This is an optimization exercise on Yosys and OpenROAD, whose aim is small area, a short achievable clock period and few clock cycles, not a production implementation. In this exercise RTL edits were held to simulation tests only and were not proved equivalent to the original. Not every run is shown, and edits may drop behaviour that the tests do not exercise.

### run.sh
#!/bin/bash
# synth_recipe.tcl (not shown) runs the flow's synth.tcl, then flattens the netlist and writes it again
# the make line also repeats each setting of config.mk as NAME=value (left out here)
make -C /OpenROAD-flow-scripts/flow DESIGN_CONFIG=/design/flow/config.mk WORK_HOME=/design/flow/orfs CLKGATE_MAP_FILE= SYNTH_SCRIPT=/design/flow/synth_recipe.tcl finish
### design.v
`timescale 1ns/100ps
`default_nettype none
module M1 (
		input logic clk,
		input logic reset,
		input logic M1_start,
		input logic [15:0] SRAM_read_data,
		output logic [17:0] M1_SRAM_Address,
		output logic [15:0] M1_SRAM_write_data,
		output logic M1_Status,
		output logic M1_SRAM_we_n
);
localparam logic [17:0] U_START_ADDRESS = 18'd38400, V_START_ADDRESS = 18'd57600,
                        RGB_START_ADDRESS = 18'd146944;
logic        run, lead, done;    
logic [9:0]  pq;          
logic        dummy;       
logic        first;       
logic [6:0]  k;           
logic [15:0] yc;          
logic [17:0] ra;          
logic        chv;         
logic        start_r;
logic [7:0]  wu0, wu1, wu2, wu3, wu4, wu5, bufu;
logic [7:0]  wv0, wv1, wv2, wv3, wv4, wv5, bufv;
logic [7:0]  yb;          
logic [7:0]  yl;          
logic [22:0] yt;          
logic [8:0]  pu, pv;      
logic        qu, qv;      
logic [8:0]  pa, pb, pc;  
logic [20:0] ft;          
logic [70:0] res;         
logic [7:0]  b0h;
wire idle = ~run & ~lead & ~done;
wire p0 = pq[0], p1 = pq[1], p2 = pq[2], p3 = pq[3], p4 = pq[4];
wire p5 = pq[5], p6 = pq[6], p7 = pq[7], p8 = pq[8], p9 = pq[9];
wire inrow = (k <= 7'd77);      
wire last_grp = (k == 7'd79);
wire tail = (k == 7'd80);
wire last_row = (yc >= 16'd38400);
wire to_lead = dummy | (last_grp & ~last_row);
wire ys_1 = yb[7] ^ yb[5];
wire ys_2 = yb[7] & yb[5];
wire ys_3 = yb[6] ^ yb[4];
wire ys_4 = yb[6] & yb[4];
wire ys_5 = yb[7] ^ yb[5];
wire ys_6 = yb[7] & yb[5];
wire ys_7 = yb[4] ^ yb[2];
wire ys_8 = yb[4] & yb[2];
wire ys_9 = yb[5] ^ yb[3] ^ yb[1];
wire ys_10 = (yb[5] & yb[3]) | (yb[5] & yb[1]) | (yb[3] & yb[1]);
wire ys_11 = yb[6] ^ yb[4] ^ yb[2];
wire ys_12 = (yb[6] & yb[4]) | (yb[6] & yb[2]) | (yb[4] & yb[2]);
wire ys_13 = ~(yb[3] ^ yb[0]);
wire ys_14 = yb[3] | yb[0];
wire ys_15 = ~(yb[1] ^ ys_2);
wire ys_16 = yb[1] | ys_2;
wire ys_17 = ~(yb[2] ^ ys_4);
wire ys_18 = yb[2] | ys_4;
wire ys_19 = ~(yb[6] ^ yb[3]);
wire ys_20 = yb[6] | yb[3];
wire ys_21 = yb[7] ^ yb[4];
wire ys_22 = yb[7] & yb[4];
wire ys_23 = yb[2] ^ yb[0];
wire ys_24 = yb[2] & yb[0];
wire ys_25 = ~(yb[3] ^ yb[1]);
wire ys_26 = yb[3] | yb[1];
wire ys_27 = ~(yb[0] ^ ys_7);
wire ys_28 = yb[0] | ys_7;
wire ys_29 = ~(ys_8 ^ ys_9);
wire ys_30 = ys_8 | ys_9;
wire ys_31 = ~(ys_10 ^ ys_11);
wire ys_32 = ys_10 | ys_11;
wire ys_33 = ys_1 ^ ys_12 ^ ys_13;
wire ys_34 = (ys_1 & ys_12) | (ys_1 & ys_13) | (ys_12 & ys_13);
wire ys_35 = ys_3 ^ ys_14 ^ ys_15;
wire ys_36 = (ys_3 & ys_14) | (ys_3 & ys_15) | (ys_14 & ys_15);
wire ys_37 = ys_5 ^ ys_16 ^ ys_17;
wire ys_38 = (ys_5 & ys_16) | (ys_5 & ys_17) | (ys_16 & ys_17);
wire ys_39 = ys_6 ^ ys_18 ^ ys_19;
wire ys_40 = (ys_6 & ys_18) | (ys_6 & ys_19) | (ys_18 & ys_19);
wire ys_41 = ~(ys_20 ^ ys_21);
wire ys_42 = ys_20 | ys_21;
wire ys_43 = ~(yb[5] ^ ys_22);
wire ys_44 = yb[5] | ys_22;
wire ys_45 = ~(yb[6]);
wire ys_46 = yb[6];
wire ys_47 = ~(yb[7]);
wire ys_48 = yb[7];
wire [24:0] ys_ra = {1'b1, ys_46, ys_44, ys_42, ys_40, ys_38, ys_36, ys_34, ys_32, ys_30, ys_28, ys_26, ys_24, 1'b1, yb[1], ~yb[7], ~yb[6], ~yb[5], ~yb[4], ~yb[3], ~yb[2], ~yb[1], ~yb[0], 1'b0, 1'b0};
wire [24:0] ys_rb = {ys_48, ys_47, ys_45, ys_43, ys_41, ys_39, ys_37, ys_35, ys_33, ys_31, ys_29, ys_27, ys_25, ys_23, 1'b1, yb[0], 1'b0, 1'b0, 1'b0, 1'b0, 1'b0, 1'b0, 1'b1, 1'b0, 1'b0};
wire [24:0] yt_s = ys_ra + ys_rb;
wire sr_1 = yt[4] ^ ~pv[6];
wire sr_2 = yt[4] & ~pv[6];
wire sr_3 = yt[5] ^ ~pv[7] ^ pv[5];
wire sr_4 = (yt[5] & ~pv[7]) | (yt[5] & pv[5]) | (~pv[7] & pv[5]);
wire sr_5 = pv[3] ^ pv[0];
wire sr_6 = pv[3] & pv[0];
wire sr_7 = yt[6] ^ ~pv[8] ^ pv[6];
wire sr_8 = (yt[6] & ~pv[8]) | (yt[6] & pv[6]) | (~pv[8] & pv[6]);
wire sr_9 = pv[4] ^ pv[1];
wire sr_10 = pv[4] & pv[1];
wire sr_11 = yt[7] ^ pv[7] ^ pv[5];
wire sr_12 = (yt[7] & pv[7]) | (yt[7] & pv[5]) | (pv[7] & pv[5]);
wire sr_13 = yt[8] ^ pv[8] ^ pv[6];
wire sr_14 = (yt[8] & pv[8]) | (yt[8] & pv[6]) | (pv[8] & pv[6]);
wire sr_15 = yt[9] ^ pv[7] ^ pv[4];
wire sr_16 = (yt[9] & pv[7]) | (yt[9] & pv[4]) | (pv[7] & pv[4]);
wire sr_17 = yt[10] ^ pv[8] ^ pv[5];
wire sr_18 = (yt[10] & pv[8]) | (yt[10] & pv[5]) | (pv[8] & pv[5]);
wire sr_19 = yt[11] ^ pv[6];
wire sr_20 = yt[11] & pv[6];
wire sr_21 = yt[12] ^ pv[7];
wire sr_22 = yt[12] & pv[7];
wire sr_23 = yt[13] ^ pv[8] ^ ~pv[4];
wire sr_24 = (yt[13] & pv[8]) | (yt[13] & ~pv[4]) | (pv[8] & ~pv[4]);
wire sr_25 = pv[2] ^ ~pv[0];
wire sr_26 = pv[2] & ~pv[0];
wire sr_27 = yt[14] ^ ~pv[5] ^ pv[3];
wire sr_28 = (yt[14] & ~pv[5]) | (yt[14] & pv[3]) | (~pv[5] & pv[3]);
wire sr_29 = ~(~pv[1]);
wire sr_30 = ~pv[1];
wire sr_31 = yt[15] ^ ~pv[6] ^ pv[4];
wire sr_32 = (yt[15] & ~pv[6]) | (yt[15] & pv[4]) | (~pv[6] & pv[4]);
wire sr_33 = ~pv[2] ^ pv[0];
wire sr_34 = ~pv[2] & pv[0];
wire sr_35 = yt[16] ^ ~pv[7] ^ pv[5];
wire sr_36 = (yt[16] & ~pv[7]) | (yt[16] & pv[5]) | (~pv[7] & pv[5]);
wire sr_37 = ~pv[3] ^ pv[1];
wire sr_38 = ~pv[3] & pv[1];
wire sr_39 = yt[17] ^ ~pv[8] ^ pv[6];
wire sr_40 = (yt[17] & ~pv[8]) | (yt[17] & pv[6]) | (~pv[8] & pv[6]);
wire sr_41 = ~pv[4] ^ pv[2];
wire sr_42 = ~pv[4] & pv[2];
wire sr_43 = yt[18] ^ pv[7] ^ ~pv[5];
wire sr_44 = (yt[18] & pv[7]) | (yt[18] & ~pv[5]) | (pv[7] & ~pv[5]);
wire sr_45 = ~(pv[3]);
wire sr_46 = pv[3];
wire sr_47 = yt[19] ^ pv[8] ^ ~pv[6];
wire sr_48 = (yt[19] & pv[8]) | (yt[19] & ~pv[6]) | (pv[8] & ~pv[6]);
wire sr_49 = yt[2] ^ ~pv[4];
wire sr_50 = yt[2] & ~pv[4];
wire sr_51 = yt[3] ^ ~pv[5] ^ pv[3];
wire sr_52 = (yt[3] & ~pv[5]) | (yt[3] & pv[3]) | (~pv[5] & pv[3]);
wire sr_53 = ~(pv[4] ^ pv[2]);
wire sr_54 = pv[4] | pv[2];
wire sr_55 = ~(sr_2 ^ sr_3);
wire sr_56 = sr_2 | sr_3;
wire sr_57 = sr_4 ^ sr_6 ^ sr_7;
wire sr_58 = (sr_4 & sr_6) | (sr_4 & sr_7) | (sr_6 & sr_7);
wire sr_59 = pv[2] ^ sr_8 ^ sr_10;
wire sr_60 = (pv[2] & sr_8) | (pv[2] & sr_10) | (sr_8 & sr_10);
wire sr_61 = ~(pv[3] ^ sr_12);
wire sr_62 = pv[3] | sr_12;
wire sr_63 = ~(~pv[0] ^ sr_14);
wire sr_64 = ~pv[0] | sr_14;
wire sr_65 = ~(~pv[1] ^ sr_16);
wire sr_66 = ~pv[1] | sr_16;
wire sr_67 = ~pv[2] ^ pv[0] ^ sr_18;
wire sr_68 = (~pv[2] & pv[0]) | (~pv[2] & sr_18) | (pv[0] & sr_18);
wire sr_69 = ~pv[3] ^ pv[1] ^ sr_20;
wire sr_70 = (~pv[3] & pv[1]) | (~pv[3] & sr_20) | (pv[1] & sr_20);
wire sr_71 = ~(sr_22 ^ sr_23);
wire sr_72 = sr_22 | sr_23;
wire sr_73 = sr_24 ^ sr_26 ^ sr_27;
wire sr_74 = (sr_24 & sr_26) | (sr_24 & sr_27) | (sr_26 & sr_27);
wire sr_75 = sr_28 ^ sr_30 ^ sr_31;
wire sr_76 = (sr_28 & sr_30) | (sr_28 & sr_31) | (sr_30 & sr_31);
wire sr_77 = sr_32 ^ sr_34 ^ sr_35;
wire sr_78 = (sr_32 & sr_34) | (sr_32 & sr_35) | (sr_34 & sr_35);
wire sr_79 = sr_36 ^ sr_38 ^ sr_39;
wire sr_80 = (sr_36 & sr_38) | (sr_36 & sr_39) | (sr_38 & sr_39);
wire sr_81 = sr_40 ^ sr_42 ^ sr_43;
wire sr_82 = (sr_40 & sr_42) | (sr_40 & sr_43) | (sr_42 & sr_43);
wire sr_83 = pv[4] ^ sr_44 ^ sr_46;
wire sr_84 = (pv[4] & sr_44) | (pv[4] & sr_46) | (sr_44 & sr_46);
wire sr_85 = yt[20] ^ ~pv[7] ^ pv[5];
wire sr_86 = (yt[20] & ~pv[7]) | (yt[20] & pv[5]) | (~pv[7] & pv[5]);
wire sr_87 = yt[21] ^ ~pv[8];
wire sr_88 = yt[21] & ~pv[8];
wire sr_89 = yt[0] ^ ~pv[2];
wire sr_90 = yt[0] & ~pv[2];
wire sr_91 = yt[1] ^ ~pv[3] ^ pv[1];
wire sr_92 = (yt[1] & ~pv[3]) | (yt[1] & pv[1]) | (~pv[3] & pv[1]);
wire sr_93 = pv[2] ^ pv[0] ^ sr_49;
wire sr_94 = (pv[2] & pv[0]) | (pv[2] & sr_49) | (pv[0] & sr_49);
wire sr_95 = pv[1] ^ sr_50 ^ sr_51;
wire sr_96 = (pv[1] & sr_50) | (pv[1] & sr_51) | (sr_50 & sr_51);
wire sr_97 = sr_1 ^ sr_52 ^ sr_53;
wire sr_98 = (sr_1 & sr_52) | (sr_1 & sr_53) | (sr_52 & sr_53);
wire sr_99 = sr_5 ^ sr_54 ^ sr_55;
wire sr_100 = (sr_5 & sr_54) | (sr_5 & sr_55) | (sr_54 & sr_55);
wire sr_101 = sr_9 ^ sr_56 ^ sr_57;
wire sr_102 = (sr_9 & sr_56) | (sr_9 & sr_57) | (sr_56 & sr_57);
wire sr_103 = sr_11 ^ sr_58 ^ sr_59;
wire sr_104 = (sr_11 & sr_58) | (sr_11 & sr_59) | (sr_58 & sr_59);
wire sr_105 = sr_13 ^ sr_60 ^ sr_61;
wire sr_106 = (sr_13 & sr_60) | (sr_13 & sr_61) | (sr_60 & sr_61);
wire sr_107 = sr_15 ^ sr_62 ^ sr_63;
wire sr_108 = (sr_15 & sr_62) | (sr_15 & sr_63) | (sr_62 & sr_63);
wire sr_109 = sr_17 ^ sr_64 ^ sr_65;
wire sr_110 = (sr_17 & sr_64) | (sr_17 & sr_65) | (sr_64 & sr_65);
wire sr_111 = sr_19 ^ sr_66 ^ sr_67;
wire sr_112 = (sr_19 & sr_66) | (sr_19 & sr_67) | (sr_66 & sr_67);
wire sr_113 = sr_21 ^ sr_68 ^ sr_69;
wire sr_114 = (sr_21 & sr_68) | (sr_21 & sr_69) | (sr_68 & sr_69);
wire sr_115 = sr_25 ^ sr_70 ^ sr_71;
wire sr_116 = (sr_25 & sr_70) | (sr_25 & sr_71) | (sr_70 & sr_71);
wire sr_117 = sr_29 ^ sr_72 ^ sr_73;
wire sr_118 = (sr_29 & sr_72) | (sr_29 & sr_73) | (sr_72 & sr_73);
wire sr_119 = sr_33 ^ sr_74 ^ sr_75;
wire sr_120 = (sr_33 & sr_74) | (sr_33 & sr_75) | (sr_74 & sr_75);
wire sr_121 = sr_37 ^ sr_76 ^ sr_77;
wire sr_122 = (sr_37 & sr_76) | (sr_37 & sr_77) | (sr_76 & sr_77);
wire sr_123 = sr_41 ^ sr_78 ^ sr_79;
wire sr_124 = (sr_41 & sr_78) | (sr_41 & sr_79) | (sr_78 & sr_79);
wire sr_125 = sr_45 ^ sr_80 ^ sr_81;
wire sr_126 = (sr_45 & sr_80) | (sr_45 & sr_81) | (sr_80 & sr_81);
wire sr_127 = sr_47 ^ sr_82 ^ sr_83;
wire sr_128 = (sr_47 & sr_82) | (sr_47 & sr_83) | (sr_82 & sr_83);
wire sr_129 = sr_48 ^ sr_84 ^ sr_85;
wire sr_130 = (sr_48 & sr_84) | (sr_48 & sr_85) | (sr_84 & sr_85);
wire sr_131 = pv[6] ^ sr_86 ^ sr_87;
wire sr_132 = (pv[6] & sr_86) | (pv[6] & sr_87) | (sr_86 & sr_87);
wire sr_133 = yt[22] ^ pv[7] ^ sr_88;
wire sr_134 = (yt[22] & pv[7]) | (yt[22] & sr_88) | (pv[7] & sr_88);
wire sr_135 = ~(pv[8]);
wire sr_136 = pv[8];
wire [26:0] sr_ra = {1'b1, sr_134, sr_132, sr_130, sr_128, sr_126, sr_124, sr_122, sr_120, sr_118, sr_116, sr_114, sr_112, sr_110, sr_108, sr_106, sr_104, sr_102, sr_100, sr_98, sr_96, sr_94, sr_92, sr_90, pv[0], ~pv[1], ~pv[0]};
wire [26:0] sr_rb = {sr_136, sr_135, sr_133, sr_131, sr_129, sr_127, sr_125, sr_123, sr_121, sr_119, sr_117, sr_115, sr_113, sr_111, sr_109, sr_107, sr_105, sr_103, sr_101, sr_99, sr_97, sr_95, sr_93, sr_91, sr_89, 1'b0, 1'b1};
wire sg_1 = yt[13] ^ ~pu[5];
wire sg_2 = yt[13] & ~pu[5];
wire sg_3 = yt[14] ^ ~pu[6] ^ pu[3];
wire sg_4 = (yt[14] & ~pu[6]) | (yt[14] & pu[3]) | (~pu[6] & pu[3]);
wire sg_5 = yt[15] ^ ~pu[7] ^ pu[4];
wire sg_6 = (yt[15] & ~pu[7]) | (yt[15] & pu[4]) | (~pu[7] & pu[4]);
wire sg_7 = yt[16] ^ ~pu[8] ^ pu[5];
wire sg_8 = (yt[16] & ~pu[8]) | (yt[16] & pu[5]) | (~pu[8] & pu[5]);
wire sg_9 = yt[17] ^ pu[6];
wire sg_10 = yt[17] & pu[6];
wire sg_11 = yt[18] ^ pu[7];
wire sg_12 = yt[18] & pu[7];
wire sg_13 = yt[19] ^ pu[8];
wire sg_14 = yt[19] & pu[8];
wire sg_15 = yt[3] ^ pu[2];
wire sg_16 = yt[3] & pu[2];
wire sg_17 = yt[4] ^ pu[3] ^ ~pu[1];
wire sg_18 = (yt[4] & pu[3]) | (yt[4] & ~pu[1]) | (pu[3] & ~pu[1]);
wire sg_19 = yt[5] ^ pu[4] ^ ~pu[2];
wire sg_20 = (yt[5] & pu[4]) | (yt[5] & ~pu[2]) | (pu[4] & ~pu[2]);
wire sg_21 = yt[6] ^ pu[5] ^ ~pu[3];
wire sg_22 = (yt[6] & pu[5]) | (yt[6] & ~pu[3]) | (pu[5] & ~pu[3]);
wire sg_23 = ~pv[8] ^ ~pv[3];
wire sg_24 = ~pv[8] & ~pv[3];
wire sg_25 = yt[7] ^ pu[6] ^ ~pu[4];
wire sg_26 = (yt[7] & pu[6]) | (yt[7] & ~pu[4]) | (pu[6] & ~pu[4]);
wire sg_27 = ~(~pv[4]);
wire sg_28 = ~pv[4];
wire sg_29 = yt[8] ^ pu[7] ^ ~pu[5];
wire sg_30 = (yt[8] & pu[7]) | (yt[8] & ~pu[5]) | (pu[7] & ~pu[5]);
wire sg_31 = ~(~pu[0] ^ ~pv[5]);
wire sg_32 = ~pu[0] | ~pv[5];
wire sg_33 = yt[9] ^ pu[8] ^ ~pu[6];
wire sg_34 = (yt[9] & pu[8]) | (yt[9] & ~pu[6]) | (pu[8] & ~pu[6]);
wire sg_35 = ~(~pu[1] ^ ~pv[6]);
wire sg_36 = ~pu[1] | ~pv[6];
wire sg_37 = yt[10] ^ ~pu[7] ^ ~pu[2];
wire sg_38 = (yt[10] & ~pu[7]) | (yt[10] & ~pu[2]) | (~pu[7] & ~pu[2]);
wire sg_39 = ~pv[7] ^ ~pv[0];
wire sg_40 = ~pv[7] & ~pv[0];
wire sg_41 = yt[11] ^ ~pu[8] ^ ~pu[3];
wire sg_42 = (yt[11] & ~pu[8]) | (yt[11] & ~pu[3]) | (~pu[8] & ~pu[3]);
wire sg_43 = pu[0] ^ ~pv[8] ^ ~pv[1];
wire sg_44 = (pu[0] & ~pv[8]) | (pu[0] & ~pv[1]) | (~pv[8] & ~pv[1]);
wire sg_45 = yt[12] ^ ~pu[4] ^ pu[1];
wire sg_46 = (yt[12] & ~pu[4]) | (yt[12] & pu[1]) | (~pu[4] & pu[1]);
wire sg_47 = ~pv[2] ^ pv[0];
wire sg_48 = ~pv[2] & pv[0];
wire sg_49 = pu[2] ^ ~pu[0] ^ ~pv[3];
wire sg_50 = (pu[2] & ~pu[0]) | (pu[2] & ~pv[3]) | (~pu[0] & ~pv[3]);
wire sg_51 = ~(pv[1] ^ sg_1);
wire sg_52 = pv[1] | sg_1;
wire sg_53 = ~pu[1] ^ ~pv[4] ^ pv[2];
wire sg_54 = (~pu[1] & ~pv[4]) | (~pu[1] & pv[2]) | (~pv[4] & pv[2]);
wire sg_55 = ~pv[0] ^ sg_2 ^ sg_3;
wire sg_56 = (~pv[0] & sg_2) | (~pv[0] & sg_3) | (sg_2 & sg_3);
wire sg_57 = ~pu[2] ^ ~pv[5] ^ pv[3];
wire sg_58 = (~pu[2] & ~pv[5]) | (~pu[2] & pv[3]) | (~pv[5] & pv[3]);
wire sg_59 = ~pv[1] ^ sg_4 ^ sg_5;
wire sg_60 = (~pv[1] & sg_4) | (~pv[1] & sg_5) | (sg_4 & sg_5);
wire sg_61 = ~pu[3] ^ ~pv[6] ^ pv[4];
wire sg_62 = (~pu[3] & ~pv[6]) | (~pu[3] & pv[4]) | (~pv[6] & pv[4]);
wire sg_63 = ~pv[2] ^ sg_6 ^ sg_7;
wire sg_64 = (~pv[2] & sg_6) | (~pv[2] & sg_7) | (sg_6 & sg_7);
wire sg_65 = ~pu[4] ^ ~pv[7] ^ pv[5];
wire sg_66 = (~pu[4] & ~pv[7]) | (~pu[4] & pv[5]) | (~pv[7] & pv[5]);
wire sg_67 = ~pv[3] ^ sg_8 ^ sg_9;
wire sg_68 = (~pv[3] & sg_8) | (~pv[3] & sg_9) | (sg_8 & sg_9);
wire sg_69 = ~pu[5] ^ ~pv[8] ^ pv[6];
wire sg_70 = (~pu[5] & ~pv[8]) | (~pu[5] & pv[6]) | (~pv[8] & pv[6]);
wire sg_71 = ~pv[4] ^ sg_10 ^ sg_11;
wire sg_72 = (~pv[4] & sg_10) | (~pv[4] & sg_11) | (sg_10 & sg_11);
wire sg_73 = ~pu[6] ^ pv[7] ^ ~pv[5];
wire sg_74 = (~pu[6] & pv[7]) | (~pu[6] & ~pv[5]) | (pv[7] & ~pv[5]);
wire sg_75 = ~(sg_12 ^ sg_13);
wire sg_76 = sg_12 | sg_13;
wire sg_77 = yt[20] ^ ~pu[7] ^ pv[8];
wire sg_78 = (yt[20] & ~pu[7]) | (yt[20] & pv[8]) | (~pu[7] & pv[8]);
wire sg_79 = ~(~pv[6] ^ sg_14);
wire sg_80 = ~pv[6] | sg_14;
wire sg_81 = yt[21] ^ ~pu[8];
wire sg_82 = yt[21] & ~pu[8];
wire sg_83 = ~pu[0] ^ ~pv[5];
wire sg_84 = ~pu[0] & ~pv[5];
wire sg_85 = ~pv[6] ^ ~pv[1] ^ sg_16;
wire sg_86 = (~pv[6] & ~pv[1]) | (~pv[6] & sg_16) | (~pv[1] & sg_16);
wire sg_87 = ~pv[7] ^ ~pv[2] ^ sg_18;
wire sg_88 = (~pv[7] & ~pv[2]) | (~pv[7] & sg_18) | (~pv[2] & sg_18);
wire sg_89 = ~(sg_20 ^ sg_21);
wire sg_90 = sg_20 | sg_21;
wire sg_91 = sg_22 ^ sg_24 ^ sg_25;
wire sg_92 = (sg_22 & sg_24) | (sg_22 & sg_25) | (sg_24 & sg_25);
wire sg_93 = sg_26 ^ sg_28 ^ sg_29;
wire sg_94 = (sg_26 & sg_28) | (sg_26 & sg_29) | (sg_28 & sg_29);
wire sg_95 = sg_30 ^ sg_32 ^ sg_33;
wire sg_96 = (sg_30 & sg_32) | (sg_30 & sg_33) | (sg_32 & sg_33);
wire sg_97 = sg_34 ^ sg_36 ^ sg_37;
wire sg_98 = (sg_34 & sg_36) | (sg_34 & sg_37) | (sg_36 & sg_37);
wire sg_99 = sg_38 ^ sg_40 ^ sg_41;
wire sg_100 = (sg_38 & sg_40) | (sg_38 & sg_41) | (sg_40 & sg_41);
wire sg_101 = sg_42 ^ sg_44 ^ sg_45;
wire sg_102 = (sg_42 & sg_44) | (sg_42 & sg_45) | (sg_44 & sg_45);
wire sg_103 = sg_46 ^ sg_48 ^ sg_49;
wire sg_104 = (sg_46 & sg_48) | (sg_46 & sg_49) | (sg_48 & sg_49);
wire sg_105 = sg_50 ^ sg_52 ^ sg_53;
wire sg_106 = (sg_50 & sg_52) | (sg_50 & sg_53) | (sg_52 & sg_53);
wire sg_107 = sg_54 ^ sg_56 ^ sg_57;
wire sg_108 = (sg_54 & sg_56) | (sg_54 & sg_57) | (sg_56 & sg_57);
wire sg_109 = sg_58 ^ sg_60 ^ sg_61;
wire sg_110 = (sg_58 & sg_60) | (sg_58 & sg_61) | (sg_60 & sg_61);
wire sg_111 = sg_62 ^ sg_64 ^ sg_65;
wire sg_112 = (sg_62 & sg_64) | (sg_62 & sg_65) | (sg_64 & sg_65);
wire sg_113 = sg_66 ^ sg_68 ^ sg_69;
wire sg_114 = (sg_66 & sg_68) | (sg_66 & sg_69) | (sg_68 & sg_69);
wire sg_115 = sg_70 ^ sg_72 ^ sg_73;
wire sg_116 = (sg_70 & sg_72) | (sg_70 & sg_73) | (sg_72 & sg_73);
wire sg_117 = sg_74 ^ sg_76 ^ sg_77;
wire sg_118 = (sg_74 & sg_76) | (sg_74 & sg_77) | (sg_76 & sg_77);
wire sg_119 = ~pv[7] ^ sg_78 ^ sg_80;
wire sg_120 = (~pv[7] & sg_78) | (~pv[7] & sg_80) | (sg_78 & sg_80);
wire sg_121 = ~(yt[22] ^ ~pv[8]);
wire sg_122 = yt[22] | ~pv[8];
wire sg_123 = yt[1] ^ pu[0];
wire sg_124 = yt[1] & pu[0];
wire sg_125 = yt[2] ^ pu[1] ^ ~pv[4];
wire sg_126 = (yt[2] & pu[1]) | (yt[2] & ~pv[4]) | (pu[1] & ~pv[4]);
wire sg_127 = ~pv[0] ^ sg_15 ^ sg_83;
wire sg_128 = (~pv[0] & sg_15) | (~pv[0] & sg_83) | (sg_15 & sg_83);
wire sg_129 = sg_17 ^ sg_84 ^ sg_85;
wire sg_130 = (sg_17 & sg_84) | (sg_17 & sg_85) | (sg_84 & sg_85);
wire sg_131 = sg_19 ^ sg_86 ^ sg_87;
wire sg_132 = (sg_19 & sg_86) | (sg_19 & sg_87) | (sg_86 & sg_87);
wire sg_133 = sg_23 ^ sg_88 ^ sg_89;
wire sg_134 = (sg_23 & sg_88) | (sg_23 & sg_89) | (sg_88 & sg_89);
wire sg_135 = sg_27 ^ sg_90 ^ sg_91;
wire sg_136 = (sg_27 & sg_90) | (sg_27 & sg_91) | (sg_90 & sg_91);
wire sg_137 = sg_31 ^ sg_92 ^ sg_93;
wire sg_138 = (sg_31 & sg_92) | (sg_31 & sg_93) | (sg_92 & sg_93);
wire sg_139 = sg_35 ^ sg_94 ^ sg_95;
wire sg_140 = (sg_35 & sg_94) | (sg_35 & sg_95) | (sg_94 & sg_95);
wire sg_141 = sg_39 ^ sg_96 ^ sg_97;
wire sg_142 = (sg_39 & sg_96) | (sg_39 & sg_97) | (sg_96 & sg_97);
wire sg_143 = sg_43 ^ sg_98 ^ sg_99;
wire sg_144 = (sg_43 & sg_98) | (sg_43 & sg_99) | (sg_98 & sg_99);
wire sg_145 = sg_47 ^ sg_100 ^ sg_101;
wire sg_146 = (sg_47 & sg_100) | (sg_47 & sg_101) | (sg_100 & sg_101);
wire sg_147 = sg_51 ^ sg_102 ^ sg_103;
wire sg_148 = (sg_51 & sg_102) | (sg_51 & sg_103) | (sg_102 & sg_103);
wire sg_149 = sg_55 ^ sg_104 ^ sg_105;
wire sg_150 = (sg_55 & sg_104) | (sg_55 & sg_105) | (sg_104 & sg_105);
wire sg_151 = sg_59 ^ sg_106 ^ sg_107;
wire sg_152 = (sg_59 & sg_106) | (sg_59 & sg_107) | (sg_106 & sg_107);
wire sg_153 = sg_63 ^ sg_108 ^ sg_109;
wire sg_154 = (sg_63 & sg_108) | (sg_63 & sg_109) | (sg_108 & sg_109);
wire sg_155 = sg_67 ^ sg_110 ^ sg_111;
wire sg_156 = (sg_67 & sg_110) | (sg_67 & sg_111) | (sg_110 & sg_111);
wire sg_157 = sg_71 ^ sg_112 ^ sg_113;
wire sg_158 = (sg_71 & sg_112) | (sg_71 & sg_113) | (sg_112 & sg_113);
wire sg_159 = sg_75 ^ sg_114 ^ sg_115;
wire sg_160 = (sg_75 & sg_114) | (sg_75 & sg_115) | (sg_114 & sg_115);
wire sg_161 = sg_79 ^ sg_116 ^ sg_117;
wire sg_162 = (sg_79 & sg_116) | (sg_79 & sg_117) | (sg_116 & sg_117);
wire sg_163 = sg_81 ^ sg_118 ^ sg_119;
wire sg_164 = (sg_81 & sg_118) | (sg_81 & sg_119) | (sg_118 & sg_119);
wire sg_165 = sg_82 ^ sg_120 ^ sg_121;
wire sg_166 = (sg_82 & sg_120) | (sg_82 & sg_121) | (sg_120 & sg_121);
wire [26:0] sg_ra = {1'b1, sg_122, sg_164, sg_162, sg_160, sg_158, sg_156, sg_154, sg_152, sg_150, sg_148, sg_146, sg_144, sg_142, sg_140, sg_138, sg_136, sg_134, sg_132, sg_130, sg_128, sg_126, sg_124, ~pv[3], yt[0], ~pv[1], ~pv[0]};
wire [26:0] sg_rb = {1'b0, sg_166, sg_165, sg_163, sg_161, sg_159, sg_157, sg_155, sg_153, sg_151, sg_149, sg_147, sg_145, sg_143, sg_141, sg_139, sg_137, sg_135, sg_133, sg_131, sg_129, sg_127, sg_125, sg_123, ~pv[2], 1'b0, 1'b1};
wire sb_1 = yt[4] ^ ~pu[6];
wire sb_2 = yt[4] & ~pu[6];
wire sb_3 = yt[5] ^ ~pu[7] ^ ~pu[5];
wire sb_4 = (yt[5] & ~pu[7]) | (yt[5] & ~pu[5]) | (~pu[7] & ~pu[5]);
wire sb_5 = pu[2] ^ pu[0];
wire sb_6 = pu[2] & pu[0];
wire sb_7 = yt[6] ^ ~pu[8] ^ ~pu[6];
wire sb_8 = (yt[6] & ~pu[8]) | (yt[6] & ~pu[6]) | (~pu[8] & ~pu[6]);
wire sb_9 = pu[3] ^ pu[1];
wire sb_10 = pu[3] & pu[1];
wire sb_11 = yt[7] ^ ~pu[7] ^ pu[4];
wire sb_12 = (yt[7] & ~pu[7]) | (yt[7] & pu[4]) | (~pu[7] & pu[4]);
wire sb_13 = yt[8] ^ ~pu[8] ^ pu[5];
wire sb_14 = (yt[8] & ~pu[8]) | (yt[8] & pu[5]) | (~pu[8] & pu[5]);
wire sb_15 = yt[9] ^ pu[6] ^ pu[4];
wire sb_16 = (yt[9] & pu[6]) | (yt[9] & pu[4]) | (pu[6] & pu[4]);
wire sb_17 = yt[10] ^ pu[7];
wire sb_18 = yt[10] & pu[7];
wire sb_19 = yt[11] ^ pu[8];
wire sb_20 = yt[11] & pu[8];
wire sb_21 = yt[0] ^ ~pu[2];
wire sb_22 = yt[0] & ~pu[2];
wire sb_23 = yt[1] ^ ~pu[3];
wire sb_24 = yt[1] & ~pu[3];
wire sb_25 = yt[2] ^ ~pu[4];
wire sb_26 = yt[2] & ~pu[4];
wire sb_27 = yt[3] ^ ~pu[5] ^ ~pu[3];
wire sb_28 = (yt[3] & ~pu[5]) | (yt[3] & ~pu[3]) | (~pu[5] & ~pu[3]);
wire sb_29 = ~(~pu[4] ^ pu[1]);
wire sb_30 = ~pu[4] | pu[1];
wire sb_31 = ~(sb_2 ^ sb_3);
wire sb_32 = sb_2 | sb_3;
wire sb_33 = sb_4 ^ sb_6 ^ sb_7;
wire sb_34 = (sb_4 & sb_6) | (sb_4 & sb_7) | (sb_6 & sb_7);
wire sb_35 = pu[2] ^ sb_8 ^ sb_10;
wire sb_36 = (pu[2] & sb_8) | (pu[2] & sb_10) | (sb_8 & sb_10);
wire sb_37 = pu[3] ^ pu[0] ^ sb_12;
wire sb_38 = (pu[3] & pu[0]) | (pu[3] & sb_12) | (pu[0] & sb_12);
wire sb_39 = ~(pu[1] ^ sb_14);
wire sb_40 = pu[1] | sb_14;
wire sb_41 = pu[5] ^ pu[2] ^ sb_16;
wire sb_42 = (pu[5] & pu[2]) | (pu[5] & sb_16) | (pu[2] & sb_16);
wire sb_43 = pu[6] ^ pu[3] ^ sb_18;
wire sb_44 = (pu[6] & pu[3]) | (pu[6] & sb_18) | (pu[3] & sb_18);
wire sb_45 = yt[12] ^ pu[7] ^ pu[4];
wire sb_46 = (yt[12] & pu[7]) | (yt[12] & pu[4]) | (pu[7] & pu[4]);
wire sb_47 = yt[13] ^ pu[8];
wire sb_48 = yt[13] & pu[8];
wire sb_49 = yt[14] ^ pu[6];
wire sb_50 = yt[14] & pu[6];
wire sb_51 = yt[15] ^ pu[7] ^ pu[0];
wire sb_52 = (yt[15] & pu[7]) | (yt[15] & pu[0]) | (pu[7] & pu[0]);
wire sb_53 = yt[16] ^ pu[8];
wire sb_54 = yt[16] & pu[8];
wire sb_55 = yt[17] ^ pu[2];
wire sb_56 = yt[17] & pu[2];
wire sb_57 = ~(~pu[0]);
wire sb_58 = ~pu[0];
wire sb_59 = ~pu[1] ^ sb_22 ^ sb_23;
wire sb_60 = (~pu[1] & sb_22) | (~pu[1] & sb_23) | (sb_22 & sb_23);
wire sb_61 = ~pu[2] ^ sb_24 ^ sb_25;
wire sb_62 = (~pu[2] & sb_24) | (~pu[2] & sb_25) | (sb_24 & sb_25);
wire sb_63 = pu[0] ^ sb_26 ^ sb_27;
wire sb_64 = (pu[0] & sb_26) | (pu[0] & sb_27) | (sb_26 & sb_27);
wire sb_65 = sb_1 ^ sb_28 ^ sb_29;
wire sb_66 = (sb_1 & sb_28) | (sb_1 & sb_29) | (sb_28 & sb_29);
wire sb_67 = sb_5 ^ sb_30 ^ sb_31;
wire sb_68 = (sb_5 & sb_30) | (sb_5 & sb_31) | (sb_30 & sb_31);
wire sb_69 = sb_9 ^ sb_32 ^ sb_33;
wire sb_70 = (sb_9 & sb_32) | (sb_9 & sb_33) | (sb_32 & sb_33);
wire sb_71 = sb_11 ^ sb_34 ^ sb_35;
wire sb_72 = (sb_11 & sb_34) | (sb_11 & sb_35) | (sb_34 & sb_35);
wire sb_73 = sb_13 ^ sb_36 ^ sb_37;
wire sb_74 = (sb_13 & sb_36) | (sb_13 & sb_37) | (sb_36 & sb_37);
wire sb_75 = sb_15 ^ sb_38 ^ sb_39;
wire sb_76 = (sb_15 & sb_38) | (sb_15 & sb_39) | (sb_38 & sb_39);
wire sb_77 = sb_17 ^ sb_40 ^ sb_41;
wire sb_78 = (sb_17 & sb_40) | (sb_17 & sb_41) | (sb_40 & sb_41);
wire sb_79 = sb_19 ^ sb_42 ^ sb_43;
wire sb_80 = (sb_19 & sb_42) | (sb_19 & sb_43) | (sb_42 & sb_43);
wire sb_81 = sb_20 ^ sb_44 ^ sb_45;
wire sb_82 = (sb_20 & sb_44) | (sb_20 & sb_45) | (sb_44 & sb_45);
wire sb_83 = pu[5] ^ sb_46 ^ sb_47;
wire sb_84 = (pu[5] & sb_46) | (pu[5] & sb_47) | (sb_46 & sb_47);
wire sb_85 = ~(sb_48 ^ sb_49);
wire sb_86 = sb_48 | sb_49;
wire sb_87 = ~(sb_50 ^ sb_51);
wire sb_88 = sb_50 | sb_51;
wire sb_89 = pu[1] ^ sb_52 ^ sb_53;
wire sb_90 = (pu[1] & sb_52) | (pu[1] & sb_53) | (sb_52 & sb_53);
wire sb_91 = ~(sb_54 ^ sb_55);
wire sb_92 = sb_54 | sb_55;
wire sb_93 = yt[18] ^ pu[3] ^ sb_56;
wire sb_94 = (yt[18] & pu[3]) | (yt[18] & sb_56) | (pu[3] & sb_56);
wire sb_95 = ~(yt[19] ^ pu[4]);
wire sb_96 = yt[19] | pu[4];
wire sb_97 = ~(yt[20] ^ pu[5]);
wire sb_98 = yt[20] | pu[5];
wire sb_99 = ~(yt[21] ^ pu[6]);
wire sb_100 = yt[21] | pu[6];
wire sb_101 = yt[22] ^ pu[7];
wire sb_102 = yt[22] & pu[7];
wire sb_103 = ~(pu[8]);
wire sb_104 = pu[8];
wire [26:0] sb_ra = {1'b1, sb_102, sb_100, sb_98, sb_96, sb_94, sb_92, sb_90, sb_88, sb_86, sb_84, sb_82, sb_80, sb_78, sb_76, sb_74, sb_72, sb_70, sb_68, sb_66, sb_64, sb_62, sb_60, sb_58, sb_21, ~pu[1], ~pu[0]};
wire [26:0] sb_rb = {sb_104, sb_103, sb_101, sb_99, sb_97, sb_95, sb_93, sb_91, sb_89, sb_87, sb_85, sb_83, sb_81, sb_79, sb_77, sb_75, sb_73, sb_71, sb_69, sb_67, sb_65, sb_63, sb_61, sb_59, sb_57, 1'b0, 1'b1};
wire fs_1 = pa[7] ^ pa[5];
wire fs_2 = pa[7] & pa[5];
wire fs_3 = pa[8] ^ pa[6];
wire fs_4 = pa[8] & pa[6];
wire fs_5 = pa[4] ^ pa[2];
wire fs_6 = pa[4] & pa[2];
wire fs_7 = pa[5] ^ pa[3] ^ pa[1];
wire fs_8 = (pa[5] & pa[3]) | (pa[5] & pa[1]) | (pa[3] & pa[1]);
wire fs_9 = ~pb[3] ^ ~pb[1] ^ ~pb[0];
wire fs_10 = (~pb[3] & ~pb[1]) | (~pb[3] & ~pb[0]) | (~pb[1] & ~pb[0]);
wire fs_11 = pa[6] ^ pa[4] ^ pa[2];
wire fs_12 = (pa[6] & pa[4]) | (pa[6] & pa[2]) | (pa[4] & pa[2]);
wire fs_13 = ~pb[4] ^ ~pb[2] ^ ~pb[1];
wire fs_14 = (~pb[4] & ~pb[2]) | (~pb[4] & ~pb[1]) | (~pb[2] & ~pb[1]);
wire fs_15 = pa[3] ^ ~pb[5] ^ ~pb[3];
wire fs_16 = (pa[3] & ~pb[5]) | (pa[3] & ~pb[3]) | (~pb[5] & ~pb[3]);
wire fs_17 = ~pb[2] ^ ~pc[7] ^ pc[2];
wire fs_18 = (~pb[2] & ~pc[7]) | (~pb[2] & pc[2]) | (~pc[7] & pc[2]);
wire fs_19 = ~(pc[0]);
wire fs_20 = pc[0];
wire fs_21 = pa[4] ^ ~pb[6] ^ ~pb[4];
wire fs_22 = (pa[4] & ~pb[6]) | (pa[4] & ~pb[4]) | (~pb[6] & ~pb[4]);
wire fs_23 = ~pb[3] ^ ~pc[8] ^ pc[3];
wire fs_24 = (~pb[3] & ~pc[8]) | (~pb[3] & pc[3]) | (~pc[8] & pc[3]);
wire fs_25 = pc[1] ^ fs_2 ^ fs_3;
wire fs_26 = (pc[1] & fs_2) | (pc[1] & fs_3) | (fs_2 & fs_3);
wire fs_27 = pa[7] ^ pa[5] ^ ~pb[7];
wire fs_28 = (pa[7] & pa[5]) | (pa[7] & ~pb[7]) | (pa[5] & ~pb[7]);
wire fs_29 = ~pb[5] ^ ~pb[4] ^ pc[4];
wire fs_30 = (~pb[5] & ~pb[4]) | (~pb[5] & pc[4]) | (~pb[4] & pc[4]);
wire fs_31 = ~(pc[2] ^ fs_4);
wire fs_32 = pc[2] | fs_4;
wire fs_33 = pa[8] ^ pa[6] ^ ~pb[8];
wire fs_34 = (pa[8] & pa[6]) | (pa[8] & ~pb[8]) | (pa[6] & ~pb[8]);
wire fs_35 = ~pb[6] ^ ~pb[5] ^ pc[5];
wire fs_36 = (~pb[6] & ~pb[5]) | (~pb[6] & pc[5]) | (~pb[5] & pc[5]);
wire fs_37 = ~(pc[3]);
wire fs_38 = pc[3];
wire fs_39 = pa[7] ^ ~pb[7] ^ ~pb[6];
wire fs_40 = (pa[7] & ~pb[7]) | (pa[7] & ~pb[6]) | (~pb[7] & ~pb[6]);
wire fs_41 = pa[8] ^ ~pb[8];
wire fs_42 = pa[8] & ~pb[8];
wire fs_43 = pa[2] ^ pa[0];
wire fs_44 = pa[2] & pa[0];
wire fs_45 = pa[3] ^ pa[1];
wire fs_46 = pa[3] & pa[1];
wire fs_47 = pa[0] ^ ~pb[2] ^ ~pb[0];
wire fs_48 = (pa[0] & ~pb[2]) | (pa[0] & ~pb[0]) | (~pb[2] & ~pb[0]);
wire fs_49 = ~(~pc[4]);
wire fs_50 = ~pc[4];
wire fs_51 = ~(~pc[5] ^ pc[0]);
wire fs_52 = ~pc[5] | pc[0];
wire fs_53 = fs_6 ^ fs_7 ^ fs_9;
wire fs_54 = (fs_6 & fs_7) | (fs_6 & fs_9) | (fs_7 & fs_9);
wire fs_55 = ~pc[6] ^ pc[1] ^ fs_8;
wire fs_56 = (~pc[6] & pc[1]) | (~pc[6] & fs_8) | (pc[1] & fs_8);
wire fs_57 = fs_10 ^ fs_11 ^ fs_13;
wire fs_58 = (fs_10 & fs_11) | (fs_10 & fs_13) | (fs_11 & fs_13);
wire fs_59 = fs_1 ^ fs_12 ^ fs_14;
wire fs_60 = (fs_1 & fs_12) | (fs_1 & fs_14) | (fs_12 & fs_14);
wire fs_61 = fs_15 ^ fs_17 ^ fs_19;
wire fs_62 = (fs_15 & fs_17) | (fs_15 & fs_19) | (fs_17 & fs_19);
wire fs_63 = fs_16 ^ fs_18 ^ fs_20;
wire fs_64 = (fs_16 & fs_18) | (fs_16 & fs_20) | (fs_18 & fs_20);
wire fs_65 = fs_21 ^ fs_23 ^ fs_25;
wire fs_66 = (fs_21 & fs_23) | (fs_21 & fs_25) | (fs_23 & fs_25);
wire fs_67 = fs_22 ^ fs_24 ^ fs_26;
wire fs_68 = (fs_22 & fs_24) | (fs_22 & fs_26) | (fs_24 & fs_26);
wire fs_69 = fs_27 ^ fs_29 ^ fs_31;
wire fs_70 = (fs_27 & fs_29) | (fs_27 & fs_31) | (fs_29 & fs_31);
wire fs_71 = fs_28 ^ fs_30 ^ fs_32;
wire fs_72 = (fs_28 & fs_30) | (fs_28 & fs_32) | (fs_30 & fs_32);
wire fs_73 = fs_33 ^ fs_35 ^ fs_37;
wire fs_74 = (fs_33 & fs_35) | (fs_33 & fs_37) | (fs_35 & fs_37);
wire fs_75 = pc[6] ^ pc[4] ^ fs_34;
wire fs_76 = (pc[6] & pc[4]) | (pc[6] & fs_34) | (pc[4] & fs_34);
wire fs_77 = fs_36 ^ fs_38 ^ fs_39;
wire fs_78 = (fs_36 & fs_38) | (fs_36 & fs_39) | (fs_38 & fs_39);
wire fs_79 = ~pb[7] ^ pc[7] ^ pc[5];
wire fs_80 = (~pb[7] & pc[7]) | (~pb[7] & pc[5]) | (pc[7] & pc[5]);
wire fs_81 = ~(fs_40 ^ fs_41);
wire fs_82 = fs_40 | fs_41;
wire fs_83 = ~pb[8] ^ pc[8] ^ pc[6];
wire fs_84 = (~pb[8] & pc[8]) | (~pb[8] & pc[6]) | (pc[8] & pc[6]);
wire fs_85 = ~pb[0] ^ ~pc[2];
wire fs_86 = ~pb[0] & ~pc[2];
wire fs_87 = ~pb[1] ^ ~pc[3] ^ fs_44;
wire fs_88 = (~pb[1] & ~pc[3]) | (~pb[1] & fs_44) | (~pc[3] & fs_44);
wire fs_89 = fs_5 ^ fs_46 ^ fs_47;
wire fs_90 = (fs_5 & fs_46) | (fs_5 & fs_47) | (fs_46 & fs_47);
wire fs_91 = fs_48 ^ fs_50 ^ fs_51;
wire fs_92 = (fs_48 & fs_50) | (fs_48 & fs_51) | (fs_50 & fs_51);
wire fs_93 = fs_52 ^ fs_54 ^ fs_55;
wire fs_94 = (fs_52 & fs_54) | (fs_52 & fs_55) | (fs_54 & fs_55);
wire fs_95 = fs_56 ^ fs_58 ^ fs_59;
wire fs_96 = (fs_56 & fs_58) | (fs_56 & fs_59) | (fs_58 & fs_59);
wire fs_97 = fs_60 ^ fs_62 ^ fs_63;
wire fs_98 = (fs_60 & fs_62) | (fs_60 & fs_63) | (fs_62 & fs_63);
wire fs_99 = fs_64 ^ fs_66 ^ fs_67;
wire fs_100 = (fs_64 & fs_66) | (fs_64 & fs_67) | (fs_66 & fs_67);
wire fs_101 = fs_68 ^ fs_70 ^ fs_71;
wire fs_102 = (fs_68 & fs_70) | (fs_68 & fs_71) | (fs_70 & fs_71);
wire fs_103 = fs_72 ^ fs_74 ^ fs_75;
wire fs_104 = (fs_72 & fs_74) | (fs_72 & fs_75) | (fs_74 & fs_75);
wire fs_105 = fs_76 ^ fs_78 ^ fs_79;
wire fs_106 = (fs_76 & fs_78) | (fs_76 & fs_79) | (fs_78 & fs_79);
wire fs_107 = fs_42 ^ fs_80 ^ fs_82;
wire fs_108 = (fs_42 & fs_80) | (fs_42 & fs_82) | (fs_80 & fs_82);
wire fs_109 = pa[0] ^ ~pc[0];
wire fs_110 = pa[0] & ~pc[0];
wire fs_111 = pa[1] ^ ~pc[1];
wire fs_112 = pa[1] & ~pc[1];
wire fs_113 = ~(fs_43 ^ fs_85);
wire fs_114 = fs_43 | fs_85;
wire fs_115 = fs_45 ^ fs_86 ^ fs_87;
wire fs_116 = (fs_45 & fs_86) | (fs_45 & fs_87) | (fs_86 & fs_87);
wire fs_117 = fs_49 ^ fs_88 ^ fs_89;
wire fs_118 = (fs_49 & fs_88) | (fs_49 & fs_89) | (fs_88 & fs_89);
wire fs_119 = fs_53 ^ fs_90 ^ fs_91;
wire fs_120 = (fs_53 & fs_90) | (fs_53 & fs_91) | (fs_90 & fs_91);
wire fs_121 = fs_57 ^ fs_92 ^ fs_93;
wire fs_122 = (fs_57 & fs_92) | (fs_57 & fs_93) | (fs_92 & fs_93);
wire fs_123 = fs_61 ^ fs_94 ^ fs_95;
wire fs_124 = (fs_61 & fs_94) | (fs_61 & fs_95) | (fs_94 & fs_95);
wire fs_125 = fs_65 ^ fs_96 ^ fs_97;
wire fs_126 = (fs_65 & fs_96) | (fs_65 & fs_97) | (fs_96 & fs_97);
wire fs_127 = fs_69 ^ fs_98 ^ fs_99;
wire fs_128 = (fs_69 & fs_98) | (fs_69 & fs_99) | (fs_98 & fs_99);
wire fs_129 = fs_73 ^ fs_100 ^ fs_101;
wire fs_130 = (fs_73 & fs_100) | (fs_73 & fs_101) | (fs_100 & fs_101);
wire fs_131 = fs_77 ^ fs_102 ^ fs_103;
wire fs_132 = (fs_77 & fs_102) | (fs_77 & fs_103) | (fs_102 & fs_103);
wire fs_133 = fs_81 ^ fs_104 ^ fs_105;
wire fs_134 = (fs_81 & fs_104) | (fs_81 & fs_105) | (fs_104 & fs_105);
wire fs_135 = fs_83 ^ fs_106 ^ fs_107;
wire fs_136 = (fs_83 & fs_106) | (fs_83 & fs_107) | (fs_106 & fs_107);
wire fs_137 = pc[7] ^ fs_84 ^ fs_108;
wire fs_138 = (pc[7] & fs_84) | (pc[7] & fs_108) | (fs_84 & fs_108);
wire fs_139 = ~(pc[8]);
wire fs_140 = pc[8];
wire [17:0] fs_ra = {1'b1, 1'b1, fs_138, fs_136, fs_134, fs_132, fs_130, fs_128, fs_126, fs_124, fs_122, fs_120, fs_118, fs_116, fs_114, fs_112, fs_110, 1'b1};
wire [17:0] fs_rb = {1'b0, fs_140, fs_139, fs_137, fs_135, fs_133, fs_131, fs_129, fs_127, fs_125, fs_123, fs_121, fs_119, fs_117, fs_115, fs_113, fs_111, fs_109};
function automatic [7:0] clip(input [10:0] s);
	clip = s[10] ? 8'd0 : (|s[9:8]) ? 8'd255 : s[7:0];
endfunction
wire rq_u = res[1], rq_v = res[0];
wire [10:0] s_r = res[70:60] + res[59:49] + {10'd0, res[48]};
wire [10:0] s_g = res[47:37] + res[36:26] + {10'd0, res[25]};
wire [10:0] s_b = res[24:14] + res[13:3] + {10'd0, res[2]};
wire [7:0] c_r = rq_v ? 8'd0 : clip(s_r);
wire [7:0] c_g = (rq_u | rq_v) ? 8'd0 : clip(s_g);
wire [7:0] c_b = rq_u ? 8'd0 : clip(s_b);
wire nx_rd_y = run & (p2 | p6);
wire nx_rd_u = (run & (p0 | (p9 & to_lead))) | (lead & p3);
wire nx_rd_v = (run & p1) | (lead & (p0 | p4));
wire nx_wr_cur  = run & ~dummy & ~tail & (p5 | p7 | p8);
wire nx_wr_prev = ~first & ((run & ((p9 & ~to_lead) | p3 | p4)) | (lead & p8));
wire nx_wr   = nx_wr_cur | nx_wr_prev;
wire [1:0] uv_d = lead ? {1'b0, p3 | p4} : (p9 ? 2'd0 : 2'd2);
wire [17:0] uv_base = (nx_rd_u ? U_START_ADDRESS : V_START_ADDRESS) + {16'd0, uv_d};
wire [17:0] nx_uva = uv_base + {3'd0, yc[15:1]};
always_ff @(posedge clk) begin
	if (nx_rd_y)                  M1_SRAM_Address <= {2'b00, yc};
	else if (nx_rd_u | nx_rd_v)   M1_SRAM_Address <= nx_uva;
	else                          M1_SRAM_Address <= ra;
	if (run & (p3 | p7))      M1_SRAM_write_data <= {b0h, c_r};
	else if (run & (p4 | p8)) M1_SRAM_write_data <= {c_g, c_b};
	else                      M1_SRAM_write_data <= {c_r, c_g};
	M1_SRAM_we_n <= ~nx_wr;
	M1_Status <= (run & p4 & tail) | (done & M1_Status);
end
always_ff @(posedge clk or negedge reset) begin
	if (~reset) begin
		start_r <= 1'b0; run <= 1'b0; lead <= 1'b0; done <= 1'b0; pq <= 10'd0;
		dummy <= 1'b0; first <= 1'b0; k <= 7'd0; chv <= 1'b0;
		yc <= 16'd0; ra <= RGB_START_ADDRESS;
	end else begin
		start_r <= M1_start;
		chv <= run & (p2 | p6);
		if (nx_rd_y) yc <= yc + 16'd1;
		if (nx_wr) ra <= ra + 18'd1;
		if (idle) begin
			if (start_r) begin
				run <= 1'b1; dummy <= 1'b1; first <= 1'b1; pq <= 10'b0001000000; k <= 7'd0;
				yc <= 16'd0; ra <= RGB_START_ADDRESS;
			end
		end else if (run) begin
			if (p5 & ~dummy) first <= 1'b0;
			if (p5 & tail) begin run <= 1'b0; done <= 1'b1; end
			if (p9) begin
				if (to_lead) begin
					run <= 1'b0; lead <= 1'b1; dummy <= 1'b0; k <= 7'd0;
				end else k <= k + 7'd1;
			end
			pq <= {pq[8:0], pq[9]};
		end else if (lead) begin
			if (p8) begin lead <= 1'b0; run <= 1'b1; pq <= 10'd1; end
			else pq <= {pq[8:0], pq[9]};
		end
	end
end
wire shu     = run ? (p3 | p9) : (lead & (p2 | p3 | p4 | p5 | p6 | p7));
wire shu_bus = run ? (p3 & inrow) : (lead & (p2 | p6));
wire shu_buf = run ? (p9 & inrow) : (lead & (p5 | p7));
wire shv     = run ? (p4 | p9) : (lead & (p3 | p4 | p5 | p6 | p7 | p8));
wire shv_bus = run ? (p4 & inrow) : (lead & (p3 | p7));
wire shv_buf = run ? (p9 & inrow) : (lead & (p6 | p8));
wire [7:0] nu = shu_bus ? SRAM_read_data[15:8] : shu_buf ? bufu : wu5;
wire [7:0] nv = shv_bus ? SRAM_read_data[15:8] : shv_buf ? bufv : wv5;
always_ff @(posedge clk) begin
	if (shu) begin wu0 <= wu1; wu1 <= wu2; wu2 <= wu3; wu3 <= wu4; wu4 <= wu5; wu5 <= nu; end
	if (shu_bus) bufu <= SRAM_read_data[7:0];
	if (shv) begin wv0 <= wv1; wv1 <= wv2; wv2 <= wv3; wv3 <= wv4; wv4 <= wv5; wv5 <= nv; end
	if (shv_bus) bufv <= SRAM_read_data[7:0];
end
wire [7:0] fa = chv ? wv0 : wu0;
wire [7:0] fb = chv ? wv1 : wu1;
wire [7:0] fc = chv ? wv2 : wu2;
wire [7:0] fd = chv ? wv3 : wu3;
wire [7:0] fe = chv ? wv4 : wu4;
wire [7:0] ff = chv ? wv5 : wu5;
always_ff @(posedge clk) begin
	pa <= {1'b0, fa} + {1'b0, ff};
	pb <= {1'b0, fb} + {1'b0, fe};
	pc <= {1'b0, fc} + {1'b0, fd};
end
wire ld_even = run & (p0 | p6);
wire [8:0] nu9 = ld_even ? {1'b0, wu2} : fir_t[8:0];
wire [8:0] nv9 = ld_even ? {1'b0, wv2} : fir_t[8:0];
wire [8:0]  fs_lo = {1'b0, fs_ra[7:0]} + {1'b0, fs_rb[7:0]};
wire [16:0] sr_lo = {1'b0, sr_ra[15:0]} + {1'b0, sr_rb[15:0]};
wire [16:0] sg_lo = {1'b0, sg_ra[15:0]} + {1'b0, sg_rb[15:0]};
wire [16:0] sb_lo = {1'b0, sb_ra[15:0]} + {1'b0, sb_rb[15:0]};
wire [9:0]  fir_t = ft[20:11] + ft[10:1] + {9'd0, ft[0]};
always_ff @(posedge clk) begin
	ft <= {fs_ra[17:8], fs_rb[17:8], fs_lo[8]};
	if (ld_even | (run & (p4 | p8))) begin pu <= nu9; qu <= ~ld_even & fir_t[9]; end
	if (ld_even | (run & (p5 | p9))) begin pv <= nv9; qv <= ~ld_even & fir_t[9]; end
	if (run & (p5 | p9)) begin yb <= SRAM_read_data[15:8]; yl <= SRAM_read_data[7:0]; end
	else if (run & (p4 | p8)) yb <= yl;
	if (run & (p3 | p5 | p7 | p9)) yt <= yt_s[24:2];
	if (run & (p0 | p4 | p6 | p8)) res <= {sr_ra[26:16], sr_rb[26:16], sr_lo[16], sg_ra[26:16], sg_rb[26:16], sg_lo[16],
	                                          sb_ra[26:16], sb_rb[26:16], sb_lo[16], qu, qv};
	if (run & (p5 | p9)) b0h <= c_b;
end
endmodule
### constraint.sdc
create_clock -name core_clock -period 13.0 [get_ports {clk}]
set_input_delay 2.6000 -clock core_clock [delete_from_list [all_inputs] [get_ports {clk}]]
set_output_delay 2.6000 -clock core_clock [all_outputs]
set_load 0.01 [all_outputs]
### config.mk
export PLATFORM = sky130hd
export DESIGN_NAME = M1
export DESIGN_NICKNAME = M1
export VERILOG_FILES = /design/flow/design.v
export SDC_FILE = /design/flow/constraint.sdc
export NUM_CORES = 4
export LEC_CHECK = 0
export CAP_MARGIN = 20
export CORE_MARGIN = 2
export CORE_UTILIZATION = 50
export CTS_BUF_LIST = sky130_fd_sc_hd__clkbuf_8
export SLEW_MARGIN = 20
==> run_1/clock_map.png <==
Scale: 2 px per um.
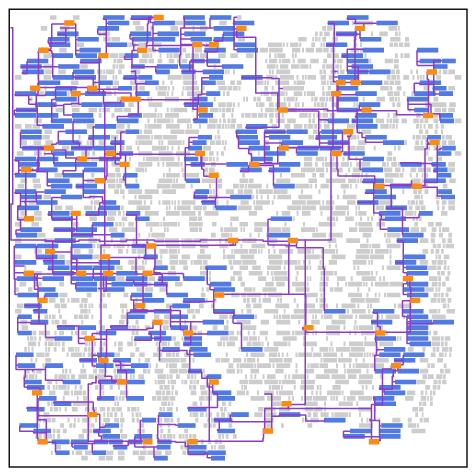
blue -> flip-flops  # count 385
orange -> cells driving clock nets  # count 70
purple -> clock wires  # length 5,640 um
flops lie = spread over the die
routed clock nets = 71
Clock Skew: 25.2 ps
clock latency on the worst-skew pair: 660 ps

==> run_1/port_nets.png <==
Scale: 1.5 px per um.
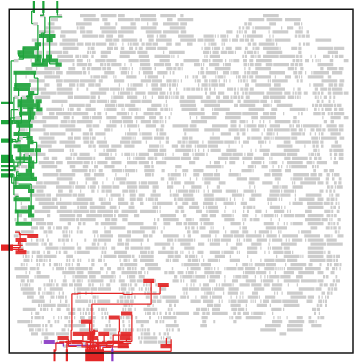
red -> M1_SRAM_Address  # bits 18, direction output, edge 15 bottom, 3 left, end cells 18, buffers 18, wire 678 um
green -> SRAM_read_data  # bits 16, direction input, edge 13 left, 3 top, end cells 48, buffers 16, wire 613 um
purple -> M1_SRAM_we_n  # bits 1, direction output, edge bottom, end cells 1, buffers 1, wire 41.7 um
port buffer count: 54
IO Pins: 55

==> results.txt, run 1 <==
* Clock network area share at 5.36%
* Fin crit period at 4220 ps
* Setup CP Type: reg2out
* Main combinational cell family by area after synthesis: adder cells
* Vias in the first global route at 16.7k
* Core Region at 49,900 um2
* Biggest regs: res (67), yt (23)
* Crit end category: primary output
* Synth Area in Compound Gates at 9.30%
* Drt wl/cell at 19.0 um
* Headroom to the max-slew limit at 26.3%
* CP startpoint kind: flip-flop
* Layout area overhead at 11.2%
* Number of flip-flops under the largest register name at 67
* H-tree levels at 3
* Met3 Wirelength at 1830 um
* Maxcap violations at 0
* Place WS at 9050 ps
* Met2 Usage GRT at 39.6%
* Status: complete, no violations
* Reg with most FFs: res
* Layout cell share with drive strength beyond 1 at 9.10%
* Multi-input gate count at 1,334
* Invs w/o clock at 434
* Initial drt markers at 774
* Detailed-route via count at 15.8k
* Sink Count at 385
* Post-synthesis xor/xnor area fraction at 3.42%
* Nets at 2,748
* Fin area at 27,900 um2
* Cells after Synth at 2,196
* Grt ovf at 0
* Fin util at 56.0%
* CLK BUF at 82
* Clock Tree Buf Depth at 3
* Post-Synthesis Net Count at 2,650
* Gpl congestion at 0.876
* Multi-input gate share of total cell area at 46.0%
* Largest net degree at the start of global routing at 68
* Top class by area: multi-input gates
* Crit path DAT at 1620 ps
* Seq. cell area at 10,500 um2
* Fillers at 4,371
* Non-CTS buffers at 69
Testbench counts for the RTL of run 1, summed over its fixed seeds: cycles 1,165,026.
==> run_1/final_congestion.png <==
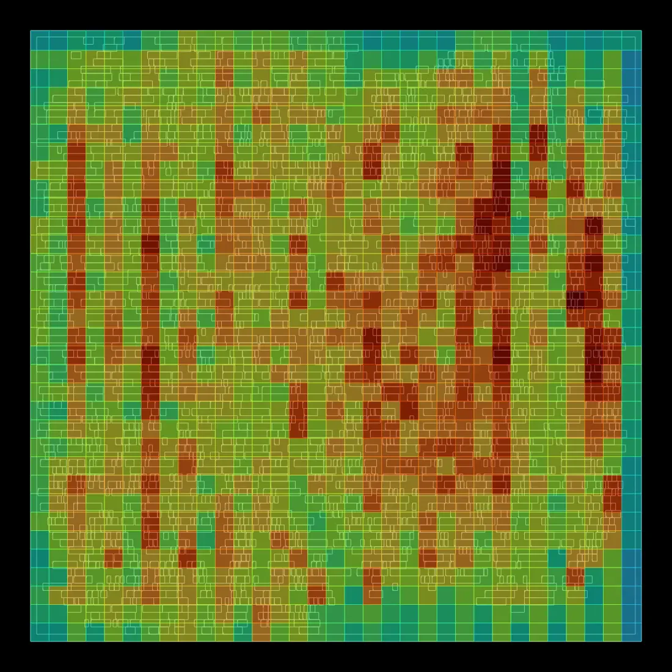
GR Layer Usage met3: 3.38%
met1 Track Usage GR: 28.1%

[run 1: final timing paths]
| path | cells past startpoint | slack, ps | end | from |
|---|---|---|---|---|
| setup / recovery | 1 | 8780 | M1_SRAM_Address[13] | M1_SRAM_Address[13]$_DFF_P_ |
| hold / removal | 0 | 400 | ft[9]$_DFF_P_ | pc[8]$_DFF_P_ |
| setup reg to reg | 12 | 9050 | res[48]$_DFFE_PP_ | pv[6]$_DFFE_PP_ |
| hold reg to reg | 0 | 400 | ft[9]$_DFF_P_ | pc[8]$_DFF_P_ |
| max in group asynchronous | 2 | 10340 | chv$_DFF_PN0_ | reset |
| min in group asynchronous | 2 | 2100 | done$_DFFE_PN0P_ | reset |
[run 1: logic make-up (layout without fill, tap and decap cells)]
logic type,count (synthesis),after routing
buf+inv,477,632
fa+ha+maj,435,435
flops,385,385
simple gates,371,371
compound gates,351,351
xor+xnor,98,98
mux,79,79
other cells,0,1
==> run_1/wire_density.png <==
Scale: 1.5 px per um. The die is cut into 23 by 23 equal tiles; white is low, dark blue is high, scaled to the fullest tile. Values are wire area over tile area, all layers added.
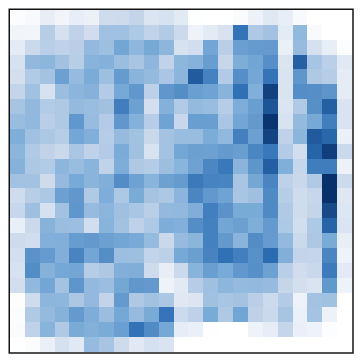

## Run 2: what changed since run 1
--- a/config.mk
+++ b/config.mk
@@ -8,5 +8,4 @@
 export CAP_MARGIN = 20
 export CORE_MARGIN = 2
-export CORE_UTILIZATION = 50
-export CTS_BUF_LIST = sky130_fd_sc_hd__clkbuf_8
+export CORE_UTILIZATION = 75
 export SLEW_MARGIN = 20
==> run_2/wire_density.png <==
Scale: 2 px per um. The die is cut into 37 by 37 equal tiles; white is low, dark blue is high, scaled to the fullest tile. Values are wire area over tile area, all layers added.
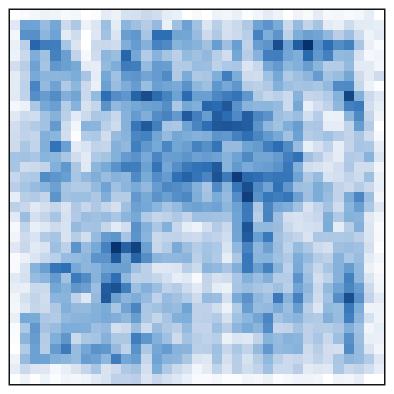
nearly empty tiles = 1.6%
densest ninth of the die = centre
tiles over half the peak = 27%
fullest tile = 0.72
detailed-route via count: 16.5k
drt wl/cell: 21.0 um
total routed wirelength: 57,700 um
GR Util All Layers: 34.5%

==> run_2/registers.png <==
Scale: 2 px per um.
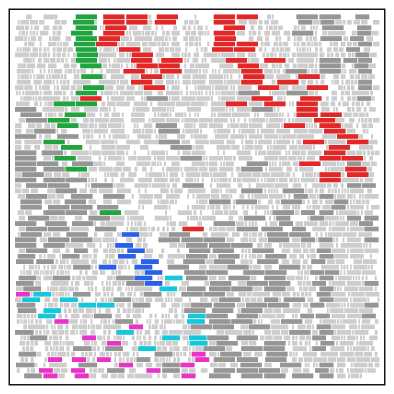
red -> res  # flops 67
cyan -> yc  # flops 16
magenta -> M1_SRAM_Address  # flops 18
green -> yt  # flops 23, where upper left
blue -> pq  # flops 10
not coloured = 251
fin util: 82.5%
Seq/total area: 38.1%
Seq. cell area: 10,500 um2

==> run 2 against run 1 <==
  * Die area fell by 33%
  * Non-clock buffer count fell by 4
  * Sequential cell count did not move
  * Global-route usage rose by 12 points
  * Highest routed layer unchanged
==> results.txt, run 2 <==
* Maxcap violations at 0 (unchanged)
* CP startpoint kind: flip-flop
* Cells after Synth at 2,196 (unchanged)
* Vias per std cell at 6.03
* Clock Tree Buf Depth at 3 (unchanged)
* Met1 Track Usage GR at 48.3% (+20 points)
* Hold path endpoint: ft[9]$_DFF_P_
* Layout area overhead at 9.23%
* Crit path DAT at 1480 ps (-140 ps)
* Clock latency on the worst-skew pair at 580 ps (-80 ps)
* H-tree levels at 2 (-1)
* Layout cell share with drive strength beyond 1 at 7.50% (-1.6 points)
* Biggest regs: res (67), yt (23)
* Number of flip-flops under the largest register name at 67 (unchanged)
* Initial drt markers at 1,555 (+100%)
* Synth Flop Type: edfxtp_1
* Status: complete, no violations
* Core Region at 33,300 um2 (-33%)
* Multi-input gate share of total cell area at 46.8% (+0.83 points)
* Synth area leaders: edfxtp_1 29%, fa_1 17%, ha_1 11%
* Sink Count at 385 (unchanged)
* Invs w/o clock at 434 (unchanged)
* Reg2reg end: res[2]$_DFFE_PP_
* Hold_sp: pc[8]$_DFF_P_
* Post-Synthesis Net Count at 2,650 (unchanged)
* Fillers at 1,893 (-57%)
* Top class by area: multi-input gates
* Largest net degree at the start of global routing at 68 (unchanged)
* Crit end category: primary output
* Total clock buffers created by CTS at 41
* Port buffer count at 54 (unchanged)
* Crit path to: M1_SRAM_Address[6]
* Worst setup path startpoint: M1_SRAM_Address[6]$_DFF_P_
* CP Depth at 1 (unchanged)
* Nets at 2,715 (-1.2%)
* Cells on worst reg2reg path at 11 (-1)
* Grt ovf at 0 (unchanged)
* Max-slew violations at 0
* Met3 Wirelength at 4590 um (+150%)
* Multi-input gate count at 1,334 (unchanged)
* CLK BUF at 48 (-41%)
* CP cell instances: clkdlybuf4s50_1
* Hold depth at 0 (unchanged)
* Largest area contributor in the netlist: edfxtp_1
* Gpl congestion at 0.971 (+11%)
* Worst reg2reg startpoint: pu[6]$_DFFE_PP_
* Fin crit period at 4080 ps (-136 ps)
* R2r setup slk at 9140 ps (+90 ps)
==> run_2/final_congestion.png <==
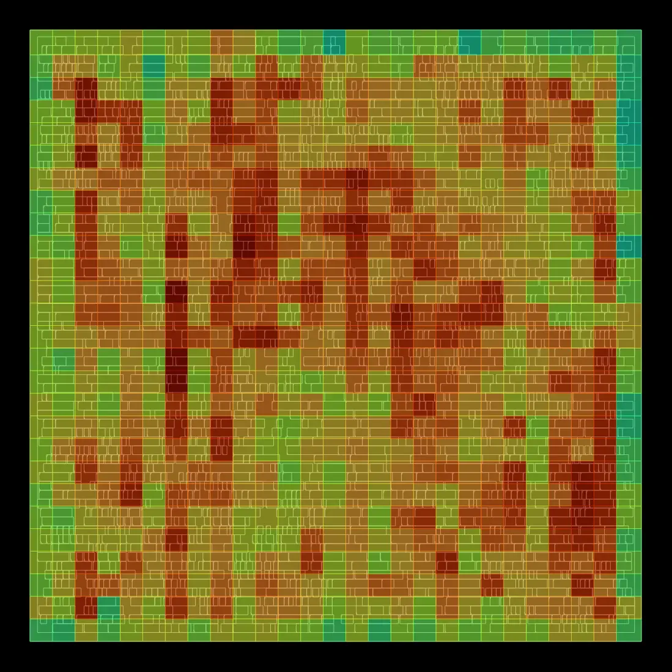
GR Layer Usage met3: 6.34%
met2 Usage GRT: 54.7%
GRT busiest layer: met2

==> run_2/port_nets.png <==
Scale: 2 px per um.
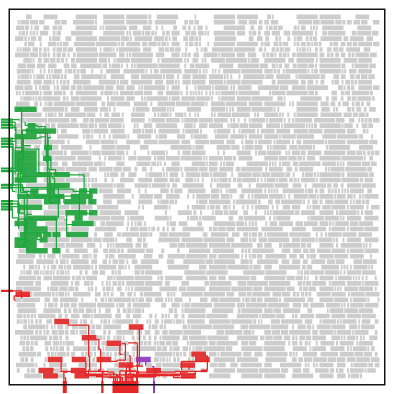
red -> M1_SRAM_Address  # bits 18, direction output, edge 17 bottom, 1 left, end cells 18, buffers 18, wire 565 um
purple -> M1_SRAM_we_n  # bits 1, direction output, edge bottom, end cells 1, buffers 1, wire 13.6 um
green -> SRAM_read_data  # bits 16, direction input, edge left, end cells 48, buffers 16, wire 817 um

## run 2: per-stage QoR
stage / hold WS [ps] / setup WS, ps / cells / area (um2)
floorplan: 364 / 9520 / 2196 / 25100
global placement: 382 / 9290 / 2666 / 26100
detailed placement: 392 / 9200 / 2666 / 26100
CTS: 399 / 8910 / 2742 / 27400
global route: 415 / 8890 / 2742 / 27400
finish: 400 / 8920 / 2742 / 27400
## run 2: logic make-up (layout without fill, tap and decap cells)
family                     Yosys count  after routing  synth area share, %
AOI/OAI and AO/OA                  351            351                 9.30
xor gates and xnor gates            98             98                 3.42
adders and majority gates          435            435                 27.9
buffers and inverters              477            575                 7.26
DFF                                385            385                 41.7
muxes                               79             79                 3.48
and+or+nand+nor                    371            371                 6.94
==> run_2/clock_map.png <==
Scale: 3 px per um.
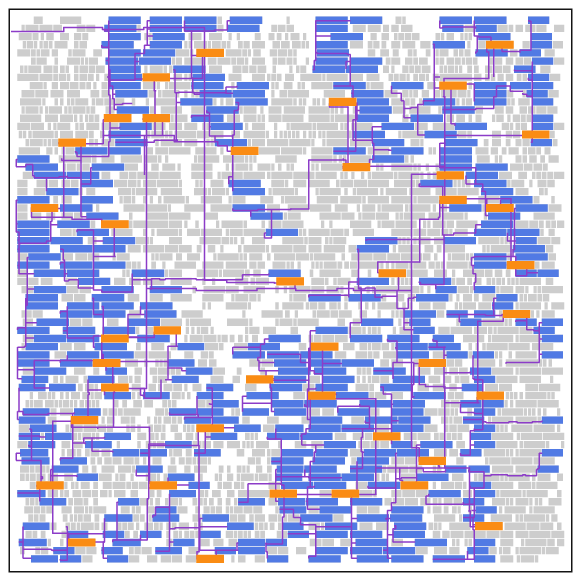

## Run 3: what changed since run 2
--- a/design.v
+++ b/design.v
@@ -677,30 +677,34 @@
 always_ff @(posedge clk or negedge reset) begin
 	if (~reset) begin
-		start_r <= 1'b0; run <= 1'b0; lead <= 1'b0; done <= 1'b0; pq <= 10'd0;
-		dummy <= 1'b0; first <= 1'b0; k <= 7'd0; chv <= 1'b0;
-		yc <= 16'd0; ra <= RGB_START_ADDRESS;
+		start_r <= 1'b0; run <= 1'b0; lead <= 1'b0; done <= 1'b0;
 	end else begin
 		start_r <= M1_start;
-		chv <= run & (p2 | p6);
-		if (nx_rd_y) yc <= yc + 16'd1;
-		if (nx_wr) ra <= ra + 18'd1;
 		if (idle) begin
-			if (start_r) begin
-				run <= 1'b1; dummy <= 1'b1; first <= 1'b1; pq <= 10'b0001000000; k <= 7'd0;
-				yc <= 16'd0; ra <= RGB_START_ADDRESS;
-			end
+			if (start_r) run <= 1'b1;
 		end else if (run) begin
-			if (p5 & ~dummy) first <= 1'b0;
 			if (p5 & tail) begin run <= 1'b0; done <= 1'b1; end
-			if (p9) begin
-				if (to_lead) begin
-					run <= 1'b0; lead <= 1'b1; dummy <= 1'b0; k <= 7'd0;
-				end else k <= k + 7'd1;
-			end
-			pq <= {pq[8:0], pq[9]};
+			if (p9 & to_lead) begin run <= 1'b0; lead <= 1'b1; end
 		end else if (lead) begin
-			if (p8) begin lead <= 1'b0; run <= 1'b1; pq <= 10'd1; end
-			else pq <= {pq[8:0], pq[9]};
+			if (p8) begin lead <= 1'b0; run <= 1'b1; end
+		end
+	end
+end
+always_ff @(posedge clk) begin
+	chv <= run & (p2 | p6);
+	if (nx_rd_y) yc <= yc + 16'd1;
+	if (nx_wr) ra <= ra + 18'd1;
+	if (idle) begin
+		dummy <= 1'b1; first <= 1'b1; pq <= 10'b0001000000; k <= 7'd0;
+		yc <= 16'd0; ra <= RGB_START_ADDRESS;
+	end else if (run) begin
+		if (p5 & ~dummy) first <= 1'b0;
+		if (p9) begin
+			if (to_lead) begin dummy <= 1'b0; k <= 7'd0; end
+			else k <= k + 7'd1;
 		end
+		pq <= {pq[8:0], pq[9]};
+	end else if (lead) begin
+		if (p8) pq <= 10'd1;
+		else pq <= {pq[8:0], pq[9]};
 	end
 end
--- a/config.mk
+++ b/config.mk
@@ -9,3 +9,5 @@
 export CORE_MARGIN = 2
 export CORE_UTILIZATION = 75
+export CTS_CLUSTER_DIAMETER = 100
+export CTS_CLUSTER_SIZE = 24
 export SLEW_MARGIN = 20
==> run_3/clock_map.png <==
Scale: 3 px per um.
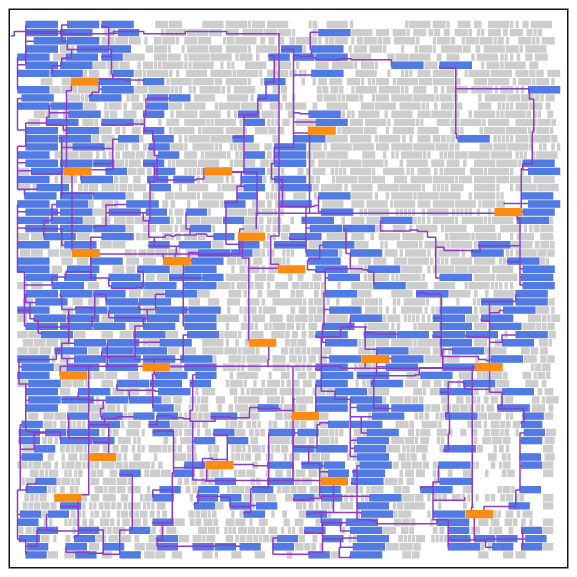
orange -> cells driving clock nets  # count 20
purple -> clock wires  # length 3,930 um
blue -> flip-flops  # count 385
routed clock nets = 21
flops lie = spread over the die
clock latency on the worst-skew pair: 540 ps

==> run_3/wire_density.png <==
Scale: 2 px per um. The die is cut into 37 by 37 equal tiles; white is low, dark blue is high, scaled to the fullest tile. Values are wire area over tile area, all layers added.
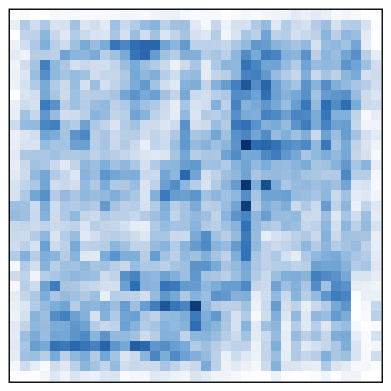
fullest tile = 0.74
mean over tiles = 0.26
tiles over half the peak = 19%
nearly empty tiles = 2.0%
drt wl/cell: 20.3 um
total routed wirelength: 54,500 um
detailed-route via count: 15.9k
GR Util All Layers: 32.8%

==> run 3 against run 2 <==
  * Global-route usage fell by 1.7 points
  * Sequential share of layout area grew 0.42 points
  * Clock skew rose by 1.8 ps
  * Cell count decreased by 2.0%
  * Die area is 1.4% lower
  * Fmax up 0.89%
  * Critical path type unchanged
  * Critical endpoint is now M1_Status
==> results.txt, run 3 <==
* Status: complete, no violations
* Grt ovf at 0 (unchanged)
* Crit end category: primary output
* Port buffer count at 54 (unchanged)
* Max-slew violations at 0 (unchanged)
* GR Layer Usage met3 at 3.83% (-2.5 points)
* Cells after Synth at 2,187 (-0.41%)
* CP startpoint kind: flip-flop
* Largest net degree at the start of global routing at 68 (unchanged)
* Clock Tree Buf Depth at 3 (unchanged)
* Fillers at 1,903 (+0.53%)
* Met1 Track Usage GR at 42.0% (-6.3 points)
* Initial drt markers at 1,259 (-19%)
* CLK BUF at 32 (-33%)
* Placed Cells incl. Taps at 2,651 (-0.56%)
* Layout cell share with drive strength beyond 1 at 6.23% (-1.3 points)
* Maxcap violations at 0 (unchanged)
* Biggest regs: res (67), yt (23)
* Top class by area: multi-input gates
* Layout area overhead at 6.71%
* Invs w/o clock at 444 (+2.3%)
* Met2 Usage GRT at 57.1% (+2.4 points)
* Gpl congestion at 0.935 (-3.8%)
Testbench counts for the RTL of run 3, summed over its fixed seeds: cycles 1,165,026.
==> run_3/registers.png <==
Scale: 2 px per um.
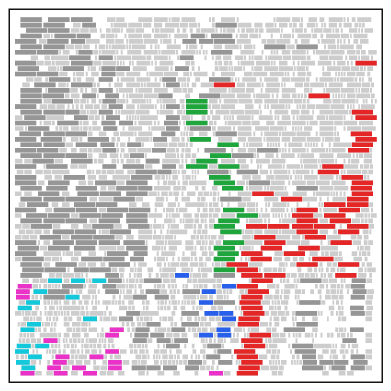
cyan -> yc  # flops 16, where lower left
magenta -> M1_SRAM_Address  # flops 18, where lower left
green -> yt  # flops 23, where centre
red -> res  # flops 67
blue -> pq  # flops 10, where bottom centre
not coloured = 251
Seq/total area: 38.6%
Seq. cell area: 10,200 um2
fin util: 81.2%

==> run_3/port_nets.png <==
Scale: 2 px per um.
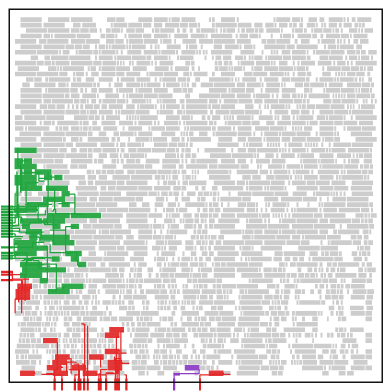
purple -> M1_SRAM_we_n  # bits 1, direction output, edge bottom, end cells 1, buffers 1, wire 20.6 um
red -> M1_SRAM_Address  # bits 18, direction output, edge 15 bottom, 3 left, end cells 18, buffers 18, wire 392 um
green -> SRAM_read_data  # bits 16, direction input, edge left, end cells 48, buffers 16, wire 676 um

==> run 3: metrics by stage <==
stage / setup WS [ps] / instance area [um2]
final: 8950 / 26400
after global routing: 8580 / 26400
after CTS: 8930 / 26400
after detailed placement: 9050 / 25800
after global placement: 9320 / 25800
after floorplan: 9610 / 24800
==> run 3: final timing paths <==
| check | startpoint | end | slack (ps) | depth (start not counted) |
|---|---|---|---|---|
| worst max-delay path | M1_Status$_DFF_P_ | M1_Status | 8950 | 1 |
| worst max register to register | k[0]$_SDFFE_PP0P_ | M1_SRAM_Address[13]$_DFF_P_ | 8980 | 15 |
| max in group asynchronous | reset | lead$_DFFE_PN0P_ | 10490 | 1 |
| min in group asynchronous | reset | start_r$_DFF_PN0_ | 2290 | 1 |
| worst min register to register | pc[8]$_DFF_P_ | ft[9]$_DFF_P_ | 410 | 0 |
| worst min-delay path | pc[8]$_DFF_P_ | ft[9]$_DFF_P_ | 410 | 0 |
==> run 3: kinds of logic after synthesis <==
kind of cell	after synthesis	synth area share (%)
buf+inv	487	7.43
fa+ha+maj	435	28.3
flops	385	41.2
simple gates	369	7.27
compound gates	344	9.15
xor+xnor	87	3.08
mux	80	3.57
==> run_3/final_congestion.png <==
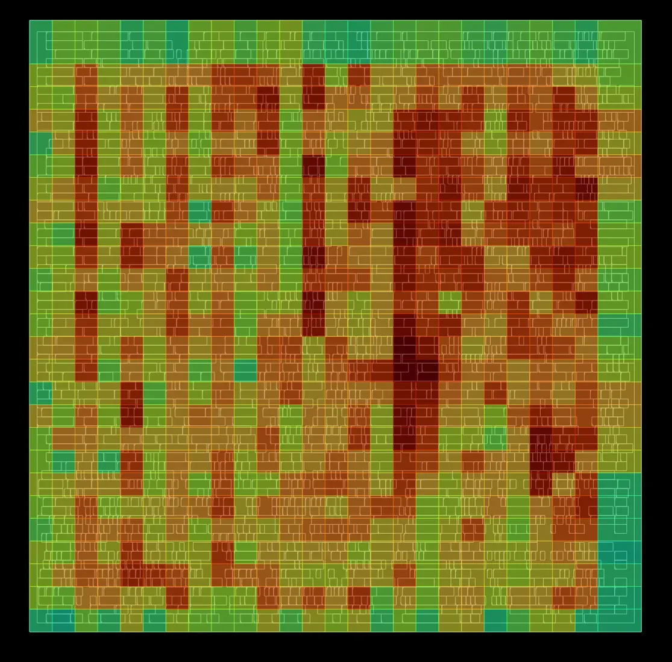

## Run 4: what changed since run 3
--- a/config.mk
+++ b/config.mk
@@ -9,5 +9,3 @@
 export CORE_MARGIN = 2
 export CORE_UTILIZATION = 75
-export CTS_CLUSTER_DIAMETER = 100
-export CTS_CLUSTER_SIZE = 24
 export SLEW_MARGIN = 20
==> run_4/final_congestion.png <==
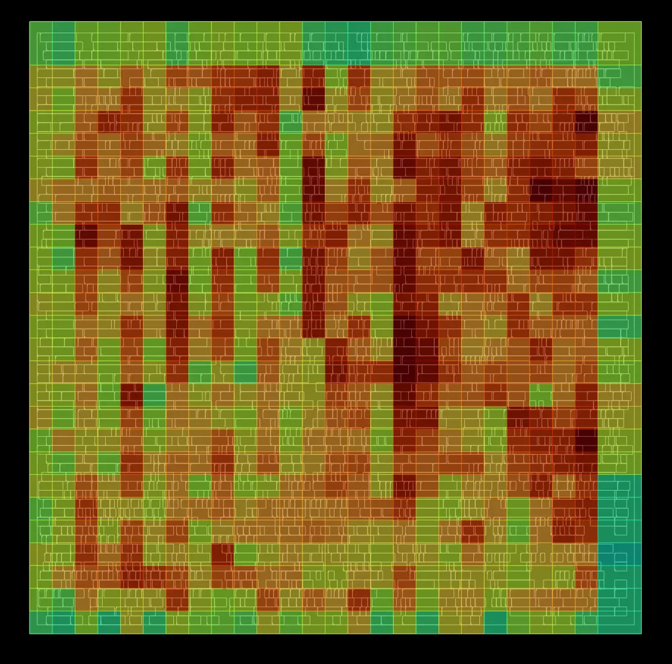
GR Layer Usage met3: 5.50%
met1 Track Usage GR: 43.1%
drt wl/cell: 21.0 um

==> run_4/registers.png <==
Scale: 2 px per um.
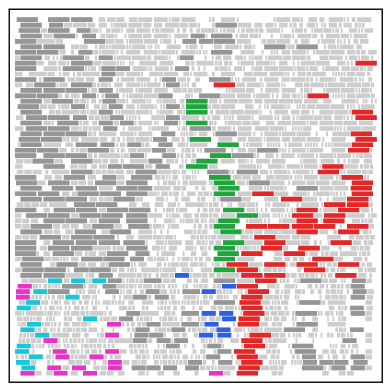
green -> yt  # flops 23, where centre
cyan -> yc  # flops 16, where lower left
magenta -> M1_SRAM_Address  # flops 18, where lower left
red -> res  # flops 67
blue -> pq  # flops 10, where bottom centre
not coloured = 251
Seq/total area: 37.6%
fin util: 83.3%

==> run 4 against run 3 <==
  * First-iteration DRC count grew 5.3%
  * Count of clock-buffer cells in the layout grew 25
  * Clock skew grew 4.9 ps
  * Sequential cell count is the same
  * Cell area grew 2.6%
  * Fmax is essentially flat
==> results.txt, run 4 <==
* Place WS at 9050 ps (unchanged)
* Largest net degree at the start of global routing at 68 (unchanged)
* R2r setup slk at 8960 ps (-20 ps)
* Worst setup path startpoint: k[0]$_SDFFE_PP0P_
* Gpl congestion at 0.935 (unchanged)
* Post-synthesis xor/xnor area fraction at 3.08% (unchanged)
* CP Depth at 15 (+14)
* Placed Area at 25,800 um2 (unchanged)
* Cells after Synth at 2,187 (unchanged)
* Maxcap violations at 0 (unchanged)
* Hold path endpoint: ft[9]$_DFF_P_
* Layout area overhead at 9.47%
* Worst reg2reg startpoint: k[0]$_SDFFE_PP0P_
* Crit end category: flip-flop
* Status: complete, no violations
* Biggest regs: res (67), yt (23)
* Setup ws final at 8960 ps (+0.920 ps)
* Synth Area in Simple Gates at 7.27% (unchanged)
* Crit path to: M1_SRAM_Address[13]$_DFF_P_
* Hold_sp: pc[8]$_DFF_P_
* Clock Tree Buf Depth at 3 (unchanged)
* Mux contribution to synthesized area at 3.57% (unchanged)
* Layout cell share with drive strength beyond 1 at 7.76% (+1.5 points)
* Synth Area in Compound Gates at 9.15% (unchanged)
* Placed Cells incl. Taps at 2,651 (unchanged)
* Port buffer count at 54 (unchanged)
* Grt ovf at 0 (unchanged)
* Max-slew violations at 0 (unchanged)
* Adder-cell share of the synthesized area at 28.3% (unchanged)
==> run_4/wire_density.png <==
Scale: 2 px per um. The die is cut into 37 by 37 equal tiles; white is low, dark blue is high, scaled to the fullest tile. Values are wire area over tile area, all layers added.
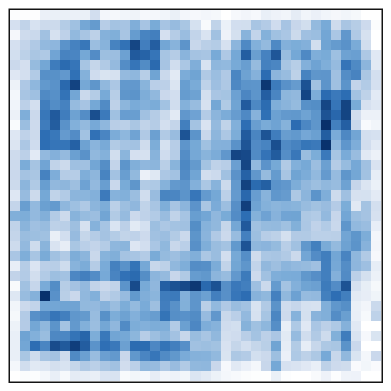
tiles over half the peak = 32%
mean over tiles = 0.28
fullest tile = 0.67
GR Util All Layers: 34.5%
total routed wirelength: 57,300 um
detailed-route via count: 16.3k

==> run_4/clock_map.png <==
Scale: 3 px per um.
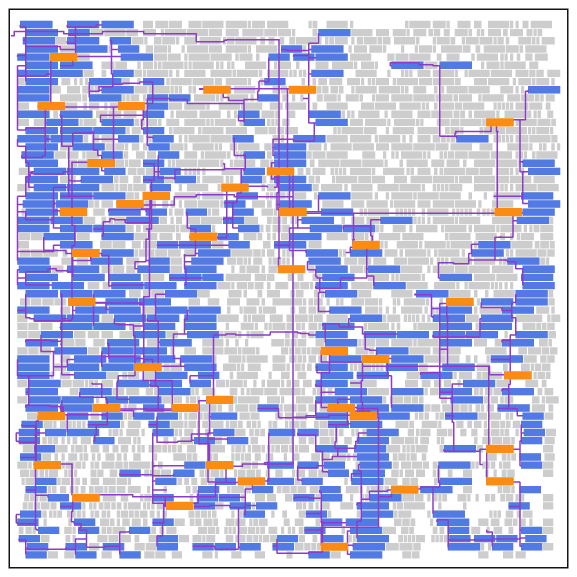
blue -> flip-flops  # count 385
purple -> clock wires  # length 4,440 um
orange -> cells driving clock nets  # count 39
routed clock nets = 40
flops lie = spread over the die
clock latency on the worst-skew pair: 550 ps
Clock Skew: 24.9 ps

-- run 4: routing by layer --
metal / GRT usage (%) / wire (um) / vias to the layer above
met1: 43.1 / 22100 / 8041
met5: 0 / 0 / -
li1: - / - / 7414
met2: 57.9 / 28300 / 666
met4: 19.2 / 3260 / 0
met3: 5.50 / 3660 / 191
-- run 4: final cells by class --
| class | instances | area [um2] |
|---|---|---|
| flip-flops and latches | 385 | 10200 |
| fillers | 1797 | 5430 |
| multi-input cells | 1315 | 12800 |
| well taps | 442 | 553 |
| clock inverters | 15 | 120 |
| inverters | 444 | 1670 |
| clock buffers | 57 | 1170 |
| repair buffers | 66 | 643 |
==> run_4/port_nets.png <==
Scale: 2 px per um.
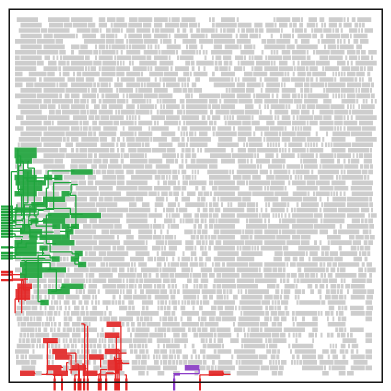

## Run 5: what changed since run 4
--- a/config.mk
+++ b/config.mk
@@ -8,4 +8,6 @@
 export CAP_MARGIN = 20
 export CORE_MARGIN = 2
-export CORE_UTILIZATION = 75
+export CORE_UTILIZATION = 70
+export CTS_CLUSTER_DIAMETER = 90
+export CTS_CLUSTER_SIZE = 30
 export SLEW_MARGIN = 20
==> run_5/port_nets.png <==
Scale: 2 px per um.
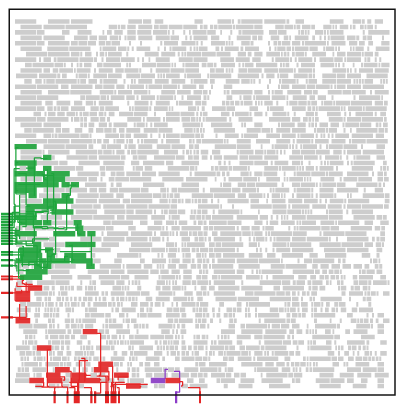
green -> SRAM_read_data  # bits 16, direction input, edge left, end cells 48, buffers 16, wire 696 um
red -> M1_SRAM_Address  # bits 18, direction output, edge 14 bottom, 4 left, end cells 18, buffers 18, wire 354 um
purple -> M1_SRAM_we_n  # bits 1, direction output, edge bottom, end cells 1, buffers 1, wire 21.8 um

==> run_5/wire_density.png <==
Scale: 2 px per um. The die is cut into 38 by 38 equal tiles; white is low, dark blue is high, scaled to the fullest tile. Values are wire area over tile area, all layers added.
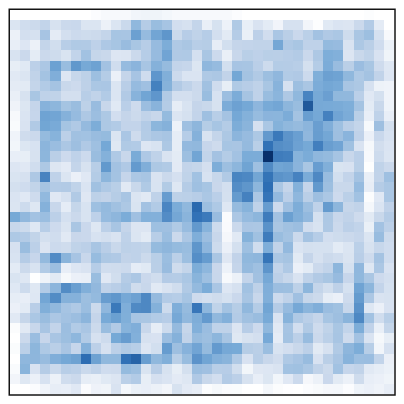
nearly empty tiles = 3.0%
fullest tile = 0.78
mean over tiles = 0.23
tiles over half the peak = 9.7%
total routed wirelength: 53,600 um
drt wl/cell: 19.9 um
GR Util All Layers: 30.1%
detailed-route via count: 15.7k

==> run 5 against run 4 <==
  * Critical path type is now reg2out
  * First-iteration DRC count down 15%
  * Count of clock-buffer cells in the layout down 30
  * Synthesized area unchanged
  * Fmax up 0.24%
==> results.txt, run 5 <==
* Die W at 192 um
* Seq. cell area at 10,200 um2 (unchanged)
* Fillers at 2,328 (+30%)
* Sequential cell count at 385 (unchanged)
* Slowest CP cell: clkdlybuf4s50_1
* Signal buffers share of area at 2.48% (+0.10 points)
* Multi-input logic area at 12,800 um2 (about the same)
* CLK BUF at 27 (-53%)
* Clock network area share at 2.21% (-2.5 points)
* Crit end category: primary output
* Cells after Synth at 2,187 (unchanged)
* #FFs+latches synth at 385
* Multi-input gate count at 1,315 (unchanged)
* Worst reg2reg startpoint: k[0]$_SDFFE_PP0P_
* Detailed Place HPWL at 42,200 um
* Invs w/o clock at 444 (unchanged)
* Port buffer count at 54 (unchanged)
* Initial drt markers at 1,133
* Multi-input gate share of total cell area at 48.3% (+1.2 points)
* Status: complete, no violations
* Setup ws final at 8960 ps (+9.81 ps)
* Max-slew violations at 0 (unchanged)
* Placed Cells incl. Taps at 2,665 (+0.53%)
* Initial antenna violation count at 1
* Worst setup path startpoint: M1_Status$_DFF_P_
* Maxcap violations at 0 (unchanged)
* Die area at 36,900 um2
* N_taps at 455 (+2.9%)
* R2r setup slk at 8960 ps (about the same)
* Hold path endpoint: ft[9]$_DFF_P_
* Placed Area at 25,800 um2 (+0.14%)
* Netlist cell types at 78
* Fin area at 26,400 um2
* Core Region at 34,700 um2
* Post-synth top cells: 441 x inv_1, 246 x edfxtp_1, 225 x ha_1
* Place WS at 9020 ps (-27.9 ps)
* Non-CTS buffers at 67 (+1.5%)
* Layout area overhead at 6.69%
* Grt ovf at 0 (unchanged)
* Hold_sp: pc[8]$_DFF_P_
* Clock Tree Buf Depth at 3 (unchanged)
* Layout cell share with drive strength beyond 1 at 6.24% (-1.5 points)
* Slew @ Worst Pin at 999 ps
* Type of the worst min-delay path: reg2reg
* Synth warn at 1
* IO Pins at 55
* Global-route wire length before repair at 84,700 um
* Hold depth at 0
* Largest net degree at the start of global routing at 68 (unchanged)
* CP Depth at 1 (-14)
* Top class by area: multi-input gates
* CP startpoint kind: flip-flop
* Most frequent cells in the layout: 441 x inv_1, 246 x edfxtp_1, 225 x ha_1
* Crit path to: M1_Status
* Final hold slack at 395 ps
* Clock latency on the worst-skew pair at 550 ps (about the same)
* Seq/total area at 38.6% (+0.98 points)
* Final period utilization at 31.0%
* Gpl congestion at 0.945 (+1.1%)
* Biggest regs: res (67), yt (23)
==> run_5/final_congestion.png <==
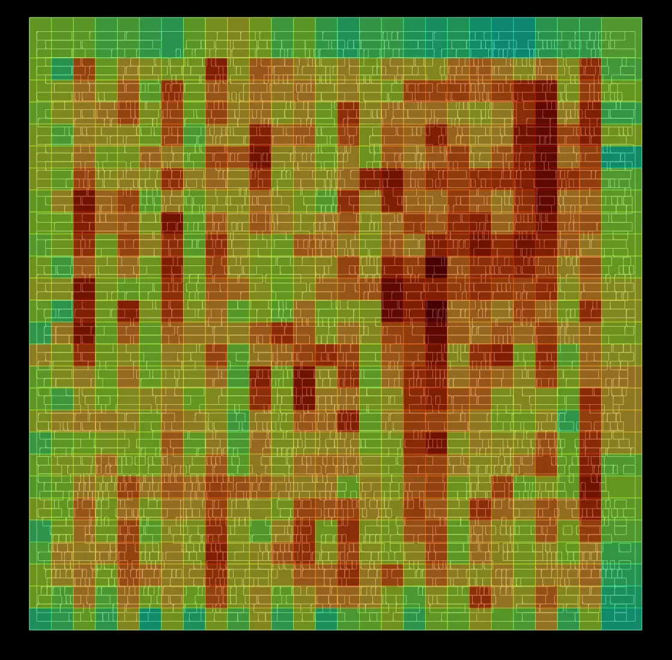
met1 Track Usage GR: 39.2%
fin util: 76.1%
met2 Usage GRT: 52.9%
GR Layer Usage met3: 3.38%

==> run_5/clock_map.png <==
Scale: 3 px per um.
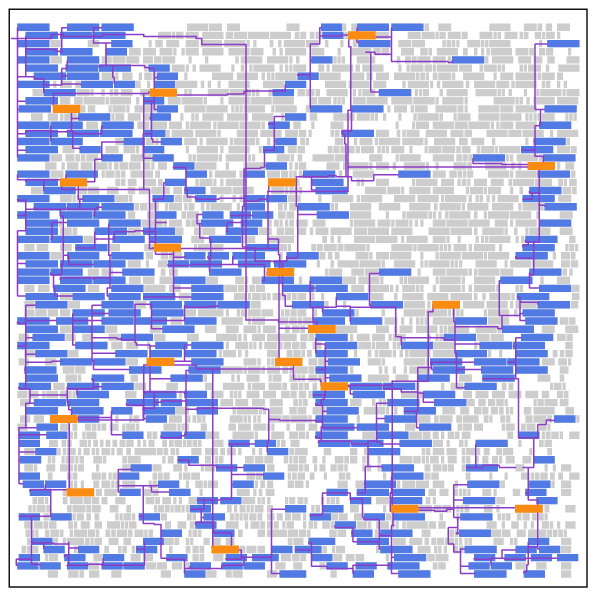
orange -> cells driving clock nets  # count 18
blue -> flip-flops  # count 385
purple -> clock wires  # length 4,080 um
routed clock nets = 19
flops lie = spread over the die
Clock Skew: 26.8 ps

[run 5: changes by cell type in the layout (fill, tap and decap cells not counted), sizes merged]
cell and delta:
clkbuf -30, bufinv -1, clkinv -8, buf +1, inv +2, clkinvlp -3
[run 5: layer usage]
| layer | part of all wire, % | vias up | track usage (%) |
|---|---|---|---|
| li1 | - | 7362 | - |
| met1 | 42 | 7760 | 39.2 |
| met2 | 50 | 432 | 52.9 |
| met3 | 4.8 | 106 | 3.38 |
| met4 | 3.5 | 0 | 10.1 |
| met5 | 0 | - | 0 |
[run 5: kinds of logic (layout without fill, tap and decap cells)]
group           count (synthesis)  after routing  synth area share (%)
compound gates                344            344                  9.15
xor+xnor                       87             87                  3.08
fa+ha+maj                     435            435                  28.3
buf+inv                       487            543                  7.43
flops                         385            385                  41.2
mux                            80             80                  3.57
simple gates                  369            369                  7.27
==> run_5/registers.png <==
Scale: 2 px per um.
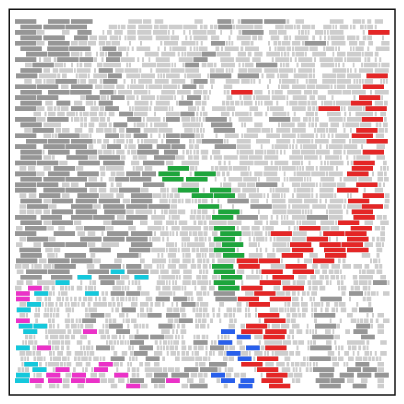

## Run 6: what changed since run 5
--- a/design.v
+++ b/design.v
@@ -36,9 +36,12 @@
 wire p0 = pq[0], p1 = pq[1], p2 = pq[2], p3 = pq[3], p4 = pq[4];
 wire p5 = pq[5], p6 = pq[6], p7 = pq[7], p8 = pq[8], p9 = pq[9];
-wire inrow = (k <= 7'd77);      
-wire last_grp = (k == 7'd79);
-wire tail = (k == 7'd80);
-wire last_row = (yc >= 16'd38400);
-wire to_lead = dummy | (last_grp & ~last_row);
+logic inrow;       
+logic tail;        
+logic to_lead;     
+always_ff @(posedge clk) begin
+	inrow <= (k <= 7'd77);
+	tail <= (k == 7'd80);
+	to_lead <= dummy | ((k == 7'd79) & (yc < 16'd38400));
+end
 wire ys_1 = yb[7] ^ yb[5];
 wire ys_2 = yb[7] & yb[5];
--- a/config.mk
+++ b/config.mk
@@ -8,6 +8,6 @@
 export CAP_MARGIN = 20
 export CORE_MARGIN = 2
-export CORE_UTILIZATION = 70
-export CTS_CLUSTER_DIAMETER = 90
-export CTS_CLUSTER_SIZE = 30
+export CORE_UTILIZATION = 75
+export CTS_CLUSTER_DIAMETER = 120
+export CTS_CLUSTER_SIZE = 28
 export SLEW_MARGIN = 20
==> run_6/registers.png <==
Scale: 2 px per um.
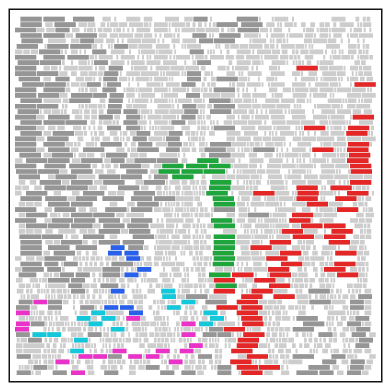
green -> yt  # flops 23, where centre
magenta -> M1_SRAM_Address  # flops 18
red -> res  # flops 67
blue -> pq  # flops 10
cyan -> yc  # flops 16
Seq. cell area: 10,300 um2
Seq/total area: 38.9%
fin util: 81.2%

==> run_6/clock_map.png <==
Scale: 3 px per um.
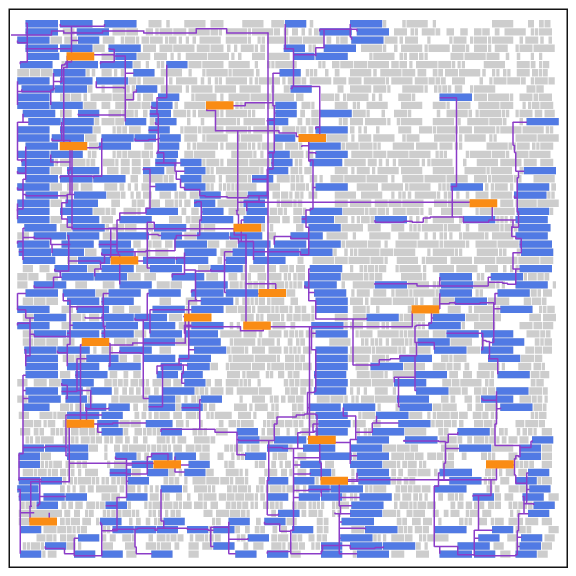
orange -> cells driving clock nets  # count 18
blue -> flip-flops  # count 388
purple -> clock wires  # length 3,830 um
flops lie = spread over the die
routed clock nets = 19
clock latency on the worst-skew pair: 540 ps
Clock Skew: 31.2 ps

==> run 6 against run 5 <==
  * Still clean on timing, DRC and antenna
  * Cell count fell by 0.30%
  * Register-to-register slack lost 310 ps
  * Synthesized area down 0.26%
  * Clock skew rose by 4.3 ps
  * Non-clock buffer count is 1 higher
  * Worst hold slack improved by 1.2 ps
  * Highest routed layer unchanged
==> results.txt, run 6 <==
* Port buffer count at 54 (unchanged)
* Met1 Track Usage GR at 40.8% (+1.5 points)
* Status: complete, no violations
* Post-route met1 wirelength at 21,100 um (-5.5%)
* Highest routed metal layer: met4
* Type of the worst min-delay path: reg2reg
* Core Region at 32,500 um2 (-6.5%)
* WL met2 at 26,500 um (-1.2%)
* Synth warn at 1 (unchanged)
* #FFs+latches synth at 388 (+0.78%)
* Netlist cell types at 81 (+3.8%)
* Layout cell share with drive strength beyond 1 at 5.69% (-0.55 points)
* Mux contribution to synthesized area at 3.33% (-0.24 points)
* Largest net degree at the start of global routing at 68 (unchanged)
* Layout area overhead at 6.64% (about the same)
* Synth Area in Simple Gates at 7.33% (+0.060 points)
* Die area at 34,400 um2 (-6.8%)
* Met3 Wirelength at 2770 um (+8.7%)
* GRT busiest layer: met2
* Global-route wire length before repair at 82,400 um (-2.8%)
* Cells after Synth at 2,185 (-0.091%)
* Hold depth at 0 (unchanged)
Testbench counts for the RTL of run 6, summed over its fixed seeds: cycles 1,165,026.
==> run_6/port_nets.png <==
Scale: 2 px per um.
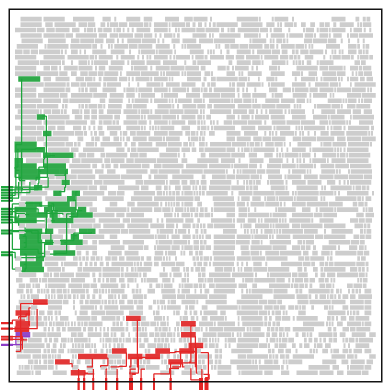
green -> SRAM_read_data  # bits 16, direction input, edge left, end cells 48, buffers 16, wire 640 um
purple -> M1_SRAM_we_n  # bits 1, direction output, edge left, end cells 1, buffers 1, wire 17.2 um
red -> M1_SRAM_Address  # bits 18, direction output, edge 14 bottom, 4 left, end cells 18, buffers 18, wire 435 um

==> run_6/wire_density.png <==
Scale: 2 px per um. The die is cut into 37 by 37 equal tiles; white is low, dark blue is high, scaled to the fullest tile. Values are wire area over tile area, all layers added.
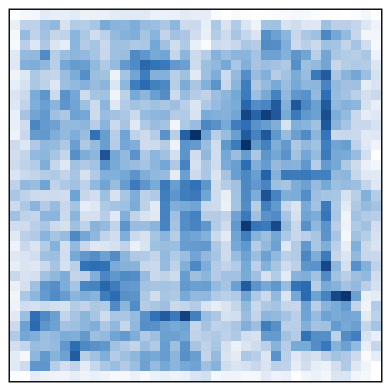
nearly empty tiles = 1.0%
tiles over half the peak = 26%
mean over tiles = 0.24
drt wl/cell: 19.4 um
detailed-route via count: 15.9k
GR Util All Layers: 31.4%
total routed wirelength: 52,100 um

## run 6: through the flow
| stage | worst slack [ps] | util [%] | area [um2] | std cells |
|---|---|---|---|---|
| after detailed placement | 8790 | 79.4 | 25800 | 2657 |
| after global placement | 9010 | 79.4 | 25800 | 2657 |
| after global routing | 8310 | 81.2 | 26300 | 2690 |
| final | 8660 | 81.2 | 26300 | 2690 |
| after CTS | 8760 | 81.1 | 26300 | 2689 |
| after floorplan | 8460 | - | 24700 | 2185 |
## run 6: logic make-up after synthesis
family / after synthesis
DFF: 388
xor gates and xnor gates: 95
adders and majority gates: 434
and+or+nand+nor: 382
muxes: 74
buffers and inverters: 475
AOI/OAI and AO/OA: 337
## run 6: cell type report
class | instances | area [um2] | area share [%]
Clock buffer | 29 | 492 | 1.87
Multi-Input combinational cell | 1322 | 12700 | 48.2
Timing Repair Buffer | 68 | 649 | 2.47
Clock inverter | 3 | 55.1 | 0.209
Tap cell | 442 | 553 | 2.10
Inverter | 438 | 1640 | 6.24
Sequential cell | 388 | 10300 | 38.9
==> run_6/final_congestion.png <==
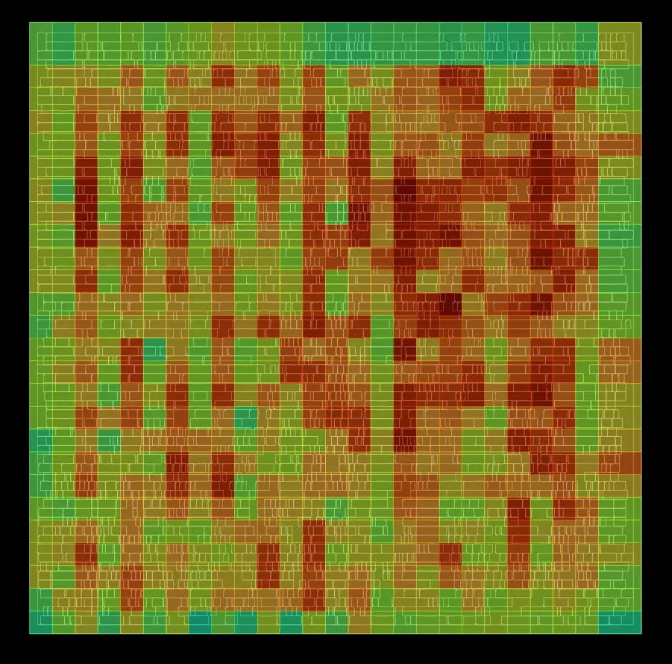

## Run 7: what changed since run 6
--- a/config.mk
+++ b/config.mk
@@ -9,5 +9,5 @@
 export CORE_MARGIN = 2
 export CORE_UTILIZATION = 75
-export CTS_CLUSTER_DIAMETER = 120
-export CTS_CLUSTER_SIZE = 28
+export CTS_CLUSTER_DIAMETER = 100
+export CTS_CLUSTER_SIZE = 24
 export SLEW_MARGIN = 20
==> run_7/final_congestion.png <==
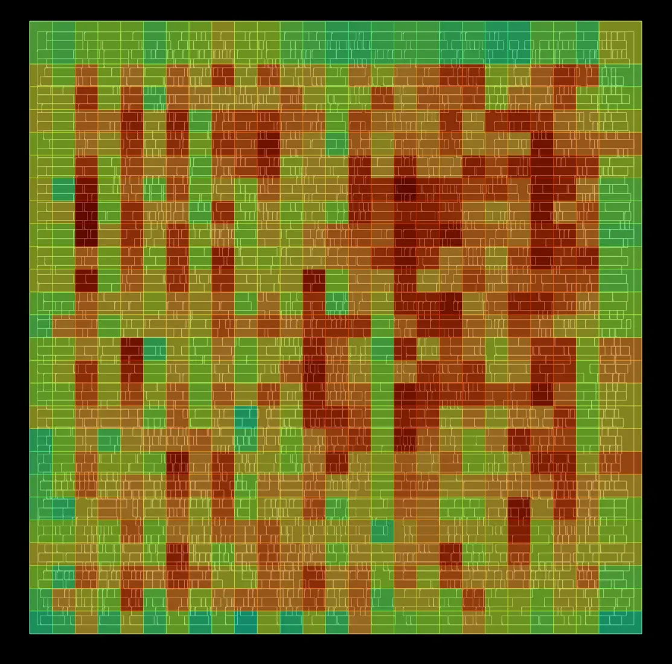
met2 Usage GRT: 55.0%
met1 Track Usage GR: 41.2%
fin util: 81.3%
GR Layer Usage met3: 3.46%
GR Util All Layers: 31.7%

==> run_7/clock_map.png <==
Scale: 3 px per um.
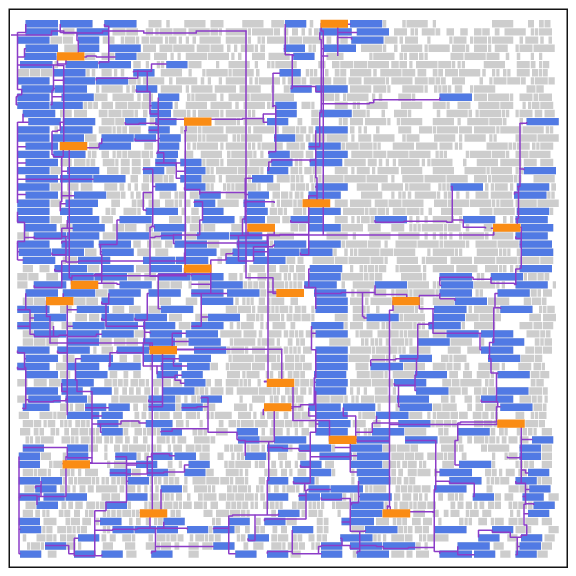
orange -> cells driving clock nets  # count 20
blue -> flip-flops  # count 388
purple -> clock wires  # length 3,950 um
routed clock nets = 21
flops lie = spread over the die
Clock Skew: 13.4 ps

==> run 7 against run 6 <==
  * Clock skew is 18 ps lower
  * Register-to-register slack is essentially flat
  * Wire length up 0.72%
  * Synthesized cell count did not move
  * Critical endpoint unchanged
==> results.txt, run 7 <==
* Slew @ Worst Pin at 972 ps
* Cells on worst reg2reg path at 12
* Setup ws final at 8660 ps (+7.32 ps)
* Setup CP Type: reg2reg
* Place WS at 8790 ps (unchanged)
* Most frequent cell on the critical path: o21bai_1
* Post-Layout Cell Count at 2,694 (+0.15%)
* Cells after Synth at 2,185 (unchanged)
* Headroom to the max-slew limit at 35.2%
* Synth warn at 1 (unchanged)
* Global-route wire length before repair at 83,000 um (+0.66%)
* CP Depth at 12
* Die area at 34,400 um2 (unchanged)
* Placed Cells incl. Taps at 2,657 (unchanged)
* Post-synth top cells: 436 x inv_1, 246 x edfxtp_1, 224 x ha_1
* Detailed Place HPWL at 40,800 um
* Rows at 66
* Met3 Wirelength at 2710 um (-2.3%)
* Final period utilization at 33.4%
* Synth Flop Type: edfxtp_1
* WL met2 at 26,200 um (-1.3%)
* Grt ovf at 0
* #FFs+latches synth at 388 (unchanged)
* Core Region at 32,500 um2 (unchanged)
* CP startpoint kind: flip-flop
* Synth area leaders: edfxtp_1 30%, fa_1 17%, ha_1 11%
* Seq. cell area at 10,300 um2 (unchanged)
* Post-route met1 wirelength at 21,400 um (+1.5%)
* Multi-input logic area at 12,700 um2 (unchanged)
* Layout area overhead at 6.87%
* Most common cell after layout, fill and taps aside: inv_1
* Total clock buffers created by CTS at 20
* Largest area contributor in the netlist: edfxtp_1
* Final hold violation count at 0
* RSZ-0062 raised after global routing: no
* Postcts setup bufs at 0
* R2r setup slk at 8660 ps
* Clock latency on the worst-skew pair at 540 ps (about the same)
* GRT busiest layer: met2
* Layout cell share with drive strength beyond 1 at 5.82% (+0.12 points)
* Crit path to: M1_SRAM_Address[15]$_DFF_P_
* Detailed-route via count at 15.8k (-0.39%)
* Placed Area at 25,800 um2 (unchanged)
* Port buffer count at 54 (unchanged)
* Status: complete, no violations
* Nets at 2,691
* Largest net degree at the start of global routing at 68 (unchanged)
* Finish-stage setup viols at 0
* Post-CTS sizing at 0
* Largest stage delay on the critical path at 990 ps
* Hold depth at 0 (unchanged)
* Netlist cell types at 81 (unchanged)
* Type of the worst min-delay path: reg2reg
* Highest routed metal layer: met4
* Fin area at 26,400 um2 (+0.22%)
==> run_7/wire_density.png <==
Scale: 2 px per um. The die is cut into 37 by 37 equal tiles; white is low, dark blue is high, scaled to the fullest tile. Values are wire area over tile area, all layers added.
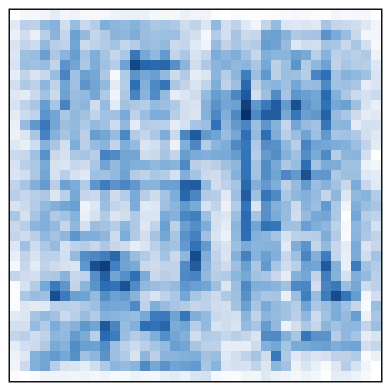
tiles over half the peak = 23%
nearly empty tiles = 1.0%
fullest tile = 0.67
mean over tiles = 0.25
drt wl/cell: 19.5 um
total routed wirelength: 52,500 um

==> run_7/registers.png <==
Scale: 2 px per um.
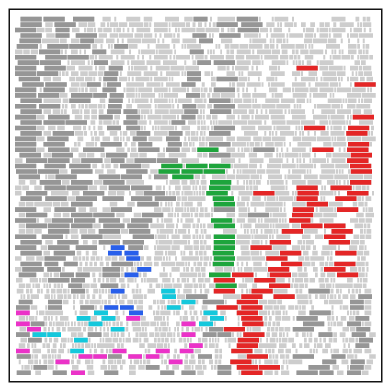
red -> res  # flops 67
cyan -> yc  # flops 16
magenta -> M1_SRAM_Address  # flops 18
green -> yt  # flops 23, where centre
blue -> pq  # flops 10
Seq/total area: 38.8%

run 7: cell counts after synthesis:
No cell type changed its count.
run 7: final cells by class:
type	instances	area share, %
well taps	442	2.10
flip-flops and latches	388	38.8
clock buffers	33	2.16
inverters	438	6.23
multi-input cells	1322	48.1
clock inverters	3	0.114
repair buffers	68	2.47
run 7: kinds of logic (layout without fill, tap and decap cells):
kind of cell,count (synthesis),in the layout,synth area share [%]
xor gates and xnor gates,95,95,3.37
DFF,388,388,41.5
adders and majority gates,434,434,28.4
AOI/OAI and AO/OA,337,337,8.81
buffers and inverters,475,542,7.29
muxes,74,74,3.33
and+or+nand+nor,382,382,7.33
==> run_7/port_nets.png <==
Scale: 2 px per um.
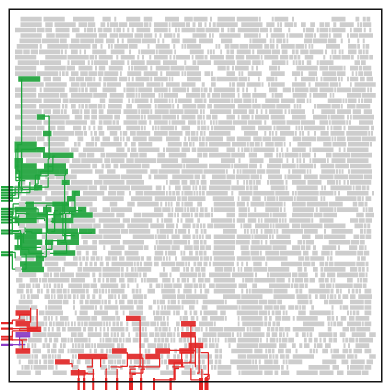

## Run 8: what changed since run 7
--- a/config.mk
+++ b/config.mk
@@ -6,8 +6,8 @@
 export NUM_CORES = 4
 export LEC_CHECK = 0
-export CAP_MARGIN = 20
+export CAP_MARGIN = 0
 export CORE_MARGIN = 2
 export CORE_UTILIZATION = 75
 export CTS_CLUSTER_DIAMETER = 100
 export CTS_CLUSTER_SIZE = 24
-export SLEW_MARGIN = 20
+export SLEW_MARGIN = 0
==> run_8/port_nets.png <==
Scale: 2 px per um.
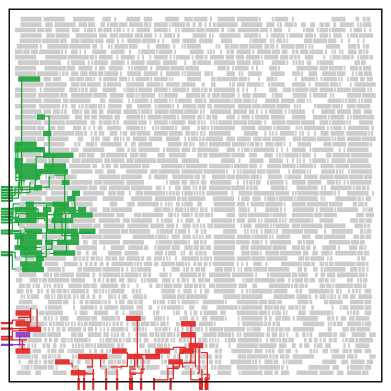
red -> M1_SRAM_Address  # bits 18, direction output, edge 14 bottom, 4 left, end cells 18, buffers 18, wire 405 um
green -> SRAM_read_data  # bits 16, direction input, edge left, end cells 48, buffers 16, wire 706 um
purple -> M1_SRAM_we_n  # bits 1, direction output, edge left, end cells 1, buffers 1, wire 17.2 um

==> run_8/registers.png <==
Scale: 2 px per um.
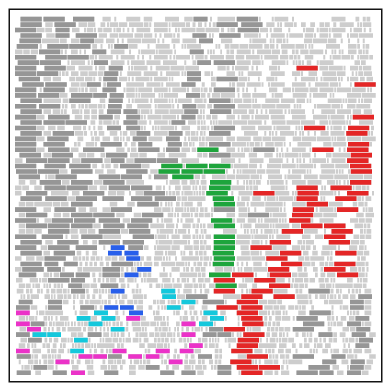
green -> yt  # flops 23, where centre
red -> res  # flops 67
blue -> pq  # flops 10
magenta -> M1_SRAM_Address  # flops 18
cyan -> yc  # flops 16
not coloured = 254
fin util: 81.3%
Seq/total area: 38.9%

==> run_8/clock_map.png <==
Scale: 3 px per um.
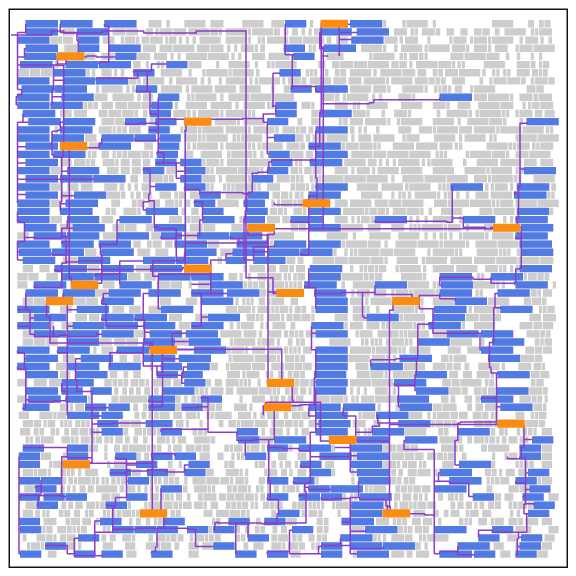
blue -> flip-flops  # count 388
orange -> cells driving clock nets  # count 20
purple -> clock wires  # length 3,910 um
flops lie = spread over the die
Clock Skew: 12.2 ps

==> run_8/wire_density.png <==
Scale: 2 px per um. The die is cut into 37 by 37 equal tiles; white is low, dark blue is high, scaled to the fullest tile. Values are wire area over tile area, all layers added.
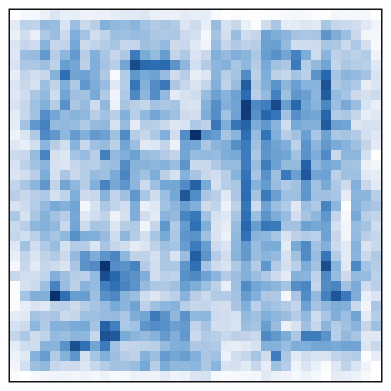
mean over tiles = 0.25
fullest tile = 0.68
tiles over half the peak = 20%
nearly empty tiles = 1.2%
drt wl/cell: 19.5 um
total routed wirelength: 52,400 um
detailed-route via count: 15.8k

==> run 8 against run 7 <==
  * Cell count about the same
  * Synthesized area did not move
  * Cell area about the same
  * Global-route usage did not move
  * Worst hold slack worse by 1.7 ps
  * Setup slack gained 0.96 ps
  * Wire length shrank 0.18%
  * Non-clock buffer count is 1 lower
==> results.txt, run 8 <==
* Global-route wire length before repair at 83,000 um (unchanged)
* R2r setup slk at 8670 ps (about the same)
* Core Region at 32,500 um2 (unchanged)
* Layout cell share with drive strength beyond 1 at 5.78% (-0.042 points)
* Placed Area at 25,800 um2 (unchanged)
* Highest routed metal layer: met4
* Synth area leaders: edfxtp_1 30%, fa_1 17%, ha_1 11%
* Netlist cell types at 81 (unchanged)
* WL met2 at 26,100 um (-0.35%)
* Most frequent cell on the critical path: o21bai_1
* Main combinational cell family by area after synthesis: adder cells
* Post-synthesis xor/xnor area fraction at 3.37% (unchanged)
* Largest area contributor in the netlist: edfxtp_1
* Post-synth top cells: 436 x inv_1, 246 x edfxtp_1, 224 x ha_1
* Post-Layout Cell Count at 2,693 (-0.037%)
* Placed Cells incl. Taps at 2,657 (unchanged)
* Status: complete, no violations
* Met1 Track Usage GR at 41.2% (unchanged)
* CP startpoint kind: flip-flop
* Setup CP Type: reg2reg
* Clock latency on the worst-skew pair at 540 ps (about the same)
* Place WS at 8790 ps (unchanged)
* Synth warn at 1 (unchanged)
* Met2 Usage GRT at 55.0% (unchanged)
* Setup ws final at 8670 ps (+0.960 ps)
* Most common cell after layout, fill and taps aside: inv_1
* Total clock buffers created by CTS at 20 (unchanged)
* Synth Area in Simple Gates at 7.33% (unchanged)
* Adder-cell share of the synthesized area at 28.4% (unchanged)
* GR Util All Layers at 31.7% (unchanged)
* GR Layer Usage met3 at 3.46% (unchanged)
* #FFs+latches synth at 388 (unchanged)
* Post-CTS sizing at 0 (unchanged)
* Final hold violation count at 0 (unchanged)
* Fin area at 26,400 um2 (about the same)
* Slew @ Worst Pin at 1220 ps (+244 ps)
* Cells after Synth at 2,185 (unchanged)
-- run 8: cell counts after synthesis --
Identical to the previous run, type by type.
-- run 8: worst max-delay path by stage --
stage | to | slack [ps] | depth (start not counted)
2_1_floorplan | res[0]$_DFFE_PP_ | 8460 | 3
3_3_place_gp | M1_SRAM_Address[13]$_DFF_P_ | 9010 | 12
3_5_place_dp | M1_SRAM_Address[15]$_DFF_P_ | 8790 | 12
4_1_cts | M1_SRAM_Address[15]$_DFF_P_ | 8760 | 12
5_1_grt | M1_SRAM_Address[15]$_DFF_P_ | 8320 | 12
6_report | M1_SRAM_Address[15]$_DFF_P_ | 8670 | 12
-- run 8: final cells by class --
class,instances,area [um2],share of cell area (%)
flip-flops and latches,388,10300,38.9
clock buffers,33,571,2.16
clock inverters,3,30.0,0.114
multi-input cells,1322,12700,48.1
repair buffers,67,638,2.42
inverters,438,1640,6.23
well taps,442,553,2.10
-- run 8: logic make-up after synthesis --
| logic type | Yosys count |
|---|---|
| buffers and inverters | 475 |
| adders and majority gates | 434 |
| DFF | 388 |
| and+or+nand+nor | 382 |
| AOI/OAI and AO/OA | 337 |
| xor gates and xnor gates | 95 |
| muxes | 74 |
==> run_8/final_congestion.png <==
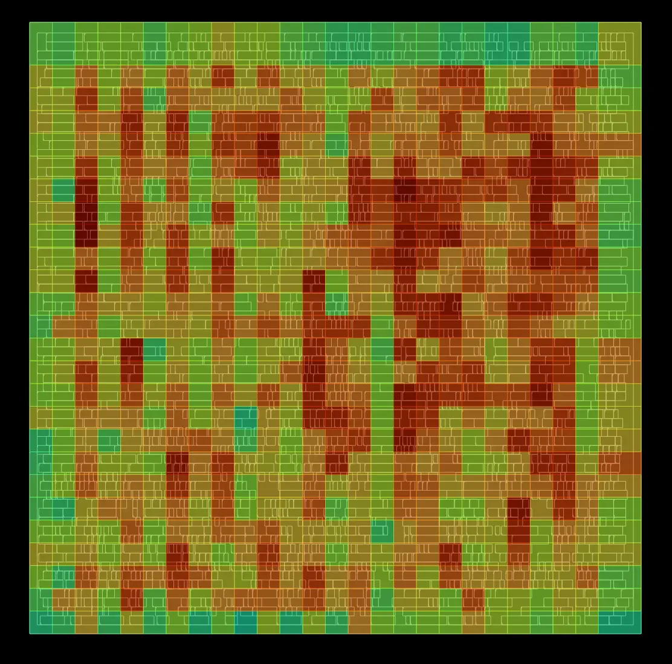

## Run 9: what changed since run 8
--- a/design.v
+++ b/design.v
@@ -13,6 +13,7 @@
 localparam logic [17:0] U_START_ADDRESS = 18'd38400, V_START_ADDRESS = 18'd57600,
                         RGB_START_ADDRESS = 18'd146944;
-logic        run, lead, done;    
+logic        idle, done;  
 logic [9:0]  pq;          
+logic [8:0]  lq;          
 logic        dummy;       
 logic        first;       
@@ -33,5 +34,6 @@
 logic [70:0] res;         
 logic [7:0]  b0h;
-wire idle = ~run & ~lead & ~done;
+wire l0 = lq[0], l1 = lq[1], l2 = lq[2], l3 = lq[3], l4 = lq[4];
+wire l5 = lq[5], l6 = lq[6], l7 = lq[7], l8 = lq[8];
 wire p0 = pq[0], p1 = pq[1], p2 = pq[2], p3 = pq[3], p4 = pq[4];
 wire p5 = pq[5], p6 = pq[6], p7 = pq[7], p8 = pq[8], p9 = pq[9];
@@ -659,11 +661,11 @@
 wire [7:0] c_g = (rq_u | rq_v) ? 8'd0 : clip(s_g);
 wire [7:0] c_b = rq_u ? 8'd0 : clip(s_b);
-wire nx_rd_y = run & (p2 | p6);
-wire nx_rd_u = (run & (p0 | (p9 & to_lead))) | (lead & p3);
-wire nx_rd_v = (run & p1) | (lead & (p0 | p4));
-wire nx_wr_cur  = run & ~dummy & ~tail & (p5 | p7 | p8);
-wire nx_wr_prev = ~first & ((run & ((p9 & ~to_lead) | p3 | p4)) | (lead & p8));
+wire nx_rd_y = p2 | p6;
+wire nx_rd_u = p0 | (p9 & to_lead) | l3;
+wire nx_rd_v = p1 | l0 | l4;
+wire nx_wr_cur  = ~dummy & ~tail & (p5 | p7 | p8);
+wire nx_wr_prev = ~first & ((p9 & ~to_lead) | p3 | p4 | l8);
 wire nx_wr   = nx_wr_cur | nx_wr_prev;
-wire [1:0] uv_d = lead ? {1'b0, p3 | p4} : (p9 ? 2'd0 : 2'd2);
+wire [1:0] uv_d = {p0 | p1, l3 | l4};
 wire [17:0] uv_base = (nx_rd_u ? U_START_ADDRESS : V_START_ADDRESS) + {16'd0, uv_d};
 wire [17:0] nx_uva = uv_base + {3'd0, yc[15:1]};
@@ -672,33 +674,34 @@
 	else if (nx_rd_u | nx_rd_v)   M1_SRAM_Address <= nx_uva;
 	else                          M1_SRAM_Address <= ra;
-	if (run & (p3 | p7))      M1_SRAM_write_data <= {b0h, c_r};
-	else if (run & (p4 | p8)) M1_SRAM_write_data <= {c_g, c_b};
+	if (p3 | p7)      M1_SRAM_write_data <= {b0h, c_r};
+	else if (p4 | p8) M1_SRAM_write_data <= {c_g, c_b};
 	else                      M1_SRAM_write_data <= {c_r, c_g};
 	M1_SRAM_we_n <= ~nx_wr;
-	M1_Status <= (run & p4 & tail) | (done & M1_Status);
+	M1_Status <= (p4 & tail) | (done & M1_Status);
 end
 always_ff @(posedge clk or negedge reset) begin
 	if (~reset) begin
-		start_r <= 1'b0; run <= 1'b0; lead <= 1'b0; done <= 1'b0;
+		start_r <= 1'b0; idle <= 1'b1; done <= 1'b0; pq <= 10'd0; lq <= 9'd0;
 	end else begin
 		start_r <= M1_start;
 		if (idle) begin
-			if (start_r) run <= 1'b1;
-		end else if (run) begin
-			if (p5 & tail) begin run <= 1'b0; done <= 1'b1; end
-			if (p9 & to_lead) begin run <= 1'b0; lead <= 1'b1; end
-		end else if (lead) begin
-			if (p8) begin lead <= 1'b0; run <= 1'b1; end
+			if (start_r) begin idle <= 1'b0; pq <= 10'b0001000000; end
+		end else begin
+			if (p9 & to_lead) pq <= 10'd0;
+			else if (p5 & tail) begin pq <= 10'd0; done <= 1'b1; end
+			else if (l8) pq <= 10'd1;
+			else pq <= {pq[8:0], pq[9]};
+			lq <= {lq[7:0], p9 & to_lead};
 		end
 	end
 end
 always_ff @(posedge clk) begin
-	chv <= run & (p2 | p6);
+	chv <= p2 | p6;
 	if (nx_rd_y) yc <= yc + 16'd1;
 	if (nx_wr) ra <= ra + 18'd1;
 	if (idle) begin
-		dummy <= 1'b1; first <= 1'b1; pq <= 10'b0001000000; k <= 7'd0;
+		dummy <= 1'b1; first <= 1'b1; k <= 7'd0;
 		yc <= 16'd0; ra <= RGB_START_ADDRESS;
-	end else if (run) begin
+	end else begin
 		if (p5 & ~dummy) first <= 1'b0;
 		if (p9) begin
@@ -706,16 +709,12 @@
 			else k <= k + 7'd1;
 		end
-		pq <= {pq[8:0], pq[9]};
-	end else if (lead) begin
-		if (p8) pq <= 10'd1;
-		else pq <= {pq[8:0], pq[9]};
 	end
 end
-wire shu     = run ? (p3 | p9) : (lead & (p2 | p3 | p4 | p5 | p6 | p7));
-wire shu_bus = run ? (p3 & inrow) : (lead & (p2 | p6));
-wire shu_buf = run ? (p9 & inrow) : (lead & (p5 | p7));
-wire shv     = run ? (p4 | p9) : (lead & (p3 | p4 | p5 | p6 | p7 | p8));
-wire shv_bus = run ? (p4 & inrow) : (lead & (p3 | p7));
-wire shv_buf = run ? (p9 & inrow) : (lead & (p6 | p8));
+wire shu     = p3 | p9 | l2 | l3 | l4 | l5 | l6 | l7;
+wire shu_bus = (p3 & inrow) | l2 | l6;
+wire shu_buf = (p9 & inrow) | l5 | l7;
+wire shv     = p4 | p9 | l3 | l4 | l5 | l6 | l7 | l8;
+wire shv_bus = (p4 & inrow) | l3 | l7;
+wire shv_buf = (p9 & inrow) | l6 | l8;
 wire [7:0] nu = shu_bus ? SRAM_read_data[15:8] : shu_buf ? bufu : wu5;
 wire [7:0] nv = shv_bus ? SRAM_read_data[15:8] : shv_buf ? bufv : wv5;
@@ -737,5 +736,5 @@
 	pc <= {1'b0, fc} + {1'b0, fd};
 end
-wire ld_even = run & (p0 | p6);
+wire ld_even = p0 | p6;
 wire [8:0] nu9 = ld_even ? {1'b0, wu2} : fir_t[8:0];
 wire [8:0] nv9 = ld_even ? {1'b0, wv2} : fir_t[8:0];
@@ -747,12 +746,12 @@
 always_ff @(posedge clk) begin
 	ft <= {fs_ra[17:8], fs_rb[17:8], fs_lo[8]};
-	if (ld_even | (run & (p4 | p8))) begin pu <= nu9; qu <= ~ld_even & fir_t[9]; end
-	if (ld_even | (run & (p5 | p9))) begin pv <= nv9; qv <= ~ld_even & fir_t[9]; end
-	if (run & (p5 | p9)) begin yb <= SRAM_read_data[15:8]; yl <= SRAM_read_data[7:0]; end
-	else if (run & (p4 | p8)) yb <= yl;
-	if (run & (p3 | p5 | p7 | p9)) yt <= yt_s[24:2];
-	if (run & (p0 | p4 | p6 | p8)) res <= {sr_ra[26:16], sr_rb[26:16], sr_lo[16], sg_ra[26:16], sg_rb[26:16], sg_lo[16],
+	if (ld_even | p4 | p8) begin pu <= nu9; qu <= ~ld_even & fir_t[9]; end
+	if (ld_even | p5 | p9) begin pv <= nv9; qv <= ~ld_even & fir_t[9]; end
+	if (p5 | p9) begin yb <= SRAM_read_data[15:8]; yl <= SRAM_read_data[7:0]; end
+	else if (p4 | p8) yb <= yl;
+	if (p3 | p5 | p7 | p9) yt <= yt_s[24:2];
+	if (p0 | p4 | p6 | p8) res <= {sr_ra[26:16], sr_rb[26:16], sr_lo[16], sg_ra[26:16], sg_rb[26:16], sg_lo[16],
 	                                          sb_ra[26:16], sb_rb[26:16], sb_lo[16], qu, qv};
-	if (run & (p5 | p9)) b0h <= c_b;
+	if (p5 | p9) b0h <= c_b;
 end
 endmodule
--- a/config.mk
+++ b/config.mk
@@ -6,8 +6,8 @@
 export NUM_CORES = 4
 export LEC_CHECK = 0
-export CAP_MARGIN = 0
+export CAP_MARGIN = 20
 export CORE_MARGIN = 2
-export CORE_UTILIZATION = 75
+export CORE_UTILIZATION = 80
 export CTS_CLUSTER_DIAMETER = 100
 export CTS_CLUSTER_SIZE = 24
-export SLEW_MARGIN = 0
+export SLEW_MARGIN = 20
==> run_9/final_congestion.png <==
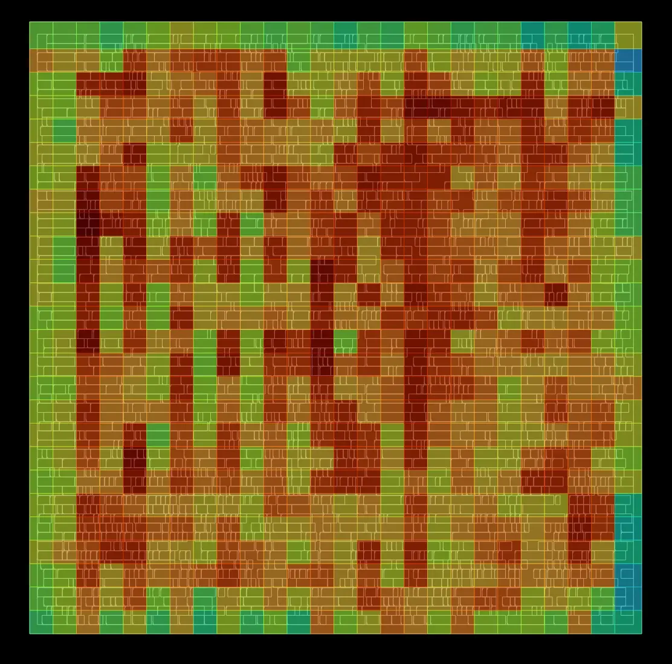
met2 Usage GRT: 64.0%
fin util: 86.6%
met1 Track Usage GR: 44.6%
GR Util All Layers: 36.1%

==> run_9/port_nets.png <==
Scale: 2 px per um.
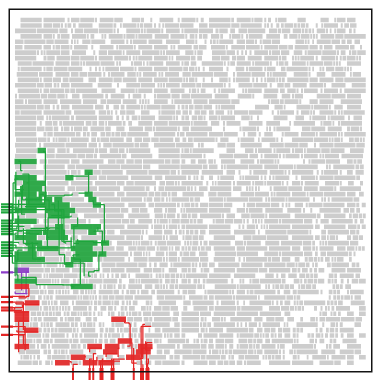
purple -> M1_SRAM_we_n  # bits 1, direction output, edge left, end cells 1, buffers 1, wire 34.0 um
red -> M1_SRAM_Address  # bits 18, direction output, edge 12 bottom, 6 left, end cells 18, buffers 18, wire 355 um
green -> SRAM_read_data  # bits 16, direction input, edge left, end cells 48, buffers 16, wire 823 um

==> run_9/registers.png <==
Scale: 2 px per um.
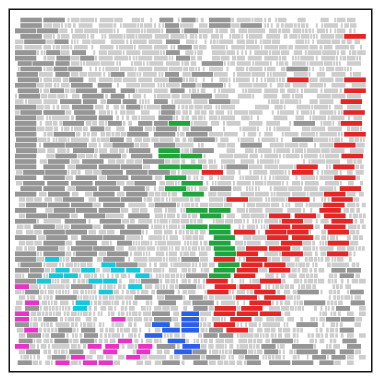
red -> res  # flops 67
green -> yt  # flops 23, where centre
magenta -> M1_SRAM_Address  # flops 18, where lower left
blue -> pq  # flops 10, where bottom centre
cyan -> yc  # flops 16, where lower left
Seq. cell area: 10,500 um2
Seq/total area: 39.6%

==> run_9/clock_map.png <==
Scale: 3 px per um.
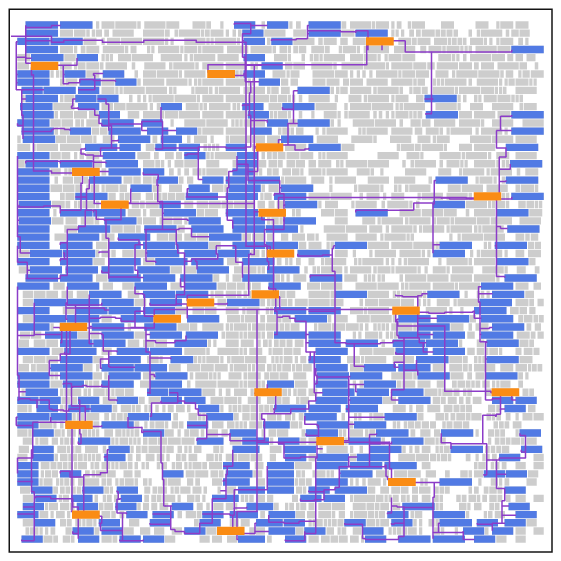
orange -> cells driving clock nets  # count 21
purple -> clock wires  # length 4,110 um
blue -> flip-flops  # count 396
routed clock nets = 22
Clock Skew: 22.6 ps

==> run 9 against run 8 <==
  * Global-route usage rose by 4.4 points
  * Critical endpoint is now M1_SRAM_Address[13]
  * Count of clock-buffer cells in the layout rose by 1
  * Clock skew rose by 10 ps
  * Via count rose by 3.2%
==> results.txt, run 9 <==
* Final antenna-violating net count at 0
* Largest area contributor in the netlist: edfxtp_1
* Setup CP Type: reg2out
* Delay-heaviest family, CP: buffers and inverters
* Core Region at 30,600 um2 (-5.7%)
* Netlist cell types at 66 (-19%)
* Clock latency on the worst-skew pair at 560 ps (+20 ps)
* #FFs+latches synth at 396 (+2.1%)
* Post-synthesis xor/xnor area fraction at 3.52% (+0.15 points)
* Biggest regs: res (67), yt (23)
* Slew @ Worst Pin at 1000 ps (-211 ps)
* Status: complete, no violations
* Placed Cells incl. Taps at 2,598 (-2.2%)
* RSZ-0062 raised after global routing: no
* CP cell instances: clkdlybuf4s50_1
* Type of the worst min-delay path: reg2reg
* CP max FO at 1
* Sink Count at 396
* Detailed-route via count at 16.3k (+3.2%)
* Mux contribution to synthesized area at 3.83%
* Synth area leaders: edfxtp_1 30%, fa_1 17%, ha_1 11%
* Synth Area in Simple Gates at 7.82% (+0.49 points)
* Ant diodes at 0
* Main combinational cell family by area after synthesis: adder cells
* Post-CTS sizing at 0 (unchanged)
* Layout cell share with drive strength beyond 1 at 6.16% (+0.39 points)
* Post-synth EDFFs at 246
* CP startpoint kind: flip-flop
* Cells after Synth at 2,178 (-0.32%)
* Most common cell after layout, fill and taps aside: inv_1
* Drt wl/cell at 21.7 um (+12%)
* Place WS at 9090 ps (+302 ps)
* Finish-stage setup viols at 0
* Die extent in y at 180 um
* Setup ws final at 8970 ps (+300 ps)
* Nets at 2,678
* Hold_sp: pc[8]$_DFF_P_
* Global-route wire length before repair at 91,600 um (+10%)
* Detailed Place HPWL at 42,800 um
* Maxcap violations at 0
* Fin area at 26,500 um2 (+0.47%)
* Adder-cell share of the synthesized area at 28.1% (-0.24 points)
* Total routed wirelength at 57,200 um (+9.2%)
* Total clock buffers created by CTS at 21 (+5.0%)
* R2r setup slk at 9050 ps (+380 ps)
* Placed Area at 25,900 um2 (+0.37%)
* Headroom to the max-slew limit at 32.7%
* Clock transition at path regs at 90 ps
* Synth warn at 1 (unchanged)
* Post-Layout Cell Count at 2,636 (-2.1%)
* Post-synth top cells: 424 x inv_1, 246 x edfxtp_1, 224 x ha_1
* Final hold violation count at 0 (unchanged)
Testbench counts for the RTL of run 9, summed over its fixed seeds: cycles 1,165,026.
[run 9: per-layer routing]
layer	track usage, %	routed length, um	up-vias
met5	0	0	-
met4	15.0	2520	0
met3	5.13	3790	180
met2	64.0	29600	748
met1	44.6	21300	8044
li1	-	-	7343
[run 9: how the worst max path moves through the flow]
stage	endpoint	slack, ps	depth (start not counted)
after floorplan	res[48]$_DFFE_PP_	9440	12
after global placement	res[48]$_DFFE_PP_	9160	12
after detailed placement	res[48]$_DFFE_PP_	9090	12
after CTS	M1_SRAM_Address[13]	8950	1
after global routing	res[48]$_DFFE_PP_	8860	12
final	M1_SRAM_Address[13]	8970	1
[run 9: cell type report]
type	instances	area, um2
Multi-Input combinational cell	1321	12700
Sequential cell	396	10500
Fill cell	1501	4090
Inverter	424	1590
Timing Repair Buffer	61	593
Clock buffer	34	574
Tap cell	396	495
Clock inverter	4	53.8
[run 9: cells by family (layout without fill, tap and decap cells)]
| family | count (synthesis) | after routing |
|---|---|---|
| AOI/OAI and AO/OA | 292 | 292 |
| DFF | 396 | 396 |
| xor gates and xnor gates | 100 | 100 |
| muxes | 86 | 86 |
| adders and majority gates | 434 | 434 |
| and+or+nand+nor | 409 | 409 |
| buffers and inverters | 461 | 523 |
==> run_9/wire_density.png <==
Scale: 2 px per um. The die is cut into 36 by 36 equal tiles; white is low, dark blue is high, scaled to the fullest tile. Values are wire area over tile area, all layers added.
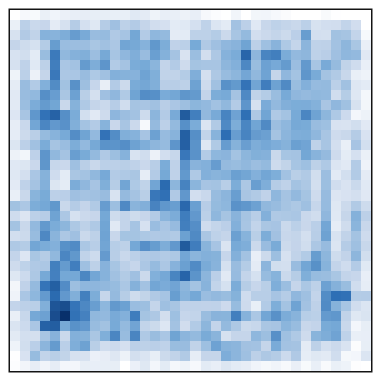

## Run 10: what changed since run 9
--- a/config.mk
+++ b/config.mk
@@ -6,7 +6,8 @@
 export NUM_CORES = 4
 export LEC_CHECK = 0
+export ABC_AREA = 1
 export CAP_MARGIN = 20
 export CORE_MARGIN = 2
-export CORE_UTILIZATION = 80
+export CORE_UTILIZATION = 75
 export CTS_CLUSTER_DIAMETER = 100
 export CTS_CLUSTER_SIZE = 24
==> run_10/wire_density.png <==
Scale: 2 px per um. The die is cut into 38 by 38 equal tiles; white is low, dark blue is high, scaled to the fullest tile. Values are wire area over tile area, all layers added.
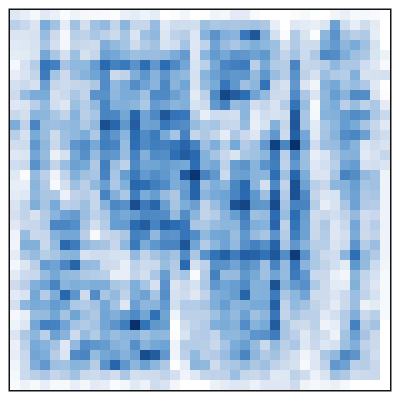
fullest tile = 0.72
tiles over half the peak = 28%
nearly empty tiles = 2.1%
total routed wirelength: 59,200 um
drt wl/cell: 18.7 um
GR Util All Layers: 33.8%

==> run_10/registers.png <==
Scale: 2 px per um.
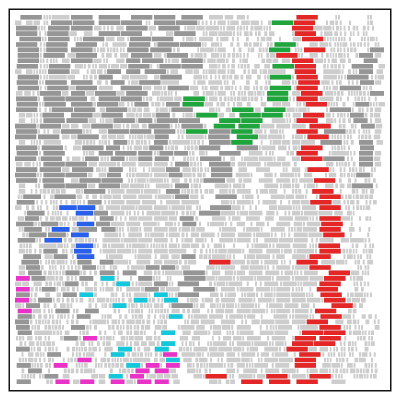
magenta -> M1_SRAM_Address  # flops 18
blue -> pq  # flops 10, where middle left
red -> res  # flops 67, where a vertical strip on the right
green -> yt  # flops 23
cyan -> yc  # flops 16
not coloured = 262
fin util: 80.3%
Seq/total area: 38.1%

==> run 10 against run 9 <==
  * Fmax rose by 0.17%
  * Count of clock-buffer cells in the layout fell by 3
  * Sequential share of layout area fell by 1.5 points
  * Sequential cell count did not move
  * Worst hold slack improved by 9.5 ps
  * Wire length rose by 3.5%
  * Global-route usage fell by 2.2 points
  * Via count rose by 13%
  * Register-to-register slack improved by 230 ps
  * Cell count rose by 20%
  * Clock skew fell by 1.2 ps
  * Critical endpoint is now M1_Status
  * Largest cell class unchanged
  * Highest routed layer unchanged
==> results.txt, run 10 <==
* Status: complete, no violations
* Most common cell after layout, fill and taps aside: inv_1
* Invs w/o clock at 600 (+42%)
* Signal buffers share of area at 2.26% (+0.024 points)
* Detailed-route via count at 18.4k (+13%)
* Sequential cell count at 396 (unchanged)
* #FFs+latches synth at 396 (unchanged)
* Multi-input gate count at 1,621 (+23%)
* Fillers at 2,150 (+43%)
* Clock transition at path regs at 90 ps (about the same)
* RSZ-0062 raised after global routing: no
* Place WS at 9240 ps (+150 ps)
* Sink Count at 396 (unchanged)
* Total clock buffers created by CTS at 20 (-4.8%)
* Largest area contributor in the netlist: edfxtp_1
* GRT busiest layer: met2
* Slew @ Worst Pin at 1070 ps (+67.1 ps)
* Fin area at 27,500 um2 (+3.9%)
* Delay-heaviest family, CP: buffers and inverters
* Biggest regs: res (67), yt (23)
* WL met2 at 30,400 um (+2.5%)
* CLK BUF at 31 (-8.8%)
* N_taps at 455 (+15%)
* Seq. cell area at 10,500 um2 (unchanged)
* Synth area leaders: edfxtp_1 28%, fa_1 16%, ha_1 11%
* Clock latency on the worst-skew pair at 550 ps (about the same)
* Top class by area: multi-input gates
* Finish-stage setup viols at 0 (unchanged)
* Placed Cells incl. Taps at 3,137 (+21%)
* CP startpoint kind: flip-flop
* Clock network area share at 2.08% (-0.29 points)
* Synth warn at 1 (unchanged)
* Multi-input logic area at 13,000 um2 (+2.6%)
* Post-CTS sizing at 0 (unchanged)
* Global-route wire length before repair at 94,800 um (+3.5%)
* Final antenna-violating net count at 0 (unchanged)
* Setup ws final at 8970 ps (+6.86 ps)
* Core Region at 34,300 um2 (+12%)
==> run_10/final_congestion.png <==
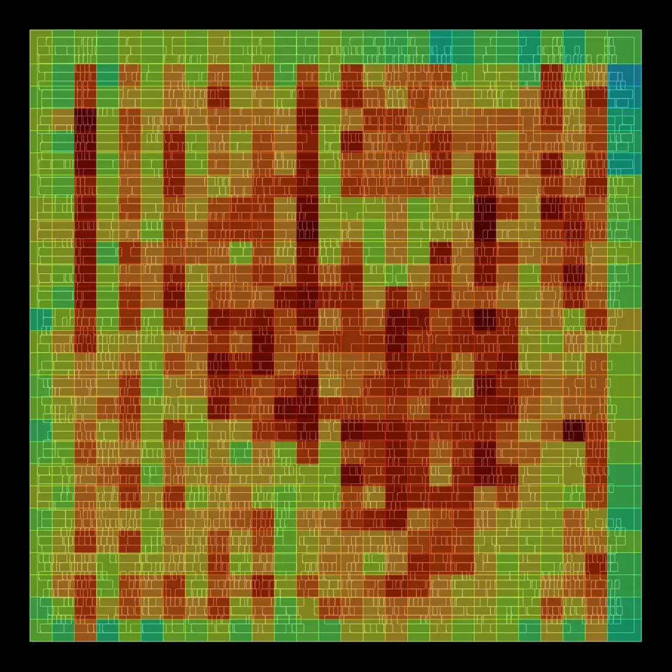
met1 Track Usage GR: 40.5%
GR Layer Usage met3: 3.12%
met2 Usage GRT: 61.0%

==> run_10/port_nets.png <==
Scale: 2 px per um.
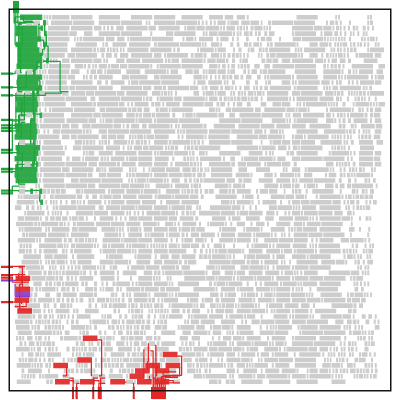
green -> SRAM_read_data  # bits 16, direction input, edge 13 left, 3 top, end cells 48, buffers 16, wire 512 um
purple -> M1_SRAM_we_n  # bits 1, direction output, edge left, end cells 1, buffers 1, wire 20.0 um
red -> M1_SRAM_Address  # bits 18, direction output, edge 14 bottom, 4 left, end cells 18, buffers 18, wire 347 um

run 10: cell types whose count changed after synthesis, sizes merged, moves of 25 or more:
| cell | previous run | this run |
|---|---|---|
| nand2 | 104 | 485 |
| a21oi | 70 | 122 |
| inv | 424 | 594 |
| o21ai | 77 | 102 |
| xnor2 | 56 | 17 |
| nand3 | 35 | 113 |
| mux2 | 75 | 35 |
| a21o | 41 | 9 |
| nand4 | 12 | 44 |
run 10: kinds of logic (layout without fill, tap and decap cells):
logic type | count (synthesis) | in the layout | share of synthesized area, %
muxes | 35 | 35 | 1.52
and+or+nand+nor | 802 | 802 | 13.3
adders and majority gates | 434 | 434 | 27.0
DFF | 396 | 396 | 40.5
buffers and inverters | 634 | 699 | 9.31
xor gates and xnor gates | 60 | 60 | 2.03
AOI/OAI and AO/OA | 290 | 290 | 6.31
run 10: final timing paths:
path	endpoint	slack [ps]	cells past startpoint
worst max-delay path	M1_Status	8970	1
worst min-delay path	ft[9]$_DFF_P_	400	0
worst max register to register	res[48]$_DFFE_PP_	9280	12
worst min register to register	ft[9]$_DFF_P_	400	0
max in group asynchronous	pq[4]$_DFFE_PN0N_	9880	1
min in group asynchronous	lq[6]$_DFFE_PN0N_	2560	1
==> run_10/clock_map.png <==
Scale: 3 px per um.
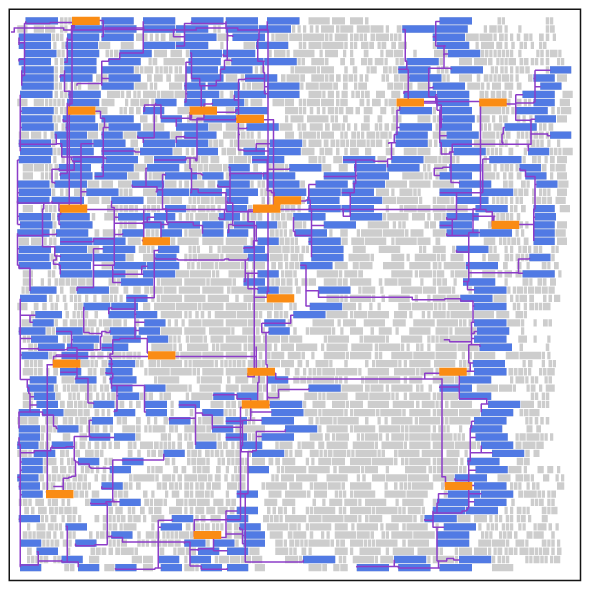

## Run 11: what changed since run 10
--- a/config.mk
+++ b/config.mk
@@ -6,5 +6,4 @@
 export NUM_CORES = 4
 export LEC_CHECK = 0
-export ABC_AREA = 1
 export CAP_MARGIN = 20
 export CORE_MARGIN = 2
==> run_11/clock_map.png <==
Scale: 3 px per um.
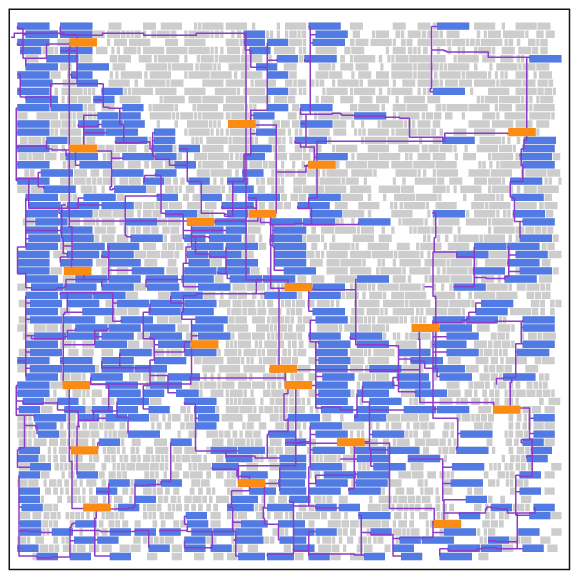
purple -> clock wires  # length 3,970 um
orange -> cells driving clock nets  # count 20
blue -> flip-flops  # count 396
flops lie = spread over the die
Clock Skew: 32.5 ps
clock latency on the worst-skew pair: 560 ps

==> run_11/port_nets.png <==
Scale: 2 px per um.
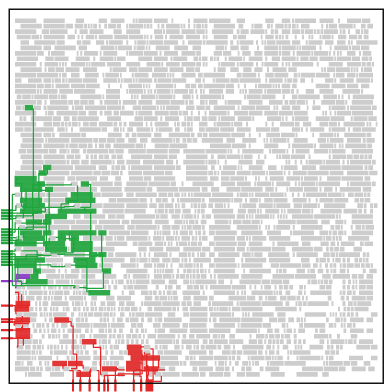
purple -> M1_SRAM_we_n  # bits 1, direction output, edge left, end cells 1, buffers 1, wire 20.0 um
red -> M1_SRAM_Address  # bits 18, direction output, edge 13 bottom, 5 left, end cells 18, buffers 18, wire 334 um
green -> SRAM_read_data  # bits 16, direction input, edge left, end cells 48, buffers 16, wire 760 um

==> run_11/wire_density.png <==
Scale: 2 px per um. The die is cut into 37 by 37 equal tiles; white is low, dark blue is high, scaled to the fullest tile. Values are wire area over tile area, all layers added.
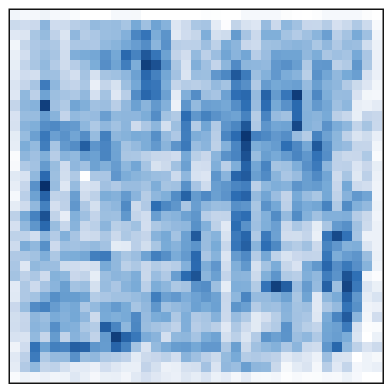
tiles over half the peak = 28%
fullest tile = 0.64
mean over tiles = 0.25
densest ninth of the die = centre
total routed wirelength: 53,300 um
drt wl/cell: 19.9 um
detailed-route via count: 15.8k
GR Util All Layers: 32.3%

==> run_11/registers.png <==
Scale: 2 px per um.
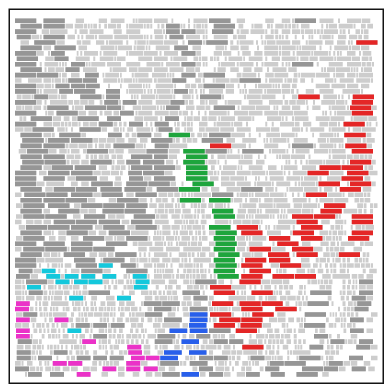
cyan -> yc  # flops 16, where lower left
blue -> pq  # flops 10, where bottom centre
magenta -> M1_SRAM_Address  # flops 18, where lower left
green -> yt  # flops 23, where centre
red -> res  # flops 67
not coloured = 262
fin util: 81.3%
Seq/total area: 39.6%

==> run 11 against run 10 <==
  * Setup slack got worse by 9.8 ps
  * Non-clock buffer count fell by 4
  * Fmax fell by 0.24%
  * Wire length fell by 10%
  * Die area fell by 3.9%
  * Cell area fell by 3.7%
  * Sequential cell count did not move
  * Register-to-register slack got worse by 250 ps
  * Synthesized area fell by 4.0%
  * Sequential share of layout area rose by 1.5 points
  * First-iteration DRC count fell by 26%
  * Critical path type unchanged
==> results.txt, run 11 <==
* Final antenna-violating net count at 0 (unchanged)
* Invs w/o clock at 424 (-29%)
* Biggest regs: res (67), yt (23)
* Main combinational cell family by area after synthesis: adder cells
* Top class by area: multi-input gates
* Placed Cells incl. Taps at 2,644 (-16%)
* Delay-heaviest family, CP: buffers and inverters
* Most common cell after layout, fill and taps aside: inv_1
* Hold path endpoint: ft[9]$_DFF_P_
* #FFs+latches synth at 396 (unchanged)
* Hold depth at 0 (unchanged)
* Seq. cell area at 10,500 um2 (unchanged)
* Multi-input logic area at 12,700 um2 (-2.5%)
* Setup ws final at 8960 ps (-9.79 ps)
* Mux contribution to synthesized area at 3.83% (+2.3 points)
* Sink Count at 396 (unchanged)
* Clock network area share at 2.21% (+0.13 points)
* Finish-stage setup viols at 0 (unchanged)
* Multi-input gate count at 1,321 (-19%)
* Slew @ Worst Pin at 1030 ps (-44.1 ps)
* RSZ-0062 raised after global routing: no
* GRT busiest layer: met2
* Largest area contributor in the netlist: edfxtp_1
* Synth Area in Compound Gates at 7.59% (+1.3 points)
* Reg2reg end: res[48]$_DFFE_PP_
* Cells on worst reg2reg path at 12 (unchanged)
* Clock transition at path regs at 100 ps (about the same)
* Synth warn at 1 (unchanged)
* Fin area at 26,500 um2 (-3.7%)
* R2r setup slk at 9030 ps (-250 ps)
* Place WS at 9070 ps (-172 ps)
* Synth Area in Simple Gates at 7.82% (-5.5 points)
* Post-CTS sizing at 0 (unchanged)
* Status: complete, no violations
* Sequential cell count at 396 (unchanged)
* CP startpoint kind: flip-flop
* Synth area leaders: edfxtp_1 30%, fa_1 17%, ha_1 11%
-- run 11: cell count changes after synthesis, moves of 31 or more --
cell,delta
nand3_1,-76
mux2_2,+40
nand4_1,-32
nor2_1,+31
inv_1,-167
a21oi_1,-50
nand2_1,-377
xnor2_1,+39
a21o_1,+32
-- run 11: worst max path at each step --
| stage | cells after the start | slack, ps | endpoint |
|---|---|---|---|
| floorplan | 12 | 9440 | res[48]$_DFFE_PP_ |
| global placement | 12 | 9150 | res[48]$_DFFE_PP_ |
| detailed placement | 12 | 9070 | res[48]$_DFFE_PP_ |
| CTS | 1 | 8950 | M1_Status |
| global route | 12 | 8850 | res[48]$_DFFE_PP_ |
| finish | 1 | 8960 | M1_Status |
-- run 11: routing by layer --
metal / up-vias / wire, um
li1: 7327 / -
met1: 7808 / 21000
met2: 476 / 27000
met3: 151 / 2820
met4: 0 / 2400
met5: - / 0
==> run_11/final_congestion.png <==
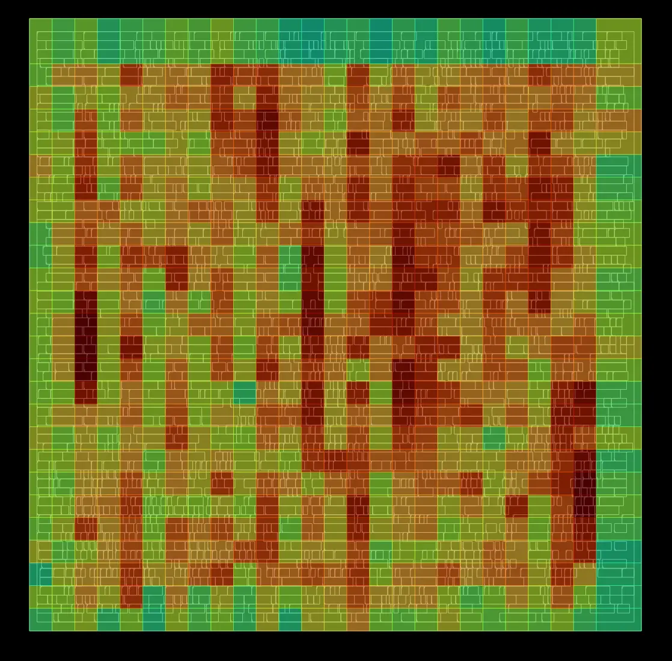

## Run 12: what changed since run 11
--- a/config.mk
+++ b/config.mk
@@ -9,5 +9,5 @@
 export CORE_MARGIN = 2
 export CORE_UTILIZATION = 75
-export CTS_CLUSTER_DIAMETER = 100
-export CTS_CLUSTER_SIZE = 24
+export CTS_CLUSTER_DIAMETER = 110
+export CTS_CLUSTER_SIZE = 28
 export SLEW_MARGIN = 20
==> run_12/final_congestion.png <==
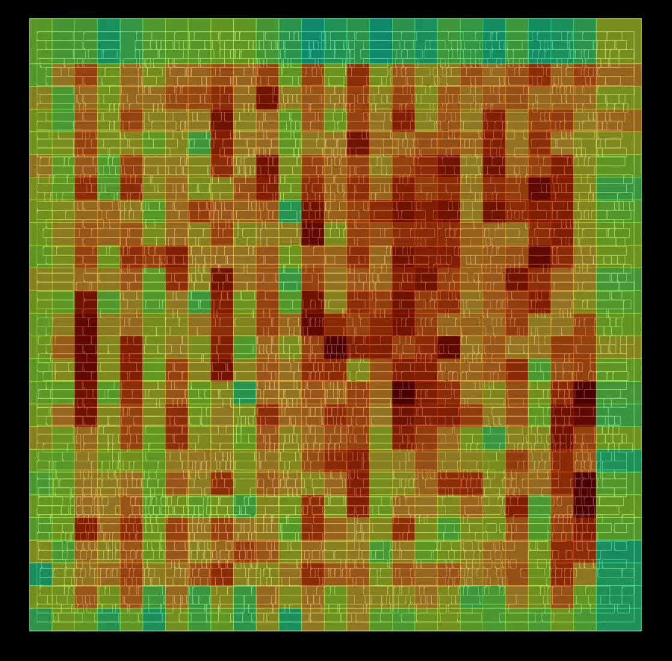
GR Util All Layers: 32.0%
met2 Usage GRT: 56.4%
GR Layer Usage met3: 3.68%

==> run_12/registers.png <==
Scale: 2 px per um.
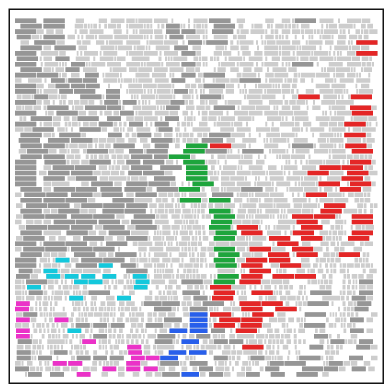
green -> yt  # flops 23, where centre
cyan -> yc  # flops 16, where lower left
red -> res  # flops 67
magenta -> M1_SRAM_Address  # flops 18, where lower left
blue -> pq  # flops 10, where bottom centre
not coloured = 262
Seq/total area: 39.7%
fin util: 81.1%

==> run_12/wire_density.png <==
Scale: 2 px per um. The die is cut into 37 by 37 equal tiles; white is low, dark blue is high, scaled to the fullest tile. Values are wire area over tile area, all layers added.
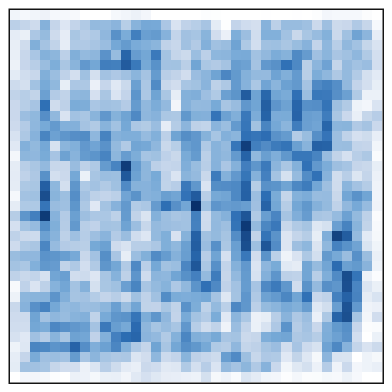
mean over tiles = 0.25
tiles over half the peak = 28%
fullest tile = 0.64
densest ninth of the die = centre
nearly empty tiles = 2.4%
drt wl/cell: 19.9 um
total routed wirelength: 53,200 um
detailed-route via count: 15.7k

==> run_12/clock_map.png <==
Scale: 3 px per um.
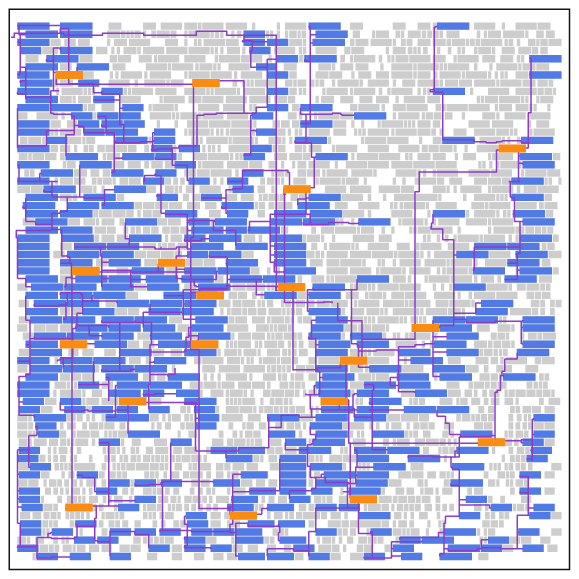
blue -> flip-flops  # count 396
orange -> cells driving clock nets  # count 18
purple -> clock wires  # length 4,070 um
routed clock nets = 19
flops lie = spread over the die
clock latency on the worst-skew pair: 550 ps

==> run 12 against run 11 <==
  * Critical path depth stayed put
  * Still clean
  * Wire length hardly changed
  * Count of clock-buffer cells in the layout is 5 lower
  * Clock skew is 3.2 ps lower
  * Synthesized cell count stayed put
==> results.txt, run 12 <==
* Status: complete, no violations
* Clock network area share at 2.01% (-0.19 points)
* Synth Area in Simple Gates at 7.82% (unchanged)
* Synth area leaders: edfxtp_1 30%, fa_1 17%, ha_1 11%
* Cells on worst reg2reg path at 12 (unchanged)
* RSZ-0062 raised after global routing: no
* Most common cell after layout, fill and taps aside: inv_1
* Multi-input gate count at 1,321 (unchanged)
* Delay-heaviest family, CP: buffers and inverters
* Synth warn at 1 (unchanged)
* Finish-stage setup viols at 0 (unchanged)
* Hold depth at 0 (unchanged)
* Top class by area: multi-input gates
* Mux contribution to synthesized area at 3.83% (unchanged)
* CP startpoint kind: flip-flop
* Place WS at 9070 ps (unchanged)
* Biggest regs: res (67), yt (23)
* Seq. cell area at 10,500 um2 (unchanged)
* Placed Cells incl. Taps at 2,644 (unchanged)
* Main combinational cell family by area after synthesis: adder cells
* CP Depth at 1 (unchanged)
* Final antenna-violating net count at 0 (unchanged)
* Clock transition at path regs at 110 ps (about the same)
* Post-CTS sizing at 0 (unchanged)
* Sequential cell count at 396 (unchanged)
* #FFs+latches synth at 396 (unchanged)
* Multi-input logic area at 12,700 um2 (about the same)
* Invs w/o clock at 424 (unchanged)
* Slew @ Worst Pin at 1020 ps (-10.0 ps)
* Synth Area in Compound Gates at 7.59% (unchanged)
[run 12: cell counts after synthesis]
Identical to the previous run, type by type.
[run 12: metal layers]
layer / vias to the layer above / track usage, % / part of all wire [%]
met4: 0 / 13.7 / 4.7
met5: - / 0 / 0
li1: 7331 / - / -
met3: 136 / 3.68 / 5.1
met1: 7773 / 40.5 / 40
met2: 462 / 56.4 / 50
[run 12: stage by stage]
step | util, % | hold slack (ps)
after floorplan | - | 364
after global placement | 79.5 | 382
after detailed placement | 79.5 | 382
after CTS | 81.1 | 397
after global routing | 81.1 | 410
final | 81.1 | 393
[run 12: path summary, 6_finish.rpt]
check | start | to
worst min register to register | pc[8]$_DFF_P_ | ft[9]$_DFF_P_
worst max-delay path | M1_SRAM_Address[5]$_DFF_P_ | M1_SRAM_Address[5]
worst min-delay path | pc[8]$_DFF_P_ | ft[9]$_DFF_P_
worst max register to register | pv[6]$_DFFE_PP_ | res[48]$_DFFE_PP_
max in group asynchronous | reset | lq[7]$_DFFE_PN0N_
min in group asynchronous | reset | start_r$_DFF_PN0_
==> run_12/port_nets.png <==
Scale: 2 px per um.
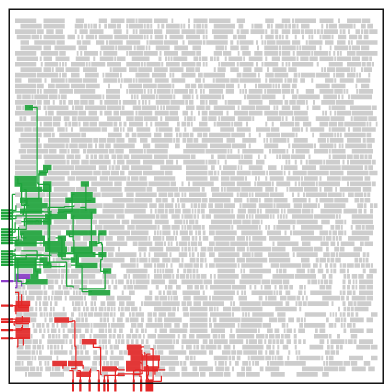

## Run 13: what changed since run 12
--- a/design.v
+++ b/design.v
@@ -661,5 +661,5 @@
 wire [7:0] c_g = (rq_u | rq_v) ? 8'd0 : clip(s_g);
 wire [7:0] c_b = rq_u ? 8'd0 : clip(s_b);
-wire nx_rd_y = p2 | p6;
+wire nx_rd_y = p2 | (p6 & ~to_lead) | l5;
 wire nx_rd_u = p0 | (p9 & to_lead) | l3;
 wire nx_rd_v = p1 | l0 | l4;
@@ -748,7 +748,7 @@
 	if (ld_even | p4 | p8) begin pu <= nu9; qu <= ~ld_even & fir_t[9]; end
 	if (ld_even | p5 | p9) begin pv <= nv9; qv <= ~ld_even & fir_t[9]; end
-	if (p5 | p9) begin yb <= SRAM_read_data[15:8]; yl <= SRAM_read_data[7:0]; end
+	if (p5 | (p9 & ~to_lead) | l8) begin yb <= SRAM_read_data[15:8]; yl <= SRAM_read_data[7:0]; end
 	else if (p4 | p8) yb <= yl;
-	if (p3 | p5 | p7 | p9) yt <= yt_s[24:2];
+	yt <= yt_s[24:2];
 	if (p0 | p4 | p6 | p8) res <= {sr_ra[26:16], sr_rb[26:16], sr_lo[16], sg_ra[26:16], sg_rb[26:16], sg_lo[16],
 	                                          sb_ra[26:16], sb_rb[26:16], sb_lo[16], qu, qv};
--- a/config.mk
+++ b/config.mk
@@ -9,5 +9,5 @@
 export CORE_MARGIN = 2
 export CORE_UTILIZATION = 75
-export CTS_CLUSTER_DIAMETER = 110
-export CTS_CLUSTER_SIZE = 28
+export CTS_CLUSTER_DIAMETER = 100
+export CTS_CLUSTER_SIZE = 24
 export SLEW_MARGIN = 20
==> run_13/port_nets.png <==
Scale: 2 px per um.
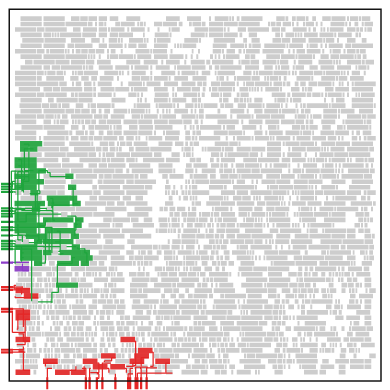
green -> SRAM_read_data  # bits 16, direction input, edge left, end cells 48, buffers 16, wire 669 um
red -> M1_SRAM_Address  # bits 18, direction output, edge 12 bottom, 6 left, end cells 18, buffers 18, wire 332 um
purple -> M1_SRAM_we_n  # bits 1, direction output, edge left, end cells 1, buffers 1, wire 15.8 um

==> run_13/final_congestion.png <==
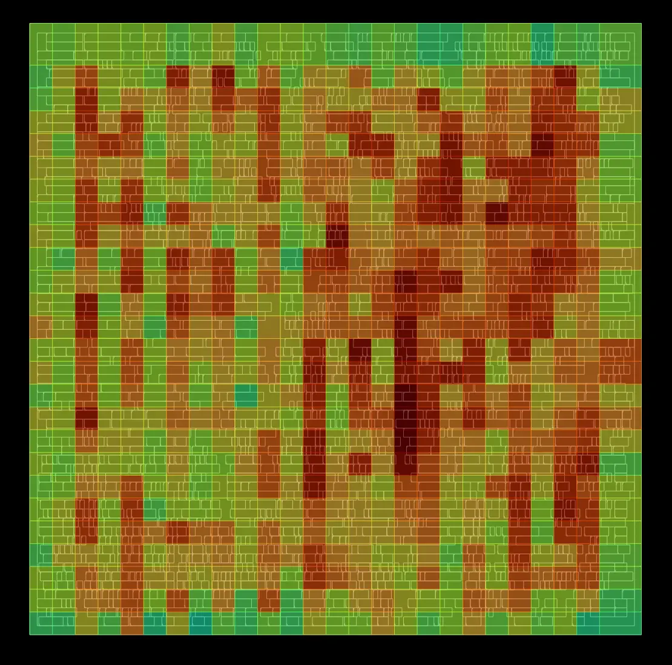
met1 Track Usage GR: 39.6%
GR Util All Layers: 31.9%
fin util: 80.9%
met2 Usage GRT: 56.7%
GR Layer Usage met3: 3.54%

==> run_13/wire_density.png <==
Scale: 2 px per um. The die is cut into 37 by 37 equal tiles; white is low, dark blue is high, scaled to the fullest tile. Values are wire area over tile area, all layers added.
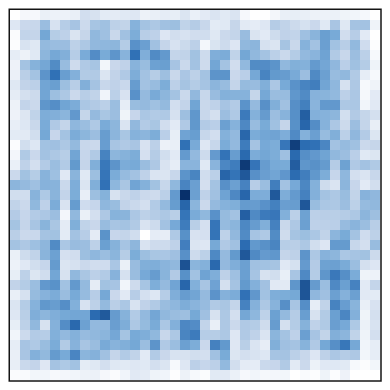
nearly empty tiles = 1.2%
fullest tile = 0.69
tiles over half the peak = 21%
mean over tiles = 0.25
drt wl/cell: 19.9 um
detailed-route via count: 15.5k
total routed wirelength: 52,700 um

==> run_13/clock_map.png <==
Scale: 3 px per um.
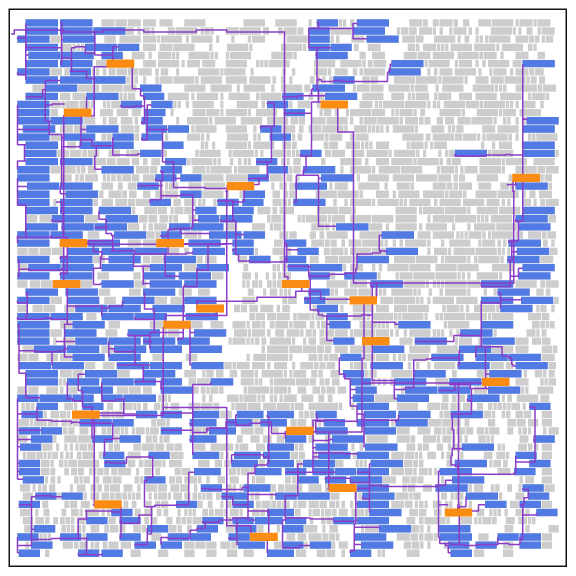
purple -> clock wires  # length 4,010 um
orange -> cells driving clock nets  # count 20
blue -> flip-flops  # count 396
routed clock nets = 21
Clock Skew: 18.1 ps

==> run 13 against run 12 <==
  * Utilization shrank 0.27 points
  * Wire length shrank 1.0%
  * Sequential share of layout area shrank 0.54 points
  * Clock skew shrank 11 ps
  * Die area shrank 1.1%
  * Critical path type unchanged
  * Cell area shrank 0.83%
  * Sequential cell count is the same
  * Worst hold slack gained 7.0 ps
==> results.txt, run 13 <==
* Status: complete, no violations
* Seq. cell area at 10,300 um2 (-2.2%)
* Largest stage delay on the critical path at 540 ps
* Final antenna-violating net count at 0 (unchanged)
* Initial DRT Pass Iterations at 7
* Register area share after synthesis at 41.7%
* #FFs+latches synth at 396 (unchanged)
* Placed Area at 25,600 um2
* Placed Cells incl. Taps at 2,617 (-1.0%)
* Highest routed metal layer: met4
* Post-CTS sizing at 0 (unchanged)
* Finish-stage setup viols at 0 (unchanged)
* Multi-input gate count at 1,291 (-2.3%)
* Invs w/o clock at 427 (+0.71%)
* Place WS at 9190 ps (+114 ps)
* Slew @ Worst Pin at 1120 ps (+104 ps)
* Seq/total area at 39.1% (-0.54 points)
* WL met2 at 26,800 um (about the same)
* Largest net degree at the start of global routing at 68
* Clock transition at path regs at 100 ps (about the same)
* Met3 Wirelength at 2260 um (-16%)
* Biggest regs: res (67), yt (23)
* Synth warn at 1 (unchanged)
* Headroom to the max-slew limit at 24.2%
* Initial core utilization at 75.9%
* Most common cell after layout, fill and taps aside: inv_1
* Sequential cell count at 396 (unchanged)
* Synth area leaders: edfxtp_1 27%, fa_1 17%, dfxtp_1 12%
* Post-route met1 wirelength at 21,100 um (-0.80%)
* Delay-heaviest family, CP: buffers and inverters
* Clock network area share at 2.28% (+0.26 points)
* Final hold slack at 400 ps (+7.04 ps)
* Top class by area: multi-input gates
* GRT busiest layer: met2
Testbench counts for the RTL of run 13, summed over its fixed seeds: cycles 1,165,026.
-- run 13: changes by cell type after synthesis, moves of 9 or more --
cell	before	now
dfxtp_1	128	151
edfxtp_1	246	223
nor3_1	39	16
o21ai_0	75	55
nand2_1	104	88
nand3_1	35	22
o221ai_1	1	14
o21ai_1	2	13
a21oi_1	70	79
-- run 13: worst paths after layout --
kind	slack, ps	cells past startpoint	end	start
min in group asynchronous	2590	1	start_r$_DFF_PN0_	reset
worst min register to register	400	0	ft[9]$_DFF_P_	pc[8]$_DFF_P_
max in group asynchronous	9810	1	pq[4]$_DFFE_PN0N_	reset
worst max-delay path	8980	1	M1_SRAM_write_data[1]	M1_SRAM_write_data[1]$_DFF_P_
worst max register to register	9160	10	res[25]$_DFFE_PP_	pu[5]$_DFFE_PP_
worst min-delay path	400	0	ft[9]$_DFF_P_	pc[8]$_DFF_P_
-- run 13: kinds of logic after synthesis --
logic type,count (synthesis),synth area share [%]
buffers and inverters,462,7.12
adders and majority gates,434,28.5
DFF,396,41.7
and+or+nand+nor,375,7.29
AOI/OAI and AO/OA,295,7.95
xor gates and xnor gates,105,3.74
muxes,82,3.71
==> run_13/registers.png <==
Scale: 2 px per um.
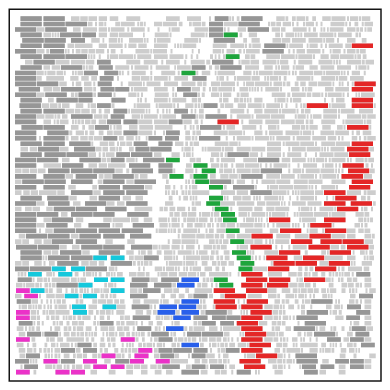

## Run 14: what changed since run 13
--- a/config.mk
+++ b/config.mk
@@ -8,5 +8,5 @@
 export CAP_MARGIN = 20
 export CORE_MARGIN = 2
-export CORE_UTILIZATION = 75
+export CORE_UTILIZATION = 70
 export CTS_CLUSTER_DIAMETER = 100
 export CTS_CLUSTER_SIZE = 24
==> run_14/registers.png <==
Scale: 2 px per um.
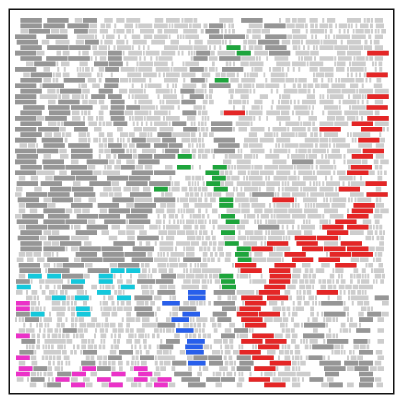
blue -> pq  # flops 10, where bottom centre
red -> res  # flops 67
magenta -> M1_SRAM_Address  # flops 18, where lower left
green -> yt  # flops 23, where centre
cyan -> yc  # flops 16, where lower left
fin util: 75.8%
Seq. cell area: 10,300 um2
Seq/total area: 39.1%

==> run_14/final_congestion.png <==
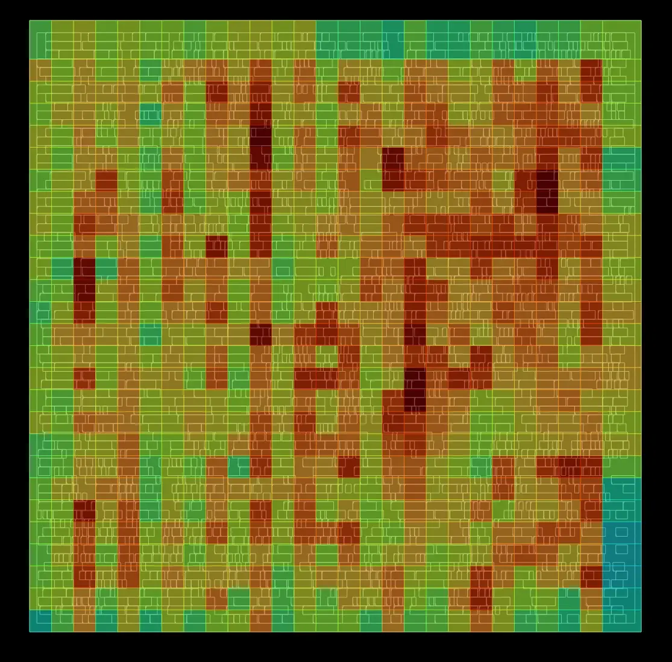
GR Util All Layers: 29.2%
met1 Track Usage GR: 37.2%

==> run 14 against run 13 <==
  * Via count is 1.6% lower
  * Critical path depth stayed put
  * First-iteration DRC count is 22% lower
  * Utilization is 5.0 points lower
==> results.txt, run 14 <==
* Status: complete, no violations
* Post-synthesis xor/xnor area fraction at 3.74% (unchanged)
* Synth Area in Compound Gates at 7.95% (unchanged)
* Post-Layout Cell Count at 2,668
* Clock transition at path regs at 90 ps (about the same)
* Highest routed metal layer: met4
* Worst setup path startpoint: M1_Status$_DFF_P_
* #FFs+latches synth at 396 (unchanged)
* Hold depth at 0 (unchanged)
* Clock Tree Buf Depth at 3
* Register area share after synthesis at 41.7% (unchanged)
* Crit end category: primary output
* Biggest regs: res (67), yt (23)
* Synth warn at 1 (unchanged)
* Adder-cell share of the synthesized area at 28.5% (unchanged)
* Initial core utilization at 71.1% (-4.8 points)
* Met3 Wirelength at 1970 um (-13%)
* Crit path to: M1_Status
* Cells on worst reg2reg path at 10 (unchanged)
* Synth Area in Simple Gates at 7.29% (unchanged)
* Final hold slack at 385 ps (-15.6 ps)
* Most common cell after layout, fill and taps aside: inv_1
* Delay-heaviest family, CP: buffers and inverters
* Max-slew violations at 0
* Die W at 192 um
* WL met2 at 26,200 um (-2.2%)
* Synth area leaders: edfxtp_1 27%, fa_1 17%, dfxtp_1 12%
* CP Depth at 1 (unchanged)
* Mux contribution to synthesized area at 3.71% (unchanged)
* Yosys top cell area share at 27.2%
* Headroom to the max-slew limit at 26.4% (+2.2 points)
* Final antenna-violating net count at 0 (unchanged)
* Worst reg2reg startpoint: pu[5]$_DFFE_PP_
* Post-route met1 wirelength at 21,700 um (+2.8%)
* Largest net degree at the start of global routing at 68 (unchanged)
* Largest stage delay on the critical path at 530 ps (about the same)
* Placed Cells incl. Taps at 2,631 (+0.53%)
* Initial DRT Pass Iterations at 6 (-1)
* Post-CTS sizing at 0 (unchanged)
* Slew @ Worst Pin at 1100 ps (-21.3 ps)
* Hold path endpoint: ft[9]$_DFF_P_
* Hold_sp: pc[8]$_DFF_P_
==> run_14/wire_density.png <==
Scale: 2 px per um. The die is cut into 38 by 38 equal tiles; white is low, dark blue is high, scaled to the fullest tile. Values are wire area over tile area, all layers added.
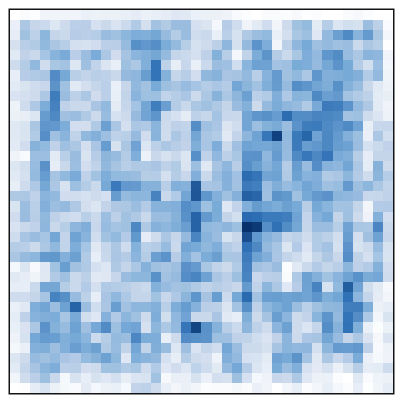
tiles over half the peak = 18%
fullest tile = 0.65
densest ninth of the die = centre
mean over tiles = 0.22
nearly empty tiles = 1.2%
detailed-route via count: 15.3k
drt wl/cell: 19.4 um
total routed wirelength: 51,700 um

==> run_14/clock_map.png <==
Scale: 3 px per um.
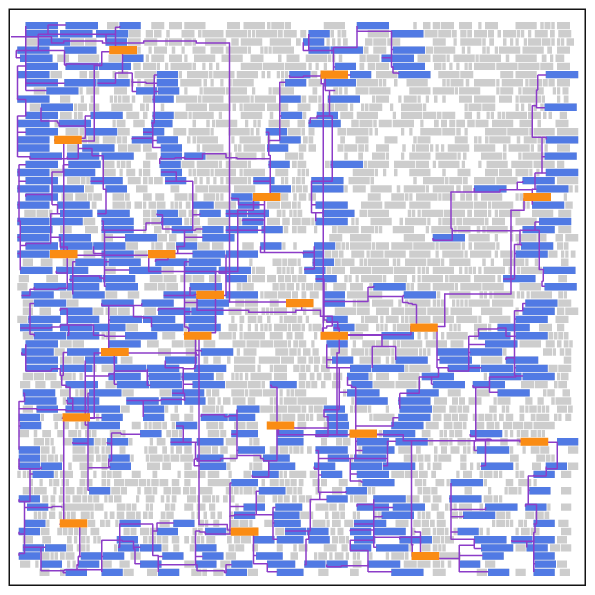
orange -> cells driving clock nets  # count 20
purple -> clock wires  # length 4,110 um
blue -> flip-flops  # count 396
flops lie = spread over the die
Clock Skew: 12.7 ps

==> run 14: cell counts after synthesis <==
No cell type changed its count.
==> run 14: metal layers <==
layer  GRT usage (%)  vias up
met1            37.2     7628
met4            10.2        0
met5               0        -
li1                -     7199
met3            3.18      100
met2            52.1      357
==> run 14: layout make-up <==
| type | count | share of cell area (%) |
|---|---|---|
| multi-input cells | 1291 | 48.0 |
| flip-flops and latches | 396 | 39.1 |
| inverters | 427 | 6.10 |
| repair buffers | 63 | 2.30 |
| well taps | 455 | 2.17 |
| clock buffers | 33 | 2.10 |
| clock inverters | 3 | 0.210 |
==> run 14: metrics by stage <==
stage               area [um2]  setup WS (ps)  utilization [%]
floorplan                24600           9610                -
global route             26300           8810             75.8
detailed placement       25700           9140             74.1
CTS                      26300           8950             75.8
finish                   26300           8980             75.8
global placement         25700           9180             74.1
==> run_14/port_nets.png <==
Scale: 2 px per um.
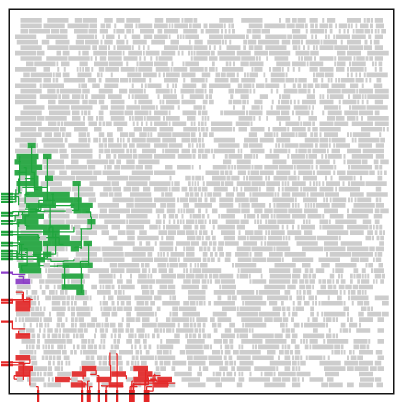

## Run 15: what changed since run 14
--- a/config.mk
+++ b/config.mk
@@ -8,5 +8,5 @@
 export CAP_MARGIN = 20
 export CORE_MARGIN = 2
-export CORE_UTILIZATION = 70
+export CORE_UTILIZATION = 78
 export CTS_CLUSTER_DIAMETER = 100
 export CTS_CLUSTER_SIZE = 24
==> run_15/port_nets.png <==
Scale: 2 px per um.
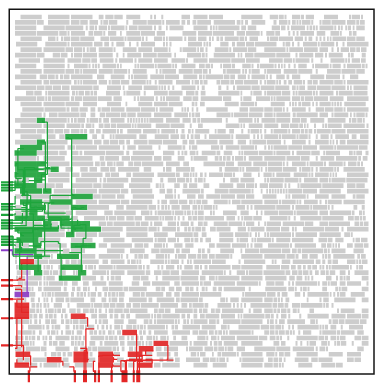
green -> SRAM_read_data  # bits 16, direction input, edge left, end cells 48, buffers 16, wire 774 um
red -> M1_SRAM_Address  # bits 18, direction output, edge 13 bottom, 5 left, end cells 18, buffers 18, wire 366 um
purple -> M1_SRAM_we_n  # bits 1, direction output, edge left, end cells 1, buffers 1, wire 32.4 um

==> run_15/wire_density.png <==
Scale: 2 px per um. The die is cut into 36 by 36 equal tiles; white is low, dark blue is high, scaled to the fullest tile. Values are wire area over tile area, all layers added.
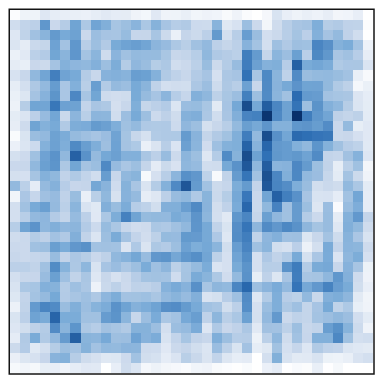
emptiest ninth of the die = lower right
tiles over half the peak = 19%
mean over tiles = 0.26
nearly empty tiles = 1.2%
total routed wirelength: 53,500 um
drt wl/cell: 20.5 um
detailed-route via count: 15.5k
GR Util All Layers: 33.6%

==> run 15 against run 14 <==
  * First-iteration DRC count grew 63%
  * Non-clock buffer count stayed put
  * Clock skew grew 15 ps
  * Register-to-register slack better by 20 ps
  * Setup slack worse by 8.7 ps
  * Worst hold slack better by 11 ps
  * Critical endpoint is now M1_SRAM_write_data[11]
  * Synthesized area is the same
  * Still clean
  * Critical path depth unchanged
  * Synthesized cell count is the same
==> results.txt, run 15 <==
* Mux contribution to synthesized area at 3.71% (unchanged)
* Post-CTS sizing at 0 (unchanged)
* Maxcap violations at 0
* Largest net degree at the start of global routing at 68 (unchanged)
* H-tree levels at 1
* Cells after Synth at 2,149
* Final hold violation count at 0
* Final antenna-violating net count at 0 (unchanged)
* Clock transition at path regs at 100 ps (about the same)
* Achievable clock frequency at 248 MHz
* Status: complete, no violations
* Initial core utilization at 78.6% (+7.5 points)
* Sink Count at 396
* Ant diodes at 0
* Rows at 65
* Worst setup path startpoint: M1_SRAM_write_data[11]$_DFF_P_
* Multi-input logic area at 12,600 um2
* Largest stage delay on the critical path at 530 ps (about the same)
* Hold path endpoint: ft[9]$_DFF_P_
* Die W at 182 um (-5.2%)
* Initial DRT Pass Iterations at 5 (-1)
* Main combinational cell family by area after synthesis: adder cells
* Most frequent cells in the layout: 427 x inv_1, 224 x ha_1, 223 x edfxtp_1
* Hold_sp: pc[8]$_DFF_P_
* Layout cell share with drive strength beyond 1 at 5.83%
* Synth area leaders: edfxtp_1 27%, fa_1 17%, dfxtp_1 12%
* Most frequent cell after synthesis: inv_1
* Register area share after synthesis at 41.7% (unchanged)
* Synth Area in Simple Gates at 7.29% (unchanged)
* Cells on worst reg2reg path at 12 (+2)
* Clock Tree Buf Depth at 3 (unchanged)
* Adder-cell share of the synthesized area at 28.5% (unchanged)
* Slew @ Worst Pin at 1020 ps (-82.8 ps)
* Final hold slack at 396 ps (+11.1 ps)
* Synth Area in Compound Gates at 7.95% (unchanged)
* Most common cell after layout, fill and taps aside: inv_1
* Slowest CP cell: clkdlybuf4s50_1
* Yosys top cell area share at 27.2% (unchanged)
* Worst reg2reg startpoint: pv[6]$_DFFE_PP_
* Biggest regs: res (67), yt (23)
* Delay-heaviest family, CP: buffers and inverters
* Post-synthesis xor/xnor area fraction at 3.74% (unchanged)
* Hold depth at 0 (unchanged)
* Max-slew violations at 0 (unchanged)
* Headroom to the max-slew limit at 32.0% (+5.7 points)
* Synth Cell Area at 24,600 um2
* Seq. cell area at 10,300 um2 (unchanged)
* Vias per std cell at 5.95
* Crit path to: M1_SRAM_write_data[11]
* #FFs+latches synth at 396 (unchanged)
* Synth warn at 1 (unchanged)
* CP Depth at 1 (unchanged)
* Crit end category: primary output
==> run_15/registers.png <==
Scale: 2 px per um.
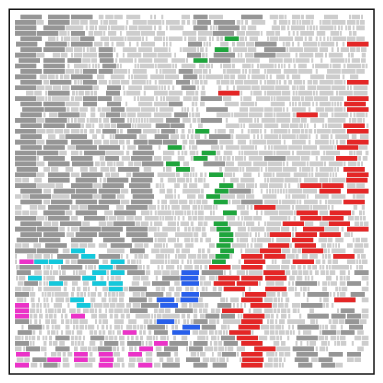
cyan -> yc  # flops 16, where lower left
magenta -> M1_SRAM_Address  # flops 18, where lower left
blue -> pq  # flops 10, where bottom centre
green -> yt  # flops 23
red -> res  # flops 67
fin util: 83.6%
Seq/total area: 39.2%

==> run_15/clock_map.png <==
Scale: 3 px per um.
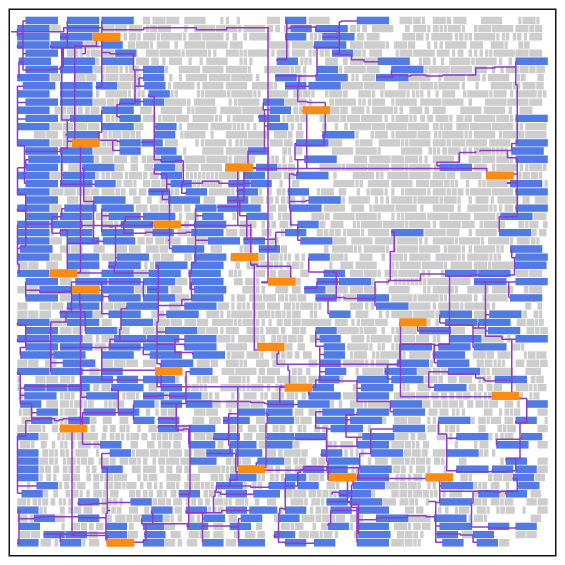
blue -> flip-flops  # count 396
purple -> clock wires  # length 4,060 um
orange -> cells driving clock nets  # count 20
flops lie = spread over the die
Clock Skew: 27.8 ps

## run 15: cell count changes in the layout (fill, tap and decap cells not counted)
cell,before,now
bufinv_16,1,0
clkinv_8,1,2
nor2_1,130,129
clkbuf_1,12,14
nor2_2,0,1
inv_6,1,0
clkbuf_8,0,1
buf_2,1,0
buf_4,9,8
clkbuf_2,1,0
clkdlybuf4s50_1,53,54
## run 15: per-stage QoR
step                      setup WS [ps]  instance area, um2  utilization (%)  instances
final                              8970               26200             83.6       2615
after global routing               8900               26200             83.6       2615
after CTS                          8930               26200             83.6       2614
after detailed placement           9160               25600             81.7       2578
after global placement             9200               25600             81.7       2578
after floorplan                    9610               24600                -       2149
## run 15: metal layers
layer	GRT usage, %	part of all wire, %
met5	0	0
met4	13.3	4.2
met3	4.11	5.3
met2	60.7	52
met1	41.3	39
## run 15: cell type report
type,instances,share of cell area [%]
timing repair buffer,63,2.35
inverter,427,6.12
tap,402,1.92
clock inverter,2,0.124
clock buffer,34,2.11
sequential,396,39.2
multi-input combinational,1291,48.2
==> run_15/final_congestion.png <==
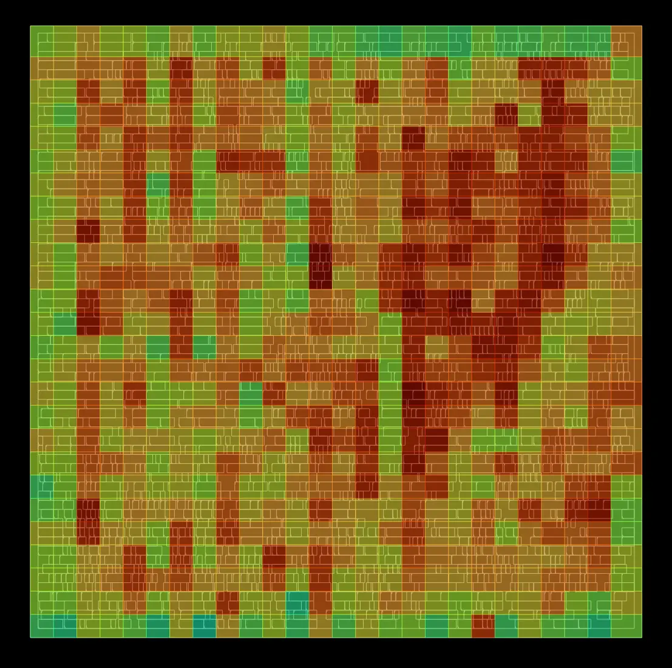

## Run 16: what changed since run 15
--- a/design.v
+++ b/design.v
@@ -32,5 +32,5 @@
 logic [8:0]  pa, pb, pc;  
 logic [20:0] ft;          
-logic [70:0] res;         
+logic [37:0] res;         
 logic [7:0]  b0h;
 wire l0 = lq[0], l1 = lq[1], l2 = lq[2], l3 = lq[3], l4 = lq[4];
@@ -655,11 +655,11 @@
 endfunction
 wire rq_u = res[1], rq_v = res[0];
-wire [10:0] s_r = res[70:60] + res[59:49] + {10'd0, res[48]};
-wire [10:0] s_g = res[47:37] + res[36:26] + {10'd0, res[25]};
-wire [10:0] s_b = res[24:14] + res[13:3] + {10'd0, res[2]};
+wire [10:0] s_r = res[37:27] + {10'd0, res[26]};
+wire [10:0] s_g = res[25:15] + {10'd0, res[14]};
+wire [10:0] s_b = res[13:3] + {10'd0, res[2]};
 wire [7:0] c_r = rq_v ? 8'd0 : clip(s_r);
 wire [7:0] c_g = (rq_u | rq_v) ? 8'd0 : clip(s_g);
 wire [7:0] c_b = rq_u ? 8'd0 : clip(s_b);
-wire nx_rd_y = p2 | (p6 & ~to_lead) | l5;
+wire nx_rd_y = p2 | p6;
 wire nx_rd_u = p0 | (p9 & to_lead) | l3;
 wire nx_rd_v = p1 | l0 | l4;
@@ -743,4 +743,7 @@
 wire [16:0] sg_lo = {1'b0, sg_ra[15:0]} + {1'b0, sg_rb[15:0]};
 wire [16:0] sb_lo = {1'b0, sb_ra[15:0]} + {1'b0, sb_rb[15:0]};
+wire [10:0] sr_hi = sr_ra[26:16] + sr_rb[26:16];
+wire [10:0] sg_hi = sg_ra[26:16] + sg_rb[26:16];
+wire [10:0] sb_hi = sb_ra[26:16] + sb_rb[26:16];
 wire [9:0]  fir_t = ft[20:11] + ft[10:1] + {9'd0, ft[0]};
 always_ff @(posedge clk) begin
@@ -748,9 +751,8 @@
 	if (ld_even | p4 | p8) begin pu <= nu9; qu <= ~ld_even & fir_t[9]; end
 	if (ld_even | p5 | p9) begin pv <= nv9; qv <= ~ld_even & fir_t[9]; end
-	if (p5 | (p9 & ~to_lead) | l8) begin yb <= SRAM_read_data[15:8]; yl <= SRAM_read_data[7:0]; end
+	if (p5 | p9) begin yb <= SRAM_read_data[15:8]; yl <= SRAM_read_data[7:0]; end
 	else if (p4 | p8) yb <= yl;
-	yt <= yt_s[24:2];
-	if (p0 | p4 | p6 | p8) res <= {sr_ra[26:16], sr_rb[26:16], sr_lo[16], sg_ra[26:16], sg_rb[26:16], sg_lo[16],
-	                                          sb_ra[26:16], sb_rb[26:16], sb_lo[16], qu, qv};
+	if (p3 | p5 | p7 | p9) yt <= yt_s[24:2];
+	if (p0 | p4 | p6 | p8) res <= {sr_hi, sr_lo[16], sg_hi, sg_lo[16], sb_hi, sb_lo[16], qu, qv};
 	if (p5 | p9) b0h <= c_b;
 end
--- a/config.mk
+++ b/config.mk
@@ -8,5 +8,5 @@
 export CAP_MARGIN = 20
 export CORE_MARGIN = 2
-export CORE_UTILIZATION = 78
+export CORE_UTILIZATION = 75
 export CTS_CLUSTER_DIAMETER = 100
 export CTS_CLUSTER_SIZE = 24
==> run_16/final_congestion.png <==
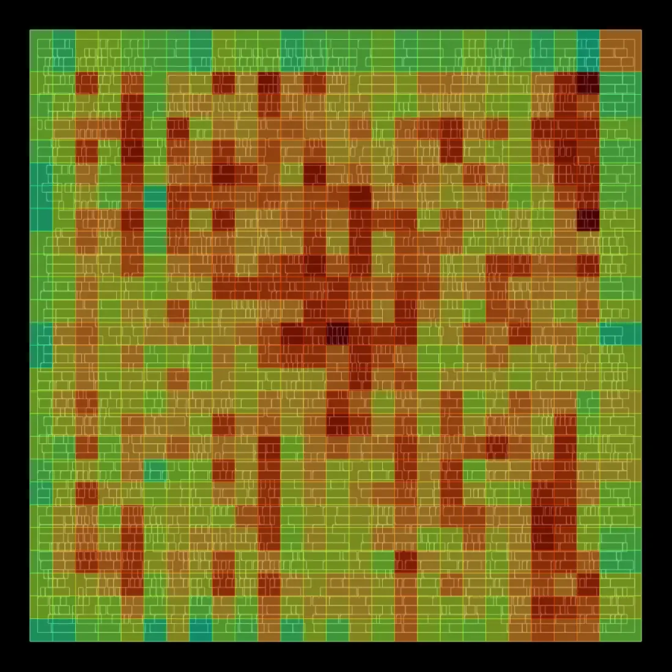
fin util: 80.7%
met2 Usage GRT: 55.0%

==> run_16/registers.png <==
Scale: 2 px per um.
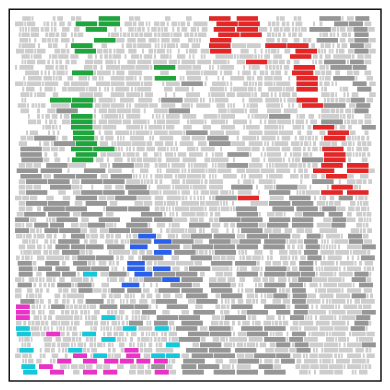
blue -> pq  # flops 10
green -> yt  # flops 23
magenta -> M1_SRAM_Address  # flops 18, where lower left
cyan -> yc  # flops 16
red -> res  # flops 38, where upper right
not coloured = 262
Seq/total area: 36.8%

==> run_16/wire_density.png <==
Scale: 2 px per um. The die is cut into 37 by 37 equal tiles; white is low, dark blue is high, scaled to the fullest tile. Values are wire area over tile area, all layers added.
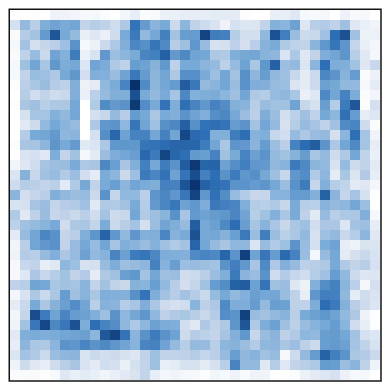
nearly empty tiles = 2.3%
fullest tile = 0.64
tiles over half the peak = 31%
mean over tiles = 0.25
densest ninth of the die = centre
total routed wirelength: 54,000 um
detailed-route via count: 16.2k
GR Util All Layers: 32.7%

==> run_16/clock_map.png <==
Scale: 3 px per um.
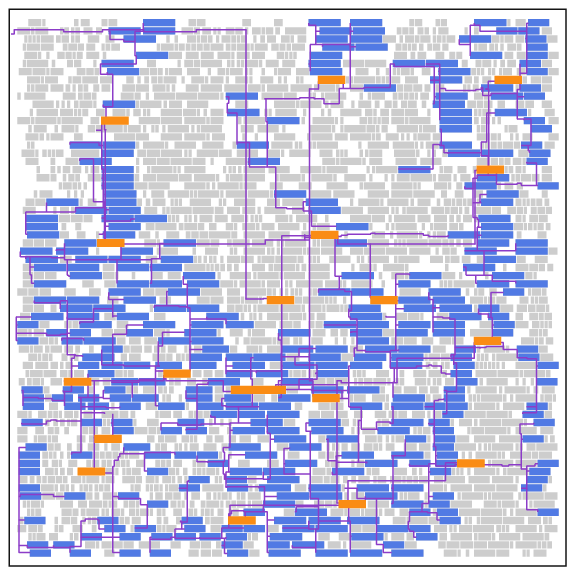
orange -> cells driving clock nets  # count 19
blue -> flip-flops  # count 367
purple -> clock wires  # length 3,850 um
routed clock nets = 20
flops lie = spread over the die
Clock Skew: 24.5 ps

==> run 16 against run 15 <==
  * Still clean on timing, DRC and antenna
  * Via count grew 4.1%
  * Count of clock-buffer cells in the layout down 2
  * Utilization down 3.0 points
  * Critical endpoint is now res[23]$_DFFE_PP_
  * Largest cell class unchanged
==> results.txt, run 16 <==
* Biggest regs: res (38), yt (23)
* Met1 Track Usage GR at 45.6% (+4.3 points)
* Drt wl/cell at 19.9 um (-2.9%)
* Final antenna-violating net count at 0 (unchanged)
* Synth area leaders: edfxtp_1 26%, fa_1 17%, ha_1 12%
* Worst setup path startpoint: pu[3]$_DFFE_PP_
* Hold_sp: pc[8]$_DFF_P_
* Multi-input gate count at 1,401 (+8.5%)
* #FFs+latches synth at 367 (-7.3%)
* Layout cell share with drive strength beyond 1 at 5.85% (+0.020 points)
* N_taps at 442 (+10%)
* Top class by area: multi-input gates
* Worst reg2reg startpoint: pu[3]$_DFFE_PP_
* Initial DRT Pass Iterations at 5 (unchanged)
* Sink Count at 367 (-7.3%)
* Largest net degree at the start of global routing at 52 (-24%)
* Initial core utilization at 75.8% (-2.8 points)
* CP Depth at 15 (+14)
* Most frequent cell after synthesis: inv_1
* Clock transition at path regs at 110 ps (about the same)
* GR Layer Usage met3 at 4.01% (-0.10 points)
* Most frequent cells in the layout: 410 x inv_1, 233 x ha_1, 217 x edfxtp_1
* Status: complete, no violations
* Headroom to the max-slew limit at 34.8% (+2.7 points)
* Place WS at 8380 ps (-778 ps)
* Crit end category: flip-flop
* Setup ws final at 8300 ps (-673 ps)
* Delay-heaviest family, CP: adder cells
* CLK BUF at 32 (-5.9%)
* Final hold slack at 416 ps (+20.5 ps)
* Slew @ Worst Pin at 976 ps (-41.6 ps)
* Clock Tree Buf Depth at 3 (unchanged)
* Slowest CP cell: edfxtp_1
* Non-CTS buffers at 61 (-3.2%)
* Maxcap violations at 0 (unchanged)
* Rows at 66 (+1.5%)
* GRT busiest layer: met2
Testbench counts for the RTL of run 16, summed over its fixed seeds: cycles 1,165,026.
==> run 16: cell count changes after synthesis, moves of 9 or more <==
cell,change
inv_1,-17
nand2_1,+23
nor3_1,+34
o21ai_1,-11
dfxtp_1,-23
o21bai_1,-9
xnor2_1,+25
ha_1,+9
==> run 16: per-layer routing <==
layer	vias up	routed length, um
met5	-	13
met4	2	1460
met3	101	3400
met2	547	26100
met1	8023	23000
li1	7507	-
==> run 16: through the flow <==
stage          std cells
2_1_floorplan       2216
3_3_place_gp        2682
3_5_place_dp        2682
4_1_cts             2716
5_1_grt             2716
6_report            2716
==> run 16: kinds of logic after synthesis <==
logic type / Yosys count / synth area share, %
and+or+nand+nor: 463 / 9.12
adders and majority gates: 440 / 28.7
AOI/OAI and AO/OA: 288 / 7.89
buffers and inverters: 448 / 6.85
muxes: 87 / 3.92
xor gates and xnor gates: 123 / 4.38
DFF: 367 / 39.1
==> run_16/port_nets.png <==
Scale: 2 px per um.
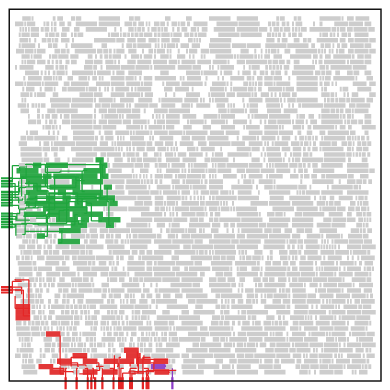

## Run 17: what changed since run 16
--- a/design.v
+++ b/design.v
@@ -31,5 +31,5 @@
 logic        qu, qv;      
 logic [8:0]  pa, pb, pc;  
-logic [20:0] ft;          
+logic [10:0] ft;          
 logic [37:0] res;         
 logic [7:0]  b0h;
@@ -746,7 +746,8 @@
 wire [10:0] sg_hi = sg_ra[26:16] + sg_rb[26:16];
 wire [10:0] sb_hi = sb_ra[26:16] + sb_rb[26:16];
-wire [9:0]  fir_t = ft[20:11] + ft[10:1] + {9'd0, ft[0]};
+wire [9:0]  fir_t = ft[10:1] + {9'd0, ft[0]};
+wire [9:0]  fs_hi = fs_ra[17:8] + fs_rb[17:8];
 always_ff @(posedge clk) begin
-	ft <= {fs_ra[17:8], fs_rb[17:8], fs_lo[8]};
+	ft <= {fs_hi, fs_lo[8]};
 	if (ld_even | p4 | p8) begin pu <= nu9; qu <= ~ld_even & fir_t[9]; end
 	if (ld_even | p5 | p9) begin pv <= nv9; qv <= ~ld_even & fir_t[9]; end
==> run_17/port_nets.png <==
Scale: 2 px per um.
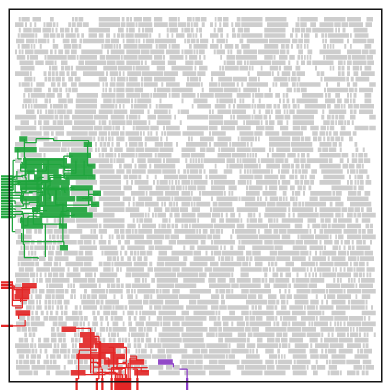
purple -> M1_SRAM_we_n  # bits 1, direction output, edge bottom, end cells 1, buffers 1, wire 11.4 um
red -> M1_SRAM_Address  # bits 18, direction output, edge 14 bottom, 4 left, end cells 18, buffers 18, wire 434 um
green -> SRAM_read_data  # bits 16, direction input, edge left, end cells 48, buffers 16, wire 837 um

==> run_17/wire_density.png <==
Scale: 2 px per um. The die is cut into 37 by 37 equal tiles; white is low, dark blue is high, scaled to the fullest tile. Values are wire area over tile area, all layers added.
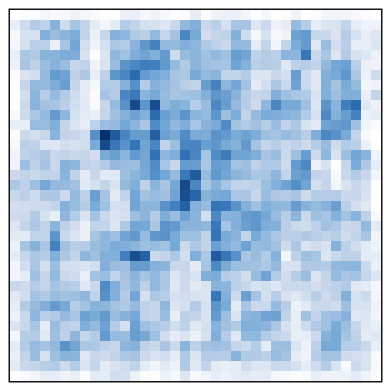
tiles over half the peak = 15%
fullest tile = 0.79
densest ninth of the die = centre
emptiest ninth of the die = lower right
nearly empty tiles = 2.0%
detailed-route via count: 16.3k
drt wl/cell: 19.8 um

==> run_17/registers.png <==
Scale: 2 px per um.
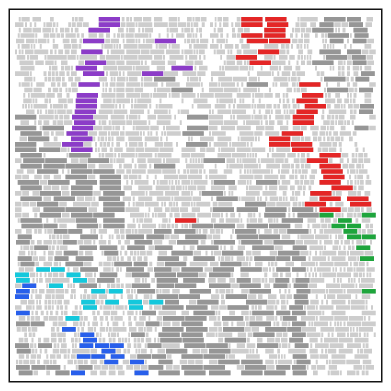
blue -> M1_SRAM_Address  # flops 18, where lower left
green -> ft  # flops 11, where middle right
cyan -> yc  # flops 16, where lower left
purple -> yt  # flops 23, where upper left
red -> res  # flops 38
Seq/total area: 36.1%

==> run_17/final_congestion.png <==
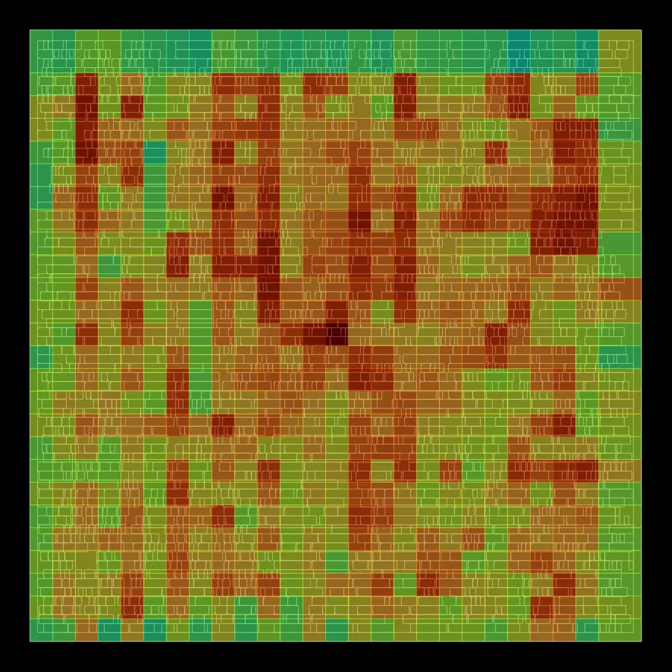
met1 Track Usage GR: 44.4%
fin util: 81.0%

==> run 17 against run 16 <==
  * Wire length is 0.52% higher
  * Highest routed layer is now met4
  * Critical path depth stayed put
==> results.txt, run 17 <==
* WL met2 at 26,100 um (about the same)
* Type of the worst min-delay path: reg2reg
* Slowest CP cell: edfxtp_1
* Slew @ Worst Pin at 973 ps (-3.17 ps)
* CP Depth at 15 (unchanged)
* Layout cell share with drive strength beyond 1 at 5.96% (+0.11 points)
* Most frequent cell after synthesis: inv_1
* Clock Tree Buf Depth at 3 (unchanged)
* Initial core utilization at 76.1% (+0.32 points)
* Crit end category: flip-flop
* Status: complete, no violations
* Place WS at 8090 ps (-294 ps)
* Die area at 34,400 um2
* Largest net degree at the start of global routing at 52 (unchanged)
* #FFs+latches synth at 360 (-1.9%)
* Maxcap violations at 0 (unchanged)
* Setup ws final at 8030 ps (-266 ps)
* Synth area leaders: edfxtp_1 26%, fa_1 17%, ha_1 12%
* Met2 Usage GRT at 54.9% (-0.071 points)
* GR Util All Layers at 32.6% (-0.065 points)
* Headroom to the max-slew limit at 34.9% (+0.17 points)
* Biggest regs: res (38), yt (23)
* Total routed wirelength at 54,300 um (+0.52%)
* Most frequent cells in the layout: 414 x inv_1, 237 x ha_1, 217 x edfxtp_1
* Post-route met1 wirelength at 22,700 um (-1.1%)
* Met3 Wirelength at 3760 um (+11%)
* Rows at 66 (unchanged)
* Hold_sp: qv$_DFFE_PP_
* Sink Count at 360 (-1.9%)
* Worst setup path startpoint: pu[3]$_DFFE_PP_
* Worst reg2reg startpoint: pu[3]$_DFFE_PP_
* Clock Skew at 13.2 ps (-11.4 ps)
* Delay-heaviest family, CP: adder cells
* RSZ-0062 raised after global routing: no
* Total clock buffers created by CTS at 19
Testbench counts for the RTL of run 17, summed over its fixed seeds: cycles 1,165,026.
## run 17: per-stage QoR
stage	std cells	hold WS, ps
3_3_place_gp	2708	407
5_1_grt	2742	438
4_1_cts	2742	432
2_1_floorplan	2239	399
6_report	2742	432
3_5_place_dp	2708	409
## run 17: how the worst min path moves through the flow
stage,endpoint,cells past startpoint
after floorplan,inrow$_DFF_P_,1
after global placement,res[1]$_DFFE_PP_,0
after detailed placement,res[0]$_DFFE_PP_,0
after CTS,res[0]$_DFFE_PP_,0
after global routing,res[1]$_DFFE_PP_,0
final,res[0]$_DFFE_PP_,0
## run 17: cells by family after synthesis
kind of cell	after synthesis	synth area share, %
fa+ha+maj	443	28.7
compound gates	316	8.57
xor+xnor	125	4.43
mux	90	4.02
flops	360	38.4
buf+inv	449	6.84
simple gates	456	9.03
## run 17: area by class of cell
cell class	instances	area, um2	share of cell area [%]
multi-input combinational	1430	13500	51.5
clock buffer	31	520	1.98
clock inverter	3	33.8	0.129
tap	442	553	2.10
timing repair buffer	61	593	2.26
inverter	415	1560	5.93
sequential	360	9490	36.1
==> run_17/clock_map.png <==
Scale: 3 px per um.
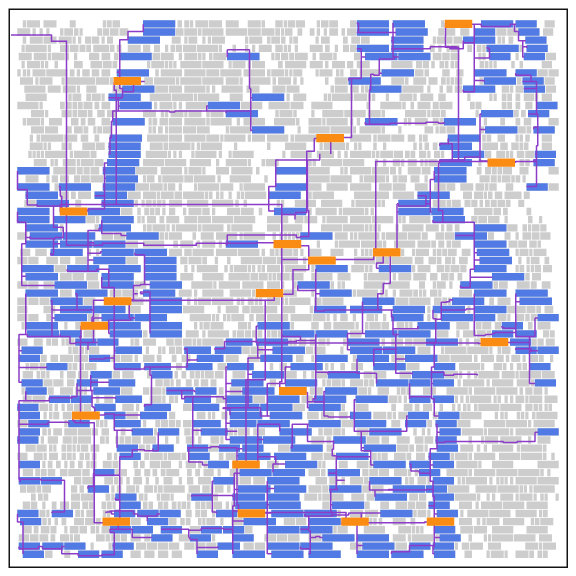

## Run 18: what changed since run 17
--- a/design.v
+++ b/design.v
@@ -15,5 +15,5 @@
 logic        idle, done;  
 logic [9:0]  pq;          
-logic [8:0]  lq;          
+logic [13:0] lq;          
 logic        dummy;       
 logic        first;       
@@ -21,8 +21,7 @@
 logic [15:0] yc;          
 logic [17:0] ra;          
-logic        chv;         
 logic        start_r;
-logic [7:0]  wu0, wu1, wu2, wu3, wu4, wu5, bufu;
-logic [7:0]  wv0, wv1, wv2, wv3, wv4, wv5, bufv;
+logic [7:0]  w0, w1, w2, w3, w4, w5, w6, w7, w8, w9, w10, w11;   
+logic [7:0]  bufu, bufv;  
 logic [7:0]  yb;          
 logic [7:0]  yl;          
@@ -31,9 +30,9 @@
 logic        qu, qv;      
 logic [8:0]  pa, pb, pc;  
-logic [10:0] ft;          
-logic [37:0] res;         
+logic [20:0] ft;          
+logic [70:0] res;         
 logic [7:0]  b0h;
-wire l0 = lq[0], l1 = lq[1], l2 = lq[2], l3 = lq[3], l4 = lq[4];
-wire l5 = lq[5], l6 = lq[6], l7 = lq[7], l8 = lq[8];
+wire l0 = lq[0], l1 = lq[1], l2 = lq[2], l3 = lq[3], l4 = lq[4], l5 = lq[5], l6 = lq[6];
+wire l7 = lq[7], l8 = lq[8], l9 = lq[9], l10 = lq[10], l11 = lq[11], l12 = lq[12], l13 = lq[13];
 wire p0 = pq[0], p1 = pq[1], p2 = pq[2], p3 = pq[3], p4 = pq[4];
 wire p5 = pq[5], p6 = pq[6], p7 = pq[7], p8 = pq[8], p9 = pq[9];
@@ -655,17 +654,17 @@
 endfunction
 wire rq_u = res[1], rq_v = res[0];
-wire [10:0] s_r = res[37:27] + {10'd0, res[26]};
-wire [10:0] s_g = res[25:15] + {10'd0, res[14]};
-wire [10:0] s_b = res[13:3] + {10'd0, res[2]};
+wire [10:0] s_r = res[70:60] + res[59:49] + {10'd0, res[48]};
+wire [10:0] s_g = res[47:37] + res[36:26] + {10'd0, res[25]};
+wire [10:0] s_b = res[24:14] + res[13:3] + {10'd0, res[2]};
 wire [7:0] c_r = rq_v ? 8'd0 : clip(s_r);
 wire [7:0] c_g = (rq_u | rq_v) ? 8'd0 : clip(s_g);
 wire [7:0] c_b = rq_u ? 8'd0 : clip(s_b);
 wire nx_rd_y = p2 | p6;
-wire nx_rd_u = p0 | (p9 & to_lead) | l3;
-wire nx_rd_v = p1 | l0 | l4;
+wire nx_rd_u = p9 | l7 | l13;
+wire nx_rd_v = p1 | l0 | l8;
 wire nx_wr_cur  = ~dummy & ~tail & (p5 | p7 | p8);
-wire nx_wr_prev = ~first & ((p9 & ~to_lead) | p3 | p4 | l8);
+wire nx_wr_prev = ~first & (p0 | p3 | p4);
 wire nx_wr   = nx_wr_cur | nx_wr_prev;
-wire [1:0] uv_d = {p0 | p1, l3 | l4};
+wire [1:0] uv_d = {(p9 & ~to_lead) | p1 | l13, l7 | l8};
 wire [17:0] uv_base = (nx_rd_u ? U_START_ADDRESS : V_START_ADDRESS) + {16'd0, uv_d};
 wire [17:0] nx_uva = uv_base + {3'd0, yc[15:1]};
@@ -682,5 +681,5 @@
 always_ff @(posedge clk or negedge reset) begin
 	if (~reset) begin
-		start_r <= 1'b0; idle <= 1'b1; done <= 1'b0; pq <= 10'd0; lq <= 9'd0;
+		start_r <= 1'b0; idle <= 1'b1; done <= 1'b0; pq <= 10'd0; lq <= 14'd0;
 	end else begin
 		start_r <= M1_start;
@@ -690,12 +689,11 @@
 			if (p9 & to_lead) pq <= 10'd0;
 			else if (p5 & tail) begin pq <= 10'd0; done <= 1'b1; end
-			else if (l8) pq <= 10'd1;
+			else if (l13) pq <= 10'd1;
 			else pq <= {pq[8:0], pq[9]};
-			lq <= {lq[7:0], p9 & to_lead};
+			lq <= {lq[12:0], p9 & to_lead};
 		end
 	end
 end
 always_ff @(posedge clk) begin
-	chv <= p2 | p6;
 	if (nx_rd_y) yc <= yc + 16'd1;
 	if (nx_wr) ra <= ra + 18'd1;
@@ -711,49 +709,42 @@
 	end
 end
-wire shu     = p3 | p9 | l2 | l3 | l4 | l5 | l6 | l7;
-wire shu_bus = (p3 & inrow) | l2 | l6;
-wire shu_buf = (p9 & inrow) | l5 | l7;
-wire shv     = p4 | p9 | l3 | l4 | l5 | l6 | l7 | l8;
-wire shv_bus = (p4 & inrow) | l3 | l7;
-wire shv_buf = (p9 & inrow) | l6 | l8;
-wire [7:0] nu = shu_bus ? SRAM_read_data[15:8] : shu_buf ? bufu : wu5;
-wire [7:0] nv = shv_bus ? SRAM_read_data[15:8] : shv_buf ? bufv : wv5;
+wire ins_bu  = (p2 & inrow) | l2 | l10;      
+wire ins_bv  = (p4 & inrow) | l3 | l11;      
+wire ins_fu  = (p2 & ~inrow) | p6 | l8 | l12;
+wire ins_fv  = (p4 & ~inrow) | p8 | l9 | l13;
+wire ins_rep = l4 | l5 | l6 | l7;
+wire shw = ins_bu | ins_bv | ins_fu | ins_fv | ins_rep;
+wire [7:0] nw = (ins_bu | ins_bv) ? SRAM_read_data[15:8] : ins_fu ? bufu : ins_fv ? bufv : w10;
 always_ff @(posedge clk) begin
-	if (shu) begin wu0 <= wu1; wu1 <= wu2; wu2 <= wu3; wu3 <= wu4; wu4 <= wu5; wu5 <= nu; end
-	if (shu_bus) bufu <= SRAM_read_data[7:0];
-	if (shv) begin wv0 <= wv1; wv1 <= wv2; wv2 <= wv3; wv3 <= wv4; wv4 <= wv5; wv5 <= nv; end
-	if (shv_bus) bufv <= SRAM_read_data[7:0];
+	if (shw) begin
+		w0 <= w1; w1 <= w2; w2 <= w3; w3 <= w4; w4 <= w5; w5 <= w6;
+		w6 <= w7; w7 <= w8; w8 <= w9; w9 <= w10; w10 <= w11; w11 <= nw;
+	end
+	if (ins_bu) bufu <= SRAM_read_data[7:0];
+	if (ins_bv) bufv <= SRAM_read_data[7:0];
 end
-wire [7:0] fa = chv ? wv0 : wu0;
-wire [7:0] fb = chv ? wv1 : wu1;
-wire [7:0] fc = chv ? wv2 : wu2;
-wire [7:0] fd = chv ? wv3 : wu3;
-wire [7:0] fe = chv ? wv4 : wu4;
-wire [7:0] ff = chv ? wv5 : wu5;
 always_ff @(posedge clk) begin
-	pa <= {1'b0, fa} + {1'b0, ff};
-	pb <= {1'b0, fb} + {1'b0, fe};
-	pc <= {1'b0, fc} + {1'b0, fd};
+	pa <= {1'b0, w0} + {1'b0, w10};
+	pb <= {1'b0, w2} + {1'b0, w8};
+	pc <= {1'b0, w4} + {1'b0, w6};
 end
-wire ld_even = p0 | p6;
-wire [8:0] nu9 = ld_even ? {1'b0, wu2} : fir_t[8:0];
-wire [8:0] nv9 = ld_even ? {1'b0, wv2} : fir_t[8:0];
+wire ld_eu = p0 | p6;
+wire ld_ev = p3 | p7;
+wire [8:0] nu9 = ld_eu ? {1'b0, w4} : fir_t[8:0];
+wire [8:0] nv9 = ld_ev ? {1'b0, w4} : fir_t[8:0];
 wire [8:0]  fs_lo = {1'b0, fs_ra[7:0]} + {1'b0, fs_rb[7:0]};
 wire [16:0] sr_lo = {1'b0, sr_ra[15:0]} + {1'b0, sr_rb[15:0]};
 wire [16:0] sg_lo = {1'b0, sg_ra[15:0]} + {1'b0, sg_rb[15:0]};
 wire [16:0] sb_lo = {1'b0, sb_ra[15:0]} + {1'b0, sb_rb[15:0]};
-wire [10:0] sr_hi = sr_ra[26:16] + sr_rb[26:16];
-wire [10:0] sg_hi = sg_ra[26:16] + sg_rb[26:16];
-wire [10:0] sb_hi = sb_ra[26:16] + sb_rb[26:16];
-wire [9:0]  fir_t = ft[10:1] + {9'd0, ft[0]};
-wire [9:0]  fs_hi = fs_ra[17:8] + fs_rb[17:8];
+wire [9:0]  fir_t = ft[20:11] + ft[10:1] + {9'd0, ft[0]};
 always_ff @(posedge clk) begin
-	ft <= {fs_hi, fs_lo[8]};
-	if (ld_even | p4 | p8) begin pu <= nu9; qu <= ~ld_even & fir_t[9]; end
-	if (ld_even | p5 | p9) begin pv <= nv9; qv <= ~ld_even & fir_t[9]; end
+	ft <= {fs_ra[17:8], fs_rb[17:8], fs_lo[8]};
+	if (ld_eu | p4 | p8) begin pu <= nu9; qu <= ~ld_eu & fir_t[9]; end
+	if (ld_ev | p5 | p9) begin pv <= nv9; qv <= ~ld_ev & fir_t[9]; end
 	if (p5 | p9) begin yb <= SRAM_read_data[15:8]; yl <= SRAM_read_data[7:0]; end
 	else if (p4 | p8) yb <= yl;
 	if (p3 | p5 | p7 | p9) yt <= yt_s[24:2];
-	if (p0 | p4 | p6 | p8) res <= {sr_hi, sr_lo[16], sg_hi, sg_lo[16], sb_hi, sb_lo[16], qu, qv};
+	if (p0 | p4 | p6 | p8) res <= {sr_ra[26:16], sr_rb[26:16], sr_lo[16], sg_ra[26:16], sg_rb[26:16], sg_lo[16],
+	                                          sb_ra[26:16], sb_rb[26:16], sb_lo[16], qu, qv};
 	if (p5 | p9) b0h <= c_b;
 end
==> run_18/clock_map.png <==
Scale: 3 px per um.
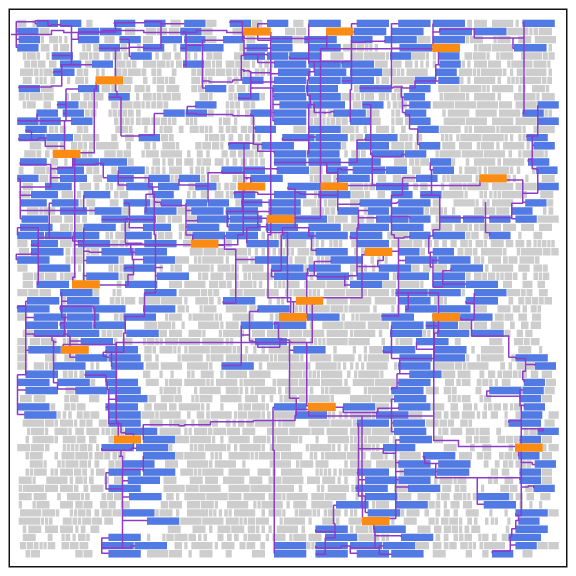
orange -> cells driving clock nets  # count 20
purple -> clock wires  # length 4,120 um
blue -> flip-flops  # count 400
flops lie = spread over the die
Clock Skew: 18.9 ps

==> run_18/final_congestion.png <==
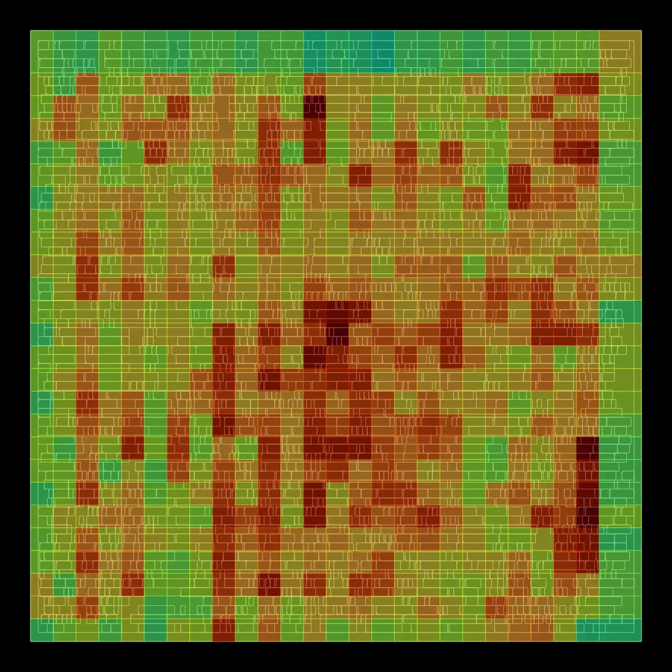
met1 Track Usage GR: 43.8%
met2 Usage GRT: 53.7%

==> run_18/wire_density.png <==
Scale: 2 px per um. The die is cut into 37 by 37 equal tiles; white is low, dark blue is high, scaled to the fullest tile. Values are wire area over tile area, all layers added.
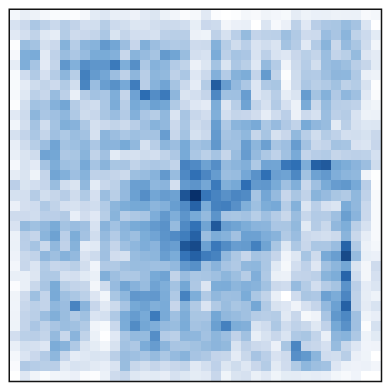
mean over tiles = 0.25
nearly empty tiles = 1.5%
densest ninth of the die = centre
fullest tile = 0.78
tiles over half the peak = 14%
detailed-route via count: 15.8k
total routed wirelength: 52,900 um

==> run_18/registers.png <==
Scale: 2 px per um.
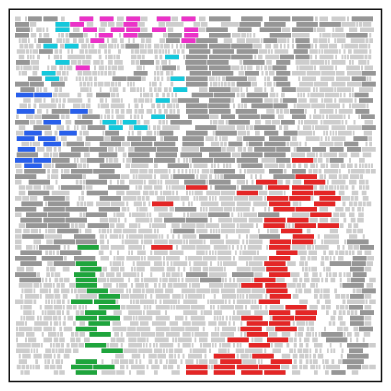
magenta -> M1_SRAM_Address  # flops 18
blue -> lq  # flops 14
red -> res  # flops 67
cyan -> yc  # flops 16
green -> yt  # flops 23, where lower left
not coloured = 262
Seq. cell area: 10,600 um2
fin util: 80.9%
Seq/total area: 40.4%

==> run 18 against run 17 <==
  * Register-to-register slack improved by 1100 ps
  * Critical path type is now reg2out
  * Die area decreased by 0.19%
  * Setup slack gained 920 ps
  * Synthesized area fell by 0.19%
  * Sequential cell count increased by 40
  * Count of clock-buffer cells in the layout increased by 2
  * Worst hold slack got worse by 13 ps
  * Synthesized cell count is 3.3% lower
==> results.txt, run 18 <==
* Status: complete, no violations
* Delay-heaviest family, CP: buffers and inverters
* Biggest regs: res (67), yt (23)
* Drt wl/cell at 19.8 um (+0.14%)
* Headroom to the max-slew limit at 24.7% (-10 points)
* Synth Area in Compound Gates at 8.57% (about the same)
* Most frequent cells in the layout: 427 x inv_1, 246 x edfxtp_1, 224 x ha_1
* CP startpoint kind: flip-flop
* Placed Cells incl. Taps at 2,633 (-2.8%)
* GR Util All Layers at 31.9% (-0.69 points)
* Slew @ Worst Pin at 1120 ps (+149 ps)
* Largest net degree at the start of global routing at 80 (+54%)
* IO Pins at 55
* Total clock buffers created by CTS at 20 (+1)
* Maxcap violations at 0 (unchanged)
* Type of the worst min-delay path: reg2reg
* Mean area per synthesized cell at 11.4 um2
* Initial drt markers at 1,205
* Die area at 34,300 um2 (-0.19%)
* RSZ-0062 raised after global routing: no
* Mux contribution to synthesized area at 1.45% (-2.6 points)
* Most frequent cell after synthesis: inv_1
* Max-slew violations at 0
* Final hold slack at 418 ps (-13.3 ps)
* Root Buffer: clkbuf_16
* Grt ovf at 0
* Main combinational cell family by area after synthesis: adder cells
* Achievable clock frequency at 247 MHz
* Post-synthesis xor/xnor area fraction at 3.30% (-1.1 points)
* Crit end category: primary output
* #FFs+latches synth at 400 (+11%)
* Synth area leaders: edfxtp_1 30%, fa_1 17%, ha_1 11%
* Initial core utilization at 76.0% (-0.15 points)
* Met3 Wirelength at 3700 um (-1.7%)
* Place WS at 8980 ps (+894 ps)
* Slowest CP cell: clkdlybuf4s50_1
* Post-Layout Cell Count at 2,669 (-2.7%)
* Postcts setup bufs at 0
* Adder-cell share of the synthesized area at 28.4% (-0.28 points)
* Layout cell share with drive strength beyond 1 at 3.01% (-2.9 points)
* Rows at 66 (unchanged)
* Clock Tree Buf Depth at 3 (unchanged)
* Sink Count at 400 (+11%)
* Post-route met1 wirelength at 22,000 um (-3.4%)
* WL met2 at 25,600 um (-2.1%)
Testbench counts for the RTL of run 18, summed over its fixed seeds: cycles 1,172,226.
run 18: changes by cell type after synthesis, moves of 12 or more:
cell	previous run	this run
mux2_2	74	22
o21ai_1	0	35
xnor2_1	83	52
edfxtp_1	217	246
o21ai_0	78	58
nand2_1	122	104
ha_1	237	224
nand3_1	35	22
inv_1	414	426
nor3_1	45	33
run 18: path summary, 6_finish.rpt:
check                                                 start                   to  slack, ps  cells past startpoint
min in group asynchronous                             reset    pq[1]$_DFFE_PN0N_       2040                      1
max in group asynchronous                             reset       idle$_DFF_PN1_      10570                      1
worst max register to register              pv[6]$_DFFE_PP_    res[48]$_DFFE_PP_       9110                     12
worst max-delay path            M1_SRAM_Address[15]$_DFF_P_  M1_SRAM_Address[15]       8950                      1
worst min register to register              w7[1]$_DFFE_PP_      w6[1]$_DFFE_PP_        420                      0
worst min-delay path                        w7[1]$_DFFE_PP_      w6[1]$_DFFE_PP_        420                      0
run 18: layout make-up:
class | count | area [um2]
Tap cell | 442 | 553
Inverter | 426 | 1600
Clock inverter | 3 | 28.8
Multi-Input combinational cell | 1304 | 12300
Sequential cell | 400 | 10600
Timing Repair Buffer | 61 | 588
Fill cell | 1957 | 6190
Clock buffer | 33 | 549
==> run_18/port_nets.png <==
Scale: 2 px per um.
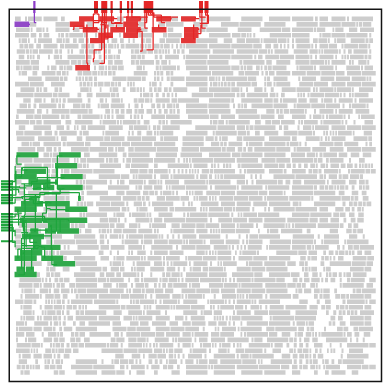

--- run 19: outline of the changes from run 18 ---
design.v: 751 -> 666 lines; modules unchanged: 0
  M1: edited, 749 -> 664 lines
--- a/config.mk
+++ b/config.mk
@@ -8,6 +8,4 @@
 export CAP_MARGIN = 20
 export CORE_MARGIN = 2
-export CORE_UTILIZATION = 75
-export CTS_CLUSTER_DIAMETER = 100
-export CTS_CLUSTER_SIZE = 24
+export CORE_UTILIZATION = 50
 export SLEW_MARGIN = 20
==> run_19/port_nets.png <==
Scale: 1.5 px per um.
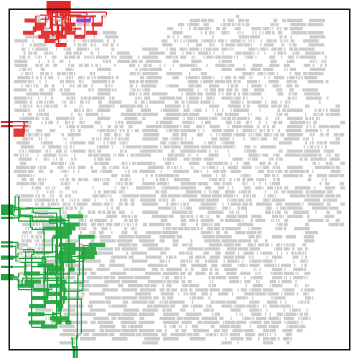
red -> M1_SRAM_Address  # bits 18, direction output, edge 16 top, 2 left, end cells 18, buffers 18, wire 390 um
purple -> M1_SRAM_we_n  # bits 1, direction output, edge top, end cells 1, buffers 1, wire 33.3 um
green -> SRAM_read_data  # bits 16, direction input, edge 14 left, 2 bottom, end cells 48, buffers 16, wire 1,420 um

==> run_19/registers.png <==
Scale: 1.5 px per um.
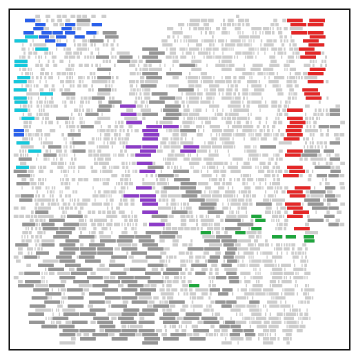
purple -> yt  # flops 23, where centre
blue -> M1_SRAM_Address  # flops 18, where upper left
cyan -> yc  # flops 16, where upper left
green -> ft  # flops 10
red -> res  # flops 38
fin util: 56.3%
Seq/total area: 36.0%
Seq. cell area: 9870 um2

==> run 19 against run 18 <==
  * Fmax down 17%
  * Count of clock-buffer cells in the layout increased by 21
  * Cell area is 4.5% higher
  * Register-to-register slack worse by 1000 ps
  * Wire length is 5.3% higher
  * Utilization is 25 points lower
  * Setup slack got worse by 840 ps
  * Synthesized cell count grew 4.9%
  * Worst hold slack improved by 12 ps
  * Sequential share of layout area decreased by 4.4 points
==> results.txt, run 19 <==
* Clock Tree Buf Depth at 3 (unchanged)
* Met3 Wirelength at 2020 um (-45%)
* Headroom to the max-slew limit at 26.3% (+1.6 points)
* Layout cell share with drive strength beyond 1 at 7.61% (+4.6 points)
* Initial core utilization at 50.5% (-25 points)
* Multi-input logic area at 13,000 um2 (+5.0%)
* Type of the worst min-delay path: reg2reg
* Root Buffer: clkbuf_16
* Most frequent cells in the layout: 431 x inv_1, 259 x ha_1, 237 x edfxtp_1
* Status: complete, no violations
* Signal buffers share of area at 2.25% (+0.013 points)
* Hold depth at 0 (unchanged)
* Multi-input gate count at 1,426 (+9.4%)
* Placed Cells incl. Taps at 2,950 (+12%)
* Top class by area: multi-input gates
* Fillers at 4,182 (+110%)
* Die area at 51,100 um2 (+49%)
* Final hold slack at 430 ps (+12.0 ps)
* CLK BUF at 54 (+64%)
* Achievable clock frequency at 205 MHz (-17%)
* Post-route met1 wirelength at 25,600 um (+17%)
* #FFs+latches synth at 361 (-9.8%)
* Synth area leaders: edfxtp_1 29%, ha_1 13%, fa_1 13%
* CP Depth at 18 (+17)
* Place WS at 8120 ps (-858 ps)
* Sink Count at 361 (-9.8%)
* Sequential cell count at 361 (-9.8%)
* Crit end category: flip-flop
* Mean area per synthesized cell at 10.9 um2 (-4.8%)
* Post-Layout Cell Count at 3,029 (+13%)
Testbench counts for the RTL of run 19, summed over its fixed seeds: cycles 1,165,026.
==> run_19/wire_density.png <==
Scale: 1.5 px per um. The die is cut into 23 by 23 equal tiles; white is low, dark blue is high, scaled to the fullest tile. Values are wire area over tile area, all layers added.
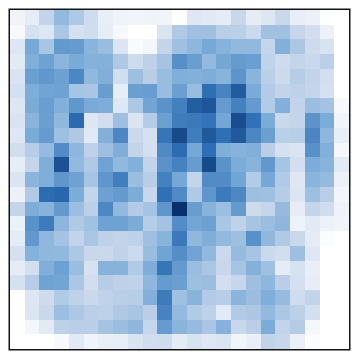
mean over tiles = 0.17
fullest tile = 0.49
nearly empty tiles = 6.2%
GR Util All Layers: 22.8%
detailed-route via count: 15.7k
drt wl/cell: 18.4 um
total routed wirelength: 55,700 um

==> run_19/final_congestion.png <==
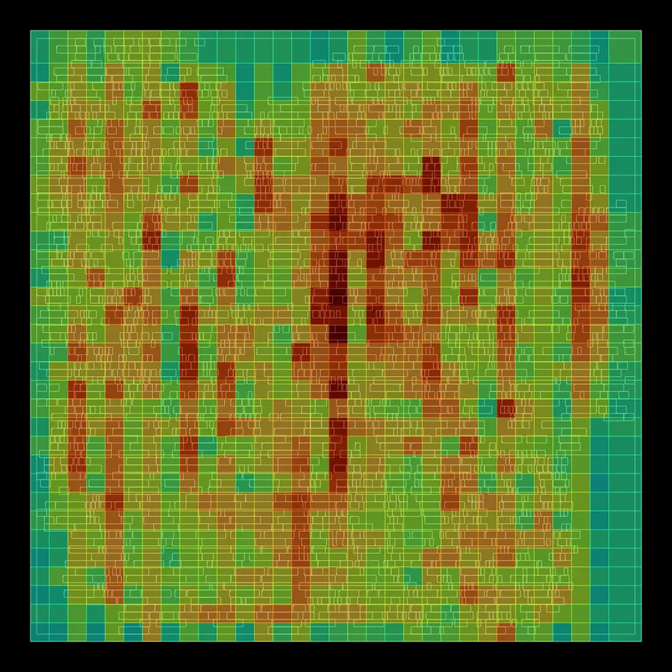
met2 Usage GRT: 38.5%
GR Layer Usage met3: 3.15%
met1 Track Usage GR: 30.7%

-- run 19: cell families after synthesis --
family	Yosys count	share of synthesized area (%)
AOI/OAI and AO/OA	390	10.1
xor gates and xnor gates	121	4.30
adders and majority gates	416	25.9
buffers and inverters	483	7.47
DFF	361	40.1
muxes	96	4.29
and+or+nand+nor	403	7.89
-- run 19: worst register-to-register path: stages, from the launching register on --
cell,delay [ps]
dfrtp_1,410
ha_1,370
nor2b_1,180
buf_4,260
mux2i_1,460
inv_1,170
ha_1,270
inv_1,70
ha_1,230
fa_1,480
inv_1,40
ha_1,340
and3_1,210
o21ai_0,90
a21o_1,190
a31oi_1,240
a2111oi_0,160
a311o_1,350
xnor2_1,120
-- run 19: final timing paths --
kind                                     end  slack (ps)         startpoint
setup / recovery            yt[21]$_DFFE_PP_        8110  ph[0]$_DFFE_PN0P_
hold / removal              res[0]$_DFFE_PP_         430       qv$_DFFE_PP_
setup reg to reg            yt[21]$_DFFE_PP_        8110  ph[0]$_DFFE_PN0P_
hold reg to reg             res[0]$_DFFE_PP_         430       qv$_DFFE_PP_
max in group asynchronous      chv$_DFF_PN0_       10340              reset
min in group asynchronous  ra[8]$_DFFE_PN0P_        2150              reset
==> run_19/clock_map.png <==
Scale: 2 px per um.
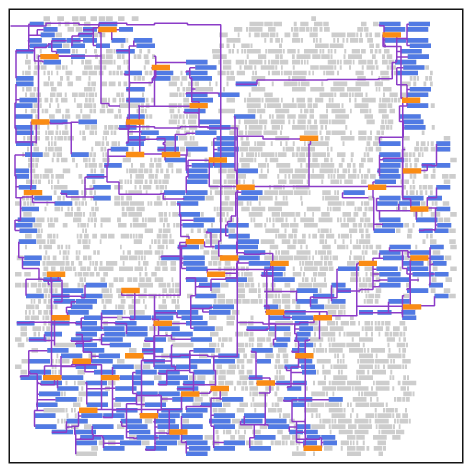

## Run 20: what changed since run 19
--- a/design.v
+++ b/design.v
@@ -29,8 +29,9 @@
 logic [8:0]  pu, pv;      
 logic [10:0] pu3, pv3;    
-logic [9:0]  ft;          
+logic [20:0] ft;          
+logic        ysel_hi;
 logic        qu, qv;      
 logic [8:0]  pa, pb, pc;  
-logic [37:0] res;         
+logic [76:0] res;         
 logic [7:0]  b0h;
 wire run  = (mode == S_RUN);
@@ -184,5 +185,4 @@
 wire [27:0] sr_ra = {1'b1, 1'b1, sr_86, sr_84, sr_82, sr_80, sr_78, sr_76, sr_74, sr_72, sr_70, sr_68, sr_66, sr_64, sr_62, sr_60, sr_58, sr_56, sr_54, sr_52, sr_50, sr_48, sr_46, pv3[4], yt[1], yt[0], pv3[1], pv3[0]};
 wire [27:0] sr_rb = {1'b0, sr_88, sr_87, sr_85, sr_83, sr_81, sr_79, sr_77, sr_75, sr_73, sr_71, sr_69, sr_67, sr_65, sr_63, sr_61, sr_59, sr_57, sr_55, sr_53, sr_51, sr_49, sr_47, sr_45, pv3[3], pv3[2], 1'b0, 1'b0};
-wire [27:0] sum_r = sr_ra + sr_rb;
 wire sg_1 = yt[11] ^ ~pu3[0];
 wire sg_2 = yt[11] & ~pu3[0];
@@ -331,5 +331,4 @@
 wire [27:0] sg_ra = {1'b1, 1'b1, sg_100, sg_142, sg_140, sg_138, sg_136, sg_134, sg_132, sg_130, sg_128, sg_126, sg_124, sg_122, sg_120, sg_118, sg_116, sg_114, sg_112, sg_110, sg_108, sg_106, sg_104, sg_102, sg_57, yt[0], ~pv[1], ~pv[0]};
 wire [27:0] sg_rb = {1'b0, 1'b0, sg_144, sg_143, sg_141, sg_139, sg_137, sg_135, sg_133, sg_131, sg_129, sg_127, sg_125, sg_123, sg_121, sg_119, sg_117, sg_115, sg_113, sg_111, sg_109, sg_107, sg_105, sg_103, sg_101, ~pv[2], 1'b0, 1'b1};
-wire [27:0] sum_g = sg_ra + sg_rb;
 wire sb_1 = yt[5] ^ pu[0];
 wire sb_2 = yt[5] & pu[0];
@@ -422,5 +421,4 @@
 wire [27:0] sb_ra = {1'b1, 1'b1, sb_86, sb_84, sb_82, sb_80, sb_78, sb_76, sb_74, sb_72, sb_70, sb_68, sb_66, sb_64, sb_62, sb_60, sb_58, sb_56, sb_54, sb_52, sb_50, sb_48, sb_46, sb_44, pu3[3], yt[0], pu3[1], pu3[0]};
 wire [27:0] sb_rb = {1'b0, sb_88, sb_87, sb_85, sb_83, sb_81, sb_79, sb_77, sb_75, sb_73, sb_71, sb_69, sb_67, sb_65, sb_63, sb_61, sb_59, sb_57, sb_55, sb_53, sb_51, sb_49, sb_47, sb_45, sb_43, pu3[2], 1'b0, 1'b0};
-wire [27:0] sum_b = sb_ra + sb_rb;
 wire fs_1 = pa[7] ^ pa[5];
 wire fs_2 = pa[7] & pa[5];
@@ -565,12 +563,14 @@
 wire [17:0] fs_ra = {1'b1, 1'b1, fs_138, fs_136, fs_134, fs_132, fs_130, fs_128, fs_126, fs_124, fs_122, fs_120, fs_118, fs_116, fs_114, fs_112, fs_110, 1'b1};
 wire [17:0] fs_rb = {1'b0, fs_140, fs_139, fs_137, fs_135, fs_133, fs_131, fs_129, fs_127, fs_125, fs_123, fs_121, fs_119, fs_117, fs_115, fs_113, fs_111, fs_109};
-wire [17:0] fir_s = fs_ra + fs_rb;
 function automatic [7:0] clip(input [11:0] s);
 	clip = s[11] ? 8'd0 : (|s[10:8]) ? 8'd255 : s[7:0];
 endfunction
 wire rq_u = res[1], rq_v = res[0];
-wire [7:0] c_r = rq_v ? 8'd0 : clip(res[37:26]);
-wire [7:0] c_g = (rq_u | rq_v) ? 8'd0 : clip(res[25:14]);
-wire [7:0] c_b = rq_u ? 8'd0 : clip(res[13:2]);
+wire [11:0] s_r = res[76:65] + res[64:53] + {11'd0, res[52]};
+wire [11:0] s_g = res[51:40] + res[39:28] + {11'd0, res[27]};
+wire [11:0] s_b = res[26:15] + res[14:3] + {11'd0, res[2]};
+wire [7:0] c_r = rq_v ? 8'd0 : clip(s_r);
+wire [7:0] c_g = (rq_u | rq_v) ? 8'd0 : clip(s_g);
+wire [7:0] c_b = rq_u ? 8'd0 : clip(s_b);
 wire nx_rd_y = run & (p2 | p6);
 wire nx_rd_u = (run & (p0 | (p9 & to_lead))) | (lead & p3);
@@ -593,5 +593,5 @@
 	if (~reset) begin
 		start_r <= 1'b0;
-		mode <= S_IDLE; dummy <= 1'b0; first <= 1'b0; ph <= 4'd0; k <= 7'd0; chv <= 1'b0;
+		mode <= S_IDLE; dummy <= 1'b0; first <= 1'b0; ph <= 4'd0; k <= 7'd0; chv <= 1'b0; ysel_hi <= 1'b0;
 		yc <= 16'd0; ra <= RGB_START_ADDRESS; M1_Status <= 1'b0; M1_SRAM_we_n <= 1'b1;
 	end else begin
@@ -599,4 +599,5 @@
 		start_r <= M1_start;
 		chv <= run & (p2 | p6);
+		ysel_hi <= run & (p2 | p6);
 		case (mode)
 		S_IDLE: if (start_r) begin
@@ -652,14 +653,20 @@
 end
 wire ld_even = run & (p0 | p6);
-wire [8:0] nu9 = ld_even ? {1'b0, wu2} : ft[8:0];
-wire [8:0] nv9 = ld_even ? {1'b0, wv2} : ft[8:0];
-wire [7:0] ysel = (p3 | p7) ? yw[15:8] : yw[7:0];
+wire [8:0] nu9 = ld_even ? {1'b0, wu2} : fir_t[8:0];
+wire [8:0] nv9 = ld_even ? {1'b0, wv2} : fir_t[8:0];
+wire [7:0] ysel = ysel_hi ? yw[15:8] : yw[7:0];
+wire [8:0]  fs_lo = {1'b0, fs_ra[7:0]} + {1'b0, fs_rb[7:0]};
+wire [16:0] sr_lo = {1'b0, sr_ra[15:0]} + {1'b0, sr_rb[15:0]};
+wire [16:0] sg_lo = {1'b0, sg_ra[15:0]} + {1'b0, sg_rb[15:0]};
+wire [16:0] sb_lo = {1'b0, sb_ra[15:0]} + {1'b0, sb_rb[15:0]};
+wire [9:0]  fir_t = ft[20:11] + ft[10:1] + {9'd0, ft[0]};
 always_ff @(posedge clk) begin
-	ft <= fir_s[17:8];
-	if (ld_even | (run & (p4 | p8))) begin pu <= nu9; pu3 <= nu9 + {nu9, 1'b0}; qu <= ~ld_even & ft[9]; end
-	if (ld_even | (run & (p5 | p9))) begin pv <= nv9; pv3 <= nv9 + {nv9, 1'b0}; qv <= ~ld_even & ft[9]; end
+	ft <= {fs_ra[17:8], fs_rb[17:8], fs_lo[8]};
+	if (ld_even | (run & (p4 | p8))) begin pu <= nu9; pu3 <= nu9 + {nu9, 1'b0}; qu <= ~ld_even & fir_t[9]; end
+	if (ld_even | (run & (p5 | p9))) begin pv <= nv9; pv3 <= nv9 + {nv9, 1'b0}; qv <= ~ld_even & fir_t[9]; end
 	if (run & (p5 | p9)) yw <= SRAM_read_data;
 	if (run & (p3 | p5 | p7 | p9)) yt <= yt_s[24:2];
-	if (run & (p0 | p4 | p6 | p8)) res <= {sum_r[27:16], sum_g[27:16], sum_b[27:16], qu, qv};
+	if (run & (p0 | p4 | p6 | p8)) res <= {sr_ra[27:16], sr_rb[27:16], sr_lo[16], sg_ra[27:16], sg_rb[27:16], sg_lo[16],
+	                                          sb_ra[27:16], sb_rb[27:16], sb_lo[16], qu, qv};
 	if (run & (p5 | p9)) b0h <= c_b;
 end
==> run_20/clock_map.png <==
Scale: 2 px per um.
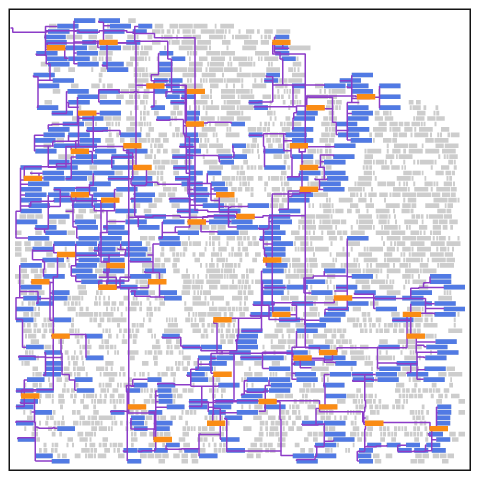
orange -> cells driving clock nets  # count 44
purple -> clock wires  # length 5,330 um
blue -> flip-flops  # count 398
routed clock nets = 45
flops lie = spread over the die
Clock Skew: 27.2 ps
clock latency on the worst-skew pair: 570 ps

==> run_20/port_nets.png <==
Scale: 1.5 px per um.
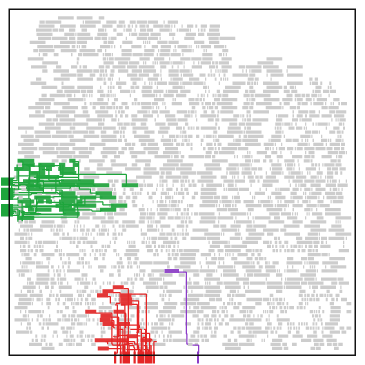
green -> SRAM_read_data  # bits 16, direction input, edge left, end cells 48, buffers 16, wire 1,030 um
purple -> M1_SRAM_we_n  # bits 1, direction output, edge bottom, end cells 1, buffers 1, wire 64.9 um
red -> M1_SRAM_Address  # bits 18, direction output, edge bottom, end cells 18, buffers 18, wire 579 um

==> run_20/registers.png <==
Scale: 1.5 px per um.
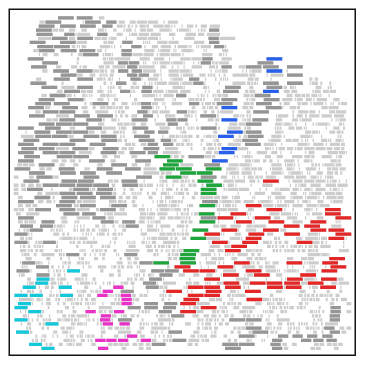
red -> res  # flops 67
cyan -> yc  # flops 16, where lower left
green -> yt  # flops 23, where centre
blue -> pu3  # flops 10
magenta -> M1_SRAM_Address  # flops 18
Seq. cell area: 10,900 um2
fin util: 56.4%
Seq/total area: 38.4%

==> run_20/wire_density.png <==
Scale: 1.5 px per um. The die is cut into 23 by 23 equal tiles; white is low, dark blue is high, scaled to the fullest tile. Values are wire area over tile area, all layers added.
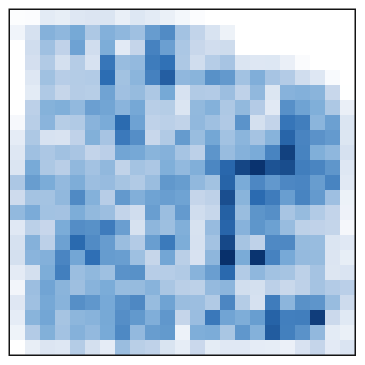
emptiest ninth of the die = upper right
nearly empty tiles = 7.6%
fullest tile = 0.46
tiles over half the peak = 26%
total routed wirelength: 57,400 um
drt wl/cell: 18.9 um

==> run 20 against run 19 <==
  * Cell area is 3.4% higher
  * Still clean on timing, DRC and antenna
  * Synthesized cell count is 0.26% lower
  * Critical path depth is 3 lower
  * Global-route usage is 0.67 points lower
  * Setup slack worse by 190 ps
  * Non-clock buffer count stayed put
  * Via count is 2.9% higher
==> results.txt, run 20 <==
* Crit path to: pv3[10]$_DFFE_PP_
* Detailed-route via count at 16.2k (+2.9%)
* Mux contribution to synthesized area at 3.60% (-0.70 points)
* Placed Cells incl. Taps at 2,958 (+0.27%)
* Hold path endpoint: ft[9]$_DFF_P_
* Headroom to the max-slew limit at 30.2% (+3.8 points)
* Type of the worst min-delay path: reg2reg
* Initial core utilization at 50.7% (+0.14 points)
* Reg2reg end: pv3[10]$_DFFE_PP_
* Sink Count at 398 (+10%)
* Most frequent cells in the layout: 418 x inv_1, 266 x edfxtp_1, 255 x ha_1
* Post-Layout Cell Count at 3,041 (+0.40%)
* Crit end category: flip-flop
* Place WS at 8010 ps (-114 ps)
* Achievable clock frequency at 197 MHz (-3.8%)
* Adder-cell share of the synthesized area at 25.6% (-0.34 points)
* Status: complete, no violations
* Root Buffer: clkbuf_16
* Layout cell share with drive strength beyond 1 at 7.47% (-0.14 points)
* #FFs+latches synth at 398 (+10%)
* GR Util All Layers at 22.1% (-0.67 points)
Testbench counts for the RTL of run 20, summed over its fixed seeds: cycles 1,165,026.
## run 20: cell types whose count changed after synthesis, sizes merged, moves of 8 or more
cell	change
clkbuf	-10
inv	-15
mux2i	-8
o21bai	-8
o21ai	+17
xnor2	-22
dfxtp	+8
fa	+9
a21o	-9
nand2	-13
edfxtp	+29
## run 20: routing by layer
layer	global-route usage (%)	share of wire [%]
met4	6.35	2.4
met1	31.6	47
met3	3.65	4.2
met5	0	0
met2	35.0	46
## run 20: cell type report
cell class                 instances  area, um2
multi-input combinational       1406      12900
timing repair buffer              64        618
clock inverter                    22        300
sequential                       398      10900
inverter                         419       1570
clock buffer                      60       1260
fill                            4265      21900
tap                              672        841
## run 20: through the flow
stage | area [um2]
detailed placement | 26800
global route | 28400
global placement | 26800
CTS | 28400
floorplan | 25500
finish | 28400
## run 20: kinds of logic after synthesis
group                      Yosys count
xor gates and xnor gates           105
muxes                               84
DFF                                398
AOI/OAI and AO/OA                  398
adders and majority gates          421
buffers and inverters              460
and+or+nand+nor                    398

re-timing with driven ports:
How much do the figures lean on ideal ports? The routed layouts below were timed once more, with nothing changed but the port constraints.
Step 1 (the two cells are an assumption about what drives the block):
set clk [get_ports {clk}]
set_driving_cell -lib_cell sky130_fd_sc_hd__clkbuf_16 $clk
set_driving_cell -lib_cell sky130_fd_sc_hd__buf_2 [delete_from_list [all_inputs] $clk]
Step 2 times the ports against the registers' clock, not the clock port: input delays grow and output delays shrink by t, the midpoint of the rising clock arrivals with the driver on.
Slacks: ideal / step 1 / step 2; pairs: ideal / step 1.
run	t, ns	setup slack, ns	worst setup path after step 2	worst slew at a driven data input, ns
run 1	0.695	8.782 / 8.729 / 9.050	register to register	0.04
run 2	0.623	8.918 / 8.864 / 9.137	register to register	0.05
run 3	0.587	8.954 / 8.899 / 8.977	register to register	0.04
run 4	0.594	8.955 / 8.908 / 8.955	register to register	0.05
run 5	0.593	8.965 / 8.906 / 8.966	register to register	0.04
run 6	0.587	8.657 / 8.657 / 8.657	register to register	0.04
run 7	0.593	8.664 / 8.664 / 8.664	register to register	0.04
run 8	0.590	8.665 / 8.665 / 8.665	register to register	0.04
run 9	0.595	8.966 / 8.914 / 9.051	register to register	0.06
run 10	0.595	8.973 / 8.917 / 9.284	register to register	0.04
run 11	0.594	8.963 / 8.908 / 9.030	register to register	0.06
run 12	0.597	8.967 / 8.911 / 9.052	register to register	0.06
run 13	0.593	8.980 / 8.925 / 9.162	register to register	0.05
run 14	0.598	8.978 / 8.922 / 9.104	register to register	0.05
run 15	0.595	8.970 / 8.914 / 9.122	register to register	0.05
run 16	0.595	8.297 / 8.297 / 8.297	register to register	0.04
run 17	0.583	8.031 / 8.031 / 8.031	register to register	0.04
run 18	0.593	8.948 / 8.892 / 9.109	register to register	0.04
run 19	0.635	8.112 / 8.112 / 8.112	register to register	0.03
run 20	0.607	7.919 / 7.919 / 7.919	register to register	0.03
After both steps every run listed still meets setup and hold.
